Context: an optimization exercise on an open-source flow, tuned for small area, a short achievable clock period and few clock cycles per item. The choices shown serve that exercise and are no tape-out recipe.
At most, simulation tests tie the RTL to the original design; equivalence was not proved.
Some runs may be left out. An edit can pass the tests and still lose a function that they never use.
Only the layout flow was run in runs 1, 2 and 9 to 15; the RTL was not checked for function there.

File: design.v
module arctan #
	(
		parameter integer C_S00_AXIS_TDATA_WIDTH	= 32,
		parameter integer C_M00_AXIS_TDATA_WIDTH	= 32,
    parameter integer ITERATIONS = 16
	)
	(
		input wire  s00_axis_aclk, s00_axis_aresetn,
		input wire  s00_axis_tlast, s00_axis_tvalid,
		input wire [C_S00_AXIS_TDATA_WIDTH-1 : 0] s00_axis_tdata,
		input wire [(C_S00_AXIS_TDATA_WIDTH/8)-1: 0] s00_axis_tstrb,
		output logic  s00_axis_tready,
		input wire  m00_axis_aclk, m00_axis_aresetn,
		input wire  m00_axis_tready,
		output logic  m00_axis_tvalid, m00_axis_tlast,
		output logic [C_M00_AXIS_TDATA_WIDTH-1 : 0] m00_axis_tdata,
		output logic [(C_M00_AXIS_TDATA_WIDTH/8)-1: 0] m00_axis_tstrb
	);
  logic ov;   
  wire adv = m00_axis_tready | ~ov;
  assign s00_axis_tready = adv;
  logic s0_v;
  logic [4:0] s0_side;
  logic signed [15:0] s0_x, s0_y;
  logic [1:0] s0_q;
  logic [0:0] s0_b;
  logic s1_v;
  logic [4:0] s1_side;
  logic signed [15:0] s1_x, s1_y;
  logic [1:0] s1_q;
  logic [1:0] s1_b;
  logic s2_v;
  logic [4:0] s2_side;
  logic signed [15:0] s2_x, s2_y;
  logic [1:0] s2_q;
  logic [2:0] s2_b;
  logic s3_v;
  logic [4:0] s3_side;
  logic signed [15:0] s3_x, s3_y;
  logic [1:0] s3_q;
  logic [3:0] s3_b;
  logic s4_v;
  logic [4:0] s4_side;
  logic signed [15:0] s4_x, s4_y;
  logic [1:0] s4_q;
  logic [4:0] s4_b;
  logic s5_v;
  logic [4:0] s5_side;
  logic signed [15:0] s5_x, s5_y;
  logic [1:0] s5_q;
  logic [5:0] s5_b;
  logic s6_v;
  logic [4:0] s6_side;
  logic signed [15:0] s6_x, s6_y;
  logic [1:0] s6_q;
  logic [6:0] s6_b;
  logic s7_v;
  logic [4:0] s7_side;
  logic signed [15:0] s7_x, s7_y;
  logic [1:0] s7_q;
  logic [7:0] s7_b;
  logic s8_v;
  logic [4:0] s8_side;
  logic signed [15:0] s8_x, s8_y;
  logic [1:0] s8_q;
  logic [8:0] s8_b;
  logic s9_v;
  logic [4:0] s9_side;
  logic signed [15:0] s9_x, s9_y;
  logic [1:0] s9_q;
  logic [9:0] s9_b;
  logic s10_v;
  logic [4:0] s10_side;
  logic signed [15:0] s10_x, s10_y;
  logic [1:0] s10_q;
  logic [10:0] s10_b;
  logic s11_v;
  logic [4:0] s11_side;
  logic signed [15:0] s11_x, s11_y;
  logic [1:0] s11_q;
  logic [11:0] s11_b;
  logic s12_v;
  logic [4:0] s12_side;
  logic signed [15:0] s12_x, s12_y;
  logic [1:0] s12_q;
  logic [12:0] s12_b;
  logic s13_v;
  logic [4:0] s13_side;
  logic signed [15:0] s13_x, s13_y;
  logic signed [18:0] s13_r;
  logic [0:0] s13_bl;
  wire c0_neg = s00_axis_tdata[15:0][15];
  wire c0_yneg = s00_axis_tdata[31:16][15];
  logic signed [15:0] c0_xf, c0_yf;
  assign c0_xf = (s00_axis_tdata[15:0] ^ {16{c0_neg}}) + 16'(c0_neg);
  assign c0_yf = (s00_axis_tdata[31:16] ^ {16{c0_neg}}) + 16'(c0_neg);
  wire c0_dn0 = ~c0_yf[15];   
  logic [0:0] c0_b;
  assign c0_b = {c0_dn0};
  always_ff @(posedge s00_axis_aclk) begin
    if (s00_axis_aresetn == 1'b0) s0_v <= 1'b0;
    else if (adv) s0_v <= s00_axis_tvalid;
  end
  always_ff @(posedge s00_axis_aclk) begin
    if (adv) begin
      s0_x <= c0_xf;
      s0_y <= c0_yf;
      s0_q <= {c0_neg, c0_yneg};
      s0_b <= c0_b;
      s0_side <= {s00_axis_tlast, s00_axis_tstrb};
    end
  end
  wire c1_d0 = s0_b[0];   
  logic signed [15:0] c1_x1, c1_y1;
  logic signed [15:0] c1_x1_op;
  assign c1_x1_op = (s0_y >>> 0);
  logic [16:0] c1_x1_s;
  assign c1_x1_s = {s0_x, 1'b1} + {c1_x1_op ^ {16{s0_y[15]}}, s0_y[15]};
  assign c1_x1 = c1_x1_s[16:1];
  logic signed [15:0] c1_y1_op;
  assign c1_y1_op = (s0_x >>> 0);
  logic [16:0] c1_y1_s;
  assign c1_y1_s = {s0_y, 1'b1} + {c1_y1_op ^ {16{c1_d0}}, c1_d0};
  assign c1_y1 = c1_y1_s[16:1];
  wire c1_dn1 = ~c1_y1[15];   
  logic [1:0] c1_b;
  assign c1_b = {c1_dn1, s0_b};
  always_ff @(posedge s00_axis_aclk) begin
    if (s00_axis_aresetn == 1'b0) s1_v <= 1'b0;
    else if (adv) s1_v <= s0_v;
  end
  always_ff @(posedge s00_axis_aclk) begin
    if (adv) begin
      s1_x <= c1_x1;
      s1_y <= c1_y1;
      s1_q <= s0_q;
      s1_b <= c1_b;
      s1_side <= s0_side;
    end
  end
  wire c2_d1 = s1_b[1];   
  logic signed [15:0] c2_x2, c2_y2;
  logic signed [15:0] c2_x2_op;
  assign c2_x2_op = (s1_y >>> 1);
  logic [16:0] c2_x2_s;
  assign c2_x2_s = {s1_x, 1'b1} + {c2_x2_op ^ {16{s1_y[15]}}, s1_y[15]};
  assign c2_x2 = c2_x2_s[16:1];
  logic signed [15:0] c2_y2_op;
  assign c2_y2_op = (s1_x >>> 1);
  logic [16:0] c2_y2_s;
  assign c2_y2_s = {s1_y, 1'b1} + {c2_y2_op ^ {16{c2_d1}}, c2_d1};
  assign c2_y2 = c2_y2_s[16:1];
  wire c2_dn2 = ~c2_y2[15];   
  logic [2:0] c2_b;
  assign c2_b = {c2_dn2, s1_b};
  always_ff @(posedge s00_axis_aclk) begin
    if (s00_axis_aresetn == 1'b0) s2_v <= 1'b0;
    else if (adv) s2_v <= s1_v;
  end
  always_ff @(posedge s00_axis_aclk) begin
    if (adv) begin
      s2_x <= c2_x2;
      s2_y <= c2_y2;
      s2_q <= s1_q;
      s2_b <= c2_b;
      s2_side <= s1_side;
    end
  end
  wire c3_d2 = s2_b[2];   
  logic signed [15:0] c3_x3, c3_y3;
  logic signed [15:0] c3_x3_op;
  assign c3_x3_op = (s2_y >>> 2);
  logic [16:0] c3_x3_s;
  assign c3_x3_s = {s2_x, 1'b1} + {c3_x3_op ^ {16{s2_y[15]}}, s2_y[15]};
  assign c3_x3 = c3_x3_s[16:1];
  logic signed [15:0] c3_y3_op;
  assign c3_y3_op = (s2_x >>> 2);
  logic [16:0] c3_y3_s;
  assign c3_y3_s = {s2_y, 1'b1} + {c3_y3_op ^ {16{c3_d2}}, c3_d2};
  assign c3_y3 = c3_y3_s[16:1];
  wire c3_dn3 = ~c3_y3[15];   
  logic [3:0] c3_b;
  assign c3_b = {c3_dn3, s2_b};
  always_ff @(posedge s00_axis_aclk) begin
    if (s00_axis_aresetn == 1'b0) s3_v <= 1'b0;
    else if (adv) s3_v <= s2_v;
  end
  always_ff @(posedge s00_axis_aclk) begin
    if (adv) begin
      s3_x <= c3_x3;
      s3_y <= c3_y3;
      s3_q <= s2_q;
      s3_b <= c3_b;
      s3_side <= s2_side;
    end
  end
  wire c4_d3 = s3_b[3];   
  logic signed [15:0] c4_x4, c4_y4;
  logic signed [15:0] c4_x4_op;
  assign c4_x4_op = (s3_y >>> 3);
  logic [16:0] c4_x4_s;
  assign c4_x4_s = {s3_x, 1'b1} + {c4_x4_op ^ {16{s3_y[15]}}, s3_y[15]};
  assign c4_x4 = c4_x4_s[16:1];
  logic signed [15:0] c4_y4_op;
  assign c4_y4_op = (s3_x >>> 3);
  logic [16:0] c4_y4_s;
  assign c4_y4_s = {s3_y, 1'b1} + {c4_y4_op ^ {16{c4_d3}}, c4_d3};
  assign c4_y4 = c4_y4_s[16:1];
  wire c4_dn4 = ~c4_y4[15];   
  logic [4:0] c4_b;
  assign c4_b = {c4_dn4, s3_b};
  always_ff @(posedge s00_axis_aclk) begin
    if (s00_axis_aresetn == 1'b0) s4_v <= 1'b0;
    else if (adv) s4_v <= s3_v;
  end
  always_ff @(posedge s00_axis_aclk) begin
    if (adv) begin
      s4_x <= c4_x4;
      s4_y <= c4_y4;
      s4_q <= s3_q;
      s4_b <= c4_b;
      s4_side <= s3_side;
    end
  end
  wire c5_d4 = s4_b[4];   
  logic signed [15:0] c5_x5, c5_y5;
  logic signed [15:0] c5_x5_op;
  assign c5_x5_op = (s4_y >>> 4);
  logic [16:0] c5_x5_s;
  assign c5_x5_s = {s4_x, 1'b1} + {c5_x5_op ^ {16{s4_y[15]}}, s4_y[15]};
  assign c5_x5 = c5_x5_s[16:1];
  logic signed [15:0] c5_y5_op;
  assign c5_y5_op = (s4_x >>> 4);
  logic [16:0] c5_y5_s;
  assign c5_y5_s = {s4_y, 1'b1} + {c5_y5_op ^ {16{c5_d4}}, c5_d4};
  assign c5_y5 = c5_y5_s[16:1];
  wire c5_dn5 = ~c5_y5[15];   
  logic [5:0] c5_b;
  assign c5_b = {c5_dn5, s4_b};
  always_ff @(posedge s00_axis_aclk) begin
    if (s00_axis_aresetn == 1'b0) s5_v <= 1'b0;
    else if (adv) s5_v <= s4_v;
  end
  always_ff @(posedge s00_axis_aclk) begin
    if (adv) begin
      s5_x <= c5_x5;
      s5_y <= c5_y5;
      s5_q <= s4_q;
      s5_b <= c5_b;
      s5_side <= s4_side;
    end
  end
  wire c6_d5 = s5_b[5];   
  logic signed [15:0] c6_x6, c6_y6;
  logic signed [15:0] c6_x6_op;
  assign c6_x6_op = (s5_y >>> 5);
  logic [16:0] c6_x6_s;
  assign c6_x6_s = {s5_x, 1'b1} + {c6_x6_op ^ {16{s5_y[15]}}, s5_y[15]};
  assign c6_x6 = c6_x6_s[16:1];
  logic signed [15:0] c6_y6_op;
  assign c6_y6_op = (s5_x >>> 5);
  logic [16:0] c6_y6_s;
  assign c6_y6_s = {s5_y, 1'b1} + {c6_y6_op ^ {16{c6_d5}}, c6_d5};
  assign c6_y6 = c6_y6_s[16:1];
  wire c6_dn6 = ~c6_y6[15];   
  logic [6:0] c6_b;
  assign c6_b = {c6_dn6, s5_b};
  always_ff @(posedge s00_axis_aclk) begin
    if (s00_axis_aresetn == 1'b0) s6_v <= 1'b0;
    else if (adv) s6_v <= s5_v;
  end
  always_ff @(posedge s00_axis_aclk) begin
    if (adv) begin
      s6_x <= c6_x6;
      s6_y <= c6_y6;
      s6_q <= s5_q;
      s6_b <= c6_b;
      s6_side <= s5_side;
    end
  end
  wire c7_d6 = s6_b[6];   
  logic signed [15:0] c7_x7, c7_y7;
  logic signed [15:0] c7_x7_op;
  assign c7_x7_op = (s6_y >>> 6);
  logic [16:0] c7_x7_s;
  assign c7_x7_s = {s6_x, 1'b1} + {c7_x7_op ^ {16{s6_y[15]}}, s6_y[15]};
  assign c7_x7 = c7_x7_s[16:1];
  logic signed [15:0] c7_y7_op;
  assign c7_y7_op = (s6_x >>> 6);
  logic [16:0] c7_y7_s;
  assign c7_y7_s = {s6_y, 1'b1} + {c7_y7_op ^ {16{c7_d6}}, c7_d6};
  assign c7_y7 = c7_y7_s[16:1];
  wire c7_dn7 = ~c7_y7[15];   
  logic [7:0] c7_b;
  assign c7_b = {c7_dn7, s6_b};
  always_ff @(posedge s00_axis_aclk) begin
    if (s00_axis_aresetn == 1'b0) s7_v <= 1'b0;
    else if (adv) s7_v <= s6_v;
  end
  always_ff @(posedge s00_axis_aclk) begin
    if (adv) begin
      s7_x <= c7_x7;
      s7_y <= c7_y7;
      s7_q <= s6_q;
      s7_b <= c7_b;
      s7_side <= s6_side;
    end
  end
  wire c8_d7 = s7_b[7];   
  logic signed [15:0] c8_x8, c8_y8;
  logic signed [15:0] c8_x8_op;
  assign c8_x8_op = (s7_y >>> 7);
  logic [16:0] c8_x8_s;
  assign c8_x8_s = {s7_x, 1'b1} + {c8_x8_op ^ {16{s7_y[15]}}, s7_y[15]};
  assign c8_x8 = c8_x8_s[16:1];
  logic signed [15:0] c8_y8_op;
  assign c8_y8_op = (s7_x >>> 7);
  logic [16:0] c8_y8_s;
  assign c8_y8_s = {s7_y, 1'b1} + {c8_y8_op ^ {16{c8_d7}}, c8_d7};
  assign c8_y8 = c8_y8_s[16:1];
  wire c8_dn8 = ~c8_y8[15];   
  logic [8:0] c8_b;
  assign c8_b = {c8_dn8, s7_b};
  always_ff @(posedge s00_axis_aclk) begin
    if (s00_axis_aresetn == 1'b0) s8_v <= 1'b0;
    else if (adv) s8_v <= s7_v;
  end
  always_ff @(posedge s00_axis_aclk) begin
    if (adv) begin
      s8_x <= c8_x8;
      s8_y <= c8_y8;
      s8_q <= s7_q;
      s8_b <= c8_b;
      s8_side <= s7_side;
    end
  end
  wire c9_d8 = s8_b[8];   
  logic signed [15:0] c9_x9, c9_y9;
  logic signed [15:0] c9_x9_op;
  assign c9_x9_op = (s8_y >>> 8);
  logic [16:0] c9_x9_s;
  assign c9_x9_s = {s8_x, 1'b1} + {c9_x9_op ^ {16{s8_y[15]}}, s8_y[15]};
  assign c9_x9 = c9_x9_s[16:1];
  logic signed [15:0] c9_y9_op;
  assign c9_y9_op = (s8_x >>> 8);
  logic [16:0] c9_y9_s;
  assign c9_y9_s = {s8_y, 1'b1} + {c9_y9_op ^ {16{c9_d8}}, c9_d8};
  assign c9_y9 = c9_y9_s[16:1];
  wire c9_dn9 = ~c9_y9[15];   
  logic [9:0] c9_b;
  assign c9_b = {c9_dn9, s8_b};
  always_ff @(posedge s00_axis_aclk) begin
    if (s00_axis_aresetn == 1'b0) s9_v <= 1'b0;
    else if (adv) s9_v <= s8_v;
  end
  always_ff @(posedge s00_axis_aclk) begin
    if (adv) begin
      s9_x <= c9_x9;
      s9_y <= c9_y9;
      s9_q <= s8_q;
      s9_b <= c9_b;
      s9_side <= s8_side;
    end
  end
  wire c10_d9 = s9_b[9];   
  logic signed [15:0] c10_x10, c10_y10;
  logic signed [15:0] c10_x10_op;
  assign c10_x10_op = (s9_y >>> 9);
  logic [16:0] c10_x10_s;
  assign c10_x10_s = {s9_x, 1'b1} + {c10_x10_op ^ {16{s9_y[15]}}, s9_y[15]};
  assign c10_x10 = c10_x10_s[16:1];
  logic signed [15:0] c10_y10_op;
  assign c10_y10_op = (s9_x >>> 9);
  logic [16:0] c10_y10_s;
  assign c10_y10_s = {s9_y, 1'b1} + {c10_y10_op ^ {16{c10_d9}}, c10_d9};
  assign c10_y10 = c10_y10_s[16:1];
  wire c10_dn10 = ~c10_y10[15];   
  logic [10:0] c10_b;
  assign c10_b = {c10_dn10, s9_b};
  always_ff @(posedge s00_axis_aclk) begin
    if (s00_axis_aresetn == 1'b0) s10_v <= 1'b0;
    else if (adv) s10_v <= s9_v;
  end
  always_ff @(posedge s00_axis_aclk) begin
    if (adv) begin
      s10_x <= c10_x10;
      s10_y <= c10_y10;
      s10_q <= s9_q;
      s10_b <= c10_b;
      s10_side <= s9_side;
    end
  end
  wire c11_d10 = s10_b[10];   
  logic signed [15:0] c11_x11, c11_y11;
  logic signed [15:0] c11_x11_op;
  assign c11_x11_op = (s10_y >>> 10);
  logic [16:0] c11_x11_s;
  assign c11_x11_s = {s10_x, 1'b1} + {c11_x11_op ^ {16{s10_y[15]}}, s10_y[15]};
  assign c11_x11 = c11_x11_s[16:1];
  logic signed [15:0] c11_y11_op;
  assign c11_y11_op = (s10_x >>> 10);
  logic [16:0] c11_y11_s;
  assign c11_y11_s = {s10_y, 1'b1} + {c11_y11_op ^ {16{c11_d10}}, c11_d10};
  assign c11_y11 = c11_y11_s[16:1];
  wire c11_dn11 = ~c11_y11[15];   
  logic [11:0] c11_b;
  assign c11_b = {c11_dn11, s10_b};
  always_ff @(posedge s00_axis_aclk) begin
    if (s00_axis_aresetn == 1'b0) s11_v <= 1'b0;
    else if (adv) s11_v <= s10_v;
  end
  always_ff @(posedge s00_axis_aclk) begin
    if (adv) begin
      s11_x <= c11_x11;
      s11_y <= c11_y11;
      s11_q <= s10_q;
      s11_b <= c11_b;
      s11_side <= s10_side;
    end
  end
  wire c12_d11 = s11_b[11];   
  logic signed [15:0] c12_x12, c12_y12;
  logic signed [15:0] c12_x12_op;
  assign c12_x12_op = (s11_y >>> 11);
  logic [16:0] c12_x12_s;
  assign c12_x12_s = {s11_x, 1'b1} + {c12_x12_op ^ {16{s11_y[15]}}, s11_y[15]};
  assign c12_x12 = c12_x12_s[16:1];
  logic signed [15:0] c12_y12_op;
  assign c12_y12_op = (s11_x >>> 11);
  logic [16:0] c12_y12_s;
  assign c12_y12_s = {s11_y, 1'b1} + {c12_y12_op ^ {16{c12_d11}}, c12_d11};
  assign c12_y12 = c12_y12_s[16:1];
  wire c12_dn12 = ~c12_y12[15];   
  logic [12:0] c12_b;
  assign c12_b = {c12_dn12, s11_b};
  always_ff @(posedge s00_axis_aclk) begin
    if (s00_axis_aresetn == 1'b0) s12_v <= 1'b0;
    else if (adv) s12_v <= s11_v;
  end
  always_ff @(posedge s00_axis_aclk) begin
    if (adv) begin
      s12_x <= c12_x12;
      s12_y <= c12_y12;
      s12_q <= s11_q;
      s12_b <= c12_b;
      s12_side <= s11_side;
    end
  end
  wire c13_d12 = s12_b[12];   
  logic signed [15:0] c13_x13, c13_y13;
  logic signed [15:0] c13_x13_op;
  assign c13_x13_op = (s12_y >>> 12);
  logic [16:0] c13_x13_s;
  assign c13_x13_s = {s12_x, 1'b1} + {c13_x13_op ^ {16{s12_y[15]}}, s12_y[15]};
  assign c13_x13 = c13_x13_s[16:1];
  logic signed [15:0] c13_y13_op;
  assign c13_y13_op = (s12_x >>> 12);
  logic [16:0] c13_y13_s;
  assign c13_y13_s = {s12_y, 1'b1} + {c13_y13_op ^ {16{c13_d12}}, c13_d12};
  assign c13_y13 = c13_y13_s[16:1];
  logic signed [18:0] c13_k;
  always_comb begin
    case ({s12_q, s12_b[4:0]})
      7'd0: c13_k = -19'sd57109;
      7'd1: c13_k = -19'sd5639;
      7'd2: c13_k = -19'sd26725;
      7'd3: c13_k = 19'sd24745;
      7'd4: c13_k = -19'sd41055;
      7'd5: c13_k = 19'sd10415;
      7'd6: c13_k = -19'sd10671;
      7'd7: c13_k = 19'sd40799;
      7'd8: c13_k = -19'sd48961;
      7'd9: c13_k = 19'sd2509;
      7'd10: c13_k = -19'sd18577;
      7'd11: c13_k = 19'sd32893;
      7'd12: c13_k = -19'sd32907;
      7'd13: c13_k = 19'sd18563;
      7'd14: c13_k = -19'sd2523;
      7'd15: c13_k = 19'sd48947;
      7'd16: c13_k = -19'sd53019;
      7'd17: c13_k = -19'sd1549;
      7'd18: c13_k = -19'sd22635;
      7'd19: c13_k = 19'sd28835;
      7'd20: c13_k = -19'sd36965;
      7'd21: c13_k = 19'sd14505;
      7'd22: c13_k = -19'sd6581;
      7'd23: c13_k = 19'sd44889;
      7'd24: c13_k = -19'sd44871;
      7'd25: c13_k = 19'sd6599;
      7'd26: c13_k = -19'sd14487;
      7'd27: c13_k = 19'sd36983;
      7'd28: c13_k = -19'sd28817;
      7'd29: c13_k = 19'sd22653;
      7'd30: c13_k = 19'sd1567;
      7'd31: c13_k = 19'sd53037;
      7'd32: c13_k = -19'sd57109;
      7'd33: c13_k = -19'sd5639;
      7'd34: c13_k = -19'sd26725;
      7'd35: c13_k = 19'sd24745;
      7'd36: c13_k = -19'sd41055;
      7'd37: c13_k = 19'sd10415;
      7'd38: c13_k = -19'sd10671;
      7'd39: c13_k = 19'sd40799;
      7'd40: c13_k = -19'sd48961;
      7'd41: c13_k = 19'sd2509;
      7'd42: c13_k = -19'sd18577;
      7'd43: c13_k = 19'sd32893;
      7'd44: c13_k = -19'sd32907;
      7'd45: c13_k = 19'sd18563;
      7'd46: c13_k = -19'sd2523;
      7'd47: c13_k = 19'sd48947;
      7'd48: c13_k = -19'sd53019;
      7'd49: c13_k = -19'sd1549;
      7'd50: c13_k = -19'sd22635;
      7'd51: c13_k = 19'sd28835;
      7'd52: c13_k = -19'sd36965;
      7'd53: c13_k = 19'sd14505;
      7'd54: c13_k = -19'sd6581;
      7'd55: c13_k = 19'sd44889;
      7'd56: c13_k = -19'sd44871;
      7'd57: c13_k = 19'sd6599;
      7'd58: c13_k = -19'sd14487;
      7'd59: c13_k = 19'sd36983;
      7'd60: c13_k = -19'sd28817;
      7'd61: c13_k = 19'sd22653;
      7'd62: c13_k = 19'sd1567;
      7'd63: c13_k = 19'sd53037;
      7'd64: c13_k = 19'sd45834;
      7'd65: c13_k = 19'sd97304;
      7'd66: c13_k = 19'sd76218;
      7'd67: c13_k = 19'sd127688;
      7'd68: c13_k = 19'sd61888;
      7'd69: c13_k = 19'sd113358;
      7'd70: c13_k = 19'sd92272;
      7'd71: c13_k = 19'sd143742;
      7'd72: c13_k = 19'sd53982;
      7'd73: c13_k = 19'sd105452;
      7'd74: c13_k = 19'sd84366;
      7'd75: c13_k = 19'sd135836;
      7'd76: c13_k = 19'sd70036;
      7'd77: c13_k = 19'sd121506;
      7'd78: c13_k = 19'sd100420;
      7'd79: c13_k = 19'sd151890;
      7'd80: c13_k = 19'sd49924;
      7'd81: c13_k = 19'sd101394;
      7'd82: c13_k = 19'sd80308;
      7'd83: c13_k = 19'sd131778;
      7'd84: c13_k = 19'sd65978;
      7'd85: c13_k = 19'sd117448;
      7'd86: c13_k = 19'sd96362;
      7'd87: c13_k = 19'sd147832;
      7'd88: c13_k = 19'sd58072;
      7'd89: c13_k = 19'sd109542;
      7'd90: c13_k = 19'sd88456;
      7'd91: c13_k = 19'sd139926;
      7'd92: c13_k = 19'sd74126;
      7'd93: c13_k = 19'sd125596;
      7'd94: c13_k = 19'sd104510;
      7'd95: c13_k = 19'sd155980;
      7'd96: c13_k = -19'sd160052;
      7'd97: c13_k = -19'sd108582;
      7'd98: c13_k = -19'sd129668;
      7'd99: c13_k = -19'sd78198;
      7'd100: c13_k = -19'sd143998;
      7'd101: c13_k = -19'sd92528;
      7'd102: c13_k = -19'sd113614;
      7'd103: c13_k = -19'sd62144;
      7'd104: c13_k = -19'sd151904;
      7'd105: c13_k = -19'sd100434;
      7'd106: c13_k = -19'sd121520;
      7'd107: c13_k = -19'sd70050;
      7'd108: c13_k = -19'sd135850;
      7'd109: c13_k = -19'sd84380;
      7'd110: c13_k = -19'sd105466;
      7'd111: c13_k = -19'sd53996;
      7'd112: c13_k = -19'sd155962;
      7'd113: c13_k = -19'sd104492;
      7'd114: c13_k = -19'sd125578;
      7'd115: c13_k = -19'sd74108;
      7'd116: c13_k = -19'sd139908;
      7'd117: c13_k = -19'sd88438;
      7'd118: c13_k = -19'sd109524;
      7'd119: c13_k = -19'sd58054;
      7'd120: c13_k = -19'sd147814;
      7'd121: c13_k = -19'sd96344;
      7'd122: c13_k = -19'sd117430;
      7'd123: c13_k = -19'sd65960;
      7'd124: c13_k = -19'sd131760;
      7'd125: c13_k = -19'sd80290;
      7'd126: c13_k = -19'sd101376;
      7'd127: c13_k = -19'sd49906;
      default: c13_k = '0;
    endcase
  end
  logic [18:0] c13_g0;
  always_comb begin
    case (s12_b[12:5])
      8'd0: c13_g0 = 19'd0;
      8'd1: c13_g0 = 19'd2046;
      8'd2: c13_g0 = 19'd1022;
      8'd3: c13_g0 = 19'd3068;
      8'd4: c13_g0 = 19'd510;
      8'd5: c13_g0 = 19'd2556;
      8'd6: c13_g0 = 19'd1532;
      8'd7: c13_g0 = 19'd3578;
      8'd8: c13_g0 = 19'd254;
      8'd9: c13_g0 = 19'd2300;
      8'd10: c13_g0 = 19'd1276;
      8'd11: c13_g0 = 19'd3322;
      8'd12: c13_g0 = 19'd764;
      8'd13: c13_g0 = 19'd2810;
      8'd14: c13_g0 = 19'd1786;
      8'd15: c13_g0 = 19'd3832;
      8'd16: c13_g0 = 19'd126;
      8'd17: c13_g0 = 19'd2172;
      8'd18: c13_g0 = 19'd1148;
      8'd19: c13_g0 = 19'd3194;
      8'd20: c13_g0 = 19'd636;
      8'd21: c13_g0 = 19'd2682;
      8'd22: c13_g0 = 19'd1658;
      8'd23: c13_g0 = 19'd3704;
      8'd24: c13_g0 = 19'd380;
      8'd25: c13_g0 = 19'd2426;
      8'd26: c13_g0 = 19'd1402;
      8'd27: c13_g0 = 19'd3448;
      8'd28: c13_g0 = 19'd890;
      8'd29: c13_g0 = 19'd2936;
      8'd30: c13_g0 = 19'd1912;
      8'd31: c13_g0 = 19'd3958;
      8'd32: c13_g0 = 19'd62;
      8'd33: c13_g0 = 19'd2108;
      8'd34: c13_g0 = 19'd1084;
      8'd35: c13_g0 = 19'd3130;
      8'd36: c13_g0 = 19'd572;
      8'd37: c13_g0 = 19'd2618;
      8'd38: c13_g0 = 19'd1594;
      8'd39: c13_g0 = 19'd3640;
      8'd40: c13_g0 = 19'd316;
      8'd41: c13_g0 = 19'd2362;
      8'd42: c13_g0 = 19'd1338;
      8'd43: c13_g0 = 19'd3384;
      8'd44: c13_g0 = 19'd826;
      8'd45: c13_g0 = 19'd2872;
      8'd46: c13_g0 = 19'd1848;
      8'd47: c13_g0 = 19'd3894;
      8'd48: c13_g0 = 19'd188;
      8'd49: c13_g0 = 19'd2234;
      8'd50: c13_g0 = 19'd1210;
      8'd51: c13_g0 = 19'd3256;
      8'd52: c13_g0 = 19'd698;
      8'd53: c13_g0 = 19'd2744;
      8'd54: c13_g0 = 19'd1720;
      8'd55: c13_g0 = 19'd3766;
      8'd56: c13_g0 = 19'd442;
      8'd57: c13_g0 = 19'd2488;
      8'd58: c13_g0 = 19'd1464;
      8'd59: c13_g0 = 19'd3510;
      8'd60: c13_g0 = 19'd952;
      8'd61: c13_g0 = 19'd2998;
      8'd62: c13_g0 = 19'd1974;
      8'd63: c13_g0 = 19'd4020;
      8'd64: c13_g0 = 19'd30;
      8'd65: c13_g0 = 19'd2076;
      8'd66: c13_g0 = 19'd1052;
      8'd67: c13_g0 = 19'd3098;
      8'd68: c13_g0 = 19'd540;
      8'd69: c13_g0 = 19'd2586;
      8'd70: c13_g0 = 19'd1562;
      8'd71: c13_g0 = 19'd3608;
      8'd72: c13_g0 = 19'd284;
      8'd73: c13_g0 = 19'd2330;
      8'd74: c13_g0 = 19'd1306;
      8'd75: c13_g0 = 19'd3352;
      8'd76: c13_g0 = 19'd794;
      8'd77: c13_g0 = 19'd2840;
      8'd78: c13_g0 = 19'd1816;
      8'd79: c13_g0 = 19'd3862;
      8'd80: c13_g0 = 19'd156;
      8'd81: c13_g0 = 19'd2202;
      8'd82: c13_g0 = 19'd1178;
      8'd83: c13_g0 = 19'd3224;
      8'd84: c13_g0 = 19'd666;
      8'd85: c13_g0 = 19'd2712;
      8'd86: c13_g0 = 19'd1688;
      8'd87: c13_g0 = 19'd3734;
      8'd88: c13_g0 = 19'd410;
      8'd89: c13_g0 = 19'd2456;
      8'd90: c13_g0 = 19'd1432;
      8'd91: c13_g0 = 19'd3478;
      8'd92: c13_g0 = 19'd920;
      8'd93: c13_g0 = 19'd2966;
      8'd94: c13_g0 = 19'd1942;
      8'd95: c13_g0 = 19'd3988;
      8'd96: c13_g0 = 19'd92;
      8'd97: c13_g0 = 19'd2138;
      8'd98: c13_g0 = 19'd1114;
      8'd99: c13_g0 = 19'd3160;
      8'd100: c13_g0 = 19'd602;
      8'd101: c13_g0 = 19'd2648;
      8'd102: c13_g0 = 19'd1624;
      8'd103: c13_g0 = 19'd3670;
      8'd104: c13_g0 = 19'd346;
      8'd105: c13_g0 = 19'd2392;
      8'd106: c13_g0 = 19'd1368;
      8'd107: c13_g0 = 19'd3414;
      8'd108: c13_g0 = 19'd856;
      8'd109: c13_g0 = 19'd2902;
      8'd110: c13_g0 = 19'd1878;
      8'd111: c13_g0 = 19'd3924;
      8'd112: c13_g0 = 19'd218;
      8'd113: c13_g0 = 19'd2264;
      8'd114: c13_g0 = 19'd1240;
      8'd115: c13_g0 = 19'd3286;
      8'd116: c13_g0 = 19'd728;
      8'd117: c13_g0 = 19'd2774;
      8'd118: c13_g0 = 19'd1750;
      8'd119: c13_g0 = 19'd3796;
      8'd120: c13_g0 = 19'd472;
      8'd121: c13_g0 = 19'd2518;
      8'd122: c13_g0 = 19'd1494;
      8'd123: c13_g0 = 19'd3540;
      8'd124: c13_g0 = 19'd982;
      8'd125: c13_g0 = 19'd3028;
      8'd126: c13_g0 = 19'd2004;
      8'd127: c13_g0 = 19'd4050;
      8'd128: c13_g0 = 19'd14;
      8'd129: c13_g0 = 19'd2060;
      8'd130: c13_g0 = 19'd1036;
      8'd131: c13_g0 = 19'd3082;
      8'd132: c13_g0 = 19'd524;
      8'd133: c13_g0 = 19'd2570;
      8'd134: c13_g0 = 19'd1546;
      8'd135: c13_g0 = 19'd3592;
      8'd136: c13_g0 = 19'd268;
      8'd137: c13_g0 = 19'd2314;
      8'd138: c13_g0 = 19'd1290;
      8'd139: c13_g0 = 19'd3336;
      8'd140: c13_g0 = 19'd778;
      8'd141: c13_g0 = 19'd2824;
      8'd142: c13_g0 = 19'd1800;
      8'd143: c13_g0 = 19'd3846;
      8'd144: c13_g0 = 19'd140;
      8'd145: c13_g0 = 19'd2186;
      8'd146: c13_g0 = 19'd1162;
      8'd147: c13_g0 = 19'd3208;
      8'd148: c13_g0 = 19'd650;
      8'd149: c13_g0 = 19'd2696;
      8'd150: c13_g0 = 19'd1672;
      8'd151: c13_g0 = 19'd3718;
      8'd152: c13_g0 = 19'd394;
      8'd153: c13_g0 = 19'd2440;
      8'd154: c13_g0 = 19'd1416;
      8'd155: c13_g0 = 19'd3462;
      8'd156: c13_g0 = 19'd904;
      8'd157: c13_g0 = 19'd2950;
      8'd158: c13_g0 = 19'd1926;
      8'd159: c13_g0 = 19'd3972;
      8'd160: c13_g0 = 19'd76;
      8'd161: c13_g0 = 19'd2122;
      8'd162: c13_g0 = 19'd1098;
      8'd163: c13_g0 = 19'd3144;
      8'd164: c13_g0 = 19'd586;
      8'd165: c13_g0 = 19'd2632;
      8'd166: c13_g0 = 19'd1608;
      8'd167: c13_g0 = 19'd3654;
      8'd168: c13_g0 = 19'd330;
      8'd169: c13_g0 = 19'd2376;
      8'd170: c13_g0 = 19'd1352;
      8'd171: c13_g0 = 19'd3398;
      8'd172: c13_g0 = 19'd840;
      8'd173: c13_g0 = 19'd2886;
      8'd174: c13_g0 = 19'd1862;
      8'd175: c13_g0 = 19'd3908;
      8'd176: c13_g0 = 19'd202;
      8'd177: c13_g0 = 19'd2248;
      8'd178: c13_g0 = 19'd1224;
      8'd179: c13_g0 = 19'd3270;
      8'd180: c13_g0 = 19'd712;
      8'd181: c13_g0 = 19'd2758;
      8'd182: c13_g0 = 19'd1734;
      8'd183: c13_g0 = 19'd3780;
      8'd184: c13_g0 = 19'd456;
      8'd185: c13_g0 = 19'd2502;
      8'd186: c13_g0 = 19'd1478;
      8'd187: c13_g0 = 19'd3524;
      8'd188: c13_g0 = 19'd966;
      8'd189: c13_g0 = 19'd3012;
      8'd190: c13_g0 = 19'd1988;
      8'd191: c13_g0 = 19'd4034;
      8'd192: c13_g0 = 19'd44;
      8'd193: c13_g0 = 19'd2090;
      8'd194: c13_g0 = 19'd1066;
      8'd195: c13_g0 = 19'd3112;
      8'd196: c13_g0 = 19'd554;
      8'd197: c13_g0 = 19'd2600;
      8'd198: c13_g0 = 19'd1576;
      8'd199: c13_g0 = 19'd3622;
      8'd200: c13_g0 = 19'd298;
      8'd201: c13_g0 = 19'd2344;
      8'd202: c13_g0 = 19'd1320;
      8'd203: c13_g0 = 19'd3366;
      8'd204: c13_g0 = 19'd808;
      8'd205: c13_g0 = 19'd2854;
      8'd206: c13_g0 = 19'd1830;
      8'd207: c13_g0 = 19'd3876;
      8'd208: c13_g0 = 19'd170;
      8'd209: c13_g0 = 19'd2216;
      8'd210: c13_g0 = 19'd1192;
      8'd211: c13_g0 = 19'd3238;
      8'd212: c13_g0 = 19'd680;
      8'd213: c13_g0 = 19'd2726;
      8'd214: c13_g0 = 19'd1702;
      8'd215: c13_g0 = 19'd3748;
      8'd216: c13_g0 = 19'd424;
      8'd217: c13_g0 = 19'd2470;
      8'd218: c13_g0 = 19'd1446;
      8'd219: c13_g0 = 19'd3492;
      8'd220: c13_g0 = 19'd934;
      8'd221: c13_g0 = 19'd2980;
      8'd222: c13_g0 = 19'd1956;
      8'd223: c13_g0 = 19'd4002;
      8'd224: c13_g0 = 19'd106;
      8'd225: c13_g0 = 19'd2152;
      8'd226: c13_g0 = 19'd1128;
      8'd227: c13_g0 = 19'd3174;
      8'd228: c13_g0 = 19'd616;
      8'd229: c13_g0 = 19'd2662;
      8'd230: c13_g0 = 19'd1638;
      8'd231: c13_g0 = 19'd3684;
      8'd232: c13_g0 = 19'd360;
      8'd233: c13_g0 = 19'd2406;
      8'd234: c13_g0 = 19'd1382;
      8'd235: c13_g0 = 19'd3428;
      8'd236: c13_g0 = 19'd870;
      8'd237: c13_g0 = 19'd2916;
      8'd238: c13_g0 = 19'd1892;
      8'd239: c13_g0 = 19'd3938;
      8'd240: c13_g0 = 19'd232;
      8'd241: c13_g0 = 19'd2278;
      8'd242: c13_g0 = 19'd1254;
      8'd243: c13_g0 = 19'd3300;
      8'd244: c13_g0 = 19'd742;
      8'd245: c13_g0 = 19'd2788;
      8'd246: c13_g0 = 19'd1764;
      8'd247: c13_g0 = 19'd3810;
      8'd248: c13_g0 = 19'd486;
      8'd249: c13_g0 = 19'd2532;
      8'd250: c13_g0 = 19'd1508;
      8'd251: c13_g0 = 19'd3554;
      8'd252: c13_g0 = 19'd996;
      8'd253: c13_g0 = 19'd3042;
      8'd254: c13_g0 = 19'd2018;
      8'd255: c13_g0 = 19'd4064;
      default: c13_g0 = '0;
    endcase
  end
  logic signed [18:0] c13_r;
  assign c13_r = c13_k + c13_g0;
  wire c13_dn13 = ~c13_y13[15];   
  logic [13:0] c13_b;
  assign c13_b = {c13_dn13, s12_b};
  always_ff @(posedge s00_axis_aclk) begin
    if (s00_axis_aresetn == 1'b0) s13_v <= 1'b0;
    else if (adv) s13_v <= s12_v;
  end
  always_ff @(posedge s00_axis_aclk) begin
    if (adv) begin
      s13_x <= c13_x13;
      s13_y <= c13_y13;
      s13_r <= c13_r;
      s13_bl <= c13_b[13:13];
      s13_side <= s12_side;
    end
  end
  wire c14_d13 = s13_bl[0];   
  logic signed [15:0] c14_y14;
  logic signed [15:0] c14_y14_op;
  assign c14_y14_op = (s13_x >>> 13);
  logic [16:0] c14_y14_s;
  assign c14_y14_s = {s13_y, 1'b1} + {c14_y14_op ^ {16{c14_d13}}, c14_d13};
  assign c14_y14 = c14_y14_s[16:1];
  wire c14_d14 = ~c14_y14[15];   
  logic [14:0] c14_b;
  assign c14_b = {c14_d14, s13_bl};
  logic signed [18:0] c14_ph;
  logic signed [18:0] c14_t0, c14_t1;
  assign c14_t0 = s13_r + 19'({s13_bl[0], s13_bl[0], 1'b0});   
  assign c14_t1 = c14_t0 + 19'sd2;
  assign c14_ph = c14_d14 ? c14_t1 : c14_t0;
  logic signed [18:0] o_ph;
  logic [4:0] o_side;
  always_ff @(posedge s00_axis_aclk) begin
    if (s00_axis_aresetn == 1'b0) ov <= 1'b0;
    else if (adv) ov <= s13_v;
  end
  always_ff @(posedge s00_axis_aclk) begin
    if (adv) begin
      o_ph <= c14_ph;
      o_side <= s13_side;
    end
  end
  assign m00_axis_tvalid = ov;
  assign m00_axis_tdata = {{(C_M00_AXIS_TDATA_WIDTH-19){o_ph[18]}}, o_ph};
  assign m00_axis_tlast = o_side[4];
  assign m00_axis_tstrb = o_side[3:0];
endmodule
File: constraint.sdc
create_clock -name core_clock -period 5.0 [get_ports {s00_axis_aclk}]
set_input_delay 1.0000 -clock core_clock [delete_from_list [all_inputs] [get_ports {s00_axis_aclk}]]
set_output_delay 1.0000 -clock core_clock [all_outputs]
set_load 0.01 [all_outputs]
File: config.mk
export PLATFORM = sky130hd
export DESIGN_NAME = arctan
export DESIGN_NICKNAME = arctan
export VERILOG_FILES = /design/flow/design.v
export SDC_FILE = /design/flow/constraint.sdc
export NUM_CORES = 4
export LEC_CHECK = 0
export CAP_MARGIN = 20
export CORE_MARGIN = 2
export CORE_UTILIZATION = 50
export PLACE_DENSITY = 0.6
export SETUP_SLACK_MARGIN = 1.9
export SLEW_MARGIN = 20
File: run.sh
#!/bin/bash
# synth_recipe.tcl (not shown) runs the flow's synth.tcl, then flattens the netlist and writes it again
# the make line also repeats each setting of config.mk as NAME=value (left out here)
make -C /OpenROAD-flow-scripts/flow DESIGN_CONFIG=/design/flow/config.mk WORK_HOME=/design/flow/orfs CLKGATE_MAP_FILE= SYNTH_SCRIPT=/design/flow/synth_recipe.tcl finish
==> tab_implementation.tex, run 1 <==
\begin{tabular}{lr}
\hline
Metric & Value \\
\hline
\multicolumn{2}{l}{\textbf{Placed design}} \\
Total placed instance area & 44600 sq um \\
Final weighted congestion in routability-driven placement & 0.850 \\
Placed cell count & 4879 \\
HPWL reported at the end of detailed placement & 63100 um \\
Port Buffer Count & 79 \\
Setup slack after placement & 0.869 ns \\
\multicolumn{2}{l}{\textbf{Final layout}} \\
Sequential share of cell area & 41.4\% \\
Post-Route Utilization & 59.1\% \\
Layout cells sized above 1 & 13.1\% \\
Most frequent standard cell in the layout excluding fill and tap cells & sky130\_fd\_sc\_hd\_\_edfxtp\_1 \\
P\&R area growth vs syn & 17.0\% \\
Proportion of cell area spent on the clock network & 5.31\% \\
Total number of nets in the final design & 4403 \\
NonClk Buf Share & 4.80\% \\
Multi-input combinational area share & 45.0\% \\
Sequential cell area & 20500 sq um \\
Count of plain and timing-repair buffers & 269 \\
Most frequent cells in the layout & sky130\_fd\_sc\_hd\_\_edfxtp\_1, sky130\_fd\_sc\_hd\_\_xor2\_1, sky130\_fd\_sc\_hd\_\_xnor2\_1 \\
Number of clock buffers in the layout & 99 \\
Fill cell total of the finished layout & 6825 \\
Multi-input gate area & 22300 sq um \\
Non-Filler Cell Area, Final & 49600 sq um \\
Top class by area & multi-input gates \\
ANT cells & 0 \\
\multicolumn{2}{l}{\textbf{Route}} \\
Routed wire length on met3 & 2990 um \\
Remaining number of nets flagged by the antenna check after routing & 0 \\
Amount of wire on met2 after detailed routing & 43800 um \\
Post-DR vias/cell & 5.46 \\
Initial DRC Count & 1375 \\
Detailed-routing wirelength on met1 & 40500 um \\
Top routing layer used & met4 \\
1st-pass router iterations & 5 \\
\multicolumn{2}{l}{\textbf{Timing}} \\
Final setup viols & 0 \\
Relative slew slack & 40.4\% \\
Worst clock skew & 0.0282 ns \\
Count of final hold-check violations & 0 \\
Max-slew violation total from the final report & 0 \\
Final TNS setup & 0 ns \\
Highest attainable clock frequency & 290 MHz \\
Worst hold margin & 0.400 ns \\
Worst path setup slack after routing & 1.55 ns \\
Transition time of the tightest slew-check pin & 0.894 ns \\
Final cycle utilization of the critical path & 69.1\% \\
\multicolumn{2}{l}{\textbf{Hold path}} \\
Worst hold path startpoint & s8\_b[3] \\
Hold depth & 0 \\
Hold Path Class & reg2reg \\
Worst hold path endpoint & s9\_b[3] \\
\multicolumn{2}{l}{\textbf{Run}} \\
\# Max-Cap Violations & 0 \\
\multicolumn{2}{l}{\textbf{Global routing}} \\
Global-route layer with the greatest usage & met2 \\
Initial antenna violation count & 0 \\
Number of global-route vias before repair & 28000 \\
Gr ovfl total & 0 \\
First-pass GRT wire length & 143000 um \\
Grt met2 use & 35.3\% \\
Met3 track utilization from global routing & 2.51\% \\
Largest net degree at the start of global routing & 152 \\
\multicolumn{2}{l}{\textbf{Synthesis}} \\
Simple-Gate Fraction of Synth Area & 9.95\% \\
Mean Syn Cell Area & 11.4 sq um \\
Netlist Area Pre-Place & 42400 sq um \\
Syn nets & 4142 \\
Largest area contributor in the synthesized netlist & sky130\_fd\_sc\_hd\_\_edfxtp\_1 \\
Register bit count reported by yosys & 698 \\
Sequential fraction of the synthesis area & 48.4\% \\
Count leader, synth & sky130\_fd\_sc\_hd\_\_edfxtp\_1 \\
Share of synthesized area spent on multiplexers & 1.39\% \\
Synth Area in Compound Gates & 12.4\% \\
Most area-consuming cells after synthesis & sky130\_fd\_sc\_hd\_\_edfxtp\_1, sky130\_fd\_sc\_hd\_\_ha\_1, sky130\_fd\_sc\_hd\_\_xor2\_1 \\
Count of flip-flops with a built-in enable after synthesis & 653 \\
Count of mapped cells out of synthesis & 3732 \\
Largest family of logic cells by synthesized area & XOR/XNOR gates \\
Warning count from the yosys run & 1 \\
Synthesized-area fraction occupied by xor and xnor cells & 15.3\% \\
Main synth FF type & sky130\_fd\_sc\_hd\_\_edfxtp\_1 \\
Asr flop ratio synth & 0\% \\
Adder-cell share of the synthesized area & 10.9\% \\
\multicolumn{2}{l}{\textbf{Critical path}} \\
Largest fanout of any net on the critical path & 3 \\
Critical Path RT & 5.49 ns \\
Largest incremental delay on the critical path & 0.46 ns \\
R2R Path End & c13\_g0[10] \\
R2r worst-path depth & 13 \\
Critical path class & reg2reg \\
Critical Path Start & s11\_b[11] \\
Cell family with the largest share of critical-path delay & compound AO/OA/AOI/OAI gates \\
Buffers plus inverters on the worst setup path & 2 \\
CP Capture Type & flip-flop \\
Kind of start point of the critical path & flip-flop \\
Data arrival time at the worst-slack endpoint & 3.95 ns \\
Worst path cell trace & buf\_4 > xor2\_1 > ha\_1 > a21oi\_2 > nor2b\_2 > o41a\_1 > o2111ai\_2 > o21ba\_4 > a31oi\_4 > xnor2\_4 > inv\_4 > a2111oi\_4 > mux2\_4 \\
Slack of the worst reg-to-reg path & 1.55 ns \\
Slowest library cell on the worst path & sky130\_fd\_sc\_hd\_\_a2111oi\_4 \\
Reg2reg start & s11\_b[11] \\
Number of gates on the worst path with buffers counted & 13 \\
Worst setup endpoint & c13\_g0[10] \\
\multicolumn{2}{l}{\textbf{Floorplan}} \\
Vert. Die Dim & 295 um \\
Count of inserted tapcells & 1134 \\
Starting utilization of the core area & 50.5\% \\
Horiz. Die Dim & 295 um \\
Top-level I/O count & 82 \\
Area of the core & 83800 sq um \\
Site Rows & 106 \\
\multicolumn{2}{l}{\textbf{Clocking}} \\
Worst-path clk slew & 0.06 ns \\
Root buffer cell & sky130\_fd\_sc\_hd\_\_clkbuf\_16 \\
Resize count post-CTS & 63 \\
Maximum root-to-sink buffer count & 3 \\
Clk sinks & 698 \\
H-tree depth & 3 \\
Post-CTS Setup Bufs & 78 \\
Total CTS buffers & 81 \\
TritonCTS clock tree & done \\
\multicolumn{2}{l}{\textbf{Run status}} \\
Result of the run & no timing/DRC/antenna violations \\
\hline
\end{tabular}
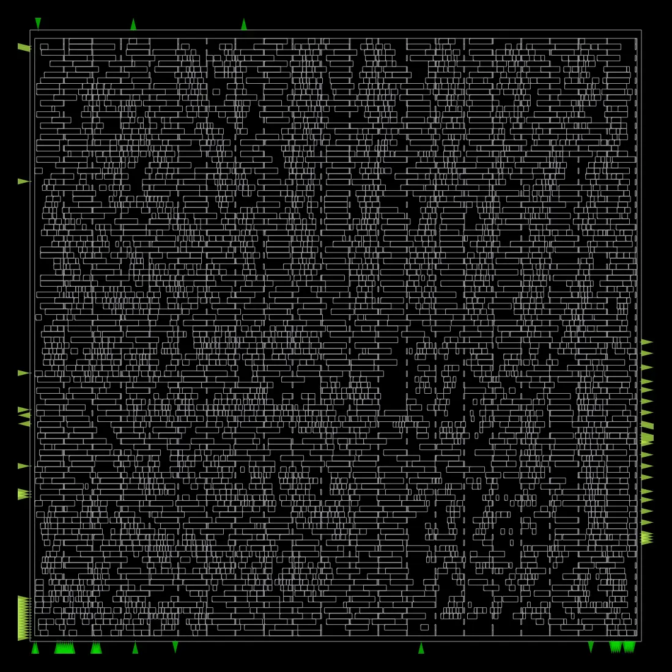
Figure 1: run 1, placed standard cells.
count of sequential standard cells: 698
final standard cell count with taps included and fillers excluded: 5195

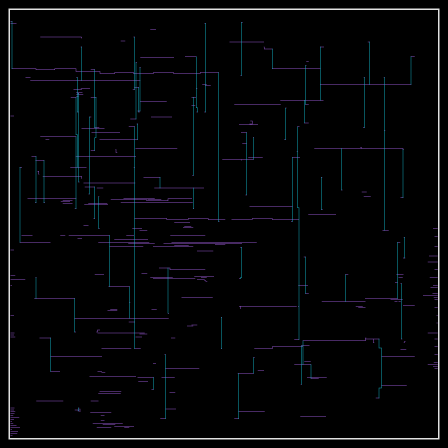
Figure 2: run 1, metal layers overlaid.
Only two layers are drawn.
colour	layer	wire length
purple	M3	2990 um
cyan	M4	2290 um
average wire per cell in the routed design: 17.2 um
detailed-route wire length: 89500 um
GRT Overall Usage: 20.3%
vias after detailed routing: 28400

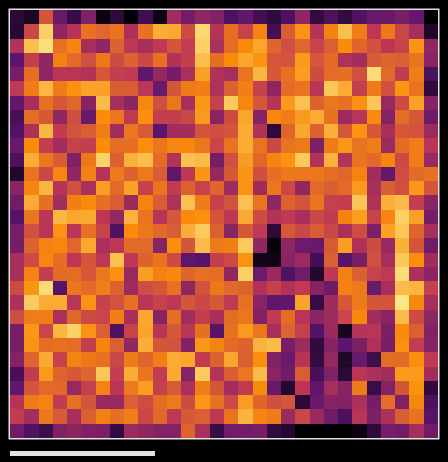
Figure 3: run 1, cell area per tile.
Scale bar: 100 um. 30 x 30 tiles, from black (low) to pale yellow (high), 0 to 100% covered.
tiles over 75% full	16%
nearly empty tiles	0.80%
mean over tiles	55%
emptiest ninth of the die	south-east
fullest tile	95%

==> run 1 -> run 2 <==
--- a/config.mk
+++ b/config.mk
@@ -9,5 +9,4 @@
 export CORE_MARGIN = 2
-export CORE_UTILIZATION = 50
-export PLACE_DENSITY = 0.6
-export SETUP_SLACK_MARGIN = 1.9
+export CORE_UTILIZATION = 40
+export SETUP_SLACK_MARGIN = 1.7
 export SLEW_MARGIN = 20
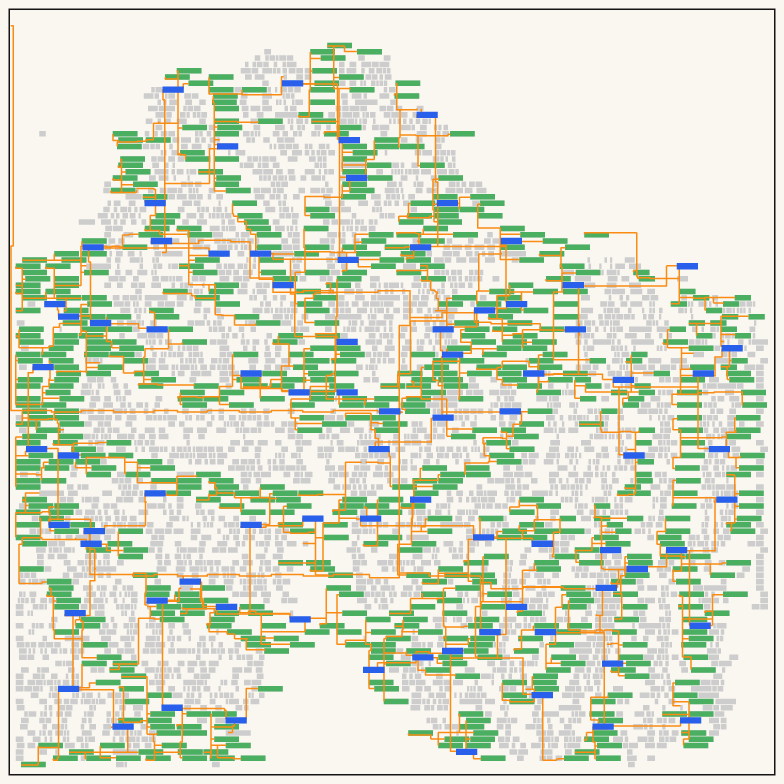
Figure 4: run 2, clock distribution.
[orange] clock wires | length: 9340 um
[green] flip-flops | count: 698
[blue] clock-net drivers | count: 80
routed clock nets	81

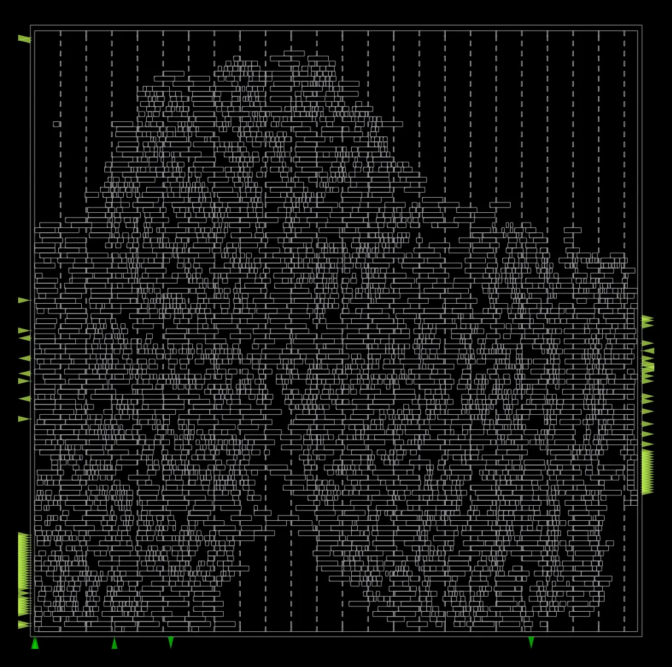
Figure 5: run 2, placed standard cells.
count of inserted tapcells: 1391
final standard cell count with taps included and fillers excluded: 5365
Post-Route Utilization: 46.4%
sequential share of cell area: 42.1%

==> run 2 against run 1 <==
Wire length shrank 6.9%. Clock skew fell by 0.0085 ns. Critical path type unchanged. Register-to-register slack improved by 0.06 ns. Synthesized cell count is the same. Final area fell by 1.7%.
==> tab_implementation.tex, run 2 <==
\begin{tabular}{lr}
\hline
Metric & Value \\
\hline
\multicolumn{2}{l}{\textbf{Global routing}} \\
Grt met2 use & 27.3\% \\
Met3 track utilization from global routing & 2.40\% \\
Routing usage on met1 & 19.1\% \\
GRT Overall Usage & 15.4\% \\
Number of global-route vias before repair & 26400 \\
Initial antenna violation count & 0 \\
Global-route layer with the greatest usage & met2 \\
Gr ovfl total & 0 \\
Largest net degree at the start of global routing & 141 \\
First-pass GRT wire length & 136000 um \\
\multicolumn{2}{l}{\textbf{Synthesis}} \\
Register bit count reported by yosys & 698 \\
Count of flip-flops with a built-in enable after synthesis & 653 \\
Synth Area in Compound Gates & 12.4\% \\
Largest family of logic cells by synthesized area & XOR/XNOR gates \\
Mean Syn Cell Area & 11.4 sq um \\
Largest area contributor in the synthesized netlist & sky130\_fd\_sc\_hd\_\_edfxtp\_1 \\
Syn nets & 4142 \\
Synth top cells by count & sky130\_fd\_sc\_hd\_\_edfxtp\_1, sky130\_fd\_sc\_hd\_\_xor2\_1, sky130\_fd\_sc\_hd\_\_ha\_1 \\
Simple-Gate Fraction of Synth Area & 9.95\% \\
Yosys top cell area share & 46.3\% \\
Share of synthesized area spent on multiplexers & 1.39\% \\
Post-synthesis cell type count & 82 \\
Main synth FF type & sky130\_fd\_sc\_hd\_\_edfxtp\_1 \\
Netlist Area Pre-Place & 42400 sq um \\
Count of mapped cells out of synthesis & 3732 \\
Warning count from the yosys run & 1 \\
Sequential fraction of the synthesis area & 48.4\% \\
Adder-cell share of the synthesized area & 10.9\% \\
Most area-consuming cells after synthesis & sky130\_fd\_sc\_hd\_\_edfxtp\_1, sky130\_fd\_sc\_hd\_\_ha\_1, sky130\_fd\_sc\_hd\_\_xor2\_1 \\
Asr flop ratio synth & 0\% \\
Synthesized-area fraction occupied by xor and xnor cells & 15.3\% \\
Count leader, synth & sky130\_fd\_sc\_hd\_\_edfxtp\_1 \\
\multicolumn{2}{l}{\textbf{Run status}} \\
Result of the run & no timing/DRC/antenna violations \\
\multicolumn{2}{l}{\textbf{Critical path}} \\
Kind of start point of the critical path & flip-flop \\
Worst setup endpoint & c13\_g0[10] \\
Reg2reg start & s11\_x[13] \\
Largest fanout of any net on the critical path & 4 \\
Data arrival time at the worst-slack endpoint & 3.92 ns \\
Number of gates on the worst path with buffers counted & 12 \\
CP Capture Type & flip-flop \\
Critical Path RT & 5.52 ns \\
Slowest library cell on the worst path & sky130\_fd\_sc\_hd\_\_edfxtp\_1 \\
Critical path class & reg2reg \\
Worst path cell trace & xor2\_2 > ha\_4 > a21oi\_4 > nor2b\_4 > o41a\_1 > o2111ai\_2 > o21ba\_4 > a31oi\_4 > xnor2\_4 > inv\_2 > a2111oi\_4 > mux2\_4 \\
R2R Path End & c13\_g0[10] \\
Slack of the worst reg-to-reg path & 1.60 ns \\
Critical Path Start & s11\_x[13] \\
Cell family with the largest share of critical-path delay & compound AO/OA/AOI/OAI gates \\
Buffers plus inverters on the worst setup path & 1 \\
R2r worst-path depth & 12 \\
Largest incremental delay on the critical path & 0.47 ns \\
\multicolumn{2}{l}{\textbf{Route}} \\
Detailed-route wire length & 83400 um \\
Average wire per cell in the routed design & 15.5 um \\
Remaining number of nets flagged by the antenna check after routing & 0 \\
Post-DR vias/cell & 5.11 \\
Detailed-routing wirelength on met1 & 37100 um \\
Routed wire length on met3 & 2540 um \\
Vias after detailed routing & 27400 \\
DRC violations left & 0 \\
Amount of wire on met2 after detailed routing & 41600 um \\
Top routing layer used & met4 \\
Initial DRC Count & 1376 \\
1st-pass router iterations & 5 \\
\multicolumn{2}{l}{\textbf{Final layout}} \\
Multi-input logic cell count & 2868 \\
P\&R area growth vs syn & 15.0\% \\
Most frequent cells in the layout & sky130\_fd\_sc\_hd\_\_edfxtp\_1, sky130\_fd\_sc\_hd\_\_xor2\_1, sky130\_fd\_sc\_hd\_\_xnor2\_1 \\
Multi-input gate area & 21700 sq um \\
Layout cells sized above 1 & 8.61\% \\
Top class by area & multi-input gates \\
NonClk Buf Share & 3.52\% \\
Number of clock buffers in the layout & 102 \\
Most frequent standard cell in the layout excluding fill and tap cells & sky130\_fd\_sc\_hd\_\_edfxtp\_1 \\
Fill cell total of the finished layout & 9615 \\
Total number of nets in the final design & 4321 \\
Count of plain and timing-repair buffers & 187 \\
Non-Filler Cell Area, Final & 48700 sq um \\
Non-clock inverter total of the final layout & 76 \\
Multi-input combinational area share & 44.6\% \\
Sequential cell area & 20500 sq um \\
Proportion of cell area spent on the clock network & 5.58\% \\
ANT cells & 0 \\
Count of sequential standard cells & 698 \\
\multicolumn{2}{l}{\textbf{Placed design}} \\
Final weighted congestion in routability-driven placement & 0.852 \\
Total placed instance area & 44800 sq um \\
Port Buffer Count & 79 \\
HPWL reported at the end of detailed placement & 60200 um \\
Placed cell count & 5135 \\
Setup slack after placement & 0.977 ns \\
\multicolumn{2}{l}{\textbf{Clocking}} \\
Hold bufs inserted after CTS & 0 \\
Root buffer cell & sky130\_fd\_sc\_hd\_\_clkbuf\_16 \\
Clk sinks & 698 \\
Resize count post-CTS & 25 \\
TritonCTS clock tree & done \\
Post-CTS Setup Bufs & 53 \\
Maximum root-to-sink buffer count & 3 \\
Total CTS buffers & 80 \\
H-tree depth & 3 \\
Skew-Pair Late Insertion Delay & 0.64 ns \\
Worst-path clk slew & 0.06 ns \\
\multicolumn{2}{l}{\textbf{Timing}} \\
Relative slew slack & 33.8\% \\
Transition time of the tightest slew-check pin & 0.993 ns \\
Worst hold margin & 0.410 ns \\
Max-slew violation total from the final report & 0 \\
Final worst path period need & 3.40 ns \\
Final setup viols & 0 \\
Final cycle utilization of the critical path & 67.9\% \\
Highest attainable clock frequency & 295 MHz \\
Setup repair after global routing missed its margin & yes \\
Worst clock skew & 0.0197 ns \\
Worst path setup slack after routing & 1.60 ns \\
Final TNS setup & 0 ns \\
Count of final hold-check violations & 0 \\
\multicolumn{2}{l}{\textbf{Floorplan}} \\
Horiz. Die Dim & 329 um \\
Top-level I/O count & 82 \\
Area of the core & 105000 sq um \\
Site Rows & 119 \\
Starting utilization of the core area & 40.3\% \\
Floorplan die area & 109000 sq um \\
Vert. Die Dim & 329 um \\
\multicolumn{2}{l}{\textbf{Hold path}} \\
Hold Path Class & reg2reg \\
Worst hold path endpoint & s6\_b[0] \\
Worst hold path startpoint & s5\_b[0] \\
Hold depth & 0 \\
\multicolumn{2}{l}{\textbf{Run}} \\
\# Max-Cap Violations & 0 \\
\hline
\end{tabular}
## Run 3: files that changed since run 2, shown whole
==> design.v <==
module arctan #
	(
		parameter integer C_S00_AXIS_TDATA_WIDTH	= 32,
		parameter integer C_M00_AXIS_TDATA_WIDTH	= 32,
    parameter integer ITERATIONS = 16
	)
	(
		input wire  s00_axis_aclk, s00_axis_aresetn,
		input wire  s00_axis_tlast, s00_axis_tvalid,
		input wire [C_S00_AXIS_TDATA_WIDTH-1 : 0] s00_axis_tdata,
		input wire [(C_S00_AXIS_TDATA_WIDTH/8)-1: 0] s00_axis_tstrb,
		output logic  s00_axis_tready,
		input wire  m00_axis_aclk, m00_axis_aresetn,
		input wire  m00_axis_tready,
		output logic  m00_axis_tvalid, m00_axis_tlast,
		output logic [C_M00_AXIS_TDATA_WIDTH-1 : 0] m00_axis_tdata,
		output logic [(C_M00_AXIS_TDATA_WIDTH/8)-1: 0] m00_axis_tstrb
	);
  logic ov;   
  wire adv = m00_axis_tready | ~ov;
  assign s00_axis_tready = adv;
  wire signed [15:0] x_in = s00_axis_tdata[15:0];
  wire signed [15:0] y_in = s00_axis_tdata[31:16];
  logic s0_v;
  logic [4:0] s0_side;
  logic signed [15:0] s0_x, s0_y;
  logic [1:0] s0_q;
  logic [0:0] s0_b;
  logic s1_v;
  logic [4:0] s1_side;
  logic signed [15:0] s1_x, s1_y;
  logic [1:0] s1_q;
  logic [1:0] s1_b;
  logic s2_v;
  logic [4:0] s2_side;
  logic signed [15:0] s2_x, s2_y;
  logic [1:0] s2_q;
  logic [2:0] s2_b;
  logic s3_v;
  logic [4:0] s3_side;
  logic signed [15:0] s3_x, s3_y;
  logic [1:0] s3_q;
  logic [3:0] s3_b;
  logic s4_v;
  logic [4:0] s4_side;
  logic signed [15:0] s4_x, s4_y;
  logic [1:0] s4_q;
  logic [4:0] s4_b;
  logic s5_v;
  logic [4:0] s5_side;
  logic signed [15:0] s5_x, s5_y;
  logic [1:0] s5_q;
  logic [5:0] s5_b;
  logic s6_v;
  logic [4:0] s6_side;
  logic signed [15:0] s6_x, s6_y;
  logic [1:0] s6_q;
  logic [6:0] s6_b;
  logic s7_v;
  logic [4:0] s7_side;
  logic signed [15:0] s7_x, s7_y;
  logic [1:0] s7_q;
  logic [7:0] s7_b;
  logic s8_v;
  logic [4:0] s8_side;
  logic signed [15:0] s8_x, s8_y;
  logic [1:0] s8_q;
  logic [8:0] s8_b;
  logic s9_v;
  logic [4:0] s9_side;
  logic signed [15:0] s9_x, s9_y;
  logic [1:0] s9_q;
  logic [9:0] s9_b;
  logic s10_v;
  logic [4:0] s10_side;
  logic signed [15:0] s10_x, s10_y;
  logic [1:0] s10_q;
  logic [10:0] s10_b;
  logic s11_v;
  logic [4:0] s11_side;
  logic signed [15:0] s11_x, s11_y;
  logic [1:0] s11_q;
  logic [11:0] s11_b;
  logic s12_v;
  logic [4:0] s12_side;
  logic signed [15:0] s12_x, s12_y;
  logic [1:0] s12_q;
  logic [12:0] s12_b;
  logic s13_v;
  logic [4:0] s13_side;
  logic signed [15:0] s13_x, s13_y;
  logic signed [18:0] s13_kk;
  logic [1:0] s13_q;
  logic [13:0] s13_b;
  logic s14_v;
  logic [4:0] s14_side;
  logic signed [18:0] s14_r;
  logic signed [4:0] s14_pc;
  logic [1:0] s14_bl;
  wire c0_neg = x_in[15];
  wire c0_yneg = y_in[15];
  logic signed [15:0] c0_xf, c0_yf;
  assign c0_xf = (x_in ^ {16{c0_neg}}) + 16'(c0_neg);
  assign c0_yf = (y_in ^ {16{c0_neg}}) + 16'(c0_neg);
  wire c0_dn0 = ~c0_yf[15];   
  logic [0:0] c0_b;
  assign c0_b = {c0_dn0};
  always_ff @(posedge s00_axis_aclk) begin
    if (s00_axis_aresetn == 1'b0) s0_v <= 1'b0;
    else if (adv) s0_v <= s00_axis_tvalid;
  end
  always_ff @(posedge s00_axis_aclk) begin
    if (adv) begin
      s0_x <= c0_xf;
      s0_y <= c0_yf;
      s0_q <= {c0_neg, c0_yneg};
      s0_b <= c0_b;
      s0_side <= {s00_axis_tlast, s00_axis_tstrb};
    end
  end
  wire c1_d0 = s0_b[0];   
  logic signed [15:0] c1_x1, c1_y1;
  logic signed [15:0] c1_x1_op;
  assign c1_x1_op = (s0_y >>> 0);
  logic [16:0] c1_x1_s;
  assign c1_x1_s = {s0_x, 1'b1} + {c1_x1_op ^ {16{s0_y[15]}}, s0_y[15]};
  assign c1_x1 = c1_x1_s[16:1];
  logic signed [15:0] c1_y1_op;
  assign c1_y1_op = (s0_x >>> 0);
  logic [16:0] c1_y1_s;
  assign c1_y1_s = {s0_y, 1'b1} + {c1_y1_op ^ {16{c1_d0}}, c1_d0};
  assign c1_y1 = c1_y1_s[16:1];
  wire c1_dn1 = ~c1_y1[15];   
  logic [1:0] c1_b;
  assign c1_b = {c1_dn1, s0_b};
  always_ff @(posedge s00_axis_aclk) begin
    if (s00_axis_aresetn == 1'b0) s1_v <= 1'b0;
    else if (adv) s1_v <= s0_v;
  end
  always_ff @(posedge s00_axis_aclk) begin
    if (adv) begin
      s1_x <= c1_x1;
      s1_y <= c1_y1;
      s1_q <= s0_q;
      s1_b <= c1_b;
      s1_side <= s0_side;
    end
  end
  wire c2_d1 = s1_b[1];   
  logic signed [15:0] c2_x2, c2_y2;
  logic signed [15:0] c2_x2_op;
  assign c2_x2_op = (s1_y >>> 1);
  logic [16:0] c2_x2_s;
  assign c2_x2_s = {s1_x, 1'b1} + {c2_x2_op ^ {16{s1_y[15]}}, s1_y[15]};
  assign c2_x2 = c2_x2_s[16:1];
  logic signed [15:0] c2_y2_op;
  assign c2_y2_op = (s1_x >>> 1);
  logic [16:0] c2_y2_s;
  assign c2_y2_s = {s1_y, 1'b1} + {c2_y2_op ^ {16{c2_d1}}, c2_d1};
  assign c2_y2 = c2_y2_s[16:1];
  wire c2_dn2 = ~c2_y2[15];   
  logic [2:0] c2_b;
  assign c2_b = {c2_dn2, s1_b};
  always_ff @(posedge s00_axis_aclk) begin
    if (s00_axis_aresetn == 1'b0) s2_v <= 1'b0;
    else if (adv) s2_v <= s1_v;
  end
  always_ff @(posedge s00_axis_aclk) begin
    if (adv) begin
      s2_x <= c2_x2;
      s2_y <= c2_y2;
      s2_q <= s1_q;
      s2_b <= c2_b;
      s2_side <= s1_side;
    end
  end
  wire c3_d2 = s2_b[2];   
  logic signed [15:0] c3_x3, c3_y3;
  logic signed [15:0] c3_x3_op;
  assign c3_x3_op = (s2_y >>> 2);
  logic [16:0] c3_x3_s;
  assign c3_x3_s = {s2_x, 1'b1} + {c3_x3_op ^ {16{s2_y[15]}}, s2_y[15]};
  assign c3_x3 = c3_x3_s[16:1];
  logic signed [15:0] c3_y3_op;
  assign c3_y3_op = (s2_x >>> 2);
  logic [16:0] c3_y3_s;
  assign c3_y3_s = {s2_y, 1'b1} + {c3_y3_op ^ {16{c3_d2}}, c3_d2};
  assign c3_y3 = c3_y3_s[16:1];
  wire c3_dn3 = ~c3_y3[15];   
  logic [3:0] c3_b;
  assign c3_b = {c3_dn3, s2_b};
  always_ff @(posedge s00_axis_aclk) begin
    if (s00_axis_aresetn == 1'b0) s3_v <= 1'b0;
    else if (adv) s3_v <= s2_v;
  end
  always_ff @(posedge s00_axis_aclk) begin
    if (adv) begin
      s3_x <= c3_x3;
      s3_y <= c3_y3;
      s3_q <= s2_q;
      s3_b <= c3_b;
      s3_side <= s2_side;
    end
  end
  wire c4_d3 = s3_b[3];   
  logic signed [15:0] c4_x4, c4_y4;
  logic signed [15:0] c4_x4_op;
  assign c4_x4_op = (s3_y >>> 3);
  logic [16:0] c4_x4_s;
  assign c4_x4_s = {s3_x, 1'b1} + {c4_x4_op ^ {16{s3_y[15]}}, s3_y[15]};
  assign c4_x4 = c4_x4_s[16:1];
  logic signed [15:0] c4_y4_op;
  assign c4_y4_op = (s3_x >>> 3);
  logic [16:0] c4_y4_s;
  assign c4_y4_s = {s3_y, 1'b1} + {c4_y4_op ^ {16{c4_d3}}, c4_d3};
  assign c4_y4 = c4_y4_s[16:1];
  wire c4_dn4 = ~c4_y4[15];   
  logic [4:0] c4_b;
  assign c4_b = {c4_dn4, s3_b};
  always_ff @(posedge s00_axis_aclk) begin
    if (s00_axis_aresetn == 1'b0) s4_v <= 1'b0;
    else if (adv) s4_v <= s3_v;
  end
  always_ff @(posedge s00_axis_aclk) begin
    if (adv) begin
      s4_x <= c4_x4;
      s4_y <= c4_y4;
      s4_q <= s3_q;
      s4_b <= c4_b;
      s4_side <= s3_side;
    end
  end
  wire c5_d4 = s4_b[4];   
  logic signed [15:0] c5_x5, c5_y5;
  logic signed [15:0] c5_x5_op;
  assign c5_x5_op = (s4_y >>> 4);
  logic [16:0] c5_x5_s;
  assign c5_x5_s = {s4_x, 1'b1} + {c5_x5_op ^ {16{s4_y[15]}}, s4_y[15]};
  assign c5_x5 = c5_x5_s[16:1];
  logic signed [15:0] c5_y5_op;
  assign c5_y5_op = (s4_x >>> 4);
  logic [16:0] c5_y5_s;
  assign c5_y5_s = {s4_y, 1'b1} + {c5_y5_op ^ {16{c5_d4}}, c5_d4};
  assign c5_y5 = c5_y5_s[16:1];
  wire c5_dn5 = ~c5_y5[15];   
  logic [5:0] c5_b;
  assign c5_b = {c5_dn5, s4_b};
  always_ff @(posedge s00_axis_aclk) begin
    if (s00_axis_aresetn == 1'b0) s5_v <= 1'b0;
    else if (adv) s5_v <= s4_v;
  end
  always_ff @(posedge s00_axis_aclk) begin
    if (adv) begin
      s5_x <= c5_x5;
      s5_y <= c5_y5;
      s5_q <= s4_q;
      s5_b <= c5_b;
      s5_side <= s4_side;
    end
  end
  wire c6_d5 = s5_b[5];   
  logic signed [15:0] c6_x6, c6_y6;
  logic signed [15:0] c6_x6_op;
  assign c6_x6_op = (s5_y >>> 5);
  logic [16:0] c6_x6_s;
  assign c6_x6_s = {s5_x, 1'b1} + {c6_x6_op ^ {16{s5_y[15]}}, s5_y[15]};
  assign c6_x6 = c6_x6_s[16:1];
  logic signed [15:0] c6_y6_op;
  assign c6_y6_op = (s5_x >>> 5);
  logic [16:0] c6_y6_s;
  assign c6_y6_s = {s5_y, 1'b1} + {c6_y6_op ^ {16{c6_d5}}, c6_d5};
  assign c6_y6 = c6_y6_s[16:1];
  wire c6_dn6 = ~c6_y6[15];   
  logic [6:0] c6_b;
  assign c6_b = {c6_dn6, s5_b};
  always_ff @(posedge s00_axis_aclk) begin
    if (s00_axis_aresetn == 1'b0) s6_v <= 1'b0;
    else if (adv) s6_v <= s5_v;
  end
  always_ff @(posedge s00_axis_aclk) begin
    if (adv) begin
      s6_x <= c6_x6;
      s6_y <= c6_y6;
      s6_q <= s5_q;
      s6_b <= c6_b;
      s6_side <= s5_side;
    end
  end
  wire c7_d6 = s6_b[6];   
  logic signed [15:0] c7_x7, c7_y7;
  logic signed [15:0] c7_x7_op;
  assign c7_x7_op = (s6_y >>> 6);
  logic [16:0] c7_x7_s;
  assign c7_x7_s = {s6_x, 1'b1} + {c7_x7_op ^ {16{s6_y[15]}}, s6_y[15]};
  assign c7_x7 = c7_x7_s[16:1];
  logic signed [15:0] c7_y7_op;
  assign c7_y7_op = (s6_x >>> 6);
  logic [16:0] c7_y7_s;
  assign c7_y7_s = {s6_y, 1'b1} + {c7_y7_op ^ {16{c7_d6}}, c7_d6};
  assign c7_y7 = c7_y7_s[16:1];
  wire c7_dn7 = ~c7_y7[15];   
  logic [7:0] c7_b;
  assign c7_b = {c7_dn7, s6_b};
  always_ff @(posedge s00_axis_aclk) begin
    if (s00_axis_aresetn == 1'b0) s7_v <= 1'b0;
    else if (adv) s7_v <= s6_v;
  end
  always_ff @(posedge s00_axis_aclk) begin
    if (adv) begin
      s7_x <= c7_x7;
      s7_y <= c7_y7;
      s7_q <= s6_q;
      s7_b <= c7_b;
      s7_side <= s6_side;
    end
  end
  wire c8_d7 = s7_b[7];   
  logic signed [15:0] c8_x8, c8_y8;
  logic signed [15:0] c8_x8_op;
  assign c8_x8_op = (s7_y >>> 7);
  logic [16:0] c8_x8_s;
  assign c8_x8_s = {s7_x, 1'b1} + {c8_x8_op ^ {16{s7_y[15]}}, s7_y[15]};
  assign c8_x8 = c8_x8_s[16:1];
  logic signed [15:0] c8_y8_op;
  assign c8_y8_op = (s7_x >>> 7);
  logic [16:0] c8_y8_s;
  assign c8_y8_s = {s7_y, 1'b1} + {c8_y8_op ^ {16{c8_d7}}, c8_d7};
  assign c8_y8 = c8_y8_s[16:1];
  wire c8_dn8 = ~c8_y8[15];   
  logic [8:0] c8_b;
  assign c8_b = {c8_dn8, s7_b};
  always_ff @(posedge s00_axis_aclk) begin
    if (s00_axis_aresetn == 1'b0) s8_v <= 1'b0;
    else if (adv) s8_v <= s7_v;
  end
  always_ff @(posedge s00_axis_aclk) begin
    if (adv) begin
      s8_x <= c8_x8;
      s8_y <= c8_y8;
      s8_q <= s7_q;
      s8_b <= c8_b;
      s8_side <= s7_side;
    end
  end
  wire c9_d8 = s8_b[8];   
  logic signed [15:0] c9_x9, c9_y9;
  logic signed [15:0] c9_x9_op;
  assign c9_x9_op = (s8_y >>> 8);
  logic [16:0] c9_x9_s;
  assign c9_x9_s = {s8_x, 1'b1} + {c9_x9_op ^ {16{s8_y[15]}}, s8_y[15]};
  assign c9_x9 = c9_x9_s[16:1];
  logic signed [15:0] c9_y9_op;
  assign c9_y9_op = (s8_x >>> 8);
  logic [16:0] c9_y9_s;
  assign c9_y9_s = {s8_y, 1'b1} + {c9_y9_op ^ {16{c9_d8}}, c9_d8};
  assign c9_y9 = c9_y9_s[16:1];
  wire c9_dn9 = ~c9_y9[15];   
  logic [9:0] c9_b;
  assign c9_b = {c9_dn9, s8_b};
  always_ff @(posedge s00_axis_aclk) begin
    if (s00_axis_aresetn == 1'b0) s9_v <= 1'b0;
    else if (adv) s9_v <= s8_v;
  end
  always_ff @(posedge s00_axis_aclk) begin
    if (adv) begin
      s9_x <= c9_x9;
      s9_y <= c9_y9;
      s9_q <= s8_q;
      s9_b <= c9_b;
      s9_side <= s8_side;
    end
  end
  wire c10_d9 = s9_b[9];   
  logic signed [15:0] c10_x10, c10_y10;
  logic signed [15:0] c10_x10_op;
  assign c10_x10_op = (s9_y >>> 9);
  logic [16:0] c10_x10_s;
  assign c10_x10_s = {s9_x, 1'b1} + {c10_x10_op ^ {16{s9_y[15]}}, s9_y[15]};
  assign c10_x10 = c10_x10_s[16:1];
  logic signed [15:0] c10_y10_op;
  assign c10_y10_op = (s9_x >>> 9);
  logic [16:0] c10_y10_s;
  assign c10_y10_s = {s9_y, 1'b1} + {c10_y10_op ^ {16{c10_d9}}, c10_d9};
  assign c10_y10 = c10_y10_s[16:1];
  wire c10_dn10 = ~c10_y10[15];   
  logic [10:0] c10_b;
  assign c10_b = {c10_dn10, s9_b};
  always_ff @(posedge s00_axis_aclk) begin
    if (s00_axis_aresetn == 1'b0) s10_v <= 1'b0;
    else if (adv) s10_v <= s9_v;
  end
  always_ff @(posedge s00_axis_aclk) begin
    if (adv) begin
      s10_x <= c10_x10;
      s10_y <= c10_y10;
      s10_q <= s9_q;
      s10_b <= c10_b;
      s10_side <= s9_side;
    end
  end
  wire c11_d10 = s10_b[10];   
  logic signed [15:0] c11_x11, c11_y11;
  logic signed [15:0] c11_x11_op;
  assign c11_x11_op = (s10_y >>> 10);
  logic [16:0] c11_x11_s;
  assign c11_x11_s = {s10_x, 1'b1} + {c11_x11_op ^ {16{s10_y[15]}}, s10_y[15]};
  assign c11_x11 = c11_x11_s[16:1];
  logic signed [15:0] c11_y11_op;
  assign c11_y11_op = (s10_x >>> 10);
  logic [16:0] c11_y11_s;
  assign c11_y11_s = {s10_y, 1'b1} + {c11_y11_op ^ {16{c11_d10}}, c11_d10};
  assign c11_y11 = c11_y11_s[16:1];
  wire c11_dn11 = ~c11_y11[15];   
  logic [11:0] c11_b;
  assign c11_b = {c11_dn11, s10_b};
  always_ff @(posedge s00_axis_aclk) begin
    if (s00_axis_aresetn == 1'b0) s11_v <= 1'b0;
    else if (adv) s11_v <= s10_v;
  end
  always_ff @(posedge s00_axis_aclk) begin
    if (adv) begin
      s11_x <= c11_x11;
      s11_y <= c11_y11;
      s11_q <= s10_q;
      s11_b <= c11_b;
      s11_side <= s10_side;
    end
  end
  wire c12_d11 = s11_b[11];   
  logic signed [15:0] c12_x12, c12_y12;
  logic signed [15:0] c12_x12_op;
  assign c12_x12_op = (s11_y >>> 11);
  logic [16:0] c12_x12_s;
  assign c12_x12_s = {s11_x, 1'b1} + {c12_x12_op ^ {16{s11_y[15]}}, s11_y[15]};
  assign c12_x12 = c12_x12_s[16:1];
  logic signed [15:0] c12_y12_op;
  assign c12_y12_op = (s11_x >>> 11);
  logic [16:0] c12_y12_s;
  assign c12_y12_s = {s11_y, 1'b1} + {c12_y12_op ^ {16{c12_d11}}, c12_d11};
  assign c12_y12 = c12_y12_s[16:1];
  wire c12_dn12 = ~c12_y12[15];   
  logic [12:0] c12_b;
  assign c12_b = {c12_dn12, s11_b};
  always_ff @(posedge s00_axis_aclk) begin
    if (s00_axis_aresetn == 1'b0) s12_v <= 1'b0;
    else if (adv) s12_v <= s11_v;
  end
  always_ff @(posedge s00_axis_aclk) begin
    if (adv) begin
      s12_x <= c12_x12;
      s12_y <= c12_y12;
      s12_q <= s11_q;
      s12_b <= c12_b;
      s12_side <= s11_side;
    end
  end
  wire c13_d12 = s12_b[12];   
  logic signed [15:0] c13_x13, c13_y13;
  logic signed [15:0] c13_x13_op;
  assign c13_x13_op = (s12_y >>> 12);
  logic [16:0] c13_x13_s;
  assign c13_x13_s = {s12_x, 1'b1} + {c13_x13_op ^ {16{s12_y[15]}}, s12_y[15]};
  assign c13_x13 = c13_x13_s[16:1];
  logic signed [15:0] c13_y13_op;
  assign c13_y13_op = (s12_x >>> 12);
  logic [16:0] c13_y13_s;
  assign c13_y13_s = {s12_y, 1'b1} + {c13_y13_op ^ {16{c13_d12}}, c13_d12};
  assign c13_y13 = c13_y13_s[16:1];
  logic signed [18:0] c13_k, c13_kc;
  logic [18:0] c13_kt;
  assign c13_kc = s12_q[1] ? (s12_q[0] ? -19'sd160052 : 19'sd45834) : -19'sd57109;
  assign c13_kt = (s12_b[4] ? (s12_b[3] ? (s12_b[2] ? (s12_b[1] ? (s12_b[0] ? 19'd110146 : 19'd58676) : (s12_b[0] ? 19'd79762 : 19'd28292)) : (s12_b[1] ? (s12_b[0] ? 19'd94092 : 19'd42622) : (s12_b[0] ? 19'd63708 : 19'd12238))) : (s12_b[2] ? (s12_b[1] ? (s12_b[0] ? 19'd101998 : 19'd50528) : (s12_b[0] ? 19'd71614 : 19'd20144)) : (s12_b[1] ? (s12_b[0] ? 19'd85944 : 19'd34474) : (s12_b[0] ? 19'd55560 : 19'd4090)))) : (s12_b[3] ? (s12_b[2] ? (s12_b[1] ? (s12_b[0] ? 19'd106056 : 19'd54586) : (s12_b[0] ? 19'd75672 : 19'd24202)) : (s12_b[1] ? (s12_b[0] ? 19'd90002 : 19'd38532) : (s12_b[0] ? 19'd59618 : 19'd8148))) : (s12_b[2] ? (s12_b[1] ? (s12_b[0] ? 19'd97908 : 19'd46438) : (s12_b[0] ? 19'd67524 : 19'd16054)) : (s12_b[1] ? (s12_b[0] ? 19'd81854 : 19'd30384) : (s12_b[0] ? 19'd51470 : 19'd0)))));
  assign c13_k = c13_kc + c13_kt;
  wire c13_dn13 = ~c13_y13[15];   
  logic [13:0] c13_b;
  assign c13_b = {c13_dn13, s12_b};
  always_ff @(posedge s00_axis_aclk) begin
    if (s00_axis_aresetn == 1'b0) s13_v <= 1'b0;
    else if (adv) s13_v <= s12_v;
  end
  always_ff @(posedge s00_axis_aclk) begin
    if (adv) begin
      s13_x <= c13_x13;
      s13_y <= c13_y13;
      s13_kk <= c13_k;
      s13_q <= s12_q;
      s13_b <= c13_b;
      s13_side <= s12_side;
    end
  end
  wire c14_d13 = s13_b[13];   
  logic signed [15:0] c14_y14;
  logic signed [15:0] c14_y14_op;
  assign c14_y14_op = (s13_x >>> 13);
  logic [16:0] c14_y14_s;
  assign c14_y14_s = {s13_y, 1'b1} + {c14_y14_op ^ {16{c14_d13}}, c14_d13};
  assign c14_y14 = c14_y14_s[16:1];
  wire c14_d14 = ~c14_y14[15];   
  logic signed [18:0] c14_k;
  assign c14_k = s13_kk;
  logic [18:0] c14_bv;
  assign c14_bv = {1'b0, 1'b0, 1'b0, 1'b0, 1'b0, 1'b0, 1'b0, s13_b[5], s13_b[6], s13_b[7], s13_b[8], s13_b[9], s13_b[10], s13_b[11], s13_b[12], 1'b0, 1'b0, 1'b0, 1'b0};
  logic signed [18:0] c14_r;
  logic [8:0] c14_lo;
  assign c14_lo = {1'b0, c14_k[11:4]} + {1'b0, c14_bv[11:4]};
  logic [6:0] c14_h0, c14_h1;
  assign c14_h0 = c14_k[18:12];
  assign c14_h1 = c14_k[18:12] + 7'd1;
  assign c14_r = {c14_lo[8] ? c14_h1 : c14_h0, c14_lo[7:0], c14_k[3:0]};
  logic [3:0] c14_pc;   
  assign c14_pc = 4'(s13_b[5]) + 4'(s13_b[6]) + 4'(s13_b[7]) + 4'(s13_b[8]) + 4'(s13_b[9]) + 4'(s13_b[10]) + 4'(s13_b[11]) + 4'(s13_b[12]);
  logic signed [4:0] c14_t;
  assign c14_t = {3'b000, s13_b[13], s13_b[13]} - {1'b0, c14_pc};
  logic [14:0] c14_b;
  assign c14_b = {c14_d14, s13_b};
  always_ff @(posedge s00_axis_aclk) begin
    if (s00_axis_aresetn == 1'b0) s14_v <= 1'b0;
    else if (adv) s14_v <= s13_v;
  end
  always_ff @(posedge s00_axis_aclk) begin
    if (adv) begin
      s14_r <= c14_r;
      s14_pc <= c14_t;
      s14_bl <= c14_b[14:13];
      s14_side <= s13_side;
    end
  end
  logic signed [18:0] c15_ph;
  logic [18:0] c15_su;
  assign c15_su = {s14_r[18:1], 1'b1} + {18'(s14_pc), s14_bl[1]};
  assign c15_ph = {c15_su[18:1], s14_r[0]};
  logic signed [18:0] o_ph;
  logic [4:0] o_side;
  always_ff @(posedge s00_axis_aclk) begin
    if (s00_axis_aresetn == 1'b0) ov <= 1'b0;
    else if (adv) ov <= s14_v;
  end
  always_ff @(posedge s00_axis_aclk) begin
    if (adv) begin
      o_ph <= c15_ph;
      o_side <= s14_side;
    end
  end
  assign m00_axis_tvalid = ov;
  assign m00_axis_tdata = {{(C_M00_AXIS_TDATA_WIDTH-19){o_ph[18]}}, o_ph};
  assign m00_axis_tlast = o_side[4];
  assign m00_axis_tstrb = o_side[3:0];
endmodule
==> config.mk <==
export PLATFORM = sky130hd
export DESIGN_NAME = arctan
export DESIGN_NICKNAME = arctan
export VERILOG_FILES = /design/flow/design.v
export SDC_FILE = /design/flow/constraint.sdc
export NUM_CORES = 4
export LEC_CHECK = 0
export CAP_MARGIN = 20
export CORE_MARGIN = 2
export CORE_UTILIZATION = 40
export CTS_BUF_LIST = sky130_fd_sc_hd__clkbuf_4 sky130_fd_sc_hd__clkbuf_8
export CTS_CLUSTER_SIZE = 40
export SETUP_SLACK_MARGIN = 1.7
export SLEW_MARGIN = 20
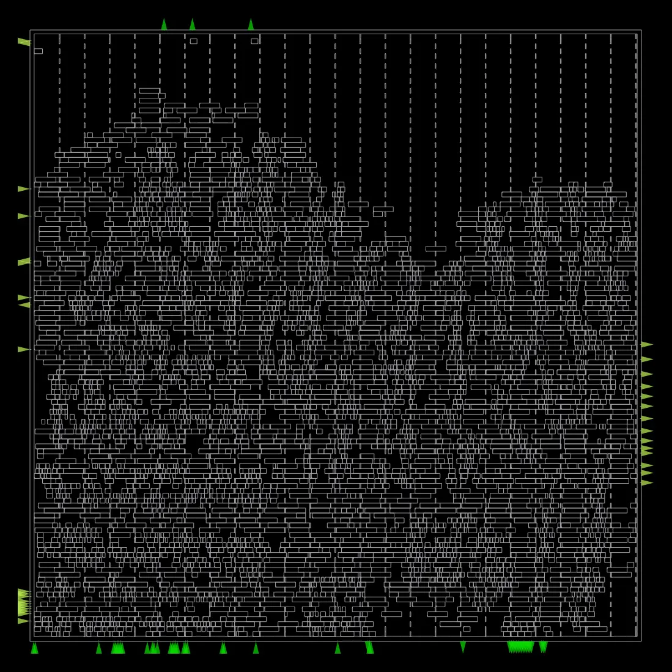
Figure 6: run 3, placed standard cells.
area of the core: 110000 sq um
Post-Route Utilization: 45.4%

==> run 3 against run 2 <==
Register-to-register slack better by 0.12 ns. Global-route usage is 0.16 points lower. Wire length is 4.2% higher. Die area is 4.5% higher. First-iteration DRC count is 13% higher.
==> tab_implementation.tex, run 3 <==
\begin{tabular}{lr}
\hline
Metric & Value \\
\hline
\multicolumn{2}{l}{\textbf{Run status}} \\
Result of the run & no timing/DRC/antenna violations \\
\multicolumn{2}{l}{\textbf{Synthesis}} \\
Yosys top cell area share & 47.6\% \\
Count of mapped cells out of synthesis & 3860 \\
Adder-cell share of the synthesized area & 11.4\% \\
Post-synthesis cell type count & 84 \\
Mean Syn Cell Area & 11.5 sq um \\
Netlist Area Pre-Place & 44300 sq um \\
Count leader, synth & sky130\_fd\_sc\_hd\_\_edfxtp\_1 \\
Largest area contributor in the synthesized netlist & sky130\_fd\_sc\_hd\_\_edfxtp\_1 \\
Warning count from the yosys run & 1 \\
Sequential fraction of the synthesis area & 48.3\% \\
Count of flip-flops with a built-in enable after synthesis & 702 \\
Most area-consuming cells after synthesis & sky130\_fd\_sc\_hd\_\_edfxtp\_1, sky130\_fd\_sc\_hd\_\_ha\_1, sky130\_fd\_sc\_hd\_\_xor2\_1 \\
Synth top cells by count & sky130\_fd\_sc\_hd\_\_edfxtp\_1, sky130\_fd\_sc\_hd\_\_xor2\_1, sky130\_fd\_sc\_hd\_\_ha\_1 \\
Synth Area in Compound Gates & 13.3\% \\
Register bit count reported by yosys & 718 \\
Main synth FF type & sky130\_fd\_sc\_hd\_\_edfxtp\_1 \\
\multicolumn{2}{l}{\textbf{Critical path}} \\
Critical Path RT & 5.52 ns \\
Buffers plus inverters on the worst setup path & 2 \\
R2R Path End & s13\_kk[13] \\
Largest incremental delay on the critical path & 0.49 ns \\
Critical Path Start & s12\_b[0] \\
Worst setup endpoint & s13\_kk[13] \\
Largest fanout of any net on the critical path & 4 \\
Worst path cell trace & buf\_6 > ha\_4 > mux2\_2 > mux4\_2 > ha\_4 > nand2\_2 > o211ai\_4 > a41oi\_2 > o31a\_1 > buf\_4 > a211o\_1 \\
Number of gates on the worst path with buffers counted & 11 \\
Critical path class & reg2reg \\
Cell family with the largest share of critical-path delay & compound AO/OA/AOI/OAI gates \\
CP Capture Type & flip-flop \\
\multicolumn{2}{l}{\textbf{Final layout}} \\
Final standard cell count with taps included and fillers excluded & 5669 \\
Sequential share of cell area & 42.7\% \\
Total number of nets in the final design & 4523 \\
Number of clock buffers in the layout & 165 \\
ANT cells & 1 \\
P\&R area growth vs syn & 13.0\% \\
Most frequent cells in the layout & sky130\_fd\_sc\_hd\_\_edfxtp\_1, sky130\_fd\_sc\_hd\_\_xor2\_1, sky130\_fd\_sc\_hd\_\_ha\_1 \\
Layout cells sized above 1 & 9.21\% \\
NonClk Buf Share & 3.20\% \\
Non-Filler Cell Area, Final & 50100 sq um \\
Multi-input gate area & 22200 sq um \\
Sequential cell area & 21400 sq um \\
Fill cell total of the finished layout & 10200 \\
\multicolumn{2}{l}{\textbf{Global routing}} \\
Global-route layer with the greatest usage & met2 \\
Initial antenna violation count & 2 \\
Largest net degree at the start of global routing & 135 \\
First-pass GRT wire length & 139000 um \\
Gr ovfl total & 0 \\
Grt met2 use & 26.6\% \\
Number of global-route vias before repair & 28000 \\
\multicolumn{2}{l}{\textbf{Placed design}} \\
HPWL reported at the end of detailed placement & 62100 um \\
Setup slack after placement & 1.19 ns \\
Final weighted congestion in routability-driven placement & 0.837 \\
Total placed instance area & 46700 sq um \\
\multicolumn{2}{l}{\textbf{Clocking}} \\
Skew-Pair Late Insertion Delay & 0.80 ns \\
Clk sinks & 718 \\
Worst-path clk slew & 0.06 ns \\
Post-CTS Setup Bufs & 40 \\
Hold bufs inserted after CTS & 0 \\
TritonCTS clock tree & done \\
\multicolumn{2}{l}{\textbf{Floorplan}} \\
Horiz. Die Dim & 337 um \\
Floorplan die area & 113000 sq um \\
Vert. Die Dim & 337 um \\
\multicolumn{2}{l}{\textbf{Run}} \\
\# Max-Cap Violations & 0 \\
\multicolumn{2}{l}{\textbf{Route}} \\
Top routing layer used & met4 \\
DRC violations left & 0 \\
Post-DR vias/cell & 5.07 \\
Vias after detailed routing & 28700 \\
Detailed-routing wirelength on met1 & 38200 um \\
1st-pass router iterations & 5 \\
\multicolumn{2}{l}{\textbf{Timing}} \\
Final TNS setup & 0 ns \\
Worst hold margin & 0.400 ns \\
Worst path setup slack after routing & 1.73 ns \\
Max-slew violation total from the final report & 0 \\
Final cycle utilization of the critical path & 65.4\% \\
Setup repair after global routing missed its margin & yes \\
Final setup viols & 0 \\
\multicolumn{2}{l}{\textbf{Hold path}} \\
Worst hold path endpoint & s2\_b[0] \\
Hold Path Class & reg2reg \\
Worst hold path startpoint & s1\_b[0] \\
Hold depth & 0 \\
\hline
\end{tabular}
Testbench counts for the RTL of run 3, summed over its fixed seeds: cycles 16,128, items 16,000.
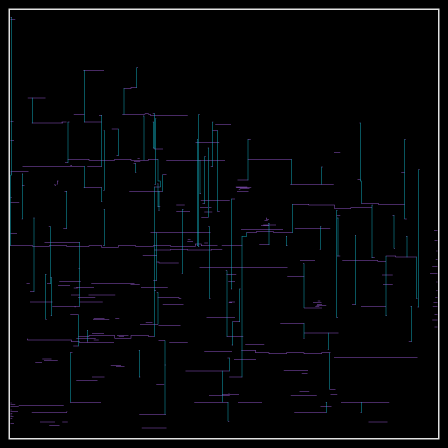
Figure 7: run 3, metal layers overlaid.
Only two layers are drawn.
colour	layer	wire length
cyan	M4	2970 um
purple	M3	2880 um
average wire per cell in the routed design: 15.3 um
GRT Overall Usage: 15.2%

Figure 8. Clock distribution (run 3).
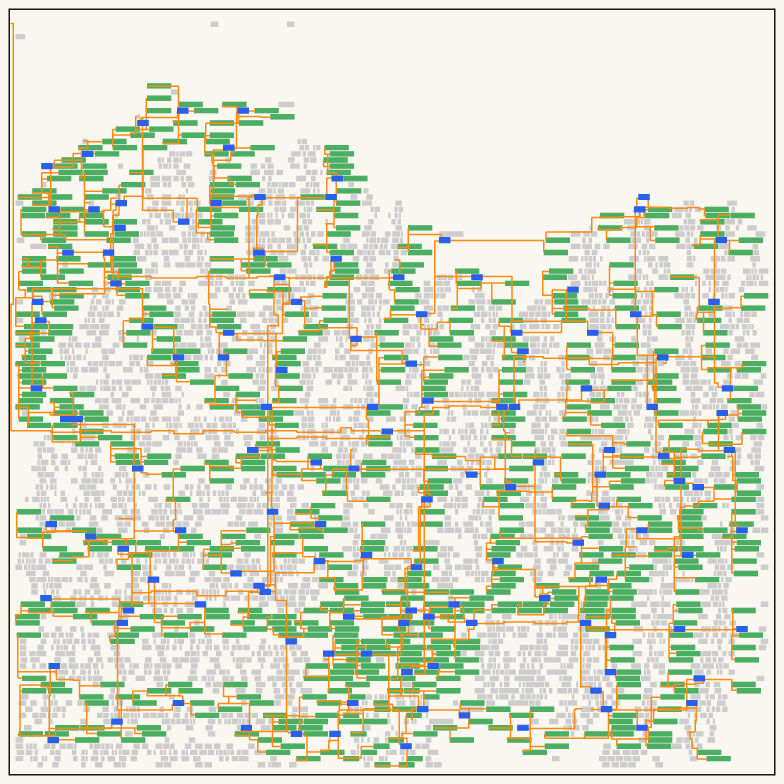

==> run 3 -> run 4 <==
--- a/config.mk
+++ b/config.mk
@@ -7,2 +7,3 @@
 export LEC_CHECK = 0
+export ABC_AREA = 1
 export CAP_MARGIN = 20
@@ -10,4 +11,2 @@
 export CORE_UTILIZATION = 40
-export CTS_BUF_LIST = sky130_fd_sc_hd__clkbuf_4 sky130_fd_sc_hd__clkbuf_8
-export CTS_CLUSTER_SIZE = 40
 export SETUP_SLACK_MARGIN = 1.7
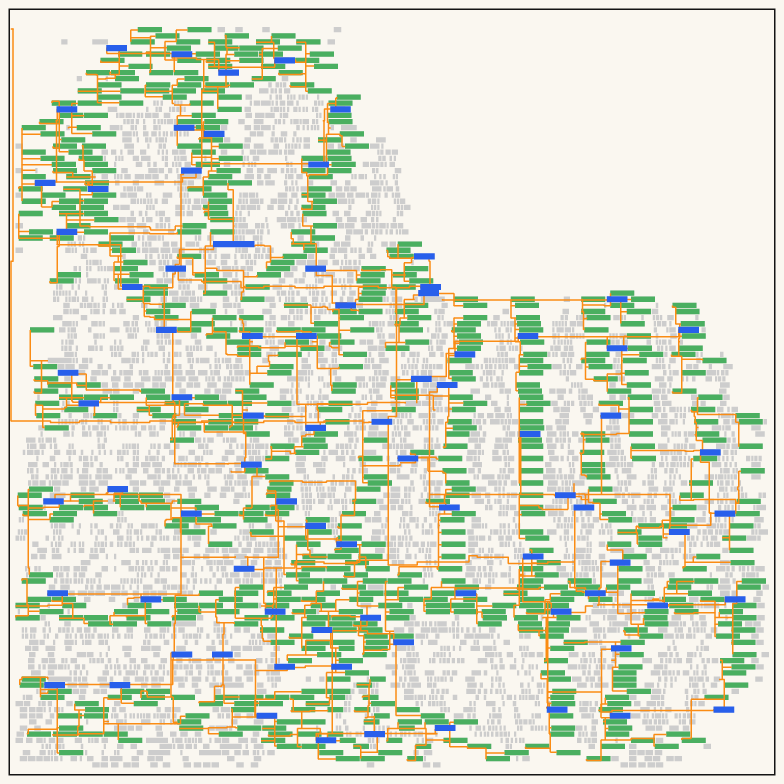
Figure 9: run 4, clock distribution.
[orange] clock wires | length: 9650 um
[green] flip-flops | count: 718
[blue] clock-net drivers | count: 82
routed clock nets	83
Skew-Pair Late Insertion Delay: 0.66 ns

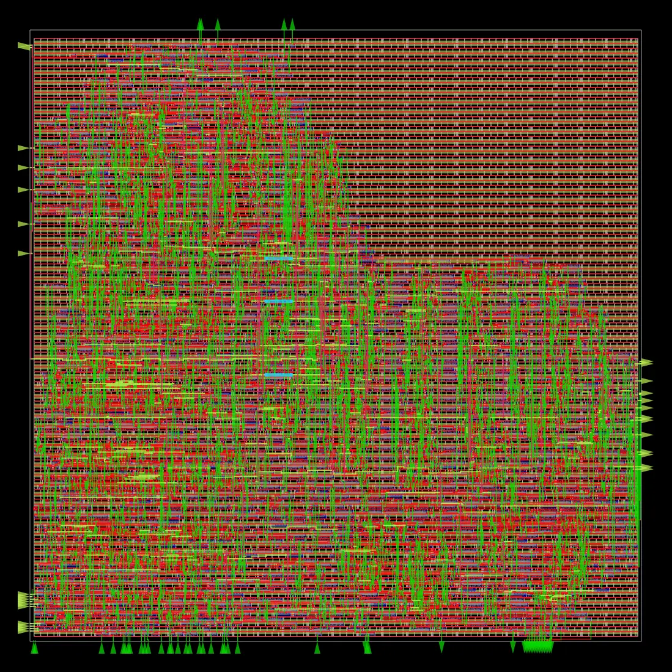
Figure 10: run 4, the routed nets.
amount of wire on met2 after detailed routing: 44100 um
detailed-route wire length: 91000 um

==> run 4 against run 3 <==
Count of clock-buffer cells in the layout is 64 lower. First-iteration DRC count is 11% higher. Setup slack better by 0.14 ns. Final area is 0.32% higher. Clock skew is 0.018 ns higher. Sequential share of layout area is 0.14 points lower. Global-route usage is 0.49 points higher. Synthesized cell count is 17% higher. Sequential cell count stayed put. Hold slack better by 0.011 ns. Largest cell class unchanged.
==> tab_implementation.tex, run 4 <==
\begin{tabular}{lr}
\hline
Metric & Value \\
\hline
\multicolumn{2}{l}{\textbf{Run status}} \\
Result of the run & no timing/DRC/antenna violations \\
\multicolumn{2}{l}{\textbf{Placed design}} \\
Setup slack after placement & 1.49 ns \\
Port Buffer Count & 79 \\
Placed cell count & 6023 \\
HPWL reported at the end of detailed placement & 69900 um \\
\multicolumn{2}{l}{\textbf{Critical path}} \\
Critical Path Start & m00\_axis\_tready \\
Largest incremental delay on the critical path & 0.44 ns \\
Reg2reg start & s13\_b[13] \\
Buffers plus inverters on the worst setup path & 3 \\
CP Capture Type & output port \\
Number of gates on the worst path with buffers counted & 4 \\
Largest fanout of any net on the critical path & 11 \\
Slack of the worst reg-to-reg path & 1.96 ns \\
Slowest library cell on the worst path & sky130\_fd\_sc\_hd\_\_clkdlybuf4s50\_1 \\
Critical path class & in2out \\
Worst setup endpoint & s00\_axis\_tready \\
Critical Path RT & 4.00 ns \\
R2R Path End & s14\_pc[2] \\
\multicolumn{2}{l}{\textbf{Clocking}} \\
TritonCTS clock tree & done \\
Hold bufs inserted after CTS & 0 \\
Root buffer cell & sky130\_fd\_sc\_hd\_\_clkbuf\_16 \\
Total CTS buffers & 82 \\
Clk sinks & 718 \\
\multicolumn{2}{l}{\textbf{Final layout}} \\
Final standard cell count with taps included and fillers excluded & 6197 \\
ANT cells & 0 \\
Total number of nets in the final design & 5082 \\
Number of clock buffers in the layout & 101 \\
Top class by area & multi-input gates \\
Proportion of cell area spent on the clock network & 5.25\% \\
Fill cell total of the finished layout & 10600 \\
Post-Route Utilization & 45.2\% \\
Sequential share of cell area & 42.6\% \\
Non-clock inverter total of the final layout & 439 \\
P\&R area growth vs syn & 11.7\% \\
NonClk Buf Share & 2.21\% \\
Non-Filler Cell Area, Final & 50200 sq um \\
Most frequent cells in the layout & sky130\_fd\_sc\_hd\_\_nand2\_1, sky130\_fd\_sc\_hd\_\_edfxtp\_1, sky130\_fd\_sc\_hd\_\_xor2\_1 \\
\multicolumn{2}{l}{\textbf{Route}} \\
1st-pass router iterations & 6 \\
Routed wire length on met3 & 3480 um \\
Remaining number of nets flagged by the antenna check after routing & 0 \\
DRC violations left & 0 \\
Detailed-routing wirelength on met1 & 40500 um \\
\multicolumn{2}{l}{\textbf{Global routing}} \\
GRT Overall Usage & 15.7\% \\
First-pass GRT wire length & 149000 um \\
Initial antenna violation count & 3 \\
Routing usage on met1 & 19.7\% \\
\multicolumn{2}{l}{\textbf{Timing}} \\
Final worst path period need & 3.13 ns \\
Setup repair after global routing missed its margin & no \\
Final TNS setup & 0 ns \\
Highest attainable clock frequency & 320 MHz \\
Final cycle utilization of the critical path & 62.6\% \\
Worst path setup slack after routing & 1.87 ns \\
Final setup viols & 0 \\
Worst clock skew & 0.0553 ns \\
Transition time of the tightest slew-check pin & 0.940 ns \\
\multicolumn{2}{l}{\textbf{Synthesis}} \\
Post-synthesis cell type count & 58 \\
Count of mapped cells out of synthesis & 4509 \\
Asr flop ratio synth & 0\% \\
Count leader, synth & sky130\_fd\_sc\_hd\_\_nand2\_1 \\
Register bit count reported by yosys & 718 \\
Largest area contributor in the synthesized netlist & sky130\_fd\_sc\_hd\_\_edfxtp\_1 \\
Most area-consuming cells after synthesis & sky130\_fd\_sc\_hd\_\_edfxtp\_1, sky130\_fd\_sc\_hd\_\_xor2\_1, sky130\_fd\_sc\_hd\_\_ha\_1 \\
Synthesized-area fraction occupied by xor and xnor cells & 14.0\% \\
Adder-cell share of the synthesized area & 11.2\% \\
Warning count from the yosys run & 1 \\
Largest family of logic cells by synthesized area & XOR/XNOR gates \\
\multicolumn{2}{l}{\textbf{Hold path}} \\
Worst hold path endpoint & s2\_b[0] \\
Hold depth & 0 \\
Worst hold path startpoint & s1\_b[0] \\
\multicolumn{2}{l}{\textbf{Floorplan}} \\
Site Rows & 122 \\
Vert. Die Dim & 339 um \\
Starting utilization of the core area & 40.4\% \\
\hline
\end{tabular}
==> run 4 -> run 5 <==
--- a/config.mk
+++ b/config.mk
@@ -7,3 +7,2 @@
 export LEC_CHECK = 0
-export ABC_AREA = 1
 export CAP_MARGIN = 20
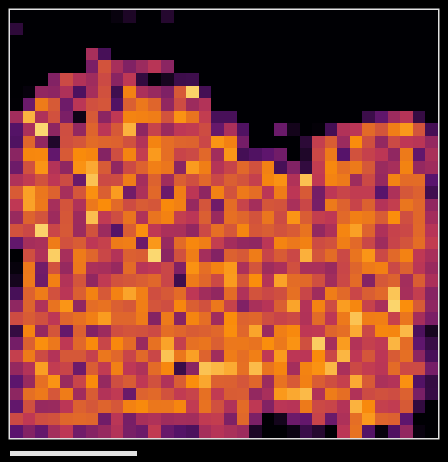
Figure 11: run 5, cell area per tile.
Scale bar: 100 um. 34 x 34 tiles, from black (low) to pale yellow (high), 0 to 100% covered.
starting utilization of the core area: 40.2%
Post-Route Utilization: 45.5%

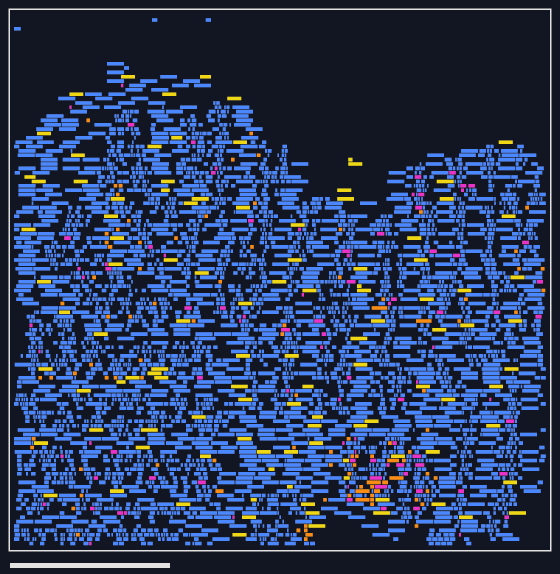
Figure 12: run 5, sizing map.
Scale bar: 100 um.
colour	size	cells	share
magenta	x2	90	2.2%
yellow	x6 and larger	109	2.7%
orange	x3 and x4	98	2.4%
blue	x1 and smaller	3799	93%
worst path setup slack after routing: 1.75 ns
P&R area growth vs syn: 13.3%
count of plain and timing-repair buffers: 173
Non-Filler Cell Area, Final: 50200 sq um

==> run 5 against run 4 <==
Still clean on timing, DRC and antenna. Core utilization is 0.34 points higher. Hold slack worse by 0.010 ns. Cell count is 9.9% lower. First-iteration DRC count is 19% lower. Critical endpoint is now s13_kk[13]. Highest routed layer is now met4.
==> tab_implementation.tex, run 5 <==
\begin{tabular}{lr}
\hline
Metric & Value \\
\hline
\multicolumn{2}{l}{\textbf{Critical path}} \\
Slowest library cell on the worst path & sky130\_fd\_sc\_hd\_\_mux4\_2 \\
R2R Path End & s13\_kk[13] \\
Largest fanout of any net on the critical path & 4 \\
Worst setup endpoint & s13\_kk[13] \\
Kind of start point of the critical path & flip-flop \\
Critical Path RT & 5.38 ns \\
Cell family with the largest share of critical-path delay & compound AO/OA/AOI/OAI gates \\
Number of gates on the worst path with buffers counted & 11 \\
Critical Path Start & s12\_b[0] \\
Critical path class & reg2reg \\
Buffers plus inverters on the worst setup path & 2 \\
\multicolumn{2}{l}{\textbf{Global routing}} \\
Routing usage on met1 & 18.3\% \\
Grt met2 use & 26.5\% \\
First-pass GRT wire length & 138000 um \\
Global-route layer with the greatest usage & met2 \\
Number of global-route vias before repair & 27400 \\
Met3 track utilization from global routing & 1.91\% \\
Gr ovfl total & 0 \\
Largest net degree at the start of global routing & 135 \\
Initial antenna violation count & 1 \\
\multicolumn{2}{l}{\textbf{Timing}} \\
Max-slew violation total from the final report & 0 \\
Count of final hold-check violations & 0 \\
Transition time of the tightest slew-check pin & 0.954 ns \\
Final setup viols & 0 \\
Setup repair after global routing missed its margin & yes \\
Final TNS setup & 0 ns \\
Relative slew slack & 36.4\% \\
Final worst path period need & 3.25 ns \\
\multicolumn{2}{l}{\textbf{Route}} \\
Detailed-routing wirelength on met1 & 37900 um \\
Post-DR vias/cell & 5.09 \\
Initial DRC Count & 1386 \\
Top routing layer used & met4 \\
Average wire per cell in the routed design & 15.3 um \\
Routed wire length on met3 & 2290 um \\
Remaining number of nets flagged by the antenna check after routing & 0 \\
1st-pass router iterations & 5 \\
\multicolumn{2}{l}{\textbf{Final layout}} \\
Multi-input logic cell count & 2935 \\
ANT cells & 0 \\
Number of clock buffers in the layout & 102 \\
Top class by area & multi-input gates \\
Layout cells sized above 1 & 7.25\% \\
Non-clock inverter total of the final layout & 124 \\
Total number of nets in the final design & 4474 \\
Multi-input gate area & 22200 sq um \\
Most frequent standard cell in the layout excluding fill and tap cells & sky130\_fd\_sc\_hd\_\_edfxtp\_1 \\
Proportion of cell area spent on the clock network & 5.22\% \\
Sequential share of cell area & 42.6\% \\
\multicolumn{2}{l}{\textbf{Synthesis}} \\
Count of mapped cells out of synthesis & 3860 \\
Main synth FF type & sky130\_fd\_sc\_hd\_\_edfxtp\_1 \\
Count leader, synth & sky130\_fd\_sc\_hd\_\_edfxtp\_1 \\
Register bit count reported by yosys & 718 \\
Warning count from the yosys run & 1 \\
Count of flip-flops with a built-in enable after synthesis & 702 \\
Sequential fraction of the synthesis area & 48.3\% \\
Synth top cells by count & sky130\_fd\_sc\_hd\_\_edfxtp\_1, sky130\_fd\_sc\_hd\_\_xor2\_1, sky130\_fd\_sc\_hd\_\_ha\_1 \\
Most area-consuming cells after synthesis & sky130\_fd\_sc\_hd\_\_edfxtp\_1, sky130\_fd\_sc\_hd\_\_ha\_1, sky130\_fd\_sc\_hd\_\_xor2\_1 \\
Share of synthesized area spent on multiplexers & 1.31\% \\
Largest area contributor in the synthesized netlist & sky130\_fd\_sc\_hd\_\_edfxtp\_1 \\
Synth Area in Compound Gates & 13.3\% \\
Netlist Area Pre-Place & 44300 sq um \\
Syn nets & 4300 \\
\multicolumn{2}{l}{\textbf{Clocking}} \\
Total CTS buffers & 82 \\
Resize count post-CTS & 12 \\
TritonCTS clock tree & done \\
Worst-path clk slew & 0.06 ns \\
\multicolumn{2}{l}{\textbf{Floorplan}} \\
Site Rows & 122 \\
Area of the core & 110000 sq um \\
Floorplan die area & 113000 sq um \\
Vert. Die Dim & 337 um \\
Count of inserted tapcells & 1488 \\
Horiz. Die Dim & 337 um \\
\multicolumn{2}{l}{\textbf{Placed design}} \\
Total placed instance area & 46700 sq um \\
Final weighted congestion in routability-driven placement & 0.837 \\
Setup slack after placement & 1.19 ns \\
\multicolumn{2}{l}{\textbf{Run status}} \\
Result of the run & no timing/DRC/antenna violations \\
\multicolumn{2}{l}{\textbf{Run}} \\
\# Max-Cap Violations & 0 \\
\multicolumn{2}{l}{\textbf{Hold path}} \\
Worst hold path startpoint & s0\_q[1] \\
Hold Path Class & reg2reg \\
\hline
\end{tabular}
==> run 5 -> run 6 <==
--- a/config.mk
+++ b/config.mk
@@ -7,2 +7,3 @@
 export LEC_CHECK = 0
+export ABC_AREA = 1
 export CAP_MARGIN = 20
@@ -10,3 +11,3 @@
 export CORE_UTILIZATION = 40
-export SETUP_SLACK_MARGIN = 1.7
+export SETUP_SLACK_MARGIN = 2.0
 export SLEW_MARGIN = 20
==> run 6 against run 5 <==
Setup slack better by 0.29 ns. Clock skew up 0.0023 ns. Register-to-register slack better by 0.35 ns. Via count up 7.2%. Synthesized cell count up 17%. Global-route usage up 0.83 points. Highest routed layer unchanged. Still clean. Sequential share of layout area down 0.47 points.
==> tab_implementation.tex, run 6 <==
\begin{tabular}{lr}
\hline
Metric & Value \\
\hline
\multicolumn{2}{l}{\textbf{Run}} \\
\# Max-Cap Violations & 0 \\
\multicolumn{2}{l}{\textbf{Timing}} \\
Worst clock skew & 0.0278 ns \\
Transition time of the tightest slew-check pin & 0.908 ns \\
Worst path setup slack after routing & 2.04 ns \\
Relative slew slack & 39.5\% \\
Final setup viols & 0 \\
Count of final hold-check violations & 0 \\
Highest attainable clock frequency & 338 MHz \\
Max-slew violation total from the final report & 0 \\
Final cycle utilization of the critical path & 59.2\% \\
Worst hold margin & 0.411 ns \\
Final TNS setup & 0 ns \\
Final worst path period need & 2.96 ns \\
Setup repair after global routing missed its margin & yes \\
\multicolumn{2}{l}{\textbf{Critical path}} \\
Critical path class & in2out \\
Reg2reg start & s13\_b[9] \\
CP Capture Type & output port \\
Slowest library cell on the worst path & sky130\_fd\_sc\_hd\_\_clkdlybuf4s50\_1 \\
Critical Path RT & 4.00 ns \\
Number of gates on the worst path with buffers counted & 4 \\
Kind of start point of the critical path & input pin \\
Buffers plus inverters on the worst setup path & 3 \\
Critical Path Start & m00\_axis\_tready \\
R2R Path End & s14\_pc[2] \\
Cell family with the largest share of critical-path delay & buffers and inverters \\
R2r worst-path depth & 8 \\
Largest incremental delay on the critical path & 0.45 ns \\
Largest fanout of any net on the critical path & 11 \\
Worst setup endpoint & s00\_axis\_tready \\
Data arrival time at the worst-slack endpoint & 1.96 ns \\
Slack of the worst reg-to-reg path & 2.10 ns \\
Worst path cell trace & clkdlybuf4s50\_1 > nor2\_4 > inv\_12 > buf\_4 \\
\multicolumn{2}{l}{\textbf{Floorplan}} \\
Starting utilization of the core area & 40.4\% \\
Top-level I/O count & 82 \\
Area of the core & 111000 sq um \\
Vert. Die Dim & 339 um \\
Site Rows & 122 \\
Count of inserted tapcells & 1488 \\
Floorplan die area & 115000 sq um \\
Horiz. Die Dim & 339 um \\
\multicolumn{2}{l}{\textbf{Global routing}} \\
Met3 track utilization from global routing & 2.31\% \\
Largest net degree at the start of global routing & 172 \\
Initial antenna violation count & 0 \\
Number of global-route vias before repair & 29200 \\
Global-route layer with the greatest usage & met2 \\
Routing usage on met1 & 20.0\% \\
Gr ovfl total & 0 \\
GRT Overall Usage & 15.7\% \\
Grt met2 use & 27.8\% \\
First-pass GRT wire length & 149000 um \\
\multicolumn{2}{l}{\textbf{Final layout}} \\
Multi-input combinational area share & 42.5\% \\
Count of plain and timing-repair buffers & 158 \\
Multi-input gate area & 21600 sq um \\
Multi-input logic cell count & 3287 \\
Non-clock inverter total of the final layout & 441 \\
Most frequent standard cell in the layout excluding fill and tap cells & sky130\_fd\_sc\_hd\_\_nand2\_1 \\
P\&R area growth vs syn & 12.9\% \\
Most frequent cells in the layout & sky130\_fd\_sc\_hd\_\_nand2\_1, sky130\_fd\_sc\_hd\_\_edfxtp\_1, sky130\_fd\_sc\_hd\_\_xor2\_1 \\
Sequential share of cell area & 42.2\% \\
Non-Filler Cell Area, Final & 50700 sq um \\
Final standard cell count with taps included and fillers excluded & 6240 \\
Proportion of cell area spent on the clock network & 5.27\% \\
NonClk Buf Share & 3.03\% \\
Number of clock buffers in the layout & 91 \\
ANT cells & 0 \\
Top class by area & multi-input gates \\
Total number of nets in the final design & 5127 \\
Sequential cell area & 21400 sq um \\
Layout cells sized above 1 & 5.37\% \\
\multicolumn{2}{l}{\textbf{Synthesis}} \\
Warning count from the yosys run & 1 \\
Adder-cell share of the synthesized area & 11.2\% \\
Synthesized-area fraction occupied by xor and xnor cells & 14.0\% \\
Count of flip-flops with a built-in enable after synthesis & 702 \\
Most area-consuming cells after synthesis & sky130\_fd\_sc\_hd\_\_edfxtp\_1, sky130\_fd\_sc\_hd\_\_xor2\_1, sky130\_fd\_sc\_hd\_\_ha\_1 \\
Asr flop ratio synth & 0\% \\
Post-synthesis cell type count & 58 \\
Simple-Gate Fraction of Synth Area & 13.7\% \\
Main synth FF type & sky130\_fd\_sc\_hd\_\_edfxtp\_1 \\
Largest family of logic cells by synthesized area & XOR/XNOR gates \\
Syn nets & 4949 \\
Yosys top cell area share & 46.9\% \\
Mean Syn Cell Area & 9.97 sq um \\
Count leader, synth & sky130\_fd\_sc\_hd\_\_nand2\_1 \\
Count of mapped cells out of synthesis & 4509 \\
Netlist Area Pre-Place & 44900 sq um \\
Sequential fraction of the synthesis area & 47.6\% \\
Synth top cells by count & sky130\_fd\_sc\_hd\_\_nand2\_1, sky130\_fd\_sc\_hd\_\_edfxtp\_1, sky130\_fd\_sc\_hd\_\_xor2\_1 \\
Share of synthesized area spent on multiplexers & 0.0696\% \\
Largest area contributor in the synthesized netlist & sky130\_fd\_sc\_hd\_\_edfxtp\_1 \\
Synth Area in Compound Gates & 8.90\% \\
Register bit count reported by yosys & 718 \\
\multicolumn{2}{l}{\textbf{Placed design}} \\
Final weighted congestion in routability-driven placement & 0.875 \\
Placed cell count & 6024 \\
Total placed instance area & 47400 sq um \\
Setup slack after placement & 1.21 ns \\
Port Buffer Count & 79 \\
HPWL reported at the end of detailed placement & 70100 um \\
\multicolumn{2}{l}{\textbf{Route}} \\
Detailed-route wire length & 92200 um \\
Vias after detailed routing & 30500 \\
Detailed-routing wirelength on met1 & 41500 um \\
Top routing layer used & met4 \\
Initial DRC Count & 1504 \\
Post-DR vias/cell & 4.89 \\
Average wire per cell in the routed design & 14.8 um \\
Remaining number of nets flagged by the antenna check after routing & 0 \\
Routed wire length on met3 & 3250 um \\
DRC violations left & 0 \\
1st-pass router iterations & 6 \\
Amount of wire on met2 after detailed routing & 45300 um \\
\multicolumn{2}{l}{\textbf{Clocking}} \\
Skew-Pair Late Insertion Delay & 0.65 ns \\
Total CTS buffers & 81 \\
Hold bufs inserted after CTS & 0 \\
Resize count post-CTS & 8 \\
Post-CTS Setup Bufs & 16 \\
TritonCTS clock tree & done \\
Worst-path clk slew & 0.06 ns \\
Maximum root-to-sink buffer count & 3 \\
Clk sinks & 718 \\
Root buffer cell & sky130\_fd\_sc\_hd\_\_clkbuf\_16 \\
H-tree depth & 3 \\
\multicolumn{2}{l}{\textbf{Hold path}} \\
Hold depth & 0 \\
Worst hold path endpoint & s11\_b[9] \\
Hold Path Class & reg2reg \\
Worst hold path startpoint & s10\_b[9] \\
\multicolumn{2}{l}{\textbf{Run status}} \\
Result of the run & no timing/DRC/antenna violations \\
\hline
\end{tabular}
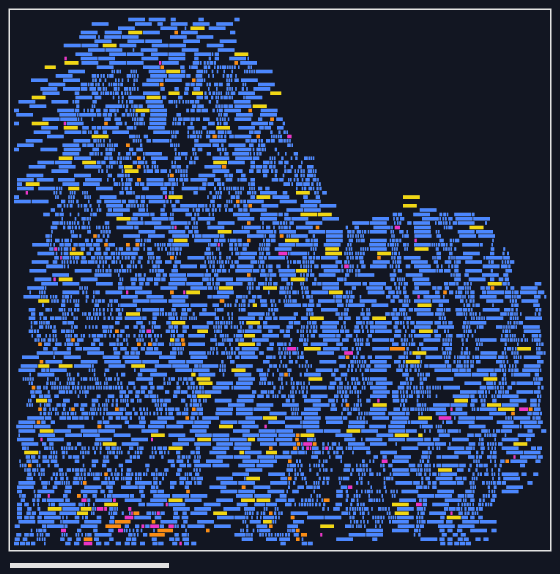
Figure 13: run 6, sizing map.
Scale bar: 100 um.
colour	size	cells	share
blue	x1 and smaller	4497	95%
yellow	x6 and larger	114	2.4%
magenta	x2	55	1.2%
orange	x3 and x4	86	1.8%

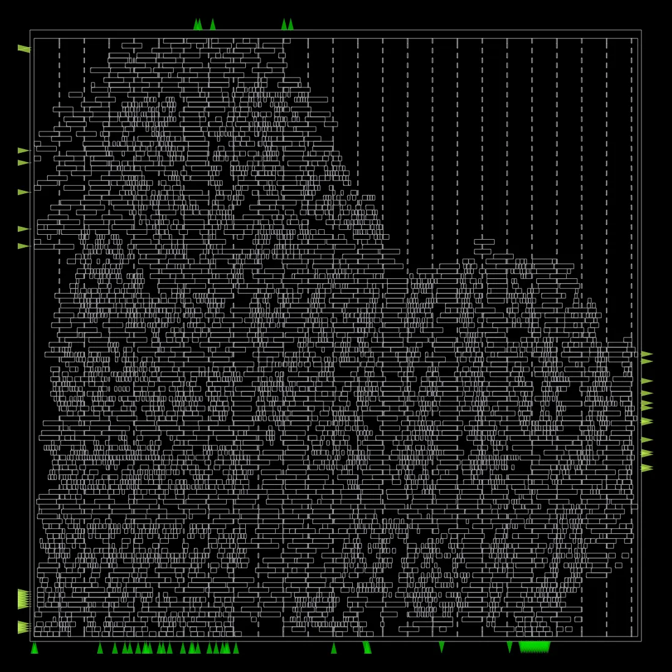
Figure 14: run 6, placed standard cells.
fill cell total of the finished layout: 10500
Post-Route Utilization: 45.7%
count of sequential standard cells: 718

==> run 6 -> run 7 <==
--- a/config.mk
+++ b/config.mk
@@ -11,3 +11,3 @@
 export CORE_UTILIZATION = 40
-export SETUP_SLACK_MARGIN = 2.0
+export SETUP_SLACK_MARGIN = 2.3
 export SLEW_MARGIN = 20
==> run 7 against run 6 <==
Sequential share of layout area decreased by 0.63 points. Synthesized cell count unchanged. Via count increased by 0.86%. Synthesized area unchanged. Count of clock-buffer cells in the layout increased by 11. Final area increased by 1.5%. Global-route usage increased by 0.22 points. Cell count increased by 0.79%. Clock skew increased by 0.013 ns. Critical path type is now reg2reg. Highest routed layer unchanged.
==> tab_implementation.tex, run 7 <==
\begin{tabular}{lr}
\hline
Metric & Value \\
\hline
\multicolumn{2}{l}{\textbf{Route}} \\
Top routing layer used & met4 \\
Average wire per cell in the routed design & 14.8 um \\
Remaining number of nets flagged by the antenna check after routing & 0 \\
Amount of wire on met2 after detailed routing & 46300 um \\
Vias after detailed routing & 30800 \\
Initial DRC Count & 1850 \\
Detailed-routing wirelength on met1 & 41700 um \\
DRC violations left & 0 \\
Detailed-route wire length & 92900 um \\
\multicolumn{2}{l}{\textbf{Synthesis}} \\
Largest area contributor in the synthesized netlist & sky130\_fd\_sc\_hd\_\_edfxtp\_1 \\
Main synth FF type & sky130\_fd\_sc\_hd\_\_edfxtp\_1 \\
Post-synthesis cell type count & 58 \\
Simple-Gate Fraction of Synth Area & 13.7\% \\
Most area-consuming cells after synthesis & sky130\_fd\_sc\_hd\_\_edfxtp\_1, sky130\_fd\_sc\_hd\_\_xor2\_1, sky130\_fd\_sc\_hd\_\_ha\_1 \\
Count of flip-flops with a built-in enable after synthesis & 702 \\
Adder-cell share of the synthesized area & 11.2\% \\
Yosys top cell area share & 46.9\% \\
Netlist Area Pre-Place & 44900 sq um \\
Register bit count reported by yosys & 718 \\
Warning count from the yosys run & 1 \\
Mean Syn Cell Area & 9.97 sq um \\
Largest family of logic cells by synthesized area & XOR/XNOR gates \\
Count leader, synth & sky130\_fd\_sc\_hd\_\_nand2\_1 \\
Synthesized-area fraction occupied by xor and xnor cells & 14.0\% \\
Synth top cells by count & sky130\_fd\_sc\_hd\_\_nand2\_1, sky130\_fd\_sc\_hd\_\_edfxtp\_1, sky130\_fd\_sc\_hd\_\_xor2\_1 \\
Share of synthesized area spent on multiplexers & 0.0696\% \\
Count of mapped cells out of synthesis & 4509 \\
\multicolumn{2}{l}{\textbf{Global routing}} \\
Grt met2 use & 28.6\% \\
Number of global-route vias before repair & 29600 \\
Global-route layer with the greatest usage & met2 \\
Gr ovfl total & 0 \\
First-pass GRT wire length & 151000 um \\
Routing usage on met1 & 20.0\% \\
Largest net degree at the start of global routing & 155 \\
GRT Overall Usage & 16.0\% \\
Initial antenna violation count & 0 \\
Met3 track utilization from global routing & 2.30\% \\
\multicolumn{2}{l}{\textbf{Floorplan}} \\
Area of the core & 111000 sq um \\
Site Rows & 122 \\
Vert. Die Dim & 339 um \\
Top-level I/O count & 82 \\
Starting utilization of the core area & 40.4\% \\
\multicolumn{2}{l}{\textbf{Hold path}} \\
Hold Path Class & reg2reg \\
Worst hold path endpoint & s5\_side[2] \\
Hold depth & 0 \\
Worst hold path startpoint & s4\_side[2] \\
\multicolumn{2}{l}{\textbf{Clocking}} \\
H-tree depth & 3 \\
Root buffer cell & sky130\_fd\_sc\_hd\_\_clkbuf\_16 \\
TritonCTS clock tree & done \\
Clk sinks & 718 \\
Hold bufs inserted after CTS & 0 \\
Total CTS buffers & 82 \\
Resize count post-CTS & 44 \\
Worst-path clk slew & 0.06 ns \\
Maximum root-to-sink buffer count & 3 \\
\multicolumn{2}{l}{\textbf{Timing}} \\
Final TNS setup & 0 ns \\
Count of final hold-check violations & 0 \\
Max-slew violation total from the final report & 0 \\
Final setup viols & 0 \\
Highest attainable clock frequency & 367 MHz \\
Final worst path period need & 2.73 ns \\
Transition time of the tightest slew-check pin & 0.853 ns \\
Worst hold margin & 0.401 ns \\
Relative slew slack & 43.2\% \\
Worst path setup slack after routing & 2.27 ns \\
Final cycle utilization of the critical path & 54.5\% \\
\multicolumn{2}{l}{\textbf{Final layout}} \\
Count of sequential standard cells & 718 \\
Post-Route Utilization & 46.4\% \\
Most frequent standard cell in the layout excluding fill and tap cells & sky130\_fd\_sc\_hd\_\_nand2\_1 \\
Non-Filler Cell Area, Final & 51500 sq um \\
Total number of nets in the final design & 5177 \\
Top class by area & multi-input gates \\
Multi-input logic cell count & 3287 \\
Most frequent cells in the layout & sky130\_fd\_sc\_hd\_\_nand2\_1, sky130\_fd\_sc\_hd\_\_edfxtp\_1, sky130\_fd\_sc\_hd\_\_xor2\_1 \\
Non-clock inverter total of the final layout & 441 \\
Multi-input gate area & 22000 sq um \\
P\&R area growth vs syn & 14.6\% \\
Count of plain and timing-repair buffers & 207 \\
Proportion of cell area spent on the clock network & 5.10\% \\
Layout cells sized above 1 & 7.54\% \\
ANT cells & 0 \\
Multi-input combinational area share & 42.8\% \\
NonClk Buf Share & 3.71\% \\
Sequential cell area & 21400 sq um \\
\multicolumn{2}{l}{\textbf{Placed design}} \\
Total placed instance area & 47400 sq um \\
HPWL reported at the end of detailed placement & 69800 um \\
Setup slack after placement & 1.26 ns \\
Placed cell count & 6027 \\
Port Buffer Count & 79 \\
\multicolumn{2}{l}{\textbf{Critical path}} \\
Slowest library cell on the worst path & sky130\_fd\_sc\_hd\_\_fa\_1 \\
CP Capture Type & flip-flop \\
Buffers plus inverters on the worst setup path & 3 \\
Reg2reg start & s13\_b[9] \\
Worst path cell trace & fa\_2 > inv\_2 > fa\_1 > fa\_1 > ha\_1 > inv\_1 > fa\_1 > inv\_1 \\
Critical Path RT & 5.40 ns \\
Critical Path Start & s13\_b[9] \\
Cell family with the largest share of critical-path delay & adder cells \\
Largest fanout of any net on the critical path & 2 \\
Largest incremental delay on the critical path & 0.50 ns \\
Critical path class & reg2reg \\
Kind of start point of the critical path & flip-flop \\
Number of gates on the worst path with buffers counted & 8 \\
Worst setup endpoint & s14\_pc[2] \\
R2r worst-path depth & 8 \\
Data arrival time at the worst-slack endpoint & 3.13 ns \\
R2R Path End & s14\_pc[2] \\
\multicolumn{2}{l}{\textbf{Run}} \\
\# Max-Cap Violations & 0 \\
\multicolumn{2}{l}{\textbf{Run status}} \\
Result of the run & no timing/DRC/antenna violations \\
\hline
\end{tabular}
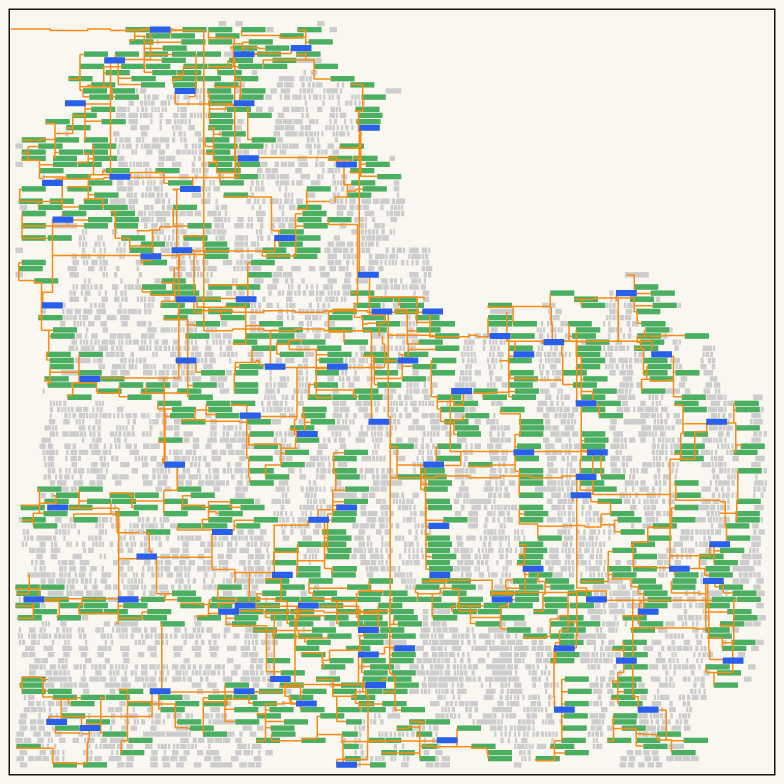
Figure 15: run 7, clock distribution.
[orange] clock wires | length: 9550 um
[blue] clock-net drivers | count: 82
[green] flip-flops | count: 718
routed clock nets	83
flops lie	all over the die
Skew-Pair Late Insertion Delay: 0.65 ns
worst clock skew: 0.0413 ns

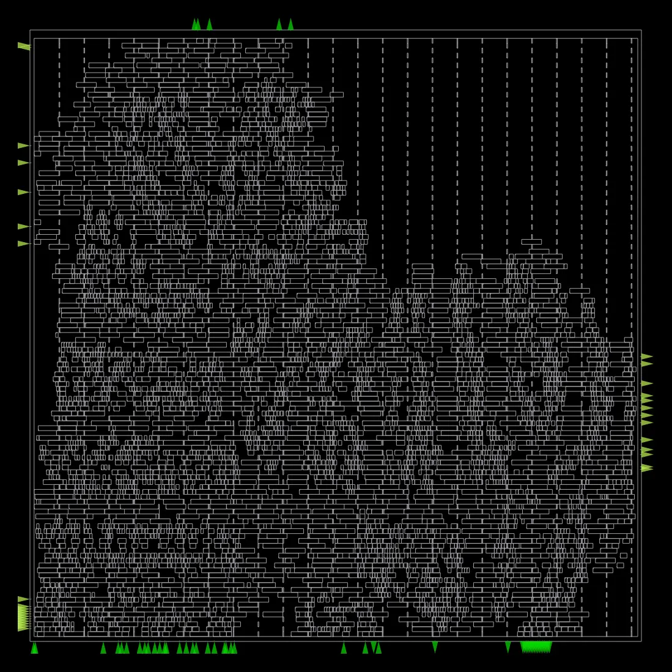
Figure 16: run 7, placed standard cells.
sequential share of cell area: 41.5%
fill cell total of the finished layout: 10500
count of inserted tapcells: 1488

==> run 7 -> run 8 <==
--- a/config.mk
+++ b/config.mk
@@ -11,3 +11,3 @@
 export CORE_UTILIZATION = 40
-export SETUP_SLACK_MARGIN = 2.3
+export SETUP_SLACK_MARGIN = 2.6
 export SLEW_MARGIN = 20
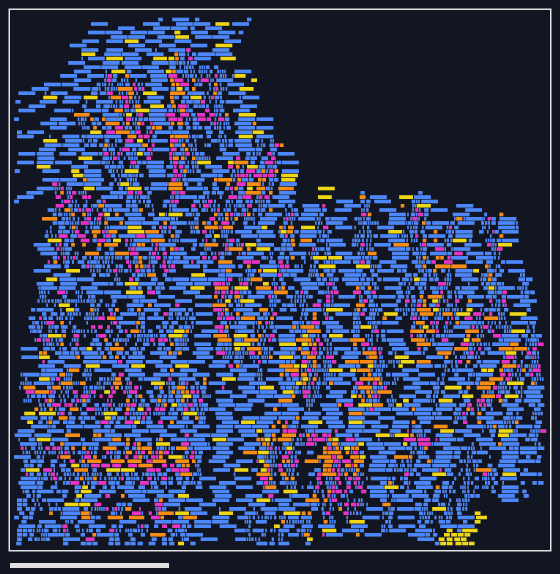
Figure 17: run 8, sizing map.
Scale bar: 100 um.
colour	size	cells	share
magenta	x2	507	10%
orange	x3 and x4	437	8.7%
blue	x1 and smaller	3861	77%
yellow	x6 and larger	215	4.3%
Non-Filler Cell Area, Final: 57100 sq um
worst path setup slack after routing: 2.19 ns

==> run 8 against run 7 <==
Clock skew decreased by 0.014 ns. Synthesized area did not move. First-iteration DRC count rose by 5.6%. Sequential share of layout area is 4.0 points lower. Register-to-register slack got worse by 0.08 ns. Hold slack improved by 0.0033 ns. Core utilization up 5.0 points. Still clean on timing, DRC and antenna.
==> tab_implementation.tex, run 8 <==
\begin{tabular}{lr}
\hline
Metric & Value \\
\hline
\multicolumn{2}{l}{\textbf{Synthesis}} \\
Synth top cells by count & sky130\_fd\_sc\_hd\_\_nand2\_1, sky130\_fd\_sc\_hd\_\_edfxtp\_1, sky130\_fd\_sc\_hd\_\_xor2\_1 \\
Syn nets & 4949 \\
Synth Area in Compound Gates & 8.90\% \\
Asr flop ratio synth & 0\% \\
Share of synthesized area spent on multiplexers & 0.0696\% \\
Sequential fraction of the synthesis area & 47.6\% \\
Count leader, synth & sky130\_fd\_sc\_hd\_\_nand2\_1 \\
Synthesized-area fraction occupied by xor and xnor cells & 14.0\% \\
Main synth FF type & sky130\_fd\_sc\_hd\_\_edfxtp\_1 \\
Mean Syn Cell Area & 9.97 sq um \\
Post-synthesis cell type count & 58 \\
Count of flip-flops with a built-in enable after synthesis & 702 \\
Register bit count reported by yosys & 718 \\
Adder-cell share of the synthesized area & 11.2\% \\
Warning count from the yosys run & 1 \\
Most area-consuming cells after synthesis & sky130\_fd\_sc\_hd\_\_edfxtp\_1, sky130\_fd\_sc\_hd\_\_xor2\_1, sky130\_fd\_sc\_hd\_\_ha\_1 \\
Largest family of logic cells by synthesized area & XOR/XNOR gates \\
Netlist Area Pre-Place & 44900 sq um \\
Yosys top cell area share & 46.9\% \\
\multicolumn{2}{l}{\textbf{Global routing}} \\
Gr ovfl total & 0 \\
Initial antenna violation count & 0 \\
First-pass GRT wire length & 155000 um \\
Number of global-route vias before repair & 30200 \\
Routing usage on met1 & 20.2\% \\
Global-route layer with the greatest usage & met2 \\
Met3 track utilization from global routing & 2.22\% \\
Largest net degree at the start of global routing & 186 \\
GRT Overall Usage & 16.4\% \\
Grt met2 use & 29.3\% \\
\multicolumn{2}{l}{\textbf{Floorplan}} \\
Site Rows & 122 \\
Top-level I/O count & 82 \\
Area of the core & 111000 sq um \\
Horiz. Die Dim & 339 um \\
Floorplan die area & 115000 sq um \\
Vert. Die Dim & 339 um \\
Starting utilization of the core area & 40.4\% \\
Count of inserted tapcells & 1488 \\
\multicolumn{2}{l}{\textbf{Route}} \\
Detailed-routing wirelength on met1 & 43200 um \\
Initial DRC Count & 1954 \\
Average wire per cell in the routed design & 15.7 um \\
Amount of wire on met2 after detailed routing & 51600 um \\
Post-DR vias/cell & 4.97 \\
Remaining number of nets flagged by the antenna check after routing & 0 \\
1st-pass router iterations & 7 \\
Top routing layer used & met4 \\
\multicolumn{2}{l}{\textbf{Final layout}} \\
Proportion of cell area spent on the clock network & 5.05\% \\
ANT cells & 0 \\
Sequential cell area & 21400 sq um \\
Post-Route Utilization & 51.3\% \\
Fill cell total of the finished layout & 9890 \\
Non-clock inverter total of the final layout & 439 \\
Top class by area & multi-input gates \\
Multi-input gate area & 25200 sq um \\
Count of plain and timing-repair buffers & 426 \\
NonClk Buf Share & 7.10\% \\
Most frequent standard cell in the layout excluding fill and tap cells & sky130\_fd\_sc\_hd\_\_nand2\_1 \\
Multi-input combinational area share & 44.2\% \\
Most frequent cells in the layout & sky130\_fd\_sc\_hd\_\_nand2\_1, sky130\_fd\_sc\_hd\_\_edfxtp\_1, sky130\_fd\_sc\_hd\_\_xor2\_1 \\
Count of sequential standard cells & 718 \\
P\&R area growth vs syn & 26.9\% \\
Layout cells sized above 1 & 23.1\% \\
Total number of nets in the final design & 5396 \\
Sequential share of cell area & 37.5\% \\
\multicolumn{2}{l}{\textbf{Timing}} \\
Worst clock skew & 0.0268 ns \\
Max-slew violation total from the final report & 0 \\
Transition time of the tightest slew-check pin & 0.905 ns \\
Count of final hold-check violations & 0 \\
Final setup viols & 0 \\
Final worst path period need & 2.81 ns \\
Worst hold margin & 0.404 ns \\
Final cycle utilization of the critical path & 56.2\% \\
Highest attainable clock frequency & 356 MHz \\
Setup repair after global routing missed its margin & yes \\
\multicolumn{2}{l}{\textbf{Hold path}} \\
Worst hold path startpoint & s7\_side[2] \\
Worst hold path endpoint & s8\_side[2] \\
Hold Path Class & reg2reg \\
\multicolumn{2}{l}{\textbf{Clocking}} \\
Hold bufs inserted after CTS & 0 \\
Total CTS buffers & 84 \\
H-tree depth & 3 \\
Skew-Pair Late Insertion Delay & 0.66 ns \\
Clk sinks & 718 \\
Resize count post-CTS & 276 \\
Post-CTS Setup Bufs & 138 \\
\multicolumn{2}{l}{\textbf{Critical path}} \\
Kind of start point of the critical path & flip-flop \\
Slowest library cell on the worst path & sky130\_fd\_sc\_hd\_\_fa\_1 \\
Reg2reg start & s13\_b[13] \\
Data arrival time at the worst-slack endpoint & 3.21 ns \\
Slack of the worst reg-to-reg path & 2.19 ns \\
R2r worst-path depth & 7 \\
Buffers plus inverters on the worst setup path & 2 \\
Cell family with the largest share of critical-path delay & adder cells \\
Critical path class & reg2reg \\
Largest incremental delay on the critical path & 0.54 ns \\
Largest fanout of any net on the critical path & 3 \\
Number of gates on the worst path with buffers counted & 7 \\
Critical Path Start & s13\_b[13] \\
Critical Path RT & 5.41 ns \\
\multicolumn{2}{l}{\textbf{Run status}} \\
Result of the run & no timing/DRC/antenna violations \\
\multicolumn{2}{l}{\textbf{Placed design}} \\
Final weighted congestion in routability-driven placement & 0.882 \\
Port Buffer Count & 79 \\
Placed cell count & 6019 \\
Total placed instance area & 47500 sq um \\
Setup slack after placement & 1.37 ns \\
\multicolumn{2}{l}{\textbf{Run}} \\
\# Max-Cap Violations & 0 \\
\hline
\end{tabular}
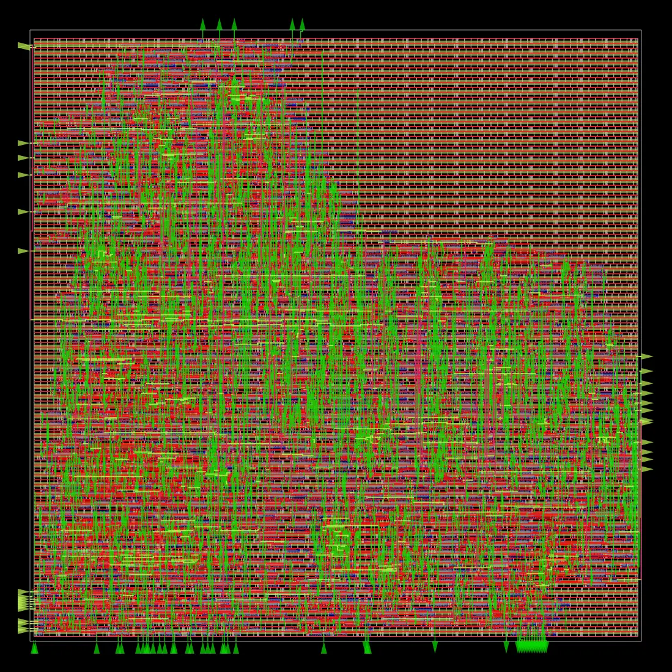
Figure 18: run 8, the routed nets.
routed wire length on met3: 3670 um
detailed-route wire length: 102000 um

==> run 8 -> run 9 <==
--- a/design.v
+++ b/design.v
@@ -91,2 +91,3 @@
   logic signed [15:0] s13_x, s13_y;
+  logic [3:0] s13_kpc;
   logic signed [18:0] s13_kk;
@@ -473,2 +474,4 @@
   assign c13_k = c13_kc + c13_kt;
+  logic [3:0] c13_pc;   
+  assign c13_pc = 4'(s12_b[5]) + 4'(s12_b[6]) + 4'(s12_b[7]) + 4'(s12_b[8]) + 4'(s12_b[9]) + 4'(s12_b[10]) + 4'(s12_b[11]) + 4'(s12_b[12]);
   wire c13_dn13 = ~c13_y13[15];   
@@ -484,2 +487,3 @@
       s13_y <= c13_y13;
+      s13_kpc <= c13_pc;
       s13_kk <= c13_k;
@@ -509,4 +513,4 @@
   assign c14_r = {c14_lo[8] ? c14_h1 : c14_h0, c14_lo[7:0], c14_k[3:0]};
-  logic [3:0] c14_pc;   
-  assign c14_pc = 4'(s13_b[5]) + 4'(s13_b[6]) + 4'(s13_b[7]) + 4'(s13_b[8]) + 4'(s13_b[9]) + 4'(s13_b[10]) + 4'(s13_b[11]) + 4'(s13_b[12]);
+  logic [3:0] c14_pc;
+  assign c14_pc = s13_kpc;
   logic signed [4:0] c14_t;
--- a/config.mk
+++ b/config.mk
@@ -11,3 +11,3 @@
 export CORE_UTILIZATION = 40
-export SETUP_SLACK_MARGIN = 2.6
+export SETUP_SLACK_MARGIN = 2.3
 export SLEW_MARGIN = 20
==> run 9 against run 8 <==
Fmax down 7.7%. Synthesized cell count up 1.9%. Critical endpoint is now s00_axis_tready. Critical path depth down 3. Sequential share of layout area up 3.5 points. Still clean. Sequential cell count up 6. Clock skew up 0.0079 ns. Non-clock buffer count down 207. Highest routed layer unchanged.
==> tab_implementation.tex, run 9 <==
\begin{tabular}{lr}
\hline
Metric & Value \\
\hline
\multicolumn{2}{l}{\textbf{Run status}} \\
Result of the run & no timing/DRC/antenna violations \\
\multicolumn{2}{l}{\textbf{Timing}} \\
Max-slew violation total from the final report & 0 \\
Transition time of the tightest slew-check pin & 1.03 ns \\
Setup repair after global routing missed its margin & yes \\
Final setup viols & 0 \\
Worst clock skew & 0.0347 ns \\
Highest attainable clock frequency & 329 MHz \\
Final TNS setup & 0 ns \\
Final worst path period need & 3.04 ns \\
\multicolumn{2}{l}{\textbf{Final layout}} \\
Non-Filler Cell Area, Final & 52600 sq um \\
Sequential cell area & 21600 sq um \\
Sequential share of cell area & 41.0\% \\
ANT cells & 0 \\
P\&R area growth vs syn & 15.6\% \\
Multi-input logic cell count & 3349 \\
NonClk Buf Share & 3.99\% \\
Proportion of cell area spent on the clock network & 5.19\% \\
Top class by area & multi-input gates \\
Total number of nets in the final design & 5271 \\
Layout cells sized above 1 & 8.89\% \\
Most frequent cells in the layout & sky130\_fd\_sc\_hd\_\_nand2\_1, sky130\_fd\_sc\_hd\_\_edfxtp\_1, sky130\_fd\_sc\_hd\_\_xor2\_1 \\
\multicolumn{2}{l}{\textbf{Critical path}} \\
Worst setup endpoint & s00\_axis\_tready \\
Critical path class & in2out \\
Critical Path Start & m00\_axis\_tready \\
Buffers plus inverters on the worst setup path & 3 \\
Slack of the worst reg-to-reg path & 2.02 ns \\
Reg2reg start & s12\_b[8] \\
CP Capture Type & output port \\
Largest fanout of any net on the critical path & 12 \\
Slowest library cell on the worst path & sky130\_fd\_sc\_hd\_\_clkdlybuf4s50\_1 \\
Worst path cell trace & clkdlybuf4s50\_1 > nor2\_4 > inv\_12 > clkdlybuf4s15\_1 \\
\multicolumn{2}{l}{\textbf{Global routing}} \\
Number of global-route vias before repair & 30000 \\
Largest net degree at the start of global routing & 197 \\
Routing usage on met1 & 20.9\% \\
Met3 track utilization from global routing & 2.15\% \\
Gr ovfl total & 0 \\
First-pass GRT wire length & 152000 um \\
GRT Overall Usage & 16.0\% \\
\multicolumn{2}{l}{\textbf{Placed design}} \\
HPWL reported at the end of detailed placement & 70100 um \\
Final weighted congestion in routability-driven placement & 0.873 \\
Setup slack after placement & 1.45 ns \\
Placed cell count & 6111 \\
Total placed instance area & 47800 sq um \\
\multicolumn{2}{l}{\textbf{Clocking}} \\
Skew-Pair Late Insertion Delay & 0.67 ns \\
Post-CTS Setup Bufs & 71 \\
Total CTS buffers & 84 \\
Resize count post-CTS & 51 \\
Hold bufs inserted after CTS & 0 \\
Root buffer cell & sky130\_fd\_sc\_hd\_\_clkbuf\_16 \\
Maximum root-to-sink buffer count & 3 \\
TritonCTS clock tree & done \\
\multicolumn{2}{l}{\textbf{Floorplan}} \\
Floorplan die area & 116000 sq um \\
Starting utilization of the core area & 40.4\% \\
\multicolumn{2}{l}{\textbf{Synthesis}} \\
Yosys top cell area share & 46.8\% \\
Netlist Area Pre-Place & 45500 sq um \\
Largest area contributor in the synthesized netlist & sky130\_fd\_sc\_hd\_\_edfxtp\_1 \\
Post-synthesis cell type count & 64 \\
Asr flop ratio synth & 0\% \\
Synth top cells by count & sky130\_fd\_sc\_hd\_\_nand2\_1, sky130\_fd\_sc\_hd\_\_edfxtp\_1, sky130\_fd\_sc\_hd\_\_xor2\_1 \\
Main synth FF type & sky130\_fd\_sc\_hd\_\_edfxtp\_1 \\
Count of mapped cells out of synthesis & 4593 \\
Synthesized-area fraction occupied by xor and xnor cells & 13.8\% \\
Count of flip-flops with a built-in enable after synthesis & 708 \\
Warning count from the yosys run & 1 \\
Count leader, synth & sky130\_fd\_sc\_hd\_\_nand2\_1 \\
Most area-consuming cells after synthesis & sky130\_fd\_sc\_hd\_\_edfxtp\_1, sky130\_fd\_sc\_hd\_\_xor2\_1, sky130\_fd\_sc\_hd\_\_ha\_1 \\
\multicolumn{2}{l}{\textbf{Route}} \\
Vias after detailed routing & 31300 \\
Detailed-route wire length & 94700 um \\
Average wire per cell in the routed design & 14.8 um \\
1st-pass router iterations & 6 \\
Remaining number of nets flagged by the antenna check after routing & 0 \\
Routed wire length on met3 & 3540 um \\
\multicolumn{2}{l}{\textbf{Run}} \\
\# Max-Cap Violations & 0 \\
\hline
\end{tabular}
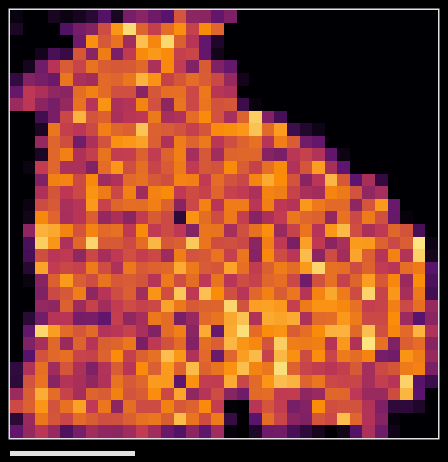
Figure 19: run 9, cell area per tile.
Scale bar: 100 um. 34 x 34 tiles, from black (low) to pale yellow (high), 0 to 100% covered.
emptiest ninth of the die	north-east
nearly empty tiles	21%
tiles over 75% full	10%

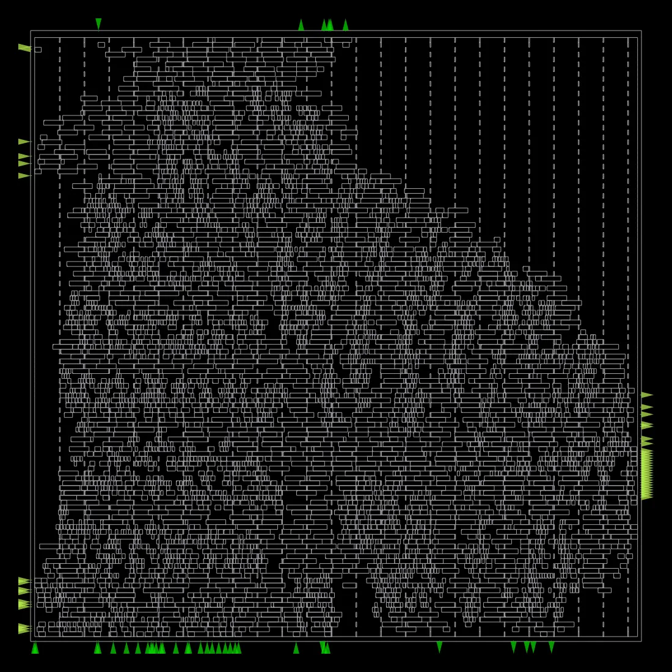
Figure 20: run 9, placed standard cells.
area of the core: 113000 sq um
final standard cell count with taps included and fillers excluded: 6393
count of sequential standard cells: 724
count of inserted tapcells: 1500
fill cell total of the finished layout: 10500

==> run 9 -> run 10 <==
--- a/design.v
+++ b/design.v
@@ -91,3 +91,2 @@
   logic signed [15:0] s13_x, s13_y;
-  logic [3:0] s13_kpc;
   logic signed [18:0] s13_kk;
@@ -474,4 +473,2 @@
   assign c13_k = c13_kc + c13_kt;
-  logic [3:0] c13_pc;   
-  assign c13_pc = 4'(s12_b[5]) + 4'(s12_b[6]) + 4'(s12_b[7]) + 4'(s12_b[8]) + 4'(s12_b[9]) + 4'(s12_b[10]) + 4'(s12_b[11]) + 4'(s12_b[12]);
   wire c13_dn13 = ~c13_y13[15];   
@@ -487,3 +484,2 @@
       s13_y <= c13_y13;
-      s13_kpc <= c13_pc;
       s13_kk <= c13_k;
@@ -513,4 +509,18 @@
   assign c14_r = {c14_lo[8] ? c14_h1 : c14_h0, c14_lo[7:0], c14_k[3:0]};
+  logic [1:0] c14_pc1_0;
+  assign c14_pc1_0 = {1'b0, s13_b[5]} + {1'b0, s13_b[6]};
+  logic [1:0] c14_pc1_1;
+  assign c14_pc1_1 = {1'b0, s13_b[7]} + {1'b0, s13_b[8]};
+  logic [1:0] c14_pc1_2;
+  assign c14_pc1_2 = {1'b0, s13_b[9]} + {1'b0, s13_b[10]};
+  logic [1:0] c14_pc1_3;
+  assign c14_pc1_3 = {1'b0, s13_b[11]} + {1'b0, s13_b[12]};
+  logic [2:0] c14_pc2_4;
+  assign c14_pc2_4 = {1'b0, c14_pc1_0} + {1'b0, c14_pc1_1};
+  logic [2:0] c14_pc2_5;
+  assign c14_pc2_5 = {1'b0, c14_pc1_2} + {1'b0, c14_pc1_3};
+  logic [3:0] c14_pc3_6;
+  assign c14_pc3_6 = {1'b0, c14_pc2_4} + {1'b0, c14_pc2_5};
   logic [3:0] c14_pc;
-  assign c14_pc = s13_kpc;
+  assign c14_pc = 4'(c14_pc3_6);
   logic signed [4:0] c14_t;
==> run 10 against run 9 <==
Still clean on timing, DRC and antenna. Sequential share of layout area about the same. Sequential cell count shrank 5. Critical path depth up 3. Final area decreased by 0.75%. First-iteration DRC count shrank 21%. Global-route usage increased by 0.23 points. Critical path type is now reg2reg. Largest cell class unchanged. Highest routed layer unchanged.
==> tab_implementation.tex, run 10 <==
\begin{tabular}{lr}
\hline
Metric & Value \\
\hline
\multicolumn{2}{l}{\textbf{Run status}} \\
Result of the run & no timing/DRC/antenna violations \\
\multicolumn{2}{l}{\textbf{Final layout}} \\
P\&R area growth vs syn & 15.3\% \\
Most frequent standard cell in the layout excluding fill and tap cells & sky130\_fd\_sc\_hd\_\_nand2\_1 \\
Fill cell total of the finished layout & 10500 \\
Non-clock inverter total of the final layout & 412 \\
Multi-input gate area & 22300 sq um \\
Sequential share of cell area & 41.1\% \\
Layout cells sized above 1 & 7.80\% \\
Sequential cell area & 21400 sq um \\
Non-Filler Cell Area, Final & 52200 sq um \\
Top class by area & multi-input gates \\
Proportion of cell area spent on the clock network & 5.41\% \\
NonClk Buf Share & 4.19\% \\
\multicolumn{2}{l}{\textbf{Route}} \\
Detailed-routing wirelength on met1 & 42100 um \\
Initial DRC Count & 1559 \\
Post-DR vias/cell & 4.89 \\
DRC violations left & 0 \\
Top routing layer used & met4 \\
Remaining number of nets flagged by the antenna check after routing & 0 \\
Average wire per cell in the routed design & 14.9 um \\
Amount of wire on met2 after detailed routing & 46900 um \\
Detailed-route wire length & 95200 um \\
\multicolumn{2}{l}{\textbf{Synthesis}} \\
Main synth FF type & sky130\_fd\_sc\_hd\_\_edfxtp\_1 \\
Synth top cells by count & sky130\_fd\_sc\_hd\_\_nand2\_1, sky130\_fd\_sc\_hd\_\_edfxtp\_1, sky130\_fd\_sc\_hd\_\_xor2\_1 \\
Synth Area in Compound Gates & 8.86\% \\
Share of synthesized area spent on multiplexers & 0\% \\
Largest area contributor in the synthesized netlist & sky130\_fd\_sc\_hd\_\_edfxtp\_1 \\
Sequential fraction of the synthesis area & 47.3\% \\
Yosys top cell area share & 46.6\% \\
Mean Syn Cell Area & 9.92 sq um \\
Count of mapped cells out of synthesis & 4562 \\
Synthesized-area fraction occupied by xor and xnor cells & 14.1\% \\
Asr flop ratio synth & 0\% \\
Register bit count reported by yosys & 719 \\
Most area-consuming cells after synthesis & sky130\_fd\_sc\_hd\_\_edfxtp\_1, sky130\_fd\_sc\_hd\_\_xor2\_1, sky130\_fd\_sc\_hd\_\_ha\_1 \\
\multicolumn{2}{l}{\textbf{Critical path}} \\
Buffers plus inverters on the worst setup path & 2 \\
R2r worst-path depth & 7 \\
Worst path cell trace & fa\_2 > fa\_1 > fa\_1 > ha\_1 > inv\_1 > fa\_1 > inv\_1 \\
Largest fanout of any net on the critical path & 2 \\
Slack of the worst reg-to-reg path & 2.27 ns \\
Worst setup endpoint & s14\_pc[2] \\
Kind of start point of the critical path & flip-flop \\
Cell family with the largest share of critical-path delay & adder cells \\
Slowest library cell on the worst path & sky130\_fd\_sc\_hd\_\_fa\_1 \\
Reg2reg start & s13\_b[13] \\
R2R Path End & s14\_pc[2] \\
Critical path class & reg2reg \\
Data arrival time at the worst-slack endpoint & 3.13 ns \\
Critical Path RT & 5.40 ns \\
\multicolumn{2}{l}{\textbf{Global routing}} \\
Gr ovfl total & 0 \\
Largest net degree at the start of global routing & 127 \\
Number of global-route vias before repair & 30200 \\
First-pass GRT wire length & 153000 um \\
Routing usage on met1 & 20.2\% \\
Grt met2 use & 28.7\% \\
Initial antenna violation count & 0 \\
Global-route layer with the greatest usage & met2 \\
\multicolumn{2}{l}{\textbf{Timing}} \\
Worst clock skew & 0.0509 ns \\
Final TNS setup & 0 ns \\
Worst path setup slack after routing & 2.27 ns \\
Final cycle utilization of the critical path & 54.6\% \\
Final setup viols & 0 \\
Transition time of the tightest slew-check pin & 0.940 ns \\
Setup repair after global routing missed its margin & yes \\
Worst hold margin & 0.410 ns \\
Count of final hold-check violations & 0 \\
\multicolumn{2}{l}{\textbf{Clocking}} \\
Root buffer cell & sky130\_fd\_sc\_hd\_\_clkbuf\_16 \\
Total CTS buffers & 85 \\
Hold bufs inserted after CTS & 0 \\
Post-CTS Setup Bufs & 59 \\
TritonCTS clock tree & done \\
H-tree depth & 3 \\
Clk sinks & 719 \\
\multicolumn{2}{l}{\textbf{Placed design}} \\
HPWL reported at the end of detailed placement & 70100 um \\
Total placed instance area & 47600 sq um \\
Final weighted congestion in routability-driven placement & 0.894 \\
Setup slack after placement & 1.16 ns \\
\multicolumn{2}{l}{\textbf{Floorplan}} \\
Vert. Die Dim & 340 um \\
Horiz. Die Dim & 340 um \\
\multicolumn{2}{l}{\textbf{Hold path}} \\
Worst hold path startpoint & s12\_b[11] \\
Worst hold path endpoint & s13\_b[11] \\
\hline
\end{tabular}
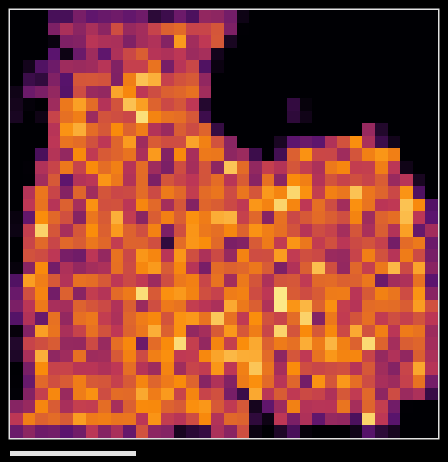
Figure 21: run 10, cell area per tile.
Scale bar: 100 um. 34 x 34 tiles, from black (low) to pale yellow (high), 0 to 100% covered.
nearly empty tiles	20%
mean over tiles	43%
fullest tile	95%
tiles over 75% full	8.9%
emptiest ninth of the die	north-east

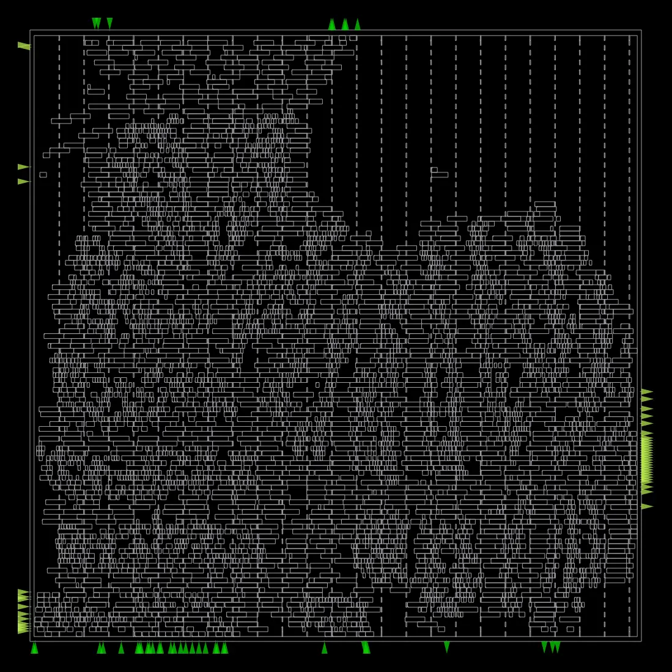
Figure 22: run 10, placed standard cells.
Post-Route Utilization: 46.5%
count of sequential standard cells: 719
area of the core: 112000 sq um
final standard cell count with taps included and fillers excluded: 6372

Figure 23. Clock distribution (run 10).
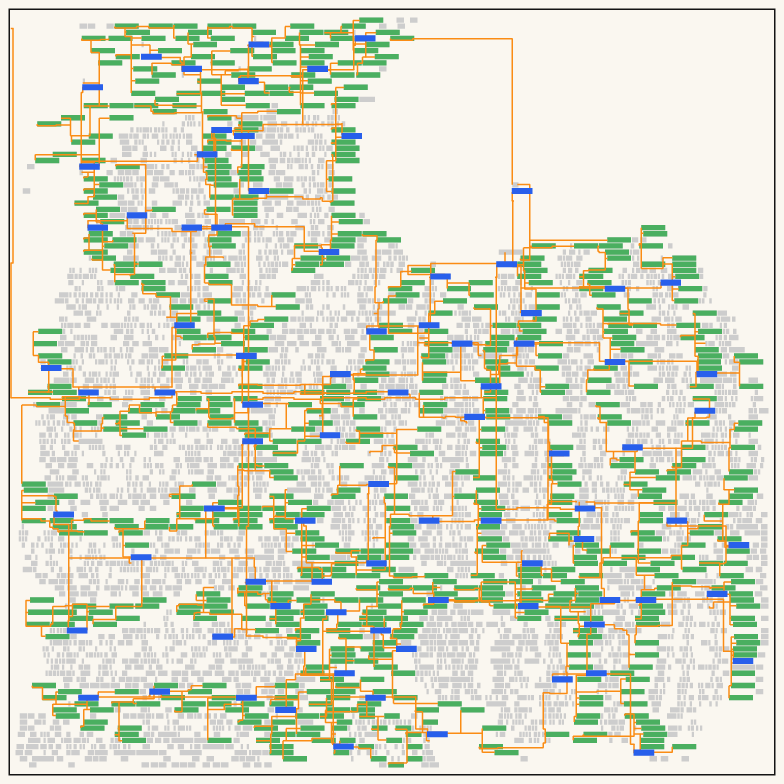

==> run 10 -> run 11 <==
--- a/design.v
+++ b/design.v
@@ -91,2 +91,3 @@
   logic signed [15:0] s13_x, s13_y;
+  logic [3:0] s13_kpc;
   logic signed [18:0] s13_kk;
@@ -473,2 +474,18 @@
   assign c13_k = c13_kc + c13_kt;
+  logic [1:0] c13_pc1_0;
+  assign c13_pc1_0 = {1'b0, s12_b[5]} + {1'b0, s12_b[6]};
+  logic [1:0] c13_pc1_1;
+  assign c13_pc1_1 = {1'b0, s12_b[7]} + {1'b0, s12_b[8]};
+  logic [1:0] c13_pc1_2;
+  assign c13_pc1_2 = {1'b0, s12_b[9]} + {1'b0, s12_b[10]};
+  logic [1:0] c13_pc1_3;
+  assign c13_pc1_3 = {1'b0, s12_b[11]} + {1'b0, s12_b[12]};
+  logic [2:0] c13_pc2_4;
+  assign c13_pc2_4 = {1'b0, c13_pc1_0} + {1'b0, c13_pc1_1};
+  logic [2:0] c13_pc2_5;
+  assign c13_pc2_5 = {1'b0, c13_pc1_2} + {1'b0, c13_pc1_3};
+  logic [3:0] c13_pc3_6;
+  assign c13_pc3_6 = {1'b0, c13_pc2_4} + {1'b0, c13_pc2_5};
+  logic [3:0] c13_pc;
+  assign c13_pc = 4'(c13_pc3_6);
   wire c13_dn13 = ~c13_y13[15];   
@@ -484,2 +501,3 @@
       s13_y <= c13_y13;
+      s13_kpc <= c13_pc;
       s13_kk <= c13_k;
@@ -509,18 +527,4 @@
   assign c14_r = {c14_lo[8] ? c14_h1 : c14_h0, c14_lo[7:0], c14_k[3:0]};
-  logic [1:0] c14_pc1_0;
-  assign c14_pc1_0 = {1'b0, s13_b[5]} + {1'b0, s13_b[6]};
-  logic [1:0] c14_pc1_1;
-  assign c14_pc1_1 = {1'b0, s13_b[7]} + {1'b0, s13_b[8]};
-  logic [1:0] c14_pc1_2;
-  assign c14_pc1_2 = {1'b0, s13_b[9]} + {1'b0, s13_b[10]};
-  logic [1:0] c14_pc1_3;
-  assign c14_pc1_3 = {1'b0, s13_b[11]} + {1'b0, s13_b[12]};
-  logic [2:0] c14_pc2_4;
-  assign c14_pc2_4 = {1'b0, c14_pc1_0} + {1'b0, c14_pc1_1};
-  logic [2:0] c14_pc2_5;
-  assign c14_pc2_5 = {1'b0, c14_pc1_2} + {1'b0, c14_pc1_3};
-  logic [3:0] c14_pc3_6;
-  assign c14_pc3_6 = {1'b0, c14_pc2_4} + {1'b0, c14_pc2_5};
   logic [3:0] c14_pc;
-  assign c14_pc = 4'(c14_pc3_6);
+  assign c14_pc = s13_kpc;
   logic signed [4:0] c14_t;
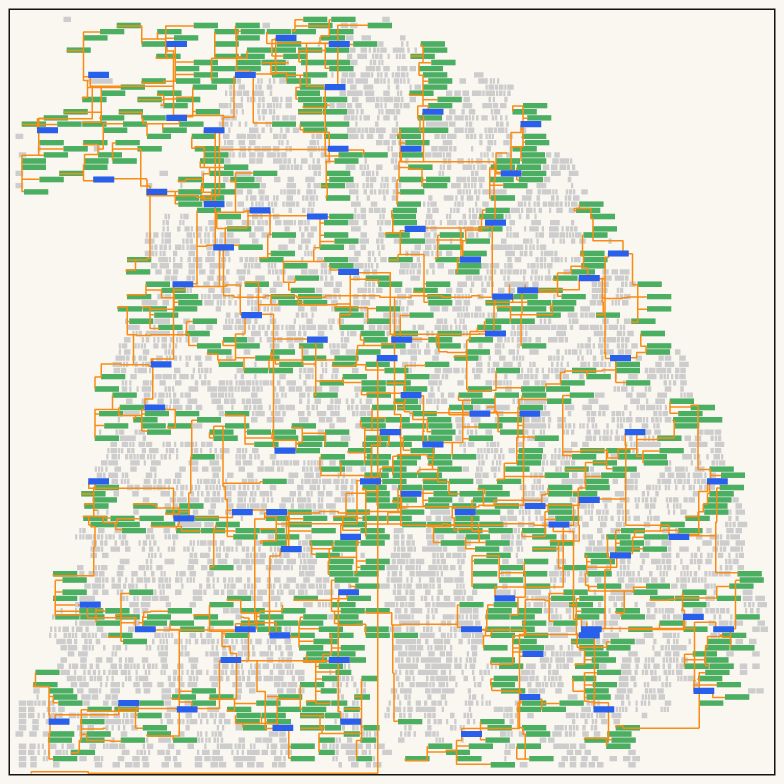
Figure 24: run 11, clock distribution.
[blue] clock-net drivers | count: 82
[orange] clock wires | length: 10200 um
[green] flip-flops | count: 724
flops lie	all over the die
routed clock nets	83
Skew-Pair Late Insertion Delay: 0.67 ns

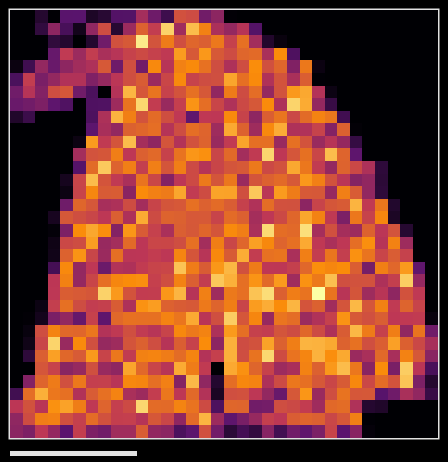
Figure 25: run 11, cell area per tile.
Scale bar: 100 um. 34 x 34 tiles, from black (low) to pale yellow (high), 0 to 100% covered.
tiles over 75% full	9.7%
mean over tiles	43%
fullest tile	100%
starting utilization of the core area: 40.3%
Post-Route Utilization: 46.5%
area of the core: 110000 sq um

==> run 11 against run 10 <==
Still clean on timing, DRC and antenna. Synthesized cell count is 4.4% lower. Cell count down 3.5%. Clock skew is 0.0065 ns lower. Register-to-register slack got worse by 0.24 ns. Sequential cell count grew 5. First-iteration DRC count rose by 14%. Sequential share of layout area is 1.0 points higher. Fmax decreased by 8.0%. Setup slack worse by 0.24 ns. Critical endpoint is now s13_kpc[1].
==> tab_implementation.tex, run 11 <==
\begin{tabular}{lr}
\hline
Metric & Value \\
\hline
\multicolumn{2}{l}{\textbf{Timing}} \\
Worst hold margin & 0.396 ns \\
Final setup viols & 0 \\
Final worst path period need & 2.97 ns \\
Transition time of the tightest slew-check pin & 1.05 ns \\
Count of final hold-check violations & 0 \\
Setup repair after global routing missed its margin & yes \\
Relative slew slack & 29.8\% \\
Worst clock skew & 0.0444 ns \\
Final cycle utilization of the critical path & 59.4\% \\
Highest attainable clock frequency & 337 MHz \\
Max-slew violation total from the final report & 0 \\
\multicolumn{2}{l}{\textbf{Global routing}} \\
Largest net degree at the start of global routing & 159 \\
Number of global-route vias before repair & 28600 \\
First-pass GRT wire length & 146000 um \\
Met3 track utilization from global routing & 2.27\% \\
Global-route layer with the greatest usage & met2 \\
Routing usage on met1 & 21.1\% \\
Gr ovfl total & 0 \\
Grt met2 use & 26.4\% \\
\multicolumn{2}{l}{\textbf{Critical path}} \\
Number of gates on the worst path with buffers counted & 9 \\
Worst setup endpoint & s13\_kpc[1] \\
Worst path cell trace & fa\_1 > inv\_1 > fa\_1 > fa\_1 > inv\_2 > ha\_4 > inv\_2 > fa\_2 > inv\_1 \\
Largest incremental delay on the critical path & 0.54 ns \\
Buffers plus inverters on the worst setup path & 4 \\
Slack of the worst reg-to-reg path & 2.03 ns \\
Slowest library cell on the worst path & sky130\_fd\_sc\_hd\_\_fa\_1 \\
R2r worst-path depth & 9 \\
Critical Path Start & s12\_b[8] \\
Critical path class & reg2reg \\
R2R Path End & s13\_kpc[1] \\
Kind of start point of the critical path & flip-flop \\
\multicolumn{2}{l}{\textbf{Hold path}} \\
Hold depth & 0 \\
Hold Path Class & reg2reg \\
Worst hold path startpoint & s7\_b[6] \\
Worst hold path endpoint & s8\_b[6] \\
\multicolumn{2}{l}{\textbf{Final layout}} \\
Multi-input combinational area share & 42.1\% \\
Most frequent cells in the layout & sky130\_fd\_sc\_hd\_\_nand2\_1, sky130\_fd\_sc\_hd\_\_edfxtp\_1, sky130\_fd\_sc\_hd\_\_xor2\_1 \\
Count of sequential standard cells & 724 \\
Non-Filler Cell Area, Final & 51300 sq um \\
Final standard cell count with taps included and fillers excluded & 6148 \\
Top class by area & multi-input gates \\
Fill cell total of the finished layout & 10200 \\
Sequential share of cell area & 42.1\% \\
Most frequent standard cell in the layout excluding fill and tap cells & sky130\_fd\_sc\_hd\_\_nand2\_1 \\
Multi-input gate area & 21600 sq um \\
Number of clock buffers in the layout & 89 \\
Multi-input logic cell count & 3161 \\
NonClk Buf Share & 3.99\% \\
P\&R area growth vs syn & 15.4\% \\
Layout cells sized above 1 & 8.65\% \\
Count of plain and timing-repair buffers & 224 \\
Total number of nets in the final design & 5041 \\
Sequential cell area & 21600 sq um \\
Non-clock inverter total of the final layout & 407 \\
\multicolumn{2}{l}{\textbf{Clocking}} \\
Root buffer cell & sky130\_fd\_sc\_hd\_\_clkbuf\_16 \\
Worst-path clk slew & 0.06 ns \\
Resize count post-CTS & 65 \\
Maximum root-to-sink buffer count & 3 \\
Post-CTS Setup Bufs & 82 \\
Clk sinks & 724 \\
TritonCTS clock tree & done \\
Hold bufs inserted after CTS & 0 \\
Total CTS buffers & 82 \\
\multicolumn{2}{l}{\textbf{Synthesis}} \\
Adder-cell share of the synthesized area & 11.3\% \\
Main synth FF type & sky130\_fd\_sc\_hd\_\_edfxtp\_1 \\
Register bit count reported by yosys & 724 \\
Post-synthesis cell type count & 54 \\
Sequential fraction of the synthesis area & 48.6\% \\
Netlist Area Pre-Place & 44400 sq um \\
Largest area contributor in the synthesized netlist & sky130\_fd\_sc\_hd\_\_edfxtp\_1 \\
Synthesized-area fraction occupied by xor and xnor cells & 14.5\% \\
Synth top cells by count & sky130\_fd\_sc\_hd\_\_nand2\_1, sky130\_fd\_sc\_hd\_\_edfxtp\_1, sky130\_fd\_sc\_hd\_\_xor2\_1 \\
Largest family of logic cells by synthesized area & XOR/XNOR gates \\
Yosys top cell area share & 47.8\% \\
Synth Area in Compound Gates & 8.78\% \\
Count leader, synth & sky130\_fd\_sc\_hd\_\_nand2\_1 \\
Most area-consuming cells after synthesis & sky130\_fd\_sc\_hd\_\_edfxtp\_1, sky130\_fd\_sc\_hd\_\_xor2\_1, sky130\_fd\_sc\_hd\_\_ha\_1 \\
Share of synthesized area spent on multiplexers & 0.0704\% \\
Syn nets & 4800 \\
Count of flip-flops with a built-in enable after synthesis & 708 \\
Count of mapped cells out of synthesis & 4359 \\
\multicolumn{2}{l}{\textbf{Route}} \\
Detailed-route wire length & 90200 um \\
Remaining number of nets flagged by the antenna check after routing & 0 \\
Initial DRC Count & 1781 \\
Vias after detailed routing & 29700 \\
Post-DR vias/cell & 4.84 \\
Top routing layer used & met4 \\
Detailed-routing wirelength on met1 & 42800 um \\
Amount of wire on met2 after detailed routing & 42700 um \\
DRC violations left & 0 \\
Average wire per cell in the routed design & 14.7 um \\
\multicolumn{2}{l}{\textbf{Floorplan}} \\
Count of inserted tapcells & 1488 \\
Horiz. Die Dim & 337 um \\
Vert. Die Dim & 337 um \\
Site Rows & 122 \\
\multicolumn{2}{l}{\textbf{Placed design}} \\
Final weighted congestion in routability-driven placement & 0.853 \\
Port Buffer Count & 79 \\
Total placed instance area & 46900 sq um \\
\multicolumn{2}{l}{\textbf{Run}} \\
\# Max-Cap Violations & 0 \\
\multicolumn{2}{l}{\textbf{Run status}} \\
Result of the run & no timing/DRC/antenna violations \\
\hline
\end{tabular}
==> run 11 -> run 12 <==
--- a/design.v
+++ b/design.v
@@ -18,4 +18,5 @@
 	);
+  logic sv;   
   logic ov;   
-  wire adv = m00_axis_tready | ~ov;
+  wire adv = ~sv;
   assign s00_axis_tready = adv;
@@ -91,3 +92,2 @@
   logic signed [15:0] s13_x, s13_y;
-  logic [3:0] s13_kpc;
   logic signed [18:0] s13_kk;
@@ -474,18 +474,2 @@
   assign c13_k = c13_kc + c13_kt;
-  logic [1:0] c13_pc1_0;
-  assign c13_pc1_0 = {1'b0, s12_b[5]} + {1'b0, s12_b[6]};
-  logic [1:0] c13_pc1_1;
-  assign c13_pc1_1 = {1'b0, s12_b[7]} + {1'b0, s12_b[8]};
-  logic [1:0] c13_pc1_2;
-  assign c13_pc1_2 = {1'b0, s12_b[9]} + {1'b0, s12_b[10]};
-  logic [1:0] c13_pc1_3;
-  assign c13_pc1_3 = {1'b0, s12_b[11]} + {1'b0, s12_b[12]};
-  logic [2:0] c13_pc2_4;
-  assign c13_pc2_4 = {1'b0, c13_pc1_0} + {1'b0, c13_pc1_1};
-  logic [2:0] c13_pc2_5;
-  assign c13_pc2_5 = {1'b0, c13_pc1_2} + {1'b0, c13_pc1_3};
-  logic [3:0] c13_pc3_6;
-  assign c13_pc3_6 = {1'b0, c13_pc2_4} + {1'b0, c13_pc2_5};
-  logic [3:0] c13_pc;
-  assign c13_pc = 4'(c13_pc3_6);
   wire c13_dn13 = ~c13_y13[15];   
@@ -501,3 +485,2 @@
       s13_y <= c13_y13;
-      s13_kpc <= c13_pc;
       s13_kk <= c13_k;
@@ -527,4 +510,18 @@
   assign c14_r = {c14_lo[8] ? c14_h1 : c14_h0, c14_lo[7:0], c14_k[3:0]};
+  logic [1:0] c14_pc1_0;
+  assign c14_pc1_0 = {1'b0, s13_b[5]} + {1'b0, s13_b[6]};
+  logic [1:0] c14_pc1_1;
+  assign c14_pc1_1 = {1'b0, s13_b[7]} + {1'b0, s13_b[8]};
+  logic [1:0] c14_pc1_2;
+  assign c14_pc1_2 = {1'b0, s13_b[9]} + {1'b0, s13_b[10]};
+  logic [1:0] c14_pc1_3;
+  assign c14_pc1_3 = {1'b0, s13_b[11]} + {1'b0, s13_b[12]};
+  logic [2:0] c14_pc2_4;
+  assign c14_pc2_4 = {1'b0, c14_pc1_0} + {1'b0, c14_pc1_1};
+  logic [2:0] c14_pc2_5;
+  assign c14_pc2_5 = {1'b0, c14_pc1_2} + {1'b0, c14_pc1_3};
+  logic [3:0] c14_pc3_6;
+  assign c14_pc3_6 = {1'b0, c14_pc2_4} + {1'b0, c14_pc2_5};
   logic [3:0] c14_pc;
-  assign c14_pc = s13_kpc;
+  assign c14_pc = 4'(c14_pc3_6);
   logic signed [4:0] c14_t;
@@ -549,18 +546,31 @@
   assign c15_ph = {c15_su[18:1], s14_r[0]};
-  logic signed [18:0] o_ph;
-  logic [4:0] o_side;
-  always_ff @(posedge s00_axis_aclk) begin
-    if (s00_axis_aresetn == 1'b0) ov <= 1'b0;
-    else if (adv) ov <= s14_v;
-  end
-  always_ff @(posedge s00_axis_aclk) begin
-    if (adv) begin
-      o_ph <= c15_ph;
-      o_side <= s14_side;
-    end
-  end
-  assign m00_axis_tvalid = ov;
-  assign m00_axis_tdata = {{(C_M00_AXIS_TDATA_WIDTH-19){o_ph[18]}}, o_ph};
-  assign m00_axis_tlast = o_side[4];
-  assign m00_axis_tstrb = o_side[3:0];
-endmodule
+      logic signed [18:0] o_ph, k_ph;
+      logic [4:0] o_side, k_side;
+      wire push = adv & s14_v;
+      wire load_o = m00_axis_tready | ~ov;
+      always_ff @(posedge s00_axis_aclk) begin
+        if (s00_axis_aresetn == 1'b0) begin
+          ov <= 1'b0;
+          sv <= 1'b0;
+        end else if (load_o) begin
+          ov <= sv | push;
+          sv <= 1'b0;
+        end else begin
+          sv <= sv | push;
+        end
+      end
+      always_ff @(posedge s00_axis_aclk) begin
+        if (load_o) begin
+          o_ph <= sv ? k_ph : c15_ph;
+          o_side <= sv ? k_side : s14_side;
+        end
+        if (adv) begin
+          k_ph <= c15_ph;
+          k_side <= s14_side;
+        end
+      end
+      assign m00_axis_tvalid = ov;
+      assign m00_axis_tdata = {{(C_M00_AXIS_TDATA_WIDTH-19){o_ph[18]}}, o_ph};
+      assign m00_axis_tlast = o_side[4];
+      assign m00_axis_tstrb = o_side[3:0];
+    endmodule
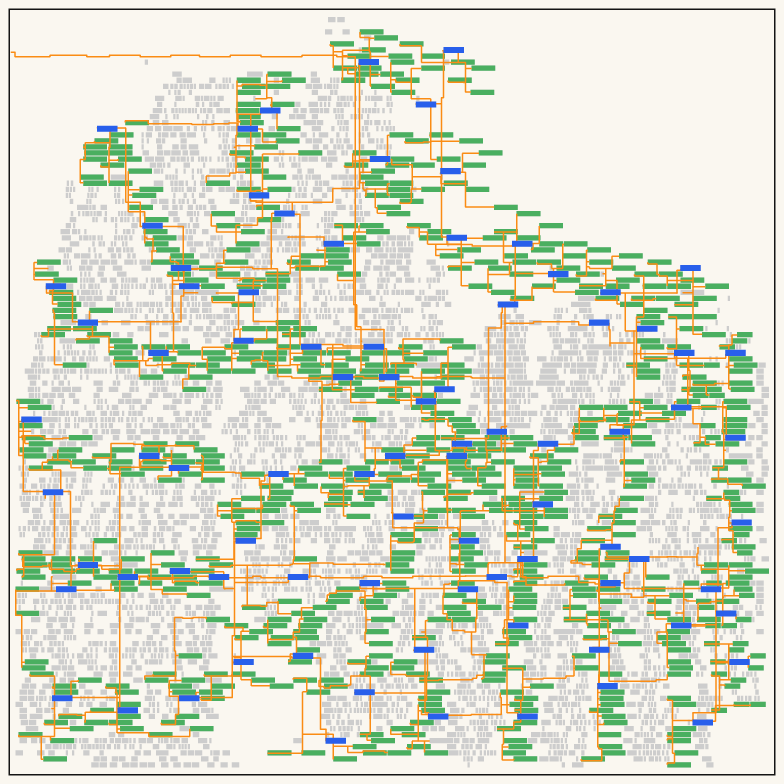
Figure 26: run 12, clock distribution.
[blue] clock-net drivers | count: 85
[green] flip-flops | count: 743
[orange] clock wires | length: 10200 um
flops lie	all over the die
routed clock nets	86
worst clock skew: 0.0385 ns
Skew-Pair Late Insertion Delay: 0.69 ns

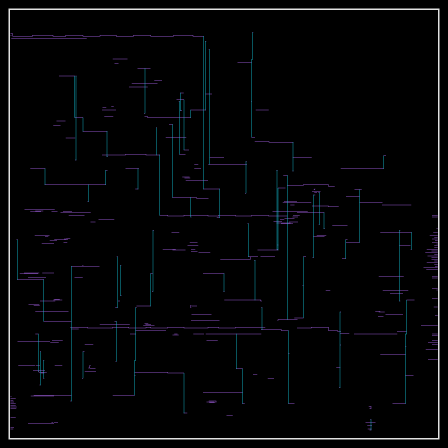
Figure 27: run 12, metal layers overlaid.
Only two layers are drawn.
average wire per cell in the routed design: 14.6 um
GRT Overall Usage: 15.9%
vias after detailed routing: 31800
detailed-route wire length: 94800 um

==> run 12 against run 11 <==
Critical path type unchanged. Critical endpoint is now s14_pc[2]. Wire length is 5.1% higher. Synthesized area up 3.4%. Core utilization down 0.10 points. Largest cell class unchanged.
==> tab_implementation.tex, run 12 <==
\begin{tabular}{lr}
\hline
Metric & Value \\
\hline
\multicolumn{2}{l}{\textbf{Run status}} \\
Result of the run & no timing/DRC/antenna violations \\
\multicolumn{2}{l}{\textbf{Timing}} \\
Highest attainable clock frequency & 358 MHz \\
Worst path setup slack after routing & 2.21 ns \\
Worst hold margin & 0.386 ns \\
Final worst path period need & 2.79 ns \\
Relative slew slack & 33.8\% \\
Transition time of the tightest slew-check pin & 0.991 ns \\
Final setup viols & 0 \\
Count of final hold-check violations & 0 \\
Setup repair after global routing missed its margin & yes \\
Final cycle utilization of the critical path & 55.8\% \\
Max-slew violation total from the final report & 0 \\
\multicolumn{2}{l}{\textbf{Final layout}} \\
Sequential share of cell area & 41.4\% \\
P\&R area growth vs syn & 15.2\% \\
Final standard cell count with taps included and fillers excluded & 6504 \\
Non-Filler Cell Area, Final & 53000 sq um \\
Layout cells sized above 1 & 7.65\% \\
NonClk Buf Share & 3.66\% \\
Count of sequential standard cells & 743 \\
Number of clock buffers in the layout & 100 \\
Multi-input gate area & 22600 sq um \\
ANT cells & 0 \\
Fill cell total of the finished layout & 10800 \\
Multi-input combinational area share & 42.6\% \\
Count of plain and timing-repair buffers & 209 \\
Most frequent cells in the layout & sky130\_fd\_sc\_hd\_\_nand2\_1, sky130\_fd\_sc\_hd\_\_edfxtp\_1, sky130\_fd\_sc\_hd\_\_xor2\_1 \\
Multi-input logic cell count & 3435 \\
Most frequent standard cell in the layout excluding fill and tap cells & sky130\_fd\_sc\_hd\_\_nand2\_1 \\
Non-clock inverter total of the final layout & 450 \\
Total number of nets in the final design & 5364 \\
Top class by area & multi-input gates \\
Post-Route Utilization & 46.4\% \\
Proportion of cell area spent on the clock network & 5.52\% \\
Sequential cell area & 21900 sq um \\
\multicolumn{2}{l}{\textbf{Synthesis}} \\
Simple-Gate Fraction of Synth Area & 15.0\% \\
Count leader, synth & sky130\_fd\_sc\_hd\_\_nand2\_1 \\
Share of synthesized area spent on multiplexers & 0.0463\% \\
Largest family of logic cells by synthesized area & simple AND/OR/NAND/NOR gates \\
Synth top cells by count & sky130\_fd\_sc\_hd\_\_nand2\_1, sky130\_fd\_sc\_hd\_\_edfxtp\_1, sky130\_fd\_sc\_hd\_\_xor2\_1 \\
Post-synthesis cell type count & 54 \\
Yosys top cell area share & 45.9\% \\
Synth Area in Compound Gates & 8.55\% \\
Syn nets & 5140 \\
Count of mapped cells out of synthesis & 4700 \\
Asr flop ratio synth & 0\% \\
Warning count from the yosys run & 1 \\
Synthesized-area fraction occupied by xor and xnor cells & 13.2\% \\
Count of flip-flops with a built-in enable after synthesis & 702 \\
Most area-consuming cells after synthesis & sky130\_fd\_sc\_hd\_\_edfxtp\_1, sky130\_fd\_sc\_hd\_\_xor2\_1, sky130\_fd\_sc\_hd\_\_ha\_1 \\
Adder-cell share of the synthesized area & 11.0\% \\
Netlist Area Pre-Place & 46000 sq um \\
Sequential fraction of the synthesis area & 47.7\% \\
Main synth FF type & sky130\_fd\_sc\_hd\_\_edfxtp\_1 \\
Mean Syn Cell Area & 9.78 sq um \\
Largest area contributor in the synthesized netlist & sky130\_fd\_sc\_hd\_\_edfxtp\_1 \\
\multicolumn{2}{l}{\textbf{Critical path}} \\
Data arrival time at the worst-slack endpoint & 3.21 ns \\
Cell family with the largest share of critical-path delay & adder cells \\
Reg2reg start & s13\_b[13] \\
Slack of the worst reg-to-reg path & 2.21 ns \\
Worst path cell trace & fa\_2 > fa\_1 > fa\_1 > ha\_1 > inv\_1 > fa\_1 > inv\_1 \\
Number of gates on the worst path with buffers counted & 7 \\
R2r worst-path depth & 7 \\
Slowest library cell on the worst path & sky130\_fd\_sc\_hd\_\_edfxtp\_1 \\
Largest incremental delay on the critical path & 0.50 ns \\
R2R Path End & s14\_pc[2] \\
Buffers plus inverters on the worst setup path & 2 \\
Largest fanout of any net on the critical path & 3 \\
Critical Path RT & 5.42 ns \\
Most frequent cell on the critical path & sky130\_fd\_sc\_hd\_\_fa\_1 \\
Critical Path Start & s13\_b[13] \\
Worst setup endpoint & s14\_pc[2] \\
Kind of start point of the critical path & flip-flop \\
Critical path class & reg2reg \\
\multicolumn{2}{l}{\textbf{Global routing}} \\
Grt met2 use & 28.3\% \\
Met3 track utilization from global routing & 2.29\% \\
Routing usage on met1 & 20.1\% \\
Initial antenna violation count & 0 \\
Number of global-route vias before repair & 30100 \\
First-pass GRT wire length & 153000 um \\
Largest net degree at the start of global routing & 166 \\
\multicolumn{2}{l}{\textbf{Hold path}} \\
Worst hold path startpoint & s5\_q[0] \\
Hold depth & 0 \\
Hold Path Class & reg2reg \\
Worst hold path endpoint & s6\_q[0] \\
\multicolumn{2}{l}{\textbf{Route}} \\
Detailed-routing wirelength on met1 & 42300 um \\
1st-pass router iterations & 6 \\
DRC violations left & 0 \\
Initial DRC Count & 1648 \\
Top routing layer used & met4 \\
Post-DR vias/cell & 4.88 \\
Amount of wire on met2 after detailed routing & 47200 um \\
Routed wire length on met3 & 2980 um \\
\multicolumn{2}{l}{\textbf{Placed design}} \\
Port Buffer Count & 79 \\
Setup slack after placement & 1.65 ns \\
Placed cell count & 6227 \\
HPWL reported at the end of detailed placement & 70400 um \\
Total placed instance area & 48300 sq um \\
Final weighted congestion in routability-driven placement & 0.880 \\
\multicolumn{2}{l}{\textbf{Clocking}} \\
Clk sinks & 743 \\
Total CTS buffers & 85 \\
Maximum root-to-sink buffer count & 3 \\
Root buffer cell & sky130\_fd\_sc\_hd\_\_clkbuf\_16 \\
Post-CTS Setup Bufs & 66 \\
Worst-path clk slew & 0.06 ns \\
TritonCTS clock tree & done \\
H-tree depth & 3 \\
Hold bufs inserted after CTS & 0 \\
Resize count post-CTS & 50 \\
\multicolumn{2}{l}{\textbf{Floorplan}} \\
Site Rows & 124 \\
Floorplan die area & 118000 sq um \\
Horiz. Die Dim & 343 um \\
Area of the core & 114000 sq um \\
Starting utilization of the core area & 40.3\% \\
Vert. Die Dim & 343 um \\
Count of inserted tapcells & 1512 \\
Top-level I/O count & 82 \\
\multicolumn{2}{l}{\textbf{Run}} \\
\# Max-Cap Violations & 0 \\
\hline
\end{tabular}
Figure 28. Placed standard cells (run 12).
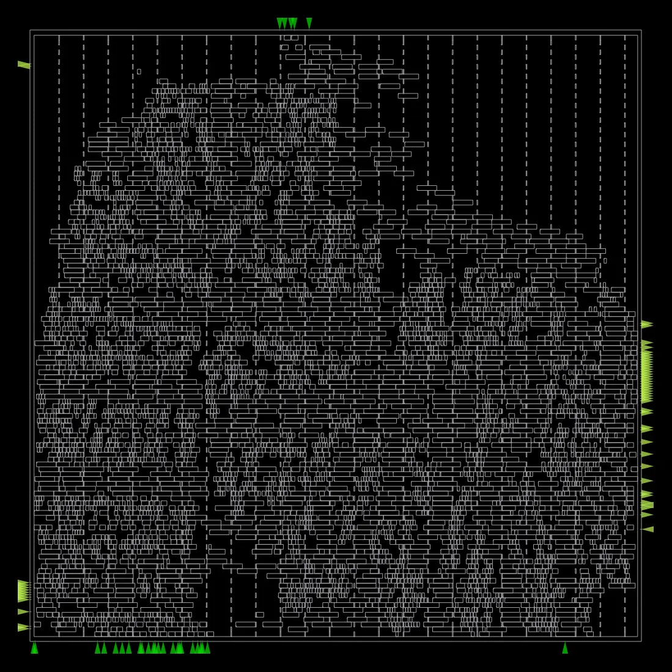

==> run 12 -> run 13 <==
--- a/design.v
+++ b/design.v
@@ -18,5 +18,4 @@
 	);
-  logic sv;   
   logic ov;   
-  wire adv = ~sv;
+  wire adv = m00_axis_tready | ~ov;
   assign s00_axis_tready = adv;
@@ -92,3 +91,3 @@
   logic signed [15:0] s13_x, s13_y;
-  logic signed [18:0] s13_kk;
+  logic [17:0] s13_kt;
   logic [1:0] s13_q;
@@ -469,7 +468,4 @@
   assign c13_y13 = c13_y13_s[16:1];
-  logic signed [18:0] c13_k, c13_kc;
-  logic [18:0] c13_kt;
-  assign c13_kc = s12_q[1] ? (s12_q[0] ? -19'sd160052 : 19'sd45834) : -19'sd57109;
-  assign c13_kt = (s12_b[4] ? (s12_b[3] ? (s12_b[2] ? (s12_b[1] ? (s12_b[0] ? 19'd110146 : 19'd58676) : (s12_b[0] ? 19'd79762 : 19'd28292)) : (s12_b[1] ? (s12_b[0] ? 19'd94092 : 19'd42622) : (s12_b[0] ? 19'd63708 : 19'd12238))) : (s12_b[2] ? (s12_b[1] ? (s12_b[0] ? 19'd101998 : 19'd50528) : (s12_b[0] ? 19'd71614 : 19'd20144)) : (s12_b[1] ? (s12_b[0] ? 19'd85944 : 19'd34474) : (s12_b[0] ? 19'd55560 : 19'd4090)))) : (s12_b[3] ? (s12_b[2] ? (s12_b[1] ? (s12_b[0] ? 19'd106056 : 19'd54586) : (s12_b[0] ? 19'd75672 : 19'd24202)) : (s12_b[1] ? (s12_b[0] ? 19'd90002 : 19'd38532) : (s12_b[0] ? 19'd59618 : 19'd8148))) : (s12_b[2] ? (s12_b[1] ? (s12_b[0] ? 19'd97908 : 19'd46438) : (s12_b[0] ? 19'd67524 : 19'd16054)) : (s12_b[1] ? (s12_b[0] ? 19'd81854 : 19'd30384) : (s12_b[0] ? 19'd51470 : 19'd0)))));
-  assign c13_k = c13_kc + c13_kt;
+  logic [17:0] c13_kt;
+  assign c13_kt = (s12_b[4] ? (s12_b[3] ? (s12_b[2] ? (s12_b[1] ? (s12_b[0] ? 18'd110146 : 18'd58676) : (s12_b[0] ? 18'd79762 : 18'd28292)) : (s12_b[1] ? (s12_b[0] ? 18'd94092 : 18'd42622) : (s12_b[0] ? 18'd63708 : 18'd12238))) : (s12_b[2] ? (s12_b[1] ? (s12_b[0] ? 18'd101998 : 18'd50528) : (s12_b[0] ? 18'd71614 : 18'd20144)) : (s12_b[1] ? (s12_b[0] ? 18'd85944 : 18'd34474) : (s12_b[0] ? 18'd55560 : 18'd4090)))) : (s12_b[3] ? (s12_b[2] ? (s12_b[1] ? (s12_b[0] ? 18'd106056 : 18'd54586) : (s12_b[0] ? 18'd75672 : 18'd24202)) : (s12_b[1] ? (s12_b[0] ? 18'd90002 : 18'd38532) : (s12_b[0] ? 18'd59618 : 18'd8148))) : (s12_b[2] ? (s12_b[1] ? (s12_b[0] ? 18'd97908 : 18'd46438) : (s12_b[0] ? 18'd67524 : 18'd16054)) : (s12_b[1] ? (s12_b[0] ? 18'd81854 : 18'd30384) : (s12_b[0] ? 18'd51470 : 18'd0)))));
   wire c13_dn13 = ~c13_y13[15];   
@@ -485,3 +481,3 @@
       s13_y <= c13_y13;
-      s13_kk <= c13_k;
+      s13_kt <= c13_kt;
       s13_q <= s12_q;
@@ -499,4 +495,4 @@
   wire c14_d14 = ~c14_y14[15];   
-  logic signed [18:0] c14_k;
-  assign c14_k = s13_kk;
+  logic signed [18:0] c14_kc;
+  assign c14_kc = s13_q[1] ? (s13_q[0] ? -19'sd160052 : 19'sd45834) : -19'sd57109;
   logic [18:0] c14_bv;
@@ -504,24 +500,5 @@
   logic signed [18:0] c14_r;
-  logic [8:0] c14_lo;
-  assign c14_lo = {1'b0, c14_k[11:4]} + {1'b0, c14_bv[11:4]};
-  logic [6:0] c14_h0, c14_h1;
-  assign c14_h0 = c14_k[18:12];
-  assign c14_h1 = c14_k[18:12] + 7'd1;
-  assign c14_r = {c14_lo[8] ? c14_h1 : c14_h0, c14_lo[7:0], c14_k[3:0]};
-  logic [1:0] c14_pc1_0;
-  assign c14_pc1_0 = {1'b0, s13_b[5]} + {1'b0, s13_b[6]};
-  logic [1:0] c14_pc1_1;
-  assign c14_pc1_1 = {1'b0, s13_b[7]} + {1'b0, s13_b[8]};
-  logic [1:0] c14_pc1_2;
-  assign c14_pc1_2 = {1'b0, s13_b[9]} + {1'b0, s13_b[10]};
-  logic [1:0] c14_pc1_3;
-  assign c14_pc1_3 = {1'b0, s13_b[11]} + {1'b0, s13_b[12]};
-  logic [2:0] c14_pc2_4;
-  assign c14_pc2_4 = {1'b0, c14_pc1_0} + {1'b0, c14_pc1_1};
-  logic [2:0] c14_pc2_5;
-  assign c14_pc2_5 = {1'b0, c14_pc1_2} + {1'b0, c14_pc1_3};
-  logic [3:0] c14_pc3_6;
-  assign c14_pc3_6 = {1'b0, c14_pc2_4} + {1'b0, c14_pc2_5};
-  logic [3:0] c14_pc;
-  assign c14_pc = 4'(c14_pc3_6);
+  assign c14_r = c14_kc + {1'b0, s13_kt} + c14_bv;
+  logic [3:0] c14_pc;   
+  assign c14_pc = 4'(s13_b[5]) + 4'(s13_b[6]) + 4'(s13_b[7]) + 4'(s13_b[8]) + 4'(s13_b[9]) + 4'(s13_b[10]) + 4'(s13_b[11]) + 4'(s13_b[12]);
   logic signed [4:0] c14_t;
@@ -546,31 +523,18 @@
   assign c15_ph = {c15_su[18:1], s14_r[0]};
-      logic signed [18:0] o_ph, k_ph;
-      logic [4:0] o_side, k_side;
-      wire push = adv & s14_v;
-      wire load_o = m00_axis_tready | ~ov;
-      always_ff @(posedge s00_axis_aclk) begin
-        if (s00_axis_aresetn == 1'b0) begin
-          ov <= 1'b0;
-          sv <= 1'b0;
-        end else if (load_o) begin
-          ov <= sv | push;
-          sv <= 1'b0;
-        end else begin
-          sv <= sv | push;
-        end
-      end
-      always_ff @(posedge s00_axis_aclk) begin
-        if (load_o) begin
-          o_ph <= sv ? k_ph : c15_ph;
-          o_side <= sv ? k_side : s14_side;
-        end
-        if (adv) begin
-          k_ph <= c15_ph;
-          k_side <= s14_side;
-        end
-      end
-      assign m00_axis_tvalid = ov;
-      assign m00_axis_tdata = {{(C_M00_AXIS_TDATA_WIDTH-19){o_ph[18]}}, o_ph};
-      assign m00_axis_tlast = o_side[4];
-      assign m00_axis_tstrb = o_side[3:0];
-    endmodule
+  logic signed [18:0] o_ph;
+  logic [4:0] o_side;
+  always_ff @(posedge s00_axis_aclk) begin
+    if (s00_axis_aresetn == 1'b0) ov <= 1'b0;
+    else if (adv) ov <= s14_v;
+  end
+  always_ff @(posedge s00_axis_aclk) begin
+    if (adv) begin
+      o_ph <= c15_ph;
+      o_side <= s14_side;
+    end
+  end
+  assign m00_axis_tvalid = ov;
+  assign m00_axis_tdata = {{(C_M00_AXIS_TDATA_WIDTH-19){o_ph[18]}}, o_ph};
+  assign m00_axis_tlast = o_side[4];
+  assign m00_axis_tstrb = o_side[3:0];
+endmodule
--- a/config.mk
+++ b/config.mk
@@ -11,3 +11,3 @@
 export CORE_UTILIZATION = 40
-export SETUP_SLACK_MARGIN = 2.3
+export SETUP_SLACK_MARGIN = 1.7
 export SLEW_MARGIN = 20
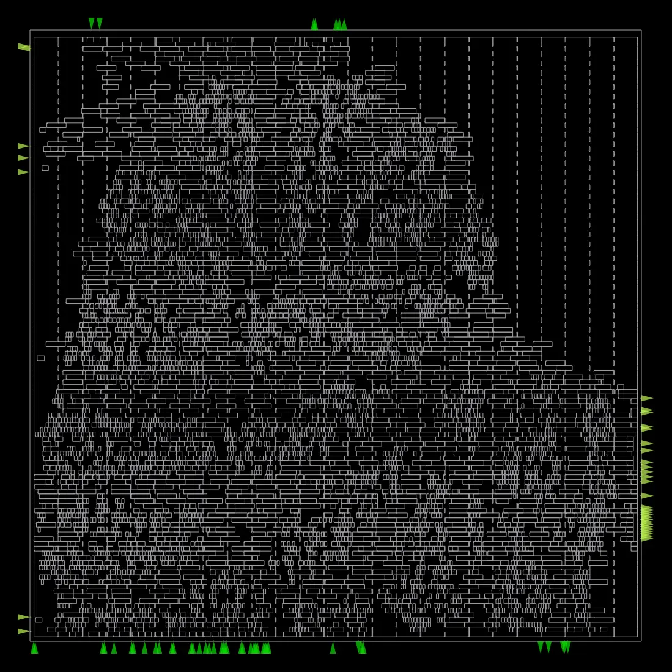
Figure 29: run 13, placed standard cells.
Site Rows: 126
fill cell total of the finished layout: 11400

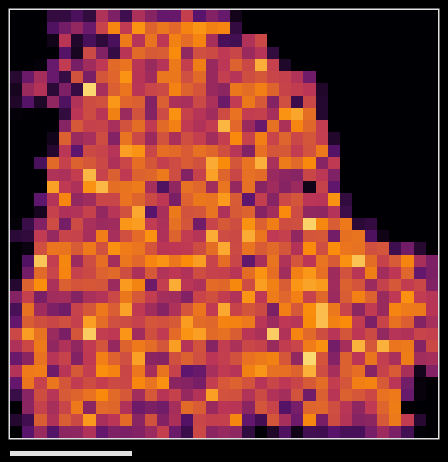
Figure 30: run 13, cell area per tile.
Scale bar: 100 um. 35 x 35 tiles, from black (low) to pale yellow (high), 0 to 100% covered.
nearly empty tiles	20%
emptiest ninth of the die	north-east
tiles over 75% full	6.0%
mean over tiles	42%
area of the core: 118000 sq um
Post-Route Utilization: 45.0%

==> run 13 against run 12 <==
Synthesized area grew 3.9%. Critical endpoint is now s00_axis_tready. Non-clock buffer count down 121. Hold slack better by 0.026 ns. Global-route usage rose by 1.0 points.
==> tab_implementation.tex, run 13 <==
\begin{tabular}{lr}
\hline
Metric & Value \\
\hline
\multicolumn{2}{l}{\textbf{Final layout}} \\
Most frequent cells in the layout & sky130\_fd\_sc\_hd\_\_nand2\_1, sky130\_fd\_sc\_hd\_\_edfxtp\_1, sky130\_fd\_sc\_hd\_\_inv\_1 \\
Top class by area & multi-input gates \\
Multi-input combinational area share & 44.8\% \\
Layout cells sized above 1 & 3.20\% \\
Non-clock inverter total of the final layout & 570 \\
Count of plain and timing-repair buffers & 88 \\
Number of clock buffers in the layout & 103 \\
Multi-input logic cell count & 4120 \\
NonClk Buf Share & 1.70\% \\
Sequential cell area & 21400 sq um \\
Final standard cell count with taps included and fillers excluded & 7191 \\
Multi-input gate area & 23800 sq um \\
\multicolumn{2}{l}{\textbf{Synthesis}} \\
Netlist Area Pre-Place & 47800 sq um \\
Yosys top cell area share & 44.1\% \\
Mean Syn Cell Area & 8.72 sq um \\
Most area-consuming cells after synthesis & sky130\_fd\_sc\_hd\_\_edfxtp\_1, sky130\_fd\_sc\_hd\_\_nand2\_1, sky130\_fd\_sc\_hd\_\_ha\_1 \\
Synthesized-area fraction occupied by xor and xnor cells & 10.4\% \\
Share of synthesized area spent on multiplexers & 0\% \\
Sequential fraction of the synthesis area & 44.8\% \\
Count leader, synth & sky130\_fd\_sc\_hd\_\_nand2\_1 \\
Adder-cell share of the synthesized area & 10.7\% \\
Syn nets & 5918 \\
Synth top cells by count & sky130\_fd\_sc\_hd\_\_nand2\_1, sky130\_fd\_sc\_hd\_\_edfxtp\_1, sky130\_fd\_sc\_hd\_\_inv\_1 \\
Asr flop ratio synth & 0\% \\
Post-synthesis cell type count & 44 \\
Simple-Gate Fraction of Synth Area & 22.3\% \\
Largest family of logic cells by synthesized area & simple AND/OR/NAND/NOR gates \\
Register bit count reported by yosys & 718 \\
\multicolumn{2}{l}{\textbf{Global routing}} \\
Largest net degree at the start of global routing & 159 \\
Gr ovfl total & 0 \\
First-pass GRT wire length & 168000 um \\
Global-route layer with the greatest usage & met2 \\
Grt met2 use & 27.8\% \\
Initial antenna violation count & 0 \\
\multicolumn{2}{l}{\textbf{Run}} \\
\# Max-Cap Violations & 0 \\
\multicolumn{2}{l}{\textbf{Route}} \\
1st-pass router iterations & 6 \\
Initial DRC Count & 2189 \\
Routed wire length on met3 & 4270 um \\
Average wire per cell in the routed design & 14.5 um \\
Detailed-routing wirelength on met1 & 49700 um \\
Top routing layer used & met4 \\
Vias after detailed routing & 35400 \\
DRC violations left & 0 \\
Post-DR vias/cell & 4.92 \\
Detailed-route wire length & 104000 um \\
\multicolumn{2}{l}{\textbf{Clocking}} \\
Resize count post-CTS & 4 \\
Skew-Pair Late Insertion Delay & 0.67 ns \\
TritonCTS clock tree & done \\
H-tree depth & 3 \\
Maximum root-to-sink buffer count & 3 \\
Clk sinks & 718 \\
Post-CTS Setup Bufs & 1 \\
Worst-path clk slew & 0.05 ns \\
\multicolumn{2}{l}{\textbf{Critical path}} \\
Kind of start point of the critical path & input pin \\
Reg2reg start & s8\_b[8] \\
Slack of the worst reg-to-reg path & 1.96 ns \\
Critical Path Start & m00\_axis\_tready \\
Cell family with the largest share of critical-path delay & buffers and inverters \\
Data arrival time at the worst-slack endpoint & 2.19 ns \\
CP Capture Type & output port \\
Worst setup endpoint & s00\_axis\_tready \\
Worst path cell trace & clkdlybuf4s50\_1 > nor2\_4 > inv\_12 > clkdlybuf4s15\_2 \\
Critical path class & in2out \\
Critical Path RT & 4.00 ns \\
R2R Path End & s9\_b[9] \\
\multicolumn{2}{l}{\textbf{Hold path}} \\
Worst hold path endpoint & o\_side[0] \\
Worst hold path startpoint & s14\_side[0] \\
Hold depth & 0 \\
Hold Path Class & reg2reg \\
\multicolumn{2}{l}{\textbf{Run status}} \\
Result of the run & no timing/DRC/antenna violations \\
\multicolumn{2}{l}{\textbf{Floorplan}} \\
Top-level I/O count & 82 \\
Count of inserted tapcells & 1536 \\
Starting utilization of the core area & 40.4\% \\
Vert. Die Dim & 350 um \\
Horiz. Die Dim & 350 um \\
Floorplan die area & 122000 sq um \\
\multicolumn{2}{l}{\textbf{Timing}} \\
Max-slew violation total from the final report & 0 \\
Relative slew slack & 28.8\% \\
Worst path setup slack after routing & 1.81 ns \\
Transition time of the tightest slew-check pin & 1.07 ns \\
Setup repair after global routing missed its margin & no \\
Worst clock skew & 0.0680 ns \\
Count of final hold-check violations & 0 \\
Final worst path period need & 3.19 ns \\
Highest attainable clock frequency & 314 MHz \\
Final setup viols & 0 \\
Final TNS setup & 0 ns \\
\multicolumn{2}{l}{\textbf{Placed design}} \\
Port Buffer Count & 79 \\
Setup slack after placement & 1.24 ns \\
HPWL reported at the end of detailed placement & 80300 um \\
Total placed instance area & 50200 sq um \\
Placed cell count & 7030 \\
Final weighted congestion in routability-driven placement & 0.890 \\
\hline
\end{tabular}
==> run 13 -> run 14 <==
--- a/design.v
+++ b/design.v
@@ -21,4 +21,2 @@
   assign s00_axis_tready = adv;
-  wire signed [15:0] x_in = s00_axis_tdata[15:0];
-  wire signed [15:0] y_in = s00_axis_tdata[31:16];
   logic s0_v;
@@ -91,3 +89,3 @@
   logic signed [15:0] s13_x, s13_y;
-  logic [17:0] s13_kt;
+  logic signed [18:0] s13_kk;
   logic [1:0] s13_q;
@@ -99,7 +97,7 @@
   logic [1:0] s14_bl;
-  wire c0_neg = x_in[15];
-  wire c0_yneg = y_in[15];
+  wire c0_neg = s00_axis_tdata[15:0][15];
+  wire c0_yneg = s00_axis_tdata[31:16][15];
   logic signed [15:0] c0_xf, c0_yf;
-  assign c0_xf = (x_in ^ {16{c0_neg}}) + 16'(c0_neg);
-  assign c0_yf = (y_in ^ {16{c0_neg}}) + 16'(c0_neg);
+  assign c0_xf = (s00_axis_tdata[15:0] ^ {16{c0_neg}}) + 16'(c0_neg);
+  assign c0_yf = (s00_axis_tdata[31:16] ^ {16{c0_neg}}) + 16'(c0_neg);
   wire c0_dn0 = ~c0_yf[15];   
@@ -468,4 +466,4 @@
   assign c13_y13 = c13_y13_s[16:1];
-  logic [17:0] c13_kt;
-  assign c13_kt = (s12_b[4] ? (s12_b[3] ? (s12_b[2] ? (s12_b[1] ? (s12_b[0] ? 18'd110146 : 18'd58676) : (s12_b[0] ? 18'd79762 : 18'd28292)) : (s12_b[1] ? (s12_b[0] ? 18'd94092 : 18'd42622) : (s12_b[0] ? 18'd63708 : 18'd12238))) : (s12_b[2] ? (s12_b[1] ? (s12_b[0] ? 18'd101998 : 18'd50528) : (s12_b[0] ? 18'd71614 : 18'd20144)) : (s12_b[1] ? (s12_b[0] ? 18'd85944 : 18'd34474) : (s12_b[0] ? 18'd55560 : 18'd4090)))) : (s12_b[3] ? (s12_b[2] ? (s12_b[1] ? (s12_b[0] ? 18'd106056 : 18'd54586) : (s12_b[0] ? 18'd75672 : 18'd24202)) : (s12_b[1] ? (s12_b[0] ? 18'd90002 : 18'd38532) : (s12_b[0] ? 18'd59618 : 18'd8148))) : (s12_b[2] ? (s12_b[1] ? (s12_b[0] ? 18'd97908 : 18'd46438) : (s12_b[0] ? 18'd67524 : 18'd16054)) : (s12_b[1] ? (s12_b[0] ? 18'd81854 : 18'd30384) : (s12_b[0] ? 18'd51470 : 18'd0)))));
+  logic signed [18:0] c13_k;
+  assign c13_k = (s12_q[1] ? (s12_q[0] ? (s12_b[4] ? (s12_b[3] ? (s12_b[2] ? (s12_b[1] ? (s12_b[0] ? -19'sd49906 : -19'sd101376) : (s12_b[0] ? -19'sd80290 : -19'sd131760)) : (s12_b[1] ? (s12_b[0] ? -19'sd65960 : -19'sd117430) : (s12_b[0] ? -19'sd96344 : -19'sd147814))) : (s12_b[2] ? (s12_b[1] ? (s12_b[0] ? -19'sd58054 : -19'sd109524) : (s12_b[0] ? -19'sd88438 : -19'sd139908)) : (s12_b[1] ? (s12_b[0] ? -19'sd74108 : -19'sd125578) : (s12_b[0] ? -19'sd104492 : -19'sd155962)))) : (s12_b[3] ? (s12_b[2] ? (s12_b[1] ? (s12_b[0] ? -19'sd53996 : -19'sd105466) : (s12_b[0] ? -19'sd84380 : -19'sd135850)) : (s12_b[1] ? (s12_b[0] ? -19'sd70050 : -19'sd121520) : (s12_b[0] ? -19'sd100434 : -19'sd151904))) : (s12_b[2] ? (s12_b[1] ? (s12_b[0] ? -19'sd62144 : -19'sd113614) : (s12_b[0] ? -19'sd92528 : -19'sd143998)) : (s12_b[1] ? (s12_b[0] ? -19'sd78198 : -19'sd129668) : (s12_b[0] ? -19'sd108582 : -19'sd160052))))) : (s12_b[4] ? (s12_b[3] ? (s12_b[2] ? (s12_b[1] ? (s12_b[0] ? 19'sd155980 : 19'sd104510) : (s12_b[0] ? 19'sd125596 : 19'sd74126)) : (s12_b[1] ? (s12_b[0] ? 19'sd139926 : 19'sd88456) : (s12_b[0] ? 19'sd109542 : 19'sd58072))) : (s12_b[2] ? (s12_b[1] ? (s12_b[0] ? 19'sd147832 : 19'sd96362) : (s12_b[0] ? 19'sd117448 : 19'sd65978)) : (s12_b[1] ? (s12_b[0] ? 19'sd131778 : 19'sd80308) : (s12_b[0] ? 19'sd101394 : 19'sd49924)))) : (s12_b[3] ? (s12_b[2] ? (s12_b[1] ? (s12_b[0] ? 19'sd151890 : 19'sd100420) : (s12_b[0] ? 19'sd121506 : 19'sd70036)) : (s12_b[1] ? (s12_b[0] ? 19'sd135836 : 19'sd84366) : (s12_b[0] ? 19'sd105452 : 19'sd53982))) : (s12_b[2] ? (s12_b[1] ? (s12_b[0] ? 19'sd143742 : 19'sd92272) : (s12_b[0] ? 19'sd113358 : 19'sd61888)) : (s12_b[1] ? (s12_b[0] ? 19'sd127688 : 19'sd76218) : (s12_b[0] ? 19'sd97304 : 19'sd45834)))))) : (s12_b[4] ? (s12_b[3] ? (s12_b[2] ? (s12_b[1] ? (s12_b[0] ? 19'sd53037 : 19'sd1567) : (s12_b[0] ? 19'sd22653 : -19'sd28817)) : (s12_b[1] ? (s12_b[0] ? 19'sd36983 : -19'sd14487) : (s12_b[0] ? 19'sd6599 : -19'sd44871))) : (s12_b[2] ? (s12_b[1] ? (s12_b[0] ? 19'sd44889 : -19'sd6581) : (s12_b[0] ? 19'sd14505 : -19'sd36965)) : (s12_b[1] ? (s12_b[0] ? 19'sd28835 : -19'sd22635) : (s12_b[0] ? -19'sd1549 : -19'sd53019)))) : (s12_b[3] ? (s12_b[2] ? (s12_b[1] ? (s12_b[0] ? 19'sd48947 : -19'sd2523) : (s12_b[0] ? 19'sd18563 : -19'sd32907)) : (s12_b[1] ? (s12_b[0] ? 19'sd32893 : -19'sd18577) : (s12_b[0] ? 19'sd2509 : -19'sd48961))) : (s12_b[2] ? (s12_b[1] ? (s12_b[0] ? 19'sd40799 : -19'sd10671) : (s12_b[0] ? 19'sd10415 : -19'sd41055)) : (s12_b[1] ? (s12_b[0] ? 19'sd24745 : -19'sd26725) : (s12_b[0] ? -19'sd5639 : -19'sd57109))))));
   wire c13_dn13 = ~c13_y13[15];   
@@ -481,3 +479,3 @@
       s13_y <= c13_y13;
-      s13_kt <= c13_kt;
+      s13_kk <= c13_k;
       s13_q <= s12_q;
@@ -495,4 +493,4 @@
   wire c14_d14 = ~c14_y14[15];   
-  logic signed [18:0] c14_kc;
-  assign c14_kc = s13_q[1] ? (s13_q[0] ? -19'sd160052 : 19'sd45834) : -19'sd57109;
+  logic signed [18:0] c14_k;
+  assign c14_k = s13_kk;
   logic [18:0] c14_bv;
@@ -500,3 +498,8 @@
   logic signed [18:0] c14_r;
-  assign c14_r = c14_kc + {1'b0, s13_kt} + c14_bv;
+  logic [8:0] c14_lo;
+  assign c14_lo = {1'b0, c14_k[11:4]} + {1'b0, c14_bv[11:4]};
+  logic [6:0] c14_h0, c14_h1;
+  assign c14_h0 = c14_k[18:12];
+  assign c14_h1 = c14_k[18:12] + 7'd1;
+  assign c14_r = {c14_lo[8] ? c14_h1 : c14_h0, c14_lo[7:0], c14_k[3:0]};
   logic [3:0] c14_pc;   
@@ -504,3 +507,3 @@
   logic signed [4:0] c14_t;
-  assign c14_t = {3'b000, s13_b[13], s13_b[13]} - {1'b0, c14_pc};
+  assign c14_t = $signed({3'b000, s13_b[13], s13_b[13]}) - $signed({1'b0, c14_pc});
   logic [14:0] c14_b;
--- a/config.mk
+++ b/config.mk
@@ -7,3 +7,2 @@
 export LEC_CHECK = 0
-export ABC_AREA = 1
 export CAP_MARGIN = 20
==> run 14 against run 13 <==
Synthesized cell count decreased by 29%. Non-clock buffer count up 63. Fmax grew 1.0%. Synthesized area decreased by 7.3%. First-iteration DRC count down 28%. Clock skew shrank 0.034 ns. Die area down 7.2%. Sequential cell count fell by 12.
==> tab_implementation.tex, run 14 <==
\begin{tabular}{lr}
\hline
Metric & Value \\
\hline
\multicolumn{2}{l}{\textbf{Clocking}} \\
H-tree depth & 3 \\
Total CTS buffers & 85 \\
Resize count post-CTS & 5 \\
Post-CTS Setup Bufs & 25 \\
Clk sinks & 706 \\
Hold bufs inserted after CTS & 0 \\
Skew-Pair Late Insertion Delay & 0.67 ns \\
Maximum root-to-sink buffer count & 3 \\
Root buffer cell & sky130\_fd\_sc\_hd\_\_clkbuf\_16 \\
TritonCTS clock tree & done \\
Worst-path clk slew & 0.06 ns \\
\multicolumn{2}{l}{\textbf{Final layout}} \\
Fill cell total of the finished layout & 10200 \\
Multi-input gate area & 22100 sq um \\
Count of plain and timing-repair buffers & 151 \\
Count of sequential standard cells & 706 \\
Most frequent cells in the layout & sky130\_fd\_sc\_hd\_\_edfxtp\_1, sky130\_fd\_sc\_hd\_\_xor2\_1, sky130\_fd\_sc\_hd\_\_ha\_1 \\
Most frequent standard cell in the layout excluding fill and tap cells & sky130\_fd\_sc\_hd\_\_edfxtp\_1 \\
Final standard cell count with taps included and fillers excluded & 5584 \\
Total number of nets in the final design & 4457 \\
ANT cells & 0 \\
Multi-input combinational area share & 44.4\% \\
Layout cells sized above 1 & 6.40\% \\
Top class by area & multi-input gates \\
Non-Filler Cell Area, Final & 49900 sq um \\
Sequential share of cell area & 42.2\% \\
Sequential cell area & 21000 sq um \\
Post-Route Utilization & 45.3\% \\
NonClk Buf Share & 2.83\% \\
Non-clock inverter total of the final layout & 166 \\
Multi-input logic cell count & 2918 \\
Proportion of cell area spent on the clock network & 5.63\% \\
P\&R area growth vs syn & 12.7\% \\
Number of clock buffers in the layout & 99 \\
\multicolumn{2}{l}{\textbf{Critical path}} \\
Critical Path RT & 5.39 ns \\
Slowest library cell on the worst path & sky130\_fd\_sc\_hd\_\_edfxtp\_1 \\
R2r worst-path depth & 10 \\
Worst setup endpoint & s10\_y[14] \\
Buffers plus inverters on the worst setup path & 1 \\
Largest fanout of any net on the critical path & 7 \\
Critical Path Start & s9\_b[9] \\
Number of gates on the worst path with buffers counted & 10 \\
Kind of start point of the critical path & flip-flop \\
CP Capture Type & flip-flop \\
Critical path class & reg2reg \\
Reg2reg start & s9\_b[9] \\
Cell family with the largest share of critical-path delay & compound AO/OA/AOI/OAI gates \\
Largest incremental delay on the critical path & 0.52 ns \\
Slack of the worst reg-to-reg path & 1.84 ns \\
R2R Path End & s10\_y[14] \\
Data arrival time at the worst-slack endpoint & 3.55 ns \\
Worst path cell trace & buf\_4 > xor2\_1 > ha\_1 > and3\_1 > a221oi\_2 > a21oi\_1 > a311oi\_2 > o21ai\_1 > o41ai\_2 > xnor2\_1 \\
\multicolumn{2}{l}{\textbf{Timing}} \\
Count of final hold-check violations & 0 \\
Transition time of the tightest slew-check pin & 1.07 ns \\
Final worst path period need & 3.16 ns \\
Final setup viols & 0 \\
Highest attainable clock frequency & 317 MHz \\
Worst path setup slack after routing & 1.84 ns \\
Setup repair after global routing missed its margin & yes \\
Max-slew violation total from the final report & 0 \\
Worst hold margin & 0.409 ns \\
Final cycle utilization of the critical path & 63.1\% \\
Worst clock skew & 0.0337 ns \\
Relative slew slack & 28.7\% \\
Final TNS setup & 0 ns \\
\multicolumn{2}{l}{\textbf{Synthesis}} \\
Main synth FF type & sky130\_fd\_sc\_hd\_\_edfxtp\_1 \\
Adder-cell share of the synthesized area & 11.0\% \\
Syn nets & 4337 \\
Warning count from the yosys run & 1 \\
Register bit count reported by yosys & 706 \\
Share of synthesized area spent on multiplexers & 1.16\% \\
Synth top cells by count & sky130\_fd\_sc\_hd\_\_edfxtp\_1, sky130\_fd\_sc\_hd\_\_xor2\_1, sky130\_fd\_sc\_hd\_\_ha\_1 \\
Post-synthesis cell type count & 101 \\
Most area-consuming cells after synthesis & sky130\_fd\_sc\_hd\_\_edfxtp\_1, sky130\_fd\_sc\_hd\_\_ha\_1, sky130\_fd\_sc\_hd\_\_xor2\_1 \\
Synthesized-area fraction occupied by xor and xnor cells & 13.6\% \\
Yosys top cell area share & 46.8\% \\
Netlist Area Pre-Place & 44300 sq um \\
Count leader, synth & sky130\_fd\_sc\_hd\_\_edfxtp\_1 \\
Largest area contributor in the synthesized netlist & sky130\_fd\_sc\_hd\_\_edfxtp\_1 \\
Simple-Gate Fraction of Synth Area & 9.11\% \\
Asr flop ratio synth & 0\% \\
Largest family of logic cells by synthesized area & compound AO/OA/AOI/OAI gates \\
Count of mapped cells out of synthesis & 3908 \\
Sequential fraction of the synthesis area & 47.5\% \\
Synth Area in Compound Gates & 14.9\% \\
Mean Syn Cell Area & 11.3 sq um \\
Count of flip-flops with a built-in enable after synthesis & 690 \\
\multicolumn{2}{l}{\textbf{Hold path}} \\
Worst hold path startpoint & s9\_side[1] \\
Hold Path Class & reg2reg \\
Hold depth & 0 \\
Worst hold path endpoint & s10\_side[1] \\
\multicolumn{2}{l}{\textbf{Route}} \\
Routed wire length on met3 & 2860 um \\
DRC violations left & 0 \\
Amount of wire on met2 after detailed routing & 43200 um \\
1st-pass router iterations & 5 \\
Top routing layer used & met4 \\
Initial DRC Count & 1574 \\
Post-DR vias/cell & 5.16 \\
Detailed-routing wirelength on met1 & 37900 um \\
Remaining number of nets flagged by the antenna check after routing & 0 \\
\multicolumn{2}{l}{\textbf{Global routing}} \\
Grt met2 use & 27.3\% \\
Largest net degree at the start of global routing & 192 \\
Routing usage on met1 & 18.3\% \\
Number of global-route vias before repair & 27800 \\
Gr ovfl total & 0 \\
First-pass GRT wire length & 141000 um \\
Global-route layer with the greatest usage & met2 \\
Initial antenna violation count & 0 \\
Met3 track utilization from global routing & 2.43\% \\
GRT Overall Usage & 15.1\% \\
\multicolumn{2}{l}{\textbf{Floorplan}} \\
Count of inserted tapcells & 1488 \\
Vert. Die Dim & 337 um \\
Top-level I/O count & 82 \\
Starting utilization of the core area & 40.2\% \\
Horiz. Die Dim & 337 um \\
Floorplan die area & 113000 sq um \\
Area of the core & 110000 sq um \\
Site Rows & 122 \\
\multicolumn{2}{l}{\textbf{Run status}} \\
Result of the run & no timing/DRC/antenna violations \\
\multicolumn{2}{l}{\textbf{Placed design}} \\
HPWL reported at the end of detailed placement & 62500 um \\
Final weighted congestion in routability-driven placement & 0.847 \\
Setup slack after placement & 1.37 ns \\
Port Buffer Count & 79 \\
Placed cell count & 5371 \\
Total placed instance area & 46500 sq um \\
\multicolumn{2}{l}{\textbf{Run}} \\
\# Max-Cap Violations & 0 \\
\hline
\end{tabular}
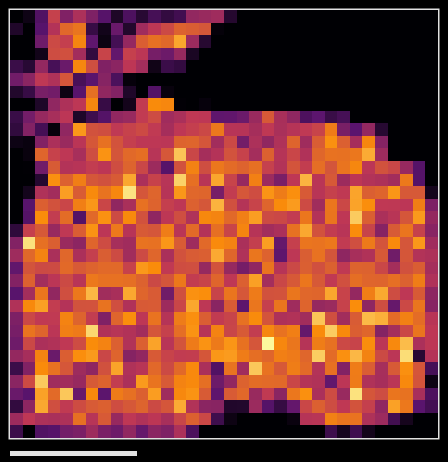
Figure 31: run 14, cell area per tile.
Scale bar: 100 um. 34 x 34 tiles, from black (low) to pale yellow (high), 0 to 100% covered.
emptiest ninth of the die	north-east
nearly empty tiles	19%
fullest tile	99%
tiles over 75% full	7.2%
mean over tiles	42%

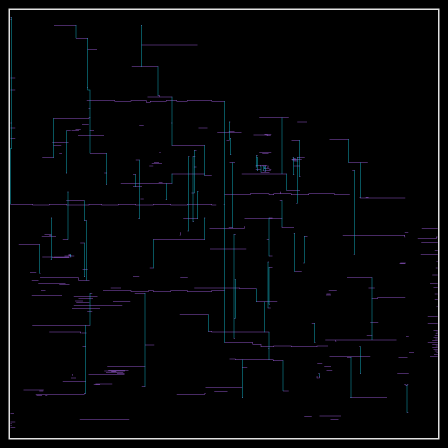
Figure 32: run 14, metal layers overlaid.
Only two layers are drawn.
vias after detailed routing: 28800
average wire per cell in the routed design: 15.4 um
detailed-route wire length: 86200 um

==> run 14 -> run 15 <==
--- a/design.v
+++ b/design.v
@@ -21,2 +21,4 @@
   assign s00_axis_tready = adv;
+  wire signed [15:0] x_in = s00_axis_tdata[15:0];
+  wire signed [15:0] y_in = s00_axis_tdata[31:16];
   logic s0_v;
@@ -89,2 +91,3 @@
   logic signed [15:0] s13_x, s13_y;
+  logic [3:0] s13_kpc;
   logic signed [18:0] s13_kk;
@@ -97,7 +100,7 @@
   logic [1:0] s14_bl;
-  wire c0_neg = s00_axis_tdata[15:0][15];
-  wire c0_yneg = s00_axis_tdata[31:16][15];
+  wire c0_neg = x_in[15];
+  wire c0_yneg = y_in[15];
   logic signed [15:0] c0_xf, c0_yf;
-  assign c0_xf = (s00_axis_tdata[15:0] ^ {16{c0_neg}}) + 16'(c0_neg);
-  assign c0_yf = (s00_axis_tdata[31:16] ^ {16{c0_neg}}) + 16'(c0_neg);
+  assign c0_xf = (x_in ^ {16{c0_neg}}) + 16'(c0_neg);
+  assign c0_yf = (y_in ^ {16{c0_neg}}) + 16'(c0_neg);
   wire c0_dn0 = ~c0_yf[15];   
@@ -466,4 +469,9 @@
   assign c13_y13 = c13_y13_s[16:1];
-  logic signed [18:0] c13_k;
-  assign c13_k = (s12_q[1] ? (s12_q[0] ? (s12_b[4] ? (s12_b[3] ? (s12_b[2] ? (s12_b[1] ? (s12_b[0] ? -19'sd49906 : -19'sd101376) : (s12_b[0] ? -19'sd80290 : -19'sd131760)) : (s12_b[1] ? (s12_b[0] ? -19'sd65960 : -19'sd117430) : (s12_b[0] ? -19'sd96344 : -19'sd147814))) : (s12_b[2] ? (s12_b[1] ? (s12_b[0] ? -19'sd58054 : -19'sd109524) : (s12_b[0] ? -19'sd88438 : -19'sd139908)) : (s12_b[1] ? (s12_b[0] ? -19'sd74108 : -19'sd125578) : (s12_b[0] ? -19'sd104492 : -19'sd155962)))) : (s12_b[3] ? (s12_b[2] ? (s12_b[1] ? (s12_b[0] ? -19'sd53996 : -19'sd105466) : (s12_b[0] ? -19'sd84380 : -19'sd135850)) : (s12_b[1] ? (s12_b[0] ? -19'sd70050 : -19'sd121520) : (s12_b[0] ? -19'sd100434 : -19'sd151904))) : (s12_b[2] ? (s12_b[1] ? (s12_b[0] ? -19'sd62144 : -19'sd113614) : (s12_b[0] ? -19'sd92528 : -19'sd143998)) : (s12_b[1] ? (s12_b[0] ? -19'sd78198 : -19'sd129668) : (s12_b[0] ? -19'sd108582 : -19'sd160052))))) : (s12_b[4] ? (s12_b[3] ? (s12_b[2] ? (s12_b[1] ? (s12_b[0] ? 19'sd155980 : 19'sd104510) : (s12_b[0] ? 19'sd125596 : 19'sd74126)) : (s12_b[1] ? (s12_b[0] ? 19'sd139926 : 19'sd88456) : (s12_b[0] ? 19'sd109542 : 19'sd58072))) : (s12_b[2] ? (s12_b[1] ? (s12_b[0] ? 19'sd147832 : 19'sd96362) : (s12_b[0] ? 19'sd117448 : 19'sd65978)) : (s12_b[1] ? (s12_b[0] ? 19'sd131778 : 19'sd80308) : (s12_b[0] ? 19'sd101394 : 19'sd49924)))) : (s12_b[3] ? (s12_b[2] ? (s12_b[1] ? (s12_b[0] ? 19'sd151890 : 19'sd100420) : (s12_b[0] ? 19'sd121506 : 19'sd70036)) : (s12_b[1] ? (s12_b[0] ? 19'sd135836 : 19'sd84366) : (s12_b[0] ? 19'sd105452 : 19'sd53982))) : (s12_b[2] ? (s12_b[1] ? (s12_b[0] ? 19'sd143742 : 19'sd92272) : (s12_b[0] ? 19'sd113358 : 19'sd61888)) : (s12_b[1] ? (s12_b[0] ? 19'sd127688 : 19'sd76218) : (s12_b[0] ? 19'sd97304 : 19'sd45834)))))) : (s12_b[4] ? (s12_b[3] ? (s12_b[2] ? (s12_b[1] ? (s12_b[0] ? 19'sd53037 : 19'sd1567) : (s12_b[0] ? 19'sd22653 : -19'sd28817)) : (s12_b[1] ? (s12_b[0] ? 19'sd36983 : -19'sd14487) : (s12_b[0] ? 19'sd6599 : -19'sd44871))) : (s12_b[2] ? (s12_b[1] ? (s12_b[0] ? 19'sd44889 : -19'sd6581) : (s12_b[0] ? 19'sd14505 : -19'sd36965)) : (s12_b[1] ? (s12_b[0] ? 19'sd28835 : -19'sd22635) : (s12_b[0] ? -19'sd1549 : -19'sd53019)))) : (s12_b[3] ? (s12_b[2] ? (s12_b[1] ? (s12_b[0] ? 19'sd48947 : -19'sd2523) : (s12_b[0] ? 19'sd18563 : -19'sd32907)) : (s12_b[1] ? (s12_b[0] ? 19'sd32893 : -19'sd18577) : (s12_b[0] ? 19'sd2509 : -19'sd48961))) : (s12_b[2] ? (s12_b[1] ? (s12_b[0] ? 19'sd40799 : -19'sd10671) : (s12_b[0] ? 19'sd10415 : -19'sd41055)) : (s12_b[1] ? (s12_b[0] ? 19'sd24745 : -19'sd26725) : (s12_b[0] ? -19'sd5639 : -19'sd57109))))));
+  logic signed [18:0] c13_k, c13_k0, c13_k1, c13_k2;
+  assign c13_k0 = (s12_b[4] ? (s12_b[3] ? (s12_b[2] ? (s12_b[1] ? (s12_b[0] ? 19'sd53037 : 19'sd1567) : (s12_b[0] ? 19'sd22653 : -19'sd28817)) : (s12_b[1] ? (s12_b[0] ? 19'sd36983 : -19'sd14487) : (s12_b[0] ? 19'sd6599 : -19'sd44871))) : (s12_b[2] ? (s12_b[1] ? (s12_b[0] ? 19'sd44889 : -19'sd6581) : (s12_b[0] ? 19'sd14505 : -19'sd36965)) : (s12_b[1] ? (s12_b[0] ? 19'sd28835 : -19'sd22635) : (s12_b[0] ? -19'sd1549 : -19'sd53019)))) : (s12_b[3] ? (s12_b[2] ? (s12_b[1] ? (s12_b[0] ? 19'sd48947 : -19'sd2523) : (s12_b[0] ? 19'sd18563 : -19'sd32907)) : (s12_b[1] ? (s12_b[0] ? 19'sd32893 : -19'sd18577) : (s12_b[0] ? 19'sd2509 : -19'sd48961))) : (s12_b[2] ? (s12_b[1] ? (s12_b[0] ? 19'sd40799 : -19'sd10671) : (s12_b[0] ? 19'sd10415 : -19'sd41055)) : (s12_b[1] ? (s12_b[0] ? 19'sd24745 : -19'sd26725) : (s12_b[0] ? -19'sd5639 : -19'sd57109)))));
+  assign c13_k1 = (s12_b[4] ? (s12_b[3] ? (s12_b[2] ? (s12_b[1] ? (s12_b[0] ? 19'sd155980 : 19'sd104510) : (s12_b[0] ? 19'sd125596 : 19'sd74126)) : (s12_b[1] ? (s12_b[0] ? 19'sd139926 : 19'sd88456) : (s12_b[0] ? 19'sd109542 : 19'sd58072))) : (s12_b[2] ? (s12_b[1] ? (s12_b[0] ? 19'sd147832 : 19'sd96362) : (s12_b[0] ? 19'sd117448 : 19'sd65978)) : (s12_b[1] ? (s12_b[0] ? 19'sd131778 : 19'sd80308) : (s12_b[0] ? 19'sd101394 : 19'sd49924)))) : (s12_b[3] ? (s12_b[2] ? (s12_b[1] ? (s12_b[0] ? 19'sd151890 : 19'sd100420) : (s12_b[0] ? 19'sd121506 : 19'sd70036)) : (s12_b[1] ? (s12_b[0] ? 19'sd135836 : 19'sd84366) : (s12_b[0] ? 19'sd105452 : 19'sd53982))) : (s12_b[2] ? (s12_b[1] ? (s12_b[0] ? 19'sd143742 : 19'sd92272) : (s12_b[0] ? 19'sd113358 : 19'sd61888)) : (s12_b[1] ? (s12_b[0] ? 19'sd127688 : 19'sd76218) : (s12_b[0] ? 19'sd97304 : 19'sd45834)))));
+  assign c13_k2 = (s12_b[4] ? (s12_b[3] ? (s12_b[2] ? (s12_b[1] ? (s12_b[0] ? -19'sd49906 : -19'sd101376) : (s12_b[0] ? -19'sd80290 : -19'sd131760)) : (s12_b[1] ? (s12_b[0] ? -19'sd65960 : -19'sd117430) : (s12_b[0] ? -19'sd96344 : -19'sd147814))) : (s12_b[2] ? (s12_b[1] ? (s12_b[0] ? -19'sd58054 : -19'sd109524) : (s12_b[0] ? -19'sd88438 : -19'sd139908)) : (s12_b[1] ? (s12_b[0] ? -19'sd74108 : -19'sd125578) : (s12_b[0] ? -19'sd104492 : -19'sd155962)))) : (s12_b[3] ? (s12_b[2] ? (s12_b[1] ? (s12_b[0] ? -19'sd53996 : -19'sd105466) : (s12_b[0] ? -19'sd84380 : -19'sd135850)) : (s12_b[1] ? (s12_b[0] ? -19'sd70050 : -19'sd121520) : (s12_b[0] ? -19'sd100434 : -19'sd151904))) : (s12_b[2] ? (s12_b[1] ? (s12_b[0] ? -19'sd62144 : -19'sd113614) : (s12_b[0] ? -19'sd92528 : -19'sd143998)) : (s12_b[1] ? (s12_b[0] ? -19'sd78198 : -19'sd129668) : (s12_b[0] ? -19'sd108582 : -19'sd160052)))));
+  assign c13_k = s12_q[1] ? (s12_q[0] ? c13_k2 : c13_k1) : c13_k0;
+  logic [3:0] c13_pc;   
+  assign c13_pc = 4'(s12_b[5]) + 4'(s12_b[6]) + 4'(s12_b[7]) + 4'(s12_b[8]) + 4'(s12_b[9]) + 4'(s12_b[10]) + 4'(s12_b[11]) + 4'(s12_b[12]);
   wire c13_dn13 = ~c13_y13[15];   
@@ -479,2 +487,3 @@
       s13_y <= c13_y13;
+      s13_kpc <= c13_pc;
       s13_kk <= c13_k;
@@ -504,6 +513,6 @@
   assign c14_r = {c14_lo[8] ? c14_h1 : c14_h0, c14_lo[7:0], c14_k[3:0]};
-  logic [3:0] c14_pc;   
-  assign c14_pc = 4'(s13_b[5]) + 4'(s13_b[6]) + 4'(s13_b[7]) + 4'(s13_b[8]) + 4'(s13_b[9]) + 4'(s13_b[10]) + 4'(s13_b[11]) + 4'(s13_b[12]);
+  logic [3:0] c14_pc;
+  assign c14_pc = s13_kpc;
   logic signed [4:0] c14_t;
-  assign c14_t = $signed({3'b000, s13_b[13], s13_b[13]}) - $signed({1'b0, c14_pc});
+  assign c14_t = {3'b000, s13_b[13], s13_b[13]} - {1'b0, c14_pc};
   logic [14:0] c14_b;
--- a/config.mk
+++ b/config.mk
@@ -7,2 +7,3 @@
 export LEC_CHECK = 0
+export ABC_AREA = 1
 export CAP_MARGIN = 20
@@ -10,3 +11,3 @@
 export CORE_UTILIZATION = 40
-export SETUP_SLACK_MARGIN = 1.7
+export SETUP_SLACK_MARGIN = 2.3
 export SLEW_MARGIN = 20
==> run 15 against run 14 <==
Register-to-register slack better by 0.15 ns. Fmax up 4.9%. Wire length is 30% higher. Sequential share of layout area down 2.8 points. Still clean. Final area increased by 9.8%.
==> tab_implementation.tex, run 15 <==
\begin{tabular}{lr}
\hline
Metric & Value \\
\hline
\multicolumn{2}{l}{\textbf{Critical path}} \\
Critical Path RT & 5.43 ns \\
Buffers plus inverters on the worst setup path & 4 \\
CP Capture Type & flip-flop \\
Number of gates on the worst path with buffers counted & 9 \\
Worst path cell trace & fa\_1 > inv\_1 > fa\_1 > fa\_1 > inv\_1 > ha\_2 > inv\_2 > fa\_2 > inv\_1 \\
R2r worst-path depth & 9 \\
Critical path class & reg2reg \\
Largest fanout of any net on the critical path & 2 \\
Data arrival time at the worst-slack endpoint & 3.43 ns \\
Worst setup endpoint & s13\_kpc[1] \\
Slowest library cell on the worst path & sky130\_fd\_sc\_hd\_\_fa\_1 \\
Kind of start point of the critical path & flip-flop \\
Slack of the worst reg-to-reg path & 1.99 ns \\
Cell family with the largest share of critical-path delay & adder cells \\
R2R Path End & s13\_kpc[1] \\
Critical Path Start & s12\_b[8] \\
\multicolumn{2}{l}{\textbf{Synthesis}} \\
Simple-Gate Fraction of Synth Area & 23.8\% \\
Warning count from the yosys run & 1 \\
Count of mapped cells out of synthesis & 5801 \\
Mean Syn Cell Area & 8.41 sq um \\
Synthesized-area fraction occupied by xor and xnor cells & 10.0\% \\
Count leader, synth & sky130\_fd\_sc\_hd\_\_nand2\_1 \\
Sequential fraction of the synthesis area & 44.2\% \\
Most area-consuming cells after synthesis & sky130\_fd\_sc\_hd\_\_edfxtp\_1, sky130\_fd\_sc\_hd\_\_nand2\_1, sky130\_fd\_sc\_hd\_\_ha\_1 \\
Main synth FF type & sky130\_fd\_sc\_hd\_\_edfxtp\_1 \\
Netlist Area Pre-Place & 48800 sq um \\
Adder-cell share of the synthesized area & 10.0\% \\
Register bit count reported by yosys & 723 \\
Yosys top cell area share & 43.5\% \\
Count of flip-flops with a built-in enable after synthesis & 707 \\
Syn nets & 6230 \\
Post-synthesis cell type count & 47 \\
Synth Area in Compound Gates & 6.05\% \\
Asr flop ratio synth & 0\% \\
Synth top cells by count & sky130\_fd\_sc\_hd\_\_nand2\_1, sky130\_fd\_sc\_hd\_\_edfxtp\_1, sky130\_fd\_sc\_hd\_\_inv\_1 \\
Largest area contributor in the synthesized netlist & sky130\_fd\_sc\_hd\_\_edfxtp\_1 \\
Share of synthesized area spent on multiplexers & 0.0231\% \\
Largest family of logic cells by synthesized area & simple AND/OR/NAND/NOR gates \\
\multicolumn{2}{l}{\textbf{Route}} \\
Remaining number of nets flagged by the antenna check after routing & 0 \\
Top routing layer used & met4 \\
Post-DR vias/cell & 4.85 \\
Initial DRC Count & 2256 \\
1st-pass router iterations & 6 \\
Average wire per cell in the routed design & 14.7 um \\
DRC violations left & 0 \\
Routed wire length on met3 & 4810 um \\
\multicolumn{2}{l}{\textbf{Floorplan}} \\
Count of inserted tapcells & 1625 \\
Floorplan die area & 125000 sq um \\
Site Rows & 128 \\
Starting utilization of the core area & 40.2\% \\
Vert. Die Dim & 353 um \\
\multicolumn{2}{l}{\textbf{Placed design}} \\
Total placed instance area & 51300 sq um \\
Port Buffer Count & 79 \\
Placed cell count & 7435 \\
Setup slack after placement & 1.42 ns \\
HPWL reported at the end of detailed placement & 85000 um \\
Final weighted congestion in routability-driven placement & 0.910 \\
\multicolumn{2}{l}{\textbf{Final layout}} \\
Sequential share of cell area & 39.3\% \\
P\&R area growth vs syn & 12.4\% \\
Fill cell total of the finished layout & 11900 \\
Total number of nets in the final design & 6383 \\
Multi-input logic cell count & 4349 \\
Sequential cell area & 21600 sq um \\
Most frequent standard cell in the layout excluding fill and tap cells & sky130\_fd\_sc\_hd\_\_nand2\_1 \\
Non-Filler Cell Area, Final & 54800 sq um \\
ANT cells & 1 \\
Top class by area & multi-input gates \\
Most frequent cells in the layout & sky130\_fd\_sc\_hd\_\_nand2\_1, sky130\_fd\_sc\_hd\_\_edfxtp\_1, sky130\_fd\_sc\_hd\_\_inv\_1 \\
Multi-input combinational area share & 44.6\% \\
NonClk Buf Share & 2.65\% \\
Proportion of cell area spent on the clock network & 5.21\% \\
Non-clock inverter total of the final layout & 651 \\
Count of sequential standard cells & 723 \\
Post-Route Utilization & 45.1\% \\
Multi-input gate area & 24400 sq um \\
Number of clock buffers in the layout & 107 \\
Layout cells sized above 1 & 3.78\% \\
\multicolumn{2}{l}{\textbf{Clocking}} \\
Skew-Pair Late Insertion Delay & 0.68 ns \\
Worst-path clk slew & 0.06 ns \\
Clk sinks & 723 \\
Resize count post-CTS & 28 \\
Post-CTS Setup Bufs & 26 \\
Root buffer cell & sky130\_fd\_sc\_hd\_\_clkbuf\_16 \\
Total CTS buffers & 86 \\
TritonCTS clock tree & done \\
Hold bufs inserted after CTS & 0 \\
H-tree depth & 3 \\
\multicolumn{2}{l}{\textbf{Global routing}} \\
First-pass GRT wire length & 182000 um \\
Largest net degree at the start of global routing & 150 \\
Initial antenna violation count & 1 \\
Gr ovfl total & 0 \\
Number of global-route vias before repair & 35100 \\
Met3 track utilization from global routing & 2.43\% \\
Grt met2 use & 30.4\% \\
Routing usage on met1 & 23.6\% \\
Global-route layer with the greatest usage & met2 \\
\multicolumn{2}{l}{\textbf{Timing}} \\
Transition time of the tightest slew-check pin & 0.834 ns \\
Worst clock skew & 0.0734 ns \\
Setup repair after global routing missed its margin & yes \\
Max-slew violation total from the final report & 0 \\
Final worst path period need & 3.01 ns \\
Final TNS setup & 0 ns \\
Worst path setup slack after routing & 1.99 ns \\
Worst hold margin & 0.403 ns \\
Final cycle utilization of the critical path & 60.1\% \\
Count of final hold-check violations & 0 \\
Relative slew slack & 44.4\% \\
Final setup viols & 0 \\
Highest attainable clock frequency & 333 MHz \\
\multicolumn{2}{l}{\textbf{Hold path}} \\
Worst hold path endpoint & s5\_b[1] \\
Hold depth & 0 \\
Worst hold path startpoint & s4\_b[1] \\
Hold Path Class & reg2reg \\
\multicolumn{2}{l}{\textbf{Run status}} \\
Result of the run & no timing/DRC/antenna violations \\
\multicolumn{2}{l}{\textbf{Run}} \\
\# Max-Cap Violations & 0 \\
\hline
\end{tabular}
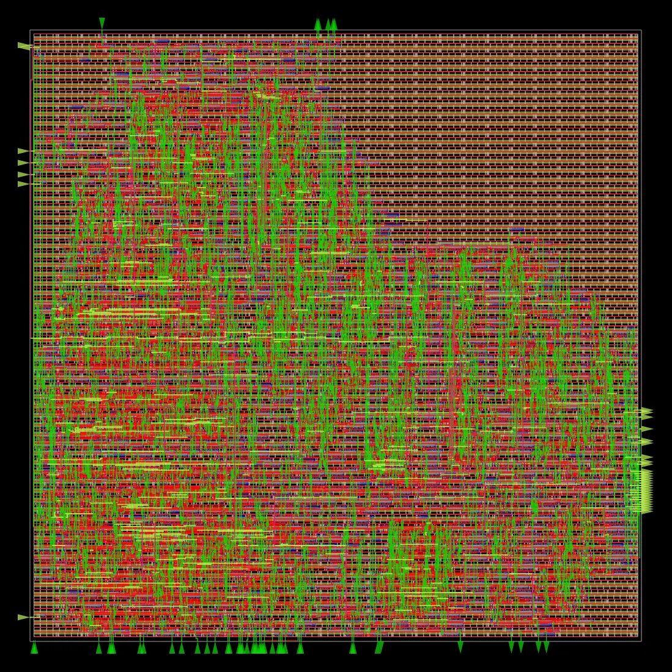
Figure 33: run 15, the routed nets.
detailed-routing wirelength on met1: 51500 um
vias after detailed routing: 37100
GRT Overall Usage: 17.8%
detailed-route wire length: 112000 um
amount of wire on met2 after detailed routing: 53200 um

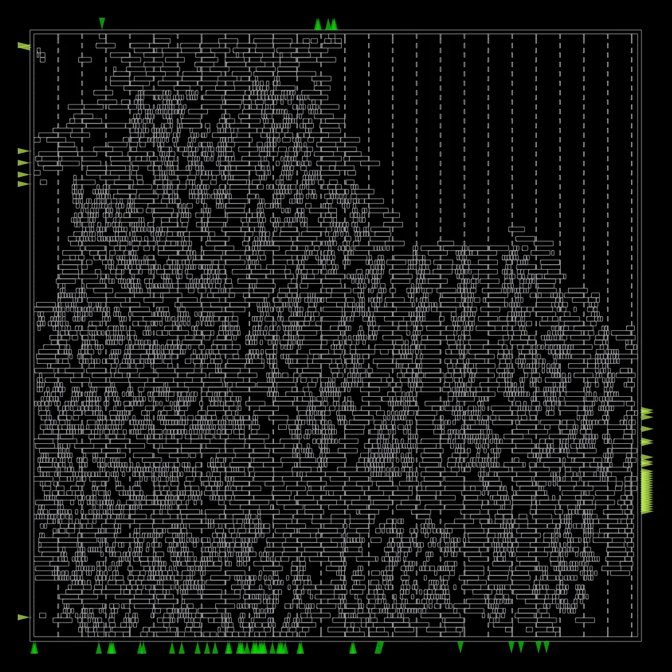
Figure 34: run 15, placed standard cells.
final standard cell count with taps included and fillers excluded: 7651
area of the core: 121000 sq um

==> run 15 -> run 16 <==
--- a/design.v
+++ b/design.v
@@ -91,3 +91,2 @@
   logic signed [15:0] s13_x, s13_y;
-  logic [3:0] s13_kpc;
   logic signed [18:0] s13_kk;
@@ -474,4 +473,2 @@
   assign c13_k = s12_q[1] ? (s12_q[0] ? c13_k2 : c13_k1) : c13_k0;
-  logic [3:0] c13_pc;   
-  assign c13_pc = 4'(s12_b[5]) + 4'(s12_b[6]) + 4'(s12_b[7]) + 4'(s12_b[8]) + 4'(s12_b[9]) + 4'(s12_b[10]) + 4'(s12_b[11]) + 4'(s12_b[12]);
   wire c13_dn13 = ~c13_y13[15];   
@@ -487,3 +484,2 @@
       s13_y <= c13_y13;
-      s13_kpc <= c13_pc;
       s13_kk <= c13_k;
@@ -514,3 +510,3 @@
   logic [3:0] c14_pc;
-  assign c14_pc = s13_kpc;
+  assign c14_pc = (s13_b[12] ? (s13_b[11] ? (s13_b[10] ? (s13_b[9] ? (s13_b[8] ? (s13_b[7] ? (s13_b[6] ? (s13_b[5] ? 4'd8 : 4'd7) : (s13_b[5] ? 4'd7 : 4'd6)) : (s13_b[6] ? (s13_b[5] ? 4'd7 : 4'd6) : (s13_b[5] ? 4'd6 : 4'd5))) : (s13_b[7] ? (s13_b[6] ? (s13_b[5] ? 4'd7 : 4'd6) : (s13_b[5] ? 4'd6 : 4'd5)) : (s13_b[6] ? (s13_b[5] ? 4'd6 : 4'd5) : (s13_b[5] ? 4'd5 : 4'd4)))) : (s13_b[8] ? (s13_b[7] ? (s13_b[6] ? (s13_b[5] ? 4'd7 : 4'd6) : (s13_b[5] ? 4'd6 : 4'd5)) : (s13_b[6] ? (s13_b[5] ? 4'd6 : 4'd5) : (s13_b[5] ? 4'd5 : 4'd4))) : (s13_b[7] ? (s13_b[6] ? (s13_b[5] ? 4'd6 : 4'd5) : (s13_b[5] ? 4'd5 : 4'd4)) : (s13_b[6] ? (s13_b[5] ? 4'd5 : 4'd4) : (s13_b[5] ? 4'd4 : 4'd3))))) : (s13_b[9] ? (s13_b[8] ? (s13_b[7] ? (s13_b[6] ? (s13_b[5] ? 4'd7 : 4'd6) : (s13_b[5] ? 4'd6 : 4'd5)) : (s13_b[6] ? (s13_b[5] ? 4'd6 : 4'd5) : (s13_b[5] ? 4'd5 : 4'd4))) : (s13_b[7] ? (s13_b[6] ? (s13_b[5] ? 4'd6 : 4'd5) : (s13_b[5] ? 4'd5 : 4'd4)) : (s13_b[6] ? (s13_b[5] ? 4'd5 : 4'd4) : (s13_b[5] ? 4'd4 : 4'd3)))) : (s13_b[8] ? (s13_b[7] ? (s13_b[6] ? (s13_b[5] ? 4'd6 : 4'd5) : (s13_b[5] ? 4'd5 : 4'd4)) : (s13_b[6] ? (s13_b[5] ? 4'd5 : 4'd4) : (s13_b[5] ? 4'd4 : 4'd3))) : (s13_b[7] ? (s13_b[6] ? (s13_b[5] ? 4'd5 : 4'd4) : (s13_b[5] ? 4'd4 : 4'd3)) : (s13_b[6] ? (s13_b[5] ? 4'd4 : 4'd3) : (s13_b[5] ? 4'd3 : 4'd2)))))) : (s13_b[10] ? (s13_b[9] ? (s13_b[8] ? (s13_b[7] ? (s13_b[6] ? (s13_b[5] ? 4'd7 : 4'd6) : (s13_b[5] ? 4'd6 : 4'd5)) : (s13_b[6] ? (s13_b[5] ? 4'd6 : 4'd5) : (s13_b[5] ? 4'd5 : 4'd4))) : (s13_b[7] ? (s13_b[6] ? (s13_b[5] ? 4'd6 : 4'd5) : (s13_b[5] ? 4'd5 : 4'd4)) : (s13_b[6] ? (s13_b[5] ? 4'd5 : 4'd4) : (s13_b[5] ? 4'd4 : 4'd3)))) : (s13_b[8] ? (s13_b[7] ? (s13_b[6] ? (s13_b[5] ? 4'd6 : 4'd5) : (s13_b[5] ? 4'd5 : 4'd4)) : (s13_b[6] ? (s13_b[5] ? 4'd5 : 4'd4) : (s13_b[5] ? 4'd4 : 4'd3))) : (s13_b[7] ? (s13_b[6] ? (s13_b[5] ? 4'd5 : 4'd4) : (s13_b[5] ? 4'd4 : 4'd3)) : (s13_b[6] ? (s13_b[5] ? 4'd4 : 4'd3) : (s13_b[5] ? 4'd3 : 4'd2))))) : (s13_b[9] ? (s13_b[8] ? (s13_b[7] ? (s13_b[6] ? (s13_b[5] ? 4'd6 : 4'd5) : (s13_b[5] ? 4'd5 : 4'd4)) : (s13_b[6] ? (s13_b[5] ? 4'd5 : 4'd4) : (s13_b[5] ? 4'd4 : 4'd3))) : (s13_b[7] ? (s13_b[6] ? (s13_b[5] ? 4'd5 : 4'd4) : (s13_b[5] ? 4'd4 : 4'd3)) : (s13_b[6] ? (s13_b[5] ? 4'd4 : 4'd3) : (s13_b[5] ? 4'd3 : 4'd2)))) : (s13_b[8] ? (s13_b[7] ? (s13_b[6] ? (s13_b[5] ? 4'd5 : 4'd4) : (s13_b[5] ? 4'd4 : 4'd3)) : (s13_b[6] ? (s13_b[5] ? 4'd4 : 4'd3) : (s13_b[5] ? 4'd3 : 4'd2))) : (s13_b[7] ? (s13_b[6] ? (s13_b[5] ? 4'd4 : 4'd3) : (s13_b[5] ? 4'd3 : 4'd2)) : (s13_b[6] ? (s13_b[5] ? 4'd3 : 4'd2) : (s13_b[5] ? 4'd2 : 4'd1))))))) : (s13_b[11] ? (s13_b[10] ? (s13_b[9] ? (s13_b[8] ? (s13_b[7] ? (s13_b[6] ? (s13_b[5] ? 4'd7 : 4'd6) : (s13_b[5] ? 4'd6 : 4'd5)) : (s13_b[6] ? (s13_b[5] ? 4'd6 : 4'd5) : (s13_b[5] ? 4'd5 : 4'd4))) : (s13_b[7] ? (s13_b[6] ? (s13_b[5] ? 4'd6 : 4'd5) : (s13_b[5] ? 4'd5 : 4'd4)) : (s13_b[6] ? (s13_b[5] ? 4'd5 : 4'd4) : (s13_b[5] ? 4'd4 : 4'd3)))) : (s13_b[8] ? (s13_b[7] ? (s13_b[6] ? (s13_b[5] ? 4'd6 : 4'd5) : (s13_b[5] ? 4'd5 : 4'd4)) : (s13_b[6] ? (s13_b[5] ? 4'd5 : 4'd4) : (s13_b[5] ? 4'd4 : 4'd3))) : (s13_b[7] ? (s13_b[6] ? (s13_b[5] ? 4'd5 : 4'd4) : (s13_b[5] ? 4'd4 : 4'd3)) : (s13_b[6] ? (s13_b[5] ? 4'd4 : 4'd3) : (s13_b[5] ? 4'd3 : 4'd2))))) : (s13_b[9] ? (s13_b[8] ? (s13_b[7] ? (s13_b[6] ? (s13_b[5] ? 4'd6 : 4'd5) : (s13_b[5] ? 4'd5 : 4'd4)) : (s13_b[6] ? (s13_b[5] ? 4'd5 : 4'd4) : (s13_b[5] ? 4'd4 : 4'd3))) : (s13_b[7] ? (s13_b[6] ? (s13_b[5] ? 4'd5 : 4'd4) : (s13_b[5] ? 4'd4 : 4'd3)) : (s13_b[6] ? (s13_b[5] ? 4'd4 : 4'd3) : (s13_b[5] ? 4'd3 : 4'd2)))) : (s13_b[8] ? (s13_b[7] ? (s13_b[6] ? (s13_b[5] ? 4'd5 : 4'd4) : (s13_b[5] ? 4'd4 : 4'd3)) : (s13_b[6] ? (s13_b[5] ? 4'd4 : 4'd3) : (s13_b[5] ? 4'd3 : 4'd2))) : (s13_b[7] ? (s13_b[6] ? (s13_b[5] ? 4'd4 : 4'd3) : (s13_b[5] ? 4'd3 : 4'd2)) : (s13_b[6] ? (s13_b[5] ? 4'd3 : 4'd2) : (s13_b[5] ? 4'd2 : 4'd1)))))) : (s13_b[10] ? (s13_b[9] ? (s13_b[8] ? (s13_b[7] ? (s13_b[6] ? (s13_b[5] ? 4'd6 : 4'd5) : (s13_b[5] ? 4'd5 : 4'd4)) : (s13_b[6] ? (s13_b[5] ? 4'd5 : 4'd4) : (s13_b[5] ? 4'd4 : 4'd3))) : (s13_b[7] ? (s13_b[6] ? (s13_b[5] ? 4'd5 : 4'd4) : (s13_b[5] ? 4'd4 : 4'd3)) : (s13_b[6] ? (s13_b[5] ? 4'd4 : 4'd3) : (s13_b[5] ? 4'd3 : 4'd2)))) : (s13_b[8] ? (s13_b[7] ? (s13_b[6] ? (s13_b[5] ? 4'd5 : 4'd4) : (s13_b[5] ? 4'd4 : 4'd3)) : (s13_b[6] ? (s13_b[5] ? 4'd4 : 4'd3) : (s13_b[5] ? 4'd3 : 4'd2))) : (s13_b[7] ? (s13_b[6] ? (s13_b[5] ? 4'd4 : 4'd3) : (s13_b[5] ? 4'd3 : 4'd2)) : (s13_b[6] ? (s13_b[5] ? 4'd3 : 4'd2) : (s13_b[5] ? 4'd2 : 4'd1))))) : (s13_b[9] ? (s13_b[8] ? (s13_b[7] ? (s13_b[6] ? (s13_b[5] ? 4'd5 : 4'd4) : (s13_b[5] ? 4'd4 : 4'd3)) : (s13_b[6] ? (s13_b[5] ? 4'd4 : 4'd3) : (s13_b[5] ? 4'd3 : 4'd2))) : (s13_b[7] ? (s13_b[6] ? (s13_b[5] ? 4'd4 : 4'd3) : (s13_b[5] ? 4'd3 : 4'd2)) : (s13_b[6] ? (s13_b[5] ? 4'd3 : 4'd2) : (s13_b[5] ? 4'd2 : 4'd1)))) : (s13_b[8] ? (s13_b[7] ? (s13_b[6] ? (s13_b[5] ? 4'd4 : 4'd3) : (s13_b[5] ? 4'd3 : 4'd2)) : (s13_b[6] ? (s13_b[5] ? 4'd3 : 4'd2) : (s13_b[5] ? 4'd2 : 4'd1))) : (s13_b[7] ? (s13_b[6] ? (s13_b[5] ? 4'd3 : 4'd2) : (s13_b[5] ? 4'd2 : 4'd1)) : (s13_b[6] ? (s13_b[5] ? 4'd2 : 4'd1) : (s13_b[5] ? 4'd1 : 4'd0))))))));
   logic signed [4:0] c14_t;
--- a/config.mk
+++ b/config.mk
@@ -11,3 +11,3 @@
 export CORE_UTILIZATION = 40
-export SETUP_SLACK_MARGIN = 2.3
+export SETUP_SLACK_MARGIN = 2.5
 export SLEW_MARGIN = 20
==> run 16 against run 15 <==
Synthesized area fell by 6.7%. Sequential cell count fell by 4. Critical path depth fell by 5. Setup slack improved by 0.46 ns. Count of clock-buffer cells in the layout fell by 16. Hold slack barely moved. Sequential share of layout area rose by 1.3 points. First-iteration DRC count fell by 12%. Register-to-register slack improved by 0.50 ns. Core utilization rose by 1.7 points. Critical path type is now in2out.
==> tab_implementation.tex, run 16 <==
\begin{tabular}{lr}
\hline
Metric & Value \\
\hline
\multicolumn{2}{l}{\textbf{Run status}} \\
Result of the run & no timing/DRC/antenna violations \\
\multicolumn{2}{l}{\textbf{Synthesis}} \\
Register bit count reported by yosys & 719 \\
Simple-Gate Fraction of Synth Area & 13.8\% \\
Synth top cells by count & sky130\_fd\_sc\_hd\_\_nand2\_1, sky130\_fd\_sc\_hd\_\_edfxtp\_1, sky130\_fd\_sc\_hd\_\_xor2\_1 \\
Most area-consuming cells after synthesis & sky130\_fd\_sc\_hd\_\_edfxtp\_1, sky130\_fd\_sc\_hd\_\_xor2\_1, sky130\_fd\_sc\_hd\_\_ha\_1 \\
Adder-cell share of the synthesized area & 10.6\% \\
Sequential fraction of the synthesis area & 47.1\% \\
Count of mapped cells out of synthesis & 4617 \\
Synthesized-area fraction occupied by xor and xnor cells & 14.5\% \\
Asr flop ratio synth & 0\% \\
Main synth FF type & sky130\_fd\_sc\_hd\_\_edfxtp\_1 \\
Netlist Area Pre-Place & 45500 sq um \\
Count of flip-flops with a built-in enable after synthesis & 703 \\
Mean Syn Cell Area & 9.86 sq um \\
Largest area contributor in the synthesized netlist & sky130\_fd\_sc\_hd\_\_edfxtp\_1 \\
Share of synthesized area spent on multiplexers & 0.0907\% \\
Syn nets & 5042 \\
Warning count from the yosys run & 1 \\
Largest family of logic cells by synthesized area & XOR/XNOR gates \\
Synth Area in Compound Gates & 9.46\% \\
Count leader, synth & sky130\_fd\_sc\_hd\_\_nand2\_1 \\
Yosys top cell area share & 46.4\% \\
Post-synthesis cell type count & 61 \\
\multicolumn{2}{l}{\textbf{Floorplan}} \\
Starting utilization of the core area & 40.4\% \\
Top-level I/O count & 82 \\
Vert. Die Dim & 341 um \\
Count of inserted tapcells & 1500 \\
Horiz. Die Dim & 341 um \\
Floorplan die area & 117000 sq um \\
\multicolumn{2}{l}{\textbf{Final layout}} \\
Proportion of cell area spent on the clock network & 5.20\% \\
Total number of nets in the final design & 5292 \\
Count of plain and timing-repair buffers & 236 \\
Multi-input gate area & 22900 sq um \\
Multi-input combinational area share & 43.3\% \\
Most frequent standard cell in the layout excluding fill and tap cells & sky130\_fd\_sc\_hd\_\_nand2\_1 \\
Layout cells sized above 1 & 10.1\% \\
Multi-input logic cell count & 3386 \\
Most frequent cells in the layout & sky130\_fd\_sc\_hd\_\_nand2\_1, sky130\_fd\_sc\_hd\_\_edfxtp\_1, sky130\_fd\_sc\_hd\_\_xor2\_1 \\
Count of sequential standard cells & 719 \\
Non-clock inverter total of the final layout & 439 \\
Number of clock buffers in the layout & 91 \\
Post-Route Utilization & 46.8\% \\
NonClk Buf Share & 4.08\% \\
Sequential cell area & 21400 sq um \\
Final standard cell count with taps included and fillers excluded & 6430 \\
Top class by area & multi-input gates \\
ANT cells & 0 \\
P\&R area growth vs syn & 15.8\% \\
\multicolumn{2}{l}{\textbf{Clocking}} \\
H-tree depth & 3 \\
TritonCTS clock tree & done \\
Root buffer cell & sky130\_fd\_sc\_hd\_\_clkbuf\_16 \\
Resize count post-CTS & 111 \\
Clk sinks & 719 \\
Worst-path clk slew & 0.06 ns \\
Skew-Pair Late Insertion Delay & 0.66 ns \\
Maximum root-to-sink buffer count & 3 \\
Total CTS buffers & 85 \\
Post-CTS Setup Bufs & 74 \\
Hold bufs inserted after CTS & 0 \\
\multicolumn{2}{l}{\textbf{Critical path}} \\
CP Capture Type & output port \\
Critical Path Start & m00\_axis\_tready \\
Worst path cell trace & clkbuf\_2 > nor2\_4 > inv\_12 > buf\_8 \\
Critical path class & in2out \\
Critical Path RT & 4.00 ns \\
Slack of the worst reg-to-reg path & 2.49 ns \\
Buffers plus inverters on the worst setup path & 3 \\
Data arrival time at the worst-slack endpoint & 1.55 ns \\
R2R Path End & s14\_pc[3] \\
Kind of start point of the critical path & input pin \\
Largest incremental delay on the critical path & 0.21 ns \\
Largest fanout of any net on the critical path & 2 \\
R2r worst-path depth & 14 \\
Number of gates on the worst path with buffers counted & 4 \\
Cell family with the largest share of critical-path delay & buffers and inverters \\
Slowest library cell on the worst path & sky130\_fd\_sc\_hd\_\_nor2\_4 \\
Worst setup endpoint & s00\_axis\_tready \\
Reg2reg start & s13\_b[6] \\
\multicolumn{2}{l}{\textbf{Run}} \\
\# Max-Cap Violations & 0 \\
\multicolumn{2}{l}{\textbf{Timing}} \\
Highest attainable clock frequency & 392 MHz \\
Worst clock skew & 0.0353 ns \\
Final cycle utilization of the critical path & 51.0\% \\
Setup repair after global routing missed its margin & yes \\
Worst hold margin & 0.403 ns \\
Transition time of the tightest slew-check pin & 1.03 ns \\
Final setup viols & 0 \\
Relative slew slack & 31.4\% \\
Final worst path period need & 2.55 ns \\
Max-slew violation total from the final report & 0 \\
Count of final hold-check violations & 0 \\
Final TNS setup & 0 ns \\
\multicolumn{2}{l}{\textbf{Global routing}} \\
Gr ovfl total & 0 \\
Grt met2 use & 27.8\% \\
Initial antenna violation count & 0 \\
GRT Overall Usage & 16.7\% \\
Largest net degree at the start of global routing & 199 \\
Number of global-route vias before repair & 30300 \\
Met3 track utilization from global routing & 2.53\% \\
Routing usage on met1 & 22.4\% \\
Global-route layer with the greatest usage & met2 \\
First-pass GRT wire length & 158000 um \\
\multicolumn{2}{l}{\textbf{Placed design}} \\
Setup slack after placement & 1.37 ns \\
Final weighted congestion in routability-driven placement & 0.856 \\
HPWL reported at the end of detailed placement & 72800 um \\
Port Buffer Count & 79 \\
Placed cell count & 6134 \\
Total placed instance area & 47900 sq um \\
\multicolumn{2}{l}{\textbf{Route}} \\
Average wire per cell in the routed design & 15.5 um \\
Amount of wire on met2 after detailed routing & 47000 um \\
Detailed-routing wirelength on met1 & 46100 um \\
1st-pass router iterations & 6 \\
Detailed-route wire length & 99800 um \\
Initial DRC Count & 1983 \\
Vias after detailed routing & 32000 \\
Remaining number of nets flagged by the antenna check after routing & 0 \\
Top routing layer used & met4 \\
Routed wire length on met3 & 4140 um \\
Post-DR vias/cell & 4.97 \\
DRC violations left & 0 \\
\multicolumn{2}{l}{\textbf{Hold path}} \\
Worst hold path startpoint & s11\_b[9] \\
Worst hold path endpoint & s12\_b[9] \\
Hold depth & 0 \\
Hold Path Class & reg2reg \\
\hline
\end{tabular}
Testbench counts for the RTL of run 16, summed over its fixed seeds: cycles 16,128, items 16,000.
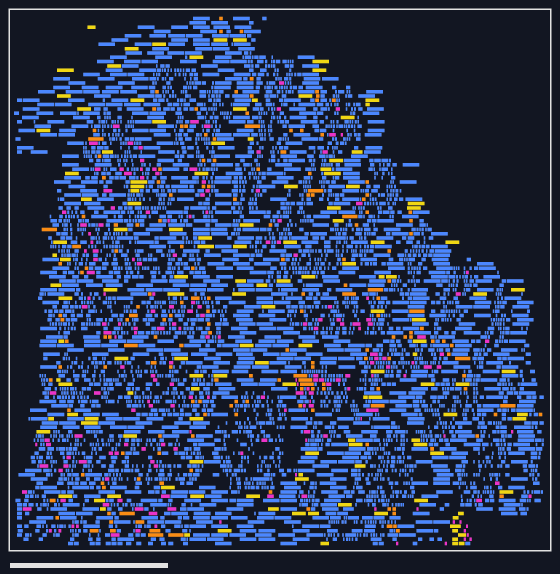
Figure 35: run 16, sizing map.
Scale bar: 100 um.
Non-Filler Cell Area, Final: 52700 sq um
worst path setup slack after routing: 2.45 ns

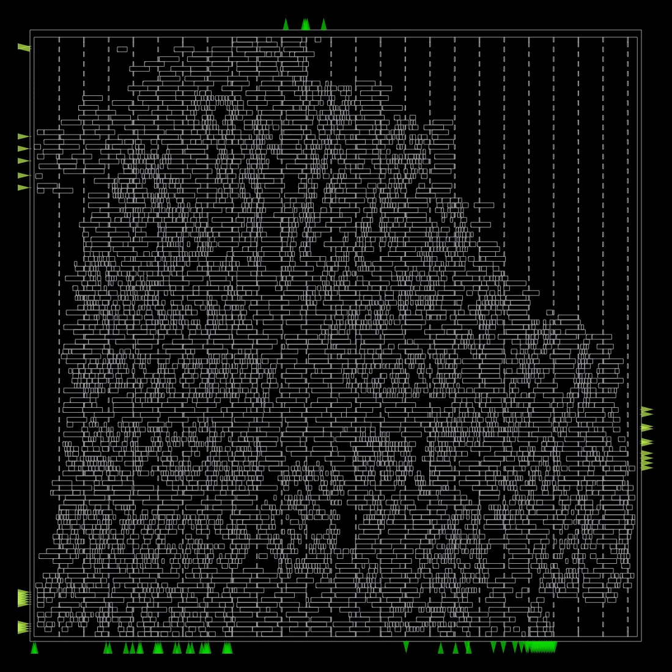
Figure 36: run 16, placed standard cells.
fill cell total of the finished layout: 10600
sequential share of cell area: 40.6%
Site Rows: 123
area of the core: 113000 sq um


==> gallery <==
Cell area per tile.
shot_01.png
Scale bar: 100 um. 34 x 34 tiles, from black (low) to pale yellow (high), 0 to 100% covered.
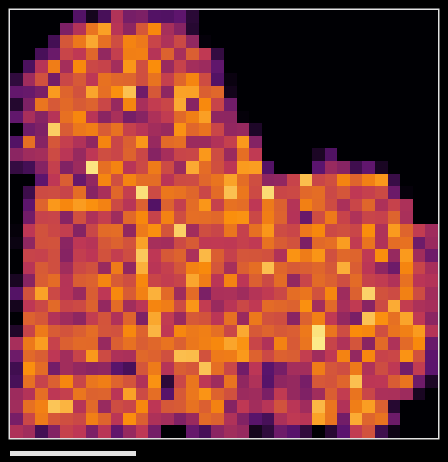
shot_02.png
Scale bar: 100 um. 33 x 33 tiles, from black (low) to pale yellow (high), 0 to 100% covered.
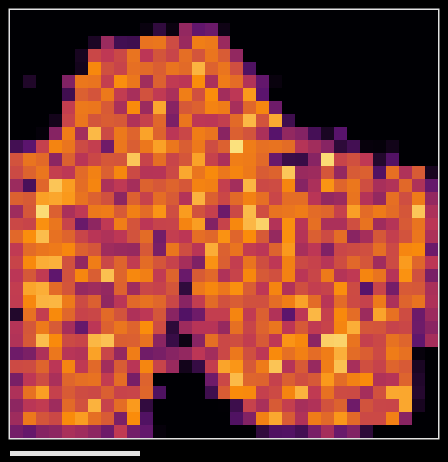
For run 6, see shot_01.png.
For run 2, see shot_02.png.

Key to shot_01.png:
emptiest ninth of the die	north-east
mean over tiles	43%
densest ninth of the die	centre
nearly empty tiles	22%
tiles over 75% full	7.4%


## Gallery

Cell area per tile.
panel A
Scale bar: 100 um. 34 x 34 tiles, from black (low) to pale yellow (high), 0 to 100% covered.
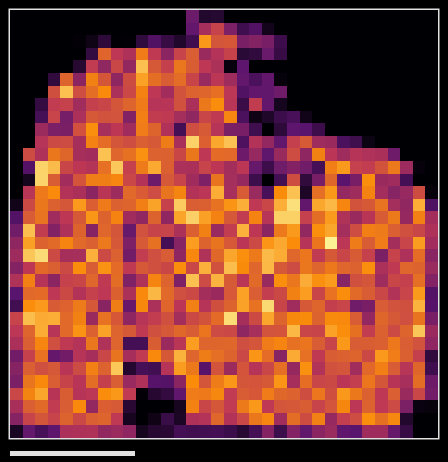
panel B
Scale bar: 100 um. 35 x 35 tiles, from black (low) to pale yellow (high), 0 to 100% covered.
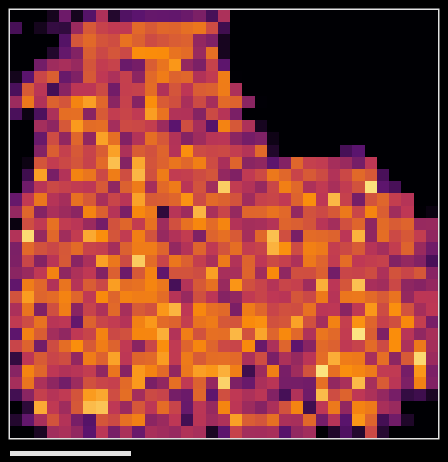
panel C
Scale bar: 100 um. 34 x 34 tiles, from black (low) to pale yellow (high), 0 to 100% covered.
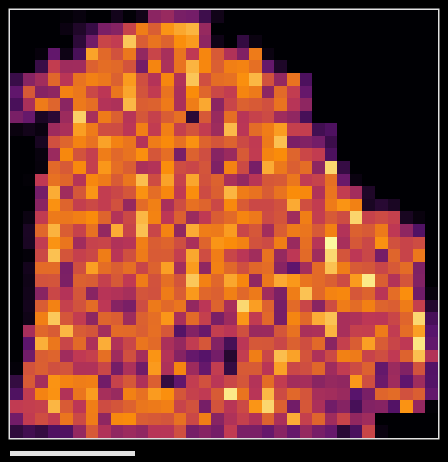
panel D
Scale bar: 100 um. 34 x 34 tiles, from black (low) to pale yellow (high), 0 to 100% covered.
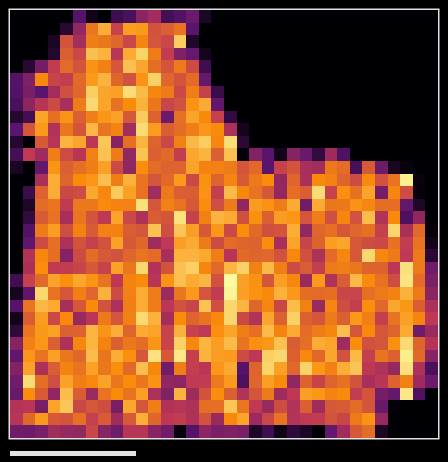
| picture | from |
|---|---|
| panel D | run 8 |
| panel B | run 15 |
| panel C | run 16 |
| panel A | run 12 |

-- static timing again, ports no longer ideal --
The flow's constraints put no driver on any port. The routed layouts listed below were extracted and timed again, unchanged, in two steps. Step 1 (the two cells are an assumption about what drives the block):
set clk [get_ports {s00_axis_aclk}]
set_driving_cell -lib_cell sky130_fd_sc_hd__clkbuf_16 $clk
set_driving_cell -lib_cell sky130_fd_sc_hd__buf_2 [delete_from_list [all_inputs] $clk]
Step 2 adds t to the input delays and takes it off the output delays; t is the mean of the earliest and latest rising clock arrival at the registers after step 1. Input paths then give back, and output paths get back, about the clock's delay inside the block. Three values: ideal, step 1, step 2; two values: the first two.
run	t (ns)	setup slack, ns	worst setup path at the end	worst slew at a driven data input, ns	cell pins on the clock port's net
run 1	0.683	1.547 / 1.547 / 1.178	input to register	0.06	1
run 2	0.698	1.604 / 1.604 / 1.081	input to register	0.05	1
run 3	0.855	1.729 / 1.729 / 1.295	input to register	0.04	1
run 4	0.700	1.871 / 1.843 / 1.647	input to register	0.04	1
run 5	0.685	1.753 / 1.753 / 1.270	input to register	0.04	1
run 6	0.704	2.042 / 2.021 / 1.510	input to register	0.04	1
run 7	0.710	2.274 / 2.274 / 1.846	input to register	0.03	1
run 8	0.717	2.192 / 2.192 / 2.028	input to register	0.04	1
run 9	0.720	1.959 / 1.938 / 1.840	input to register	0.03	1
run 10	0.716	2.269 / 2.269 / 1.926	input to register	0.03	1
run 11	0.707	2.032 / 2.032 / 1.793	input to register	0.03	1
run 12	0.738	2.210 / 2.210 / 1.893	input to register	0.03	1
run 13	0.712	1.812 / 1.790 / 1.433	input to register	0.03	1
run 14	0.712	1.844 / 1.825 / 1.350	input to register	0.05	1
run 15	0.719	1.993 / 1.993 / 1.828	input to register	0.04	1
run 16	0.715	2.449 / 2.411 / 1.902	input to register	0.04	1
After both steps every run listed still meets setup and hold. For run 16, which loses most, drivers alone change the setup slack by -0.038 ns; drivers and shift together by -0.547 ns.
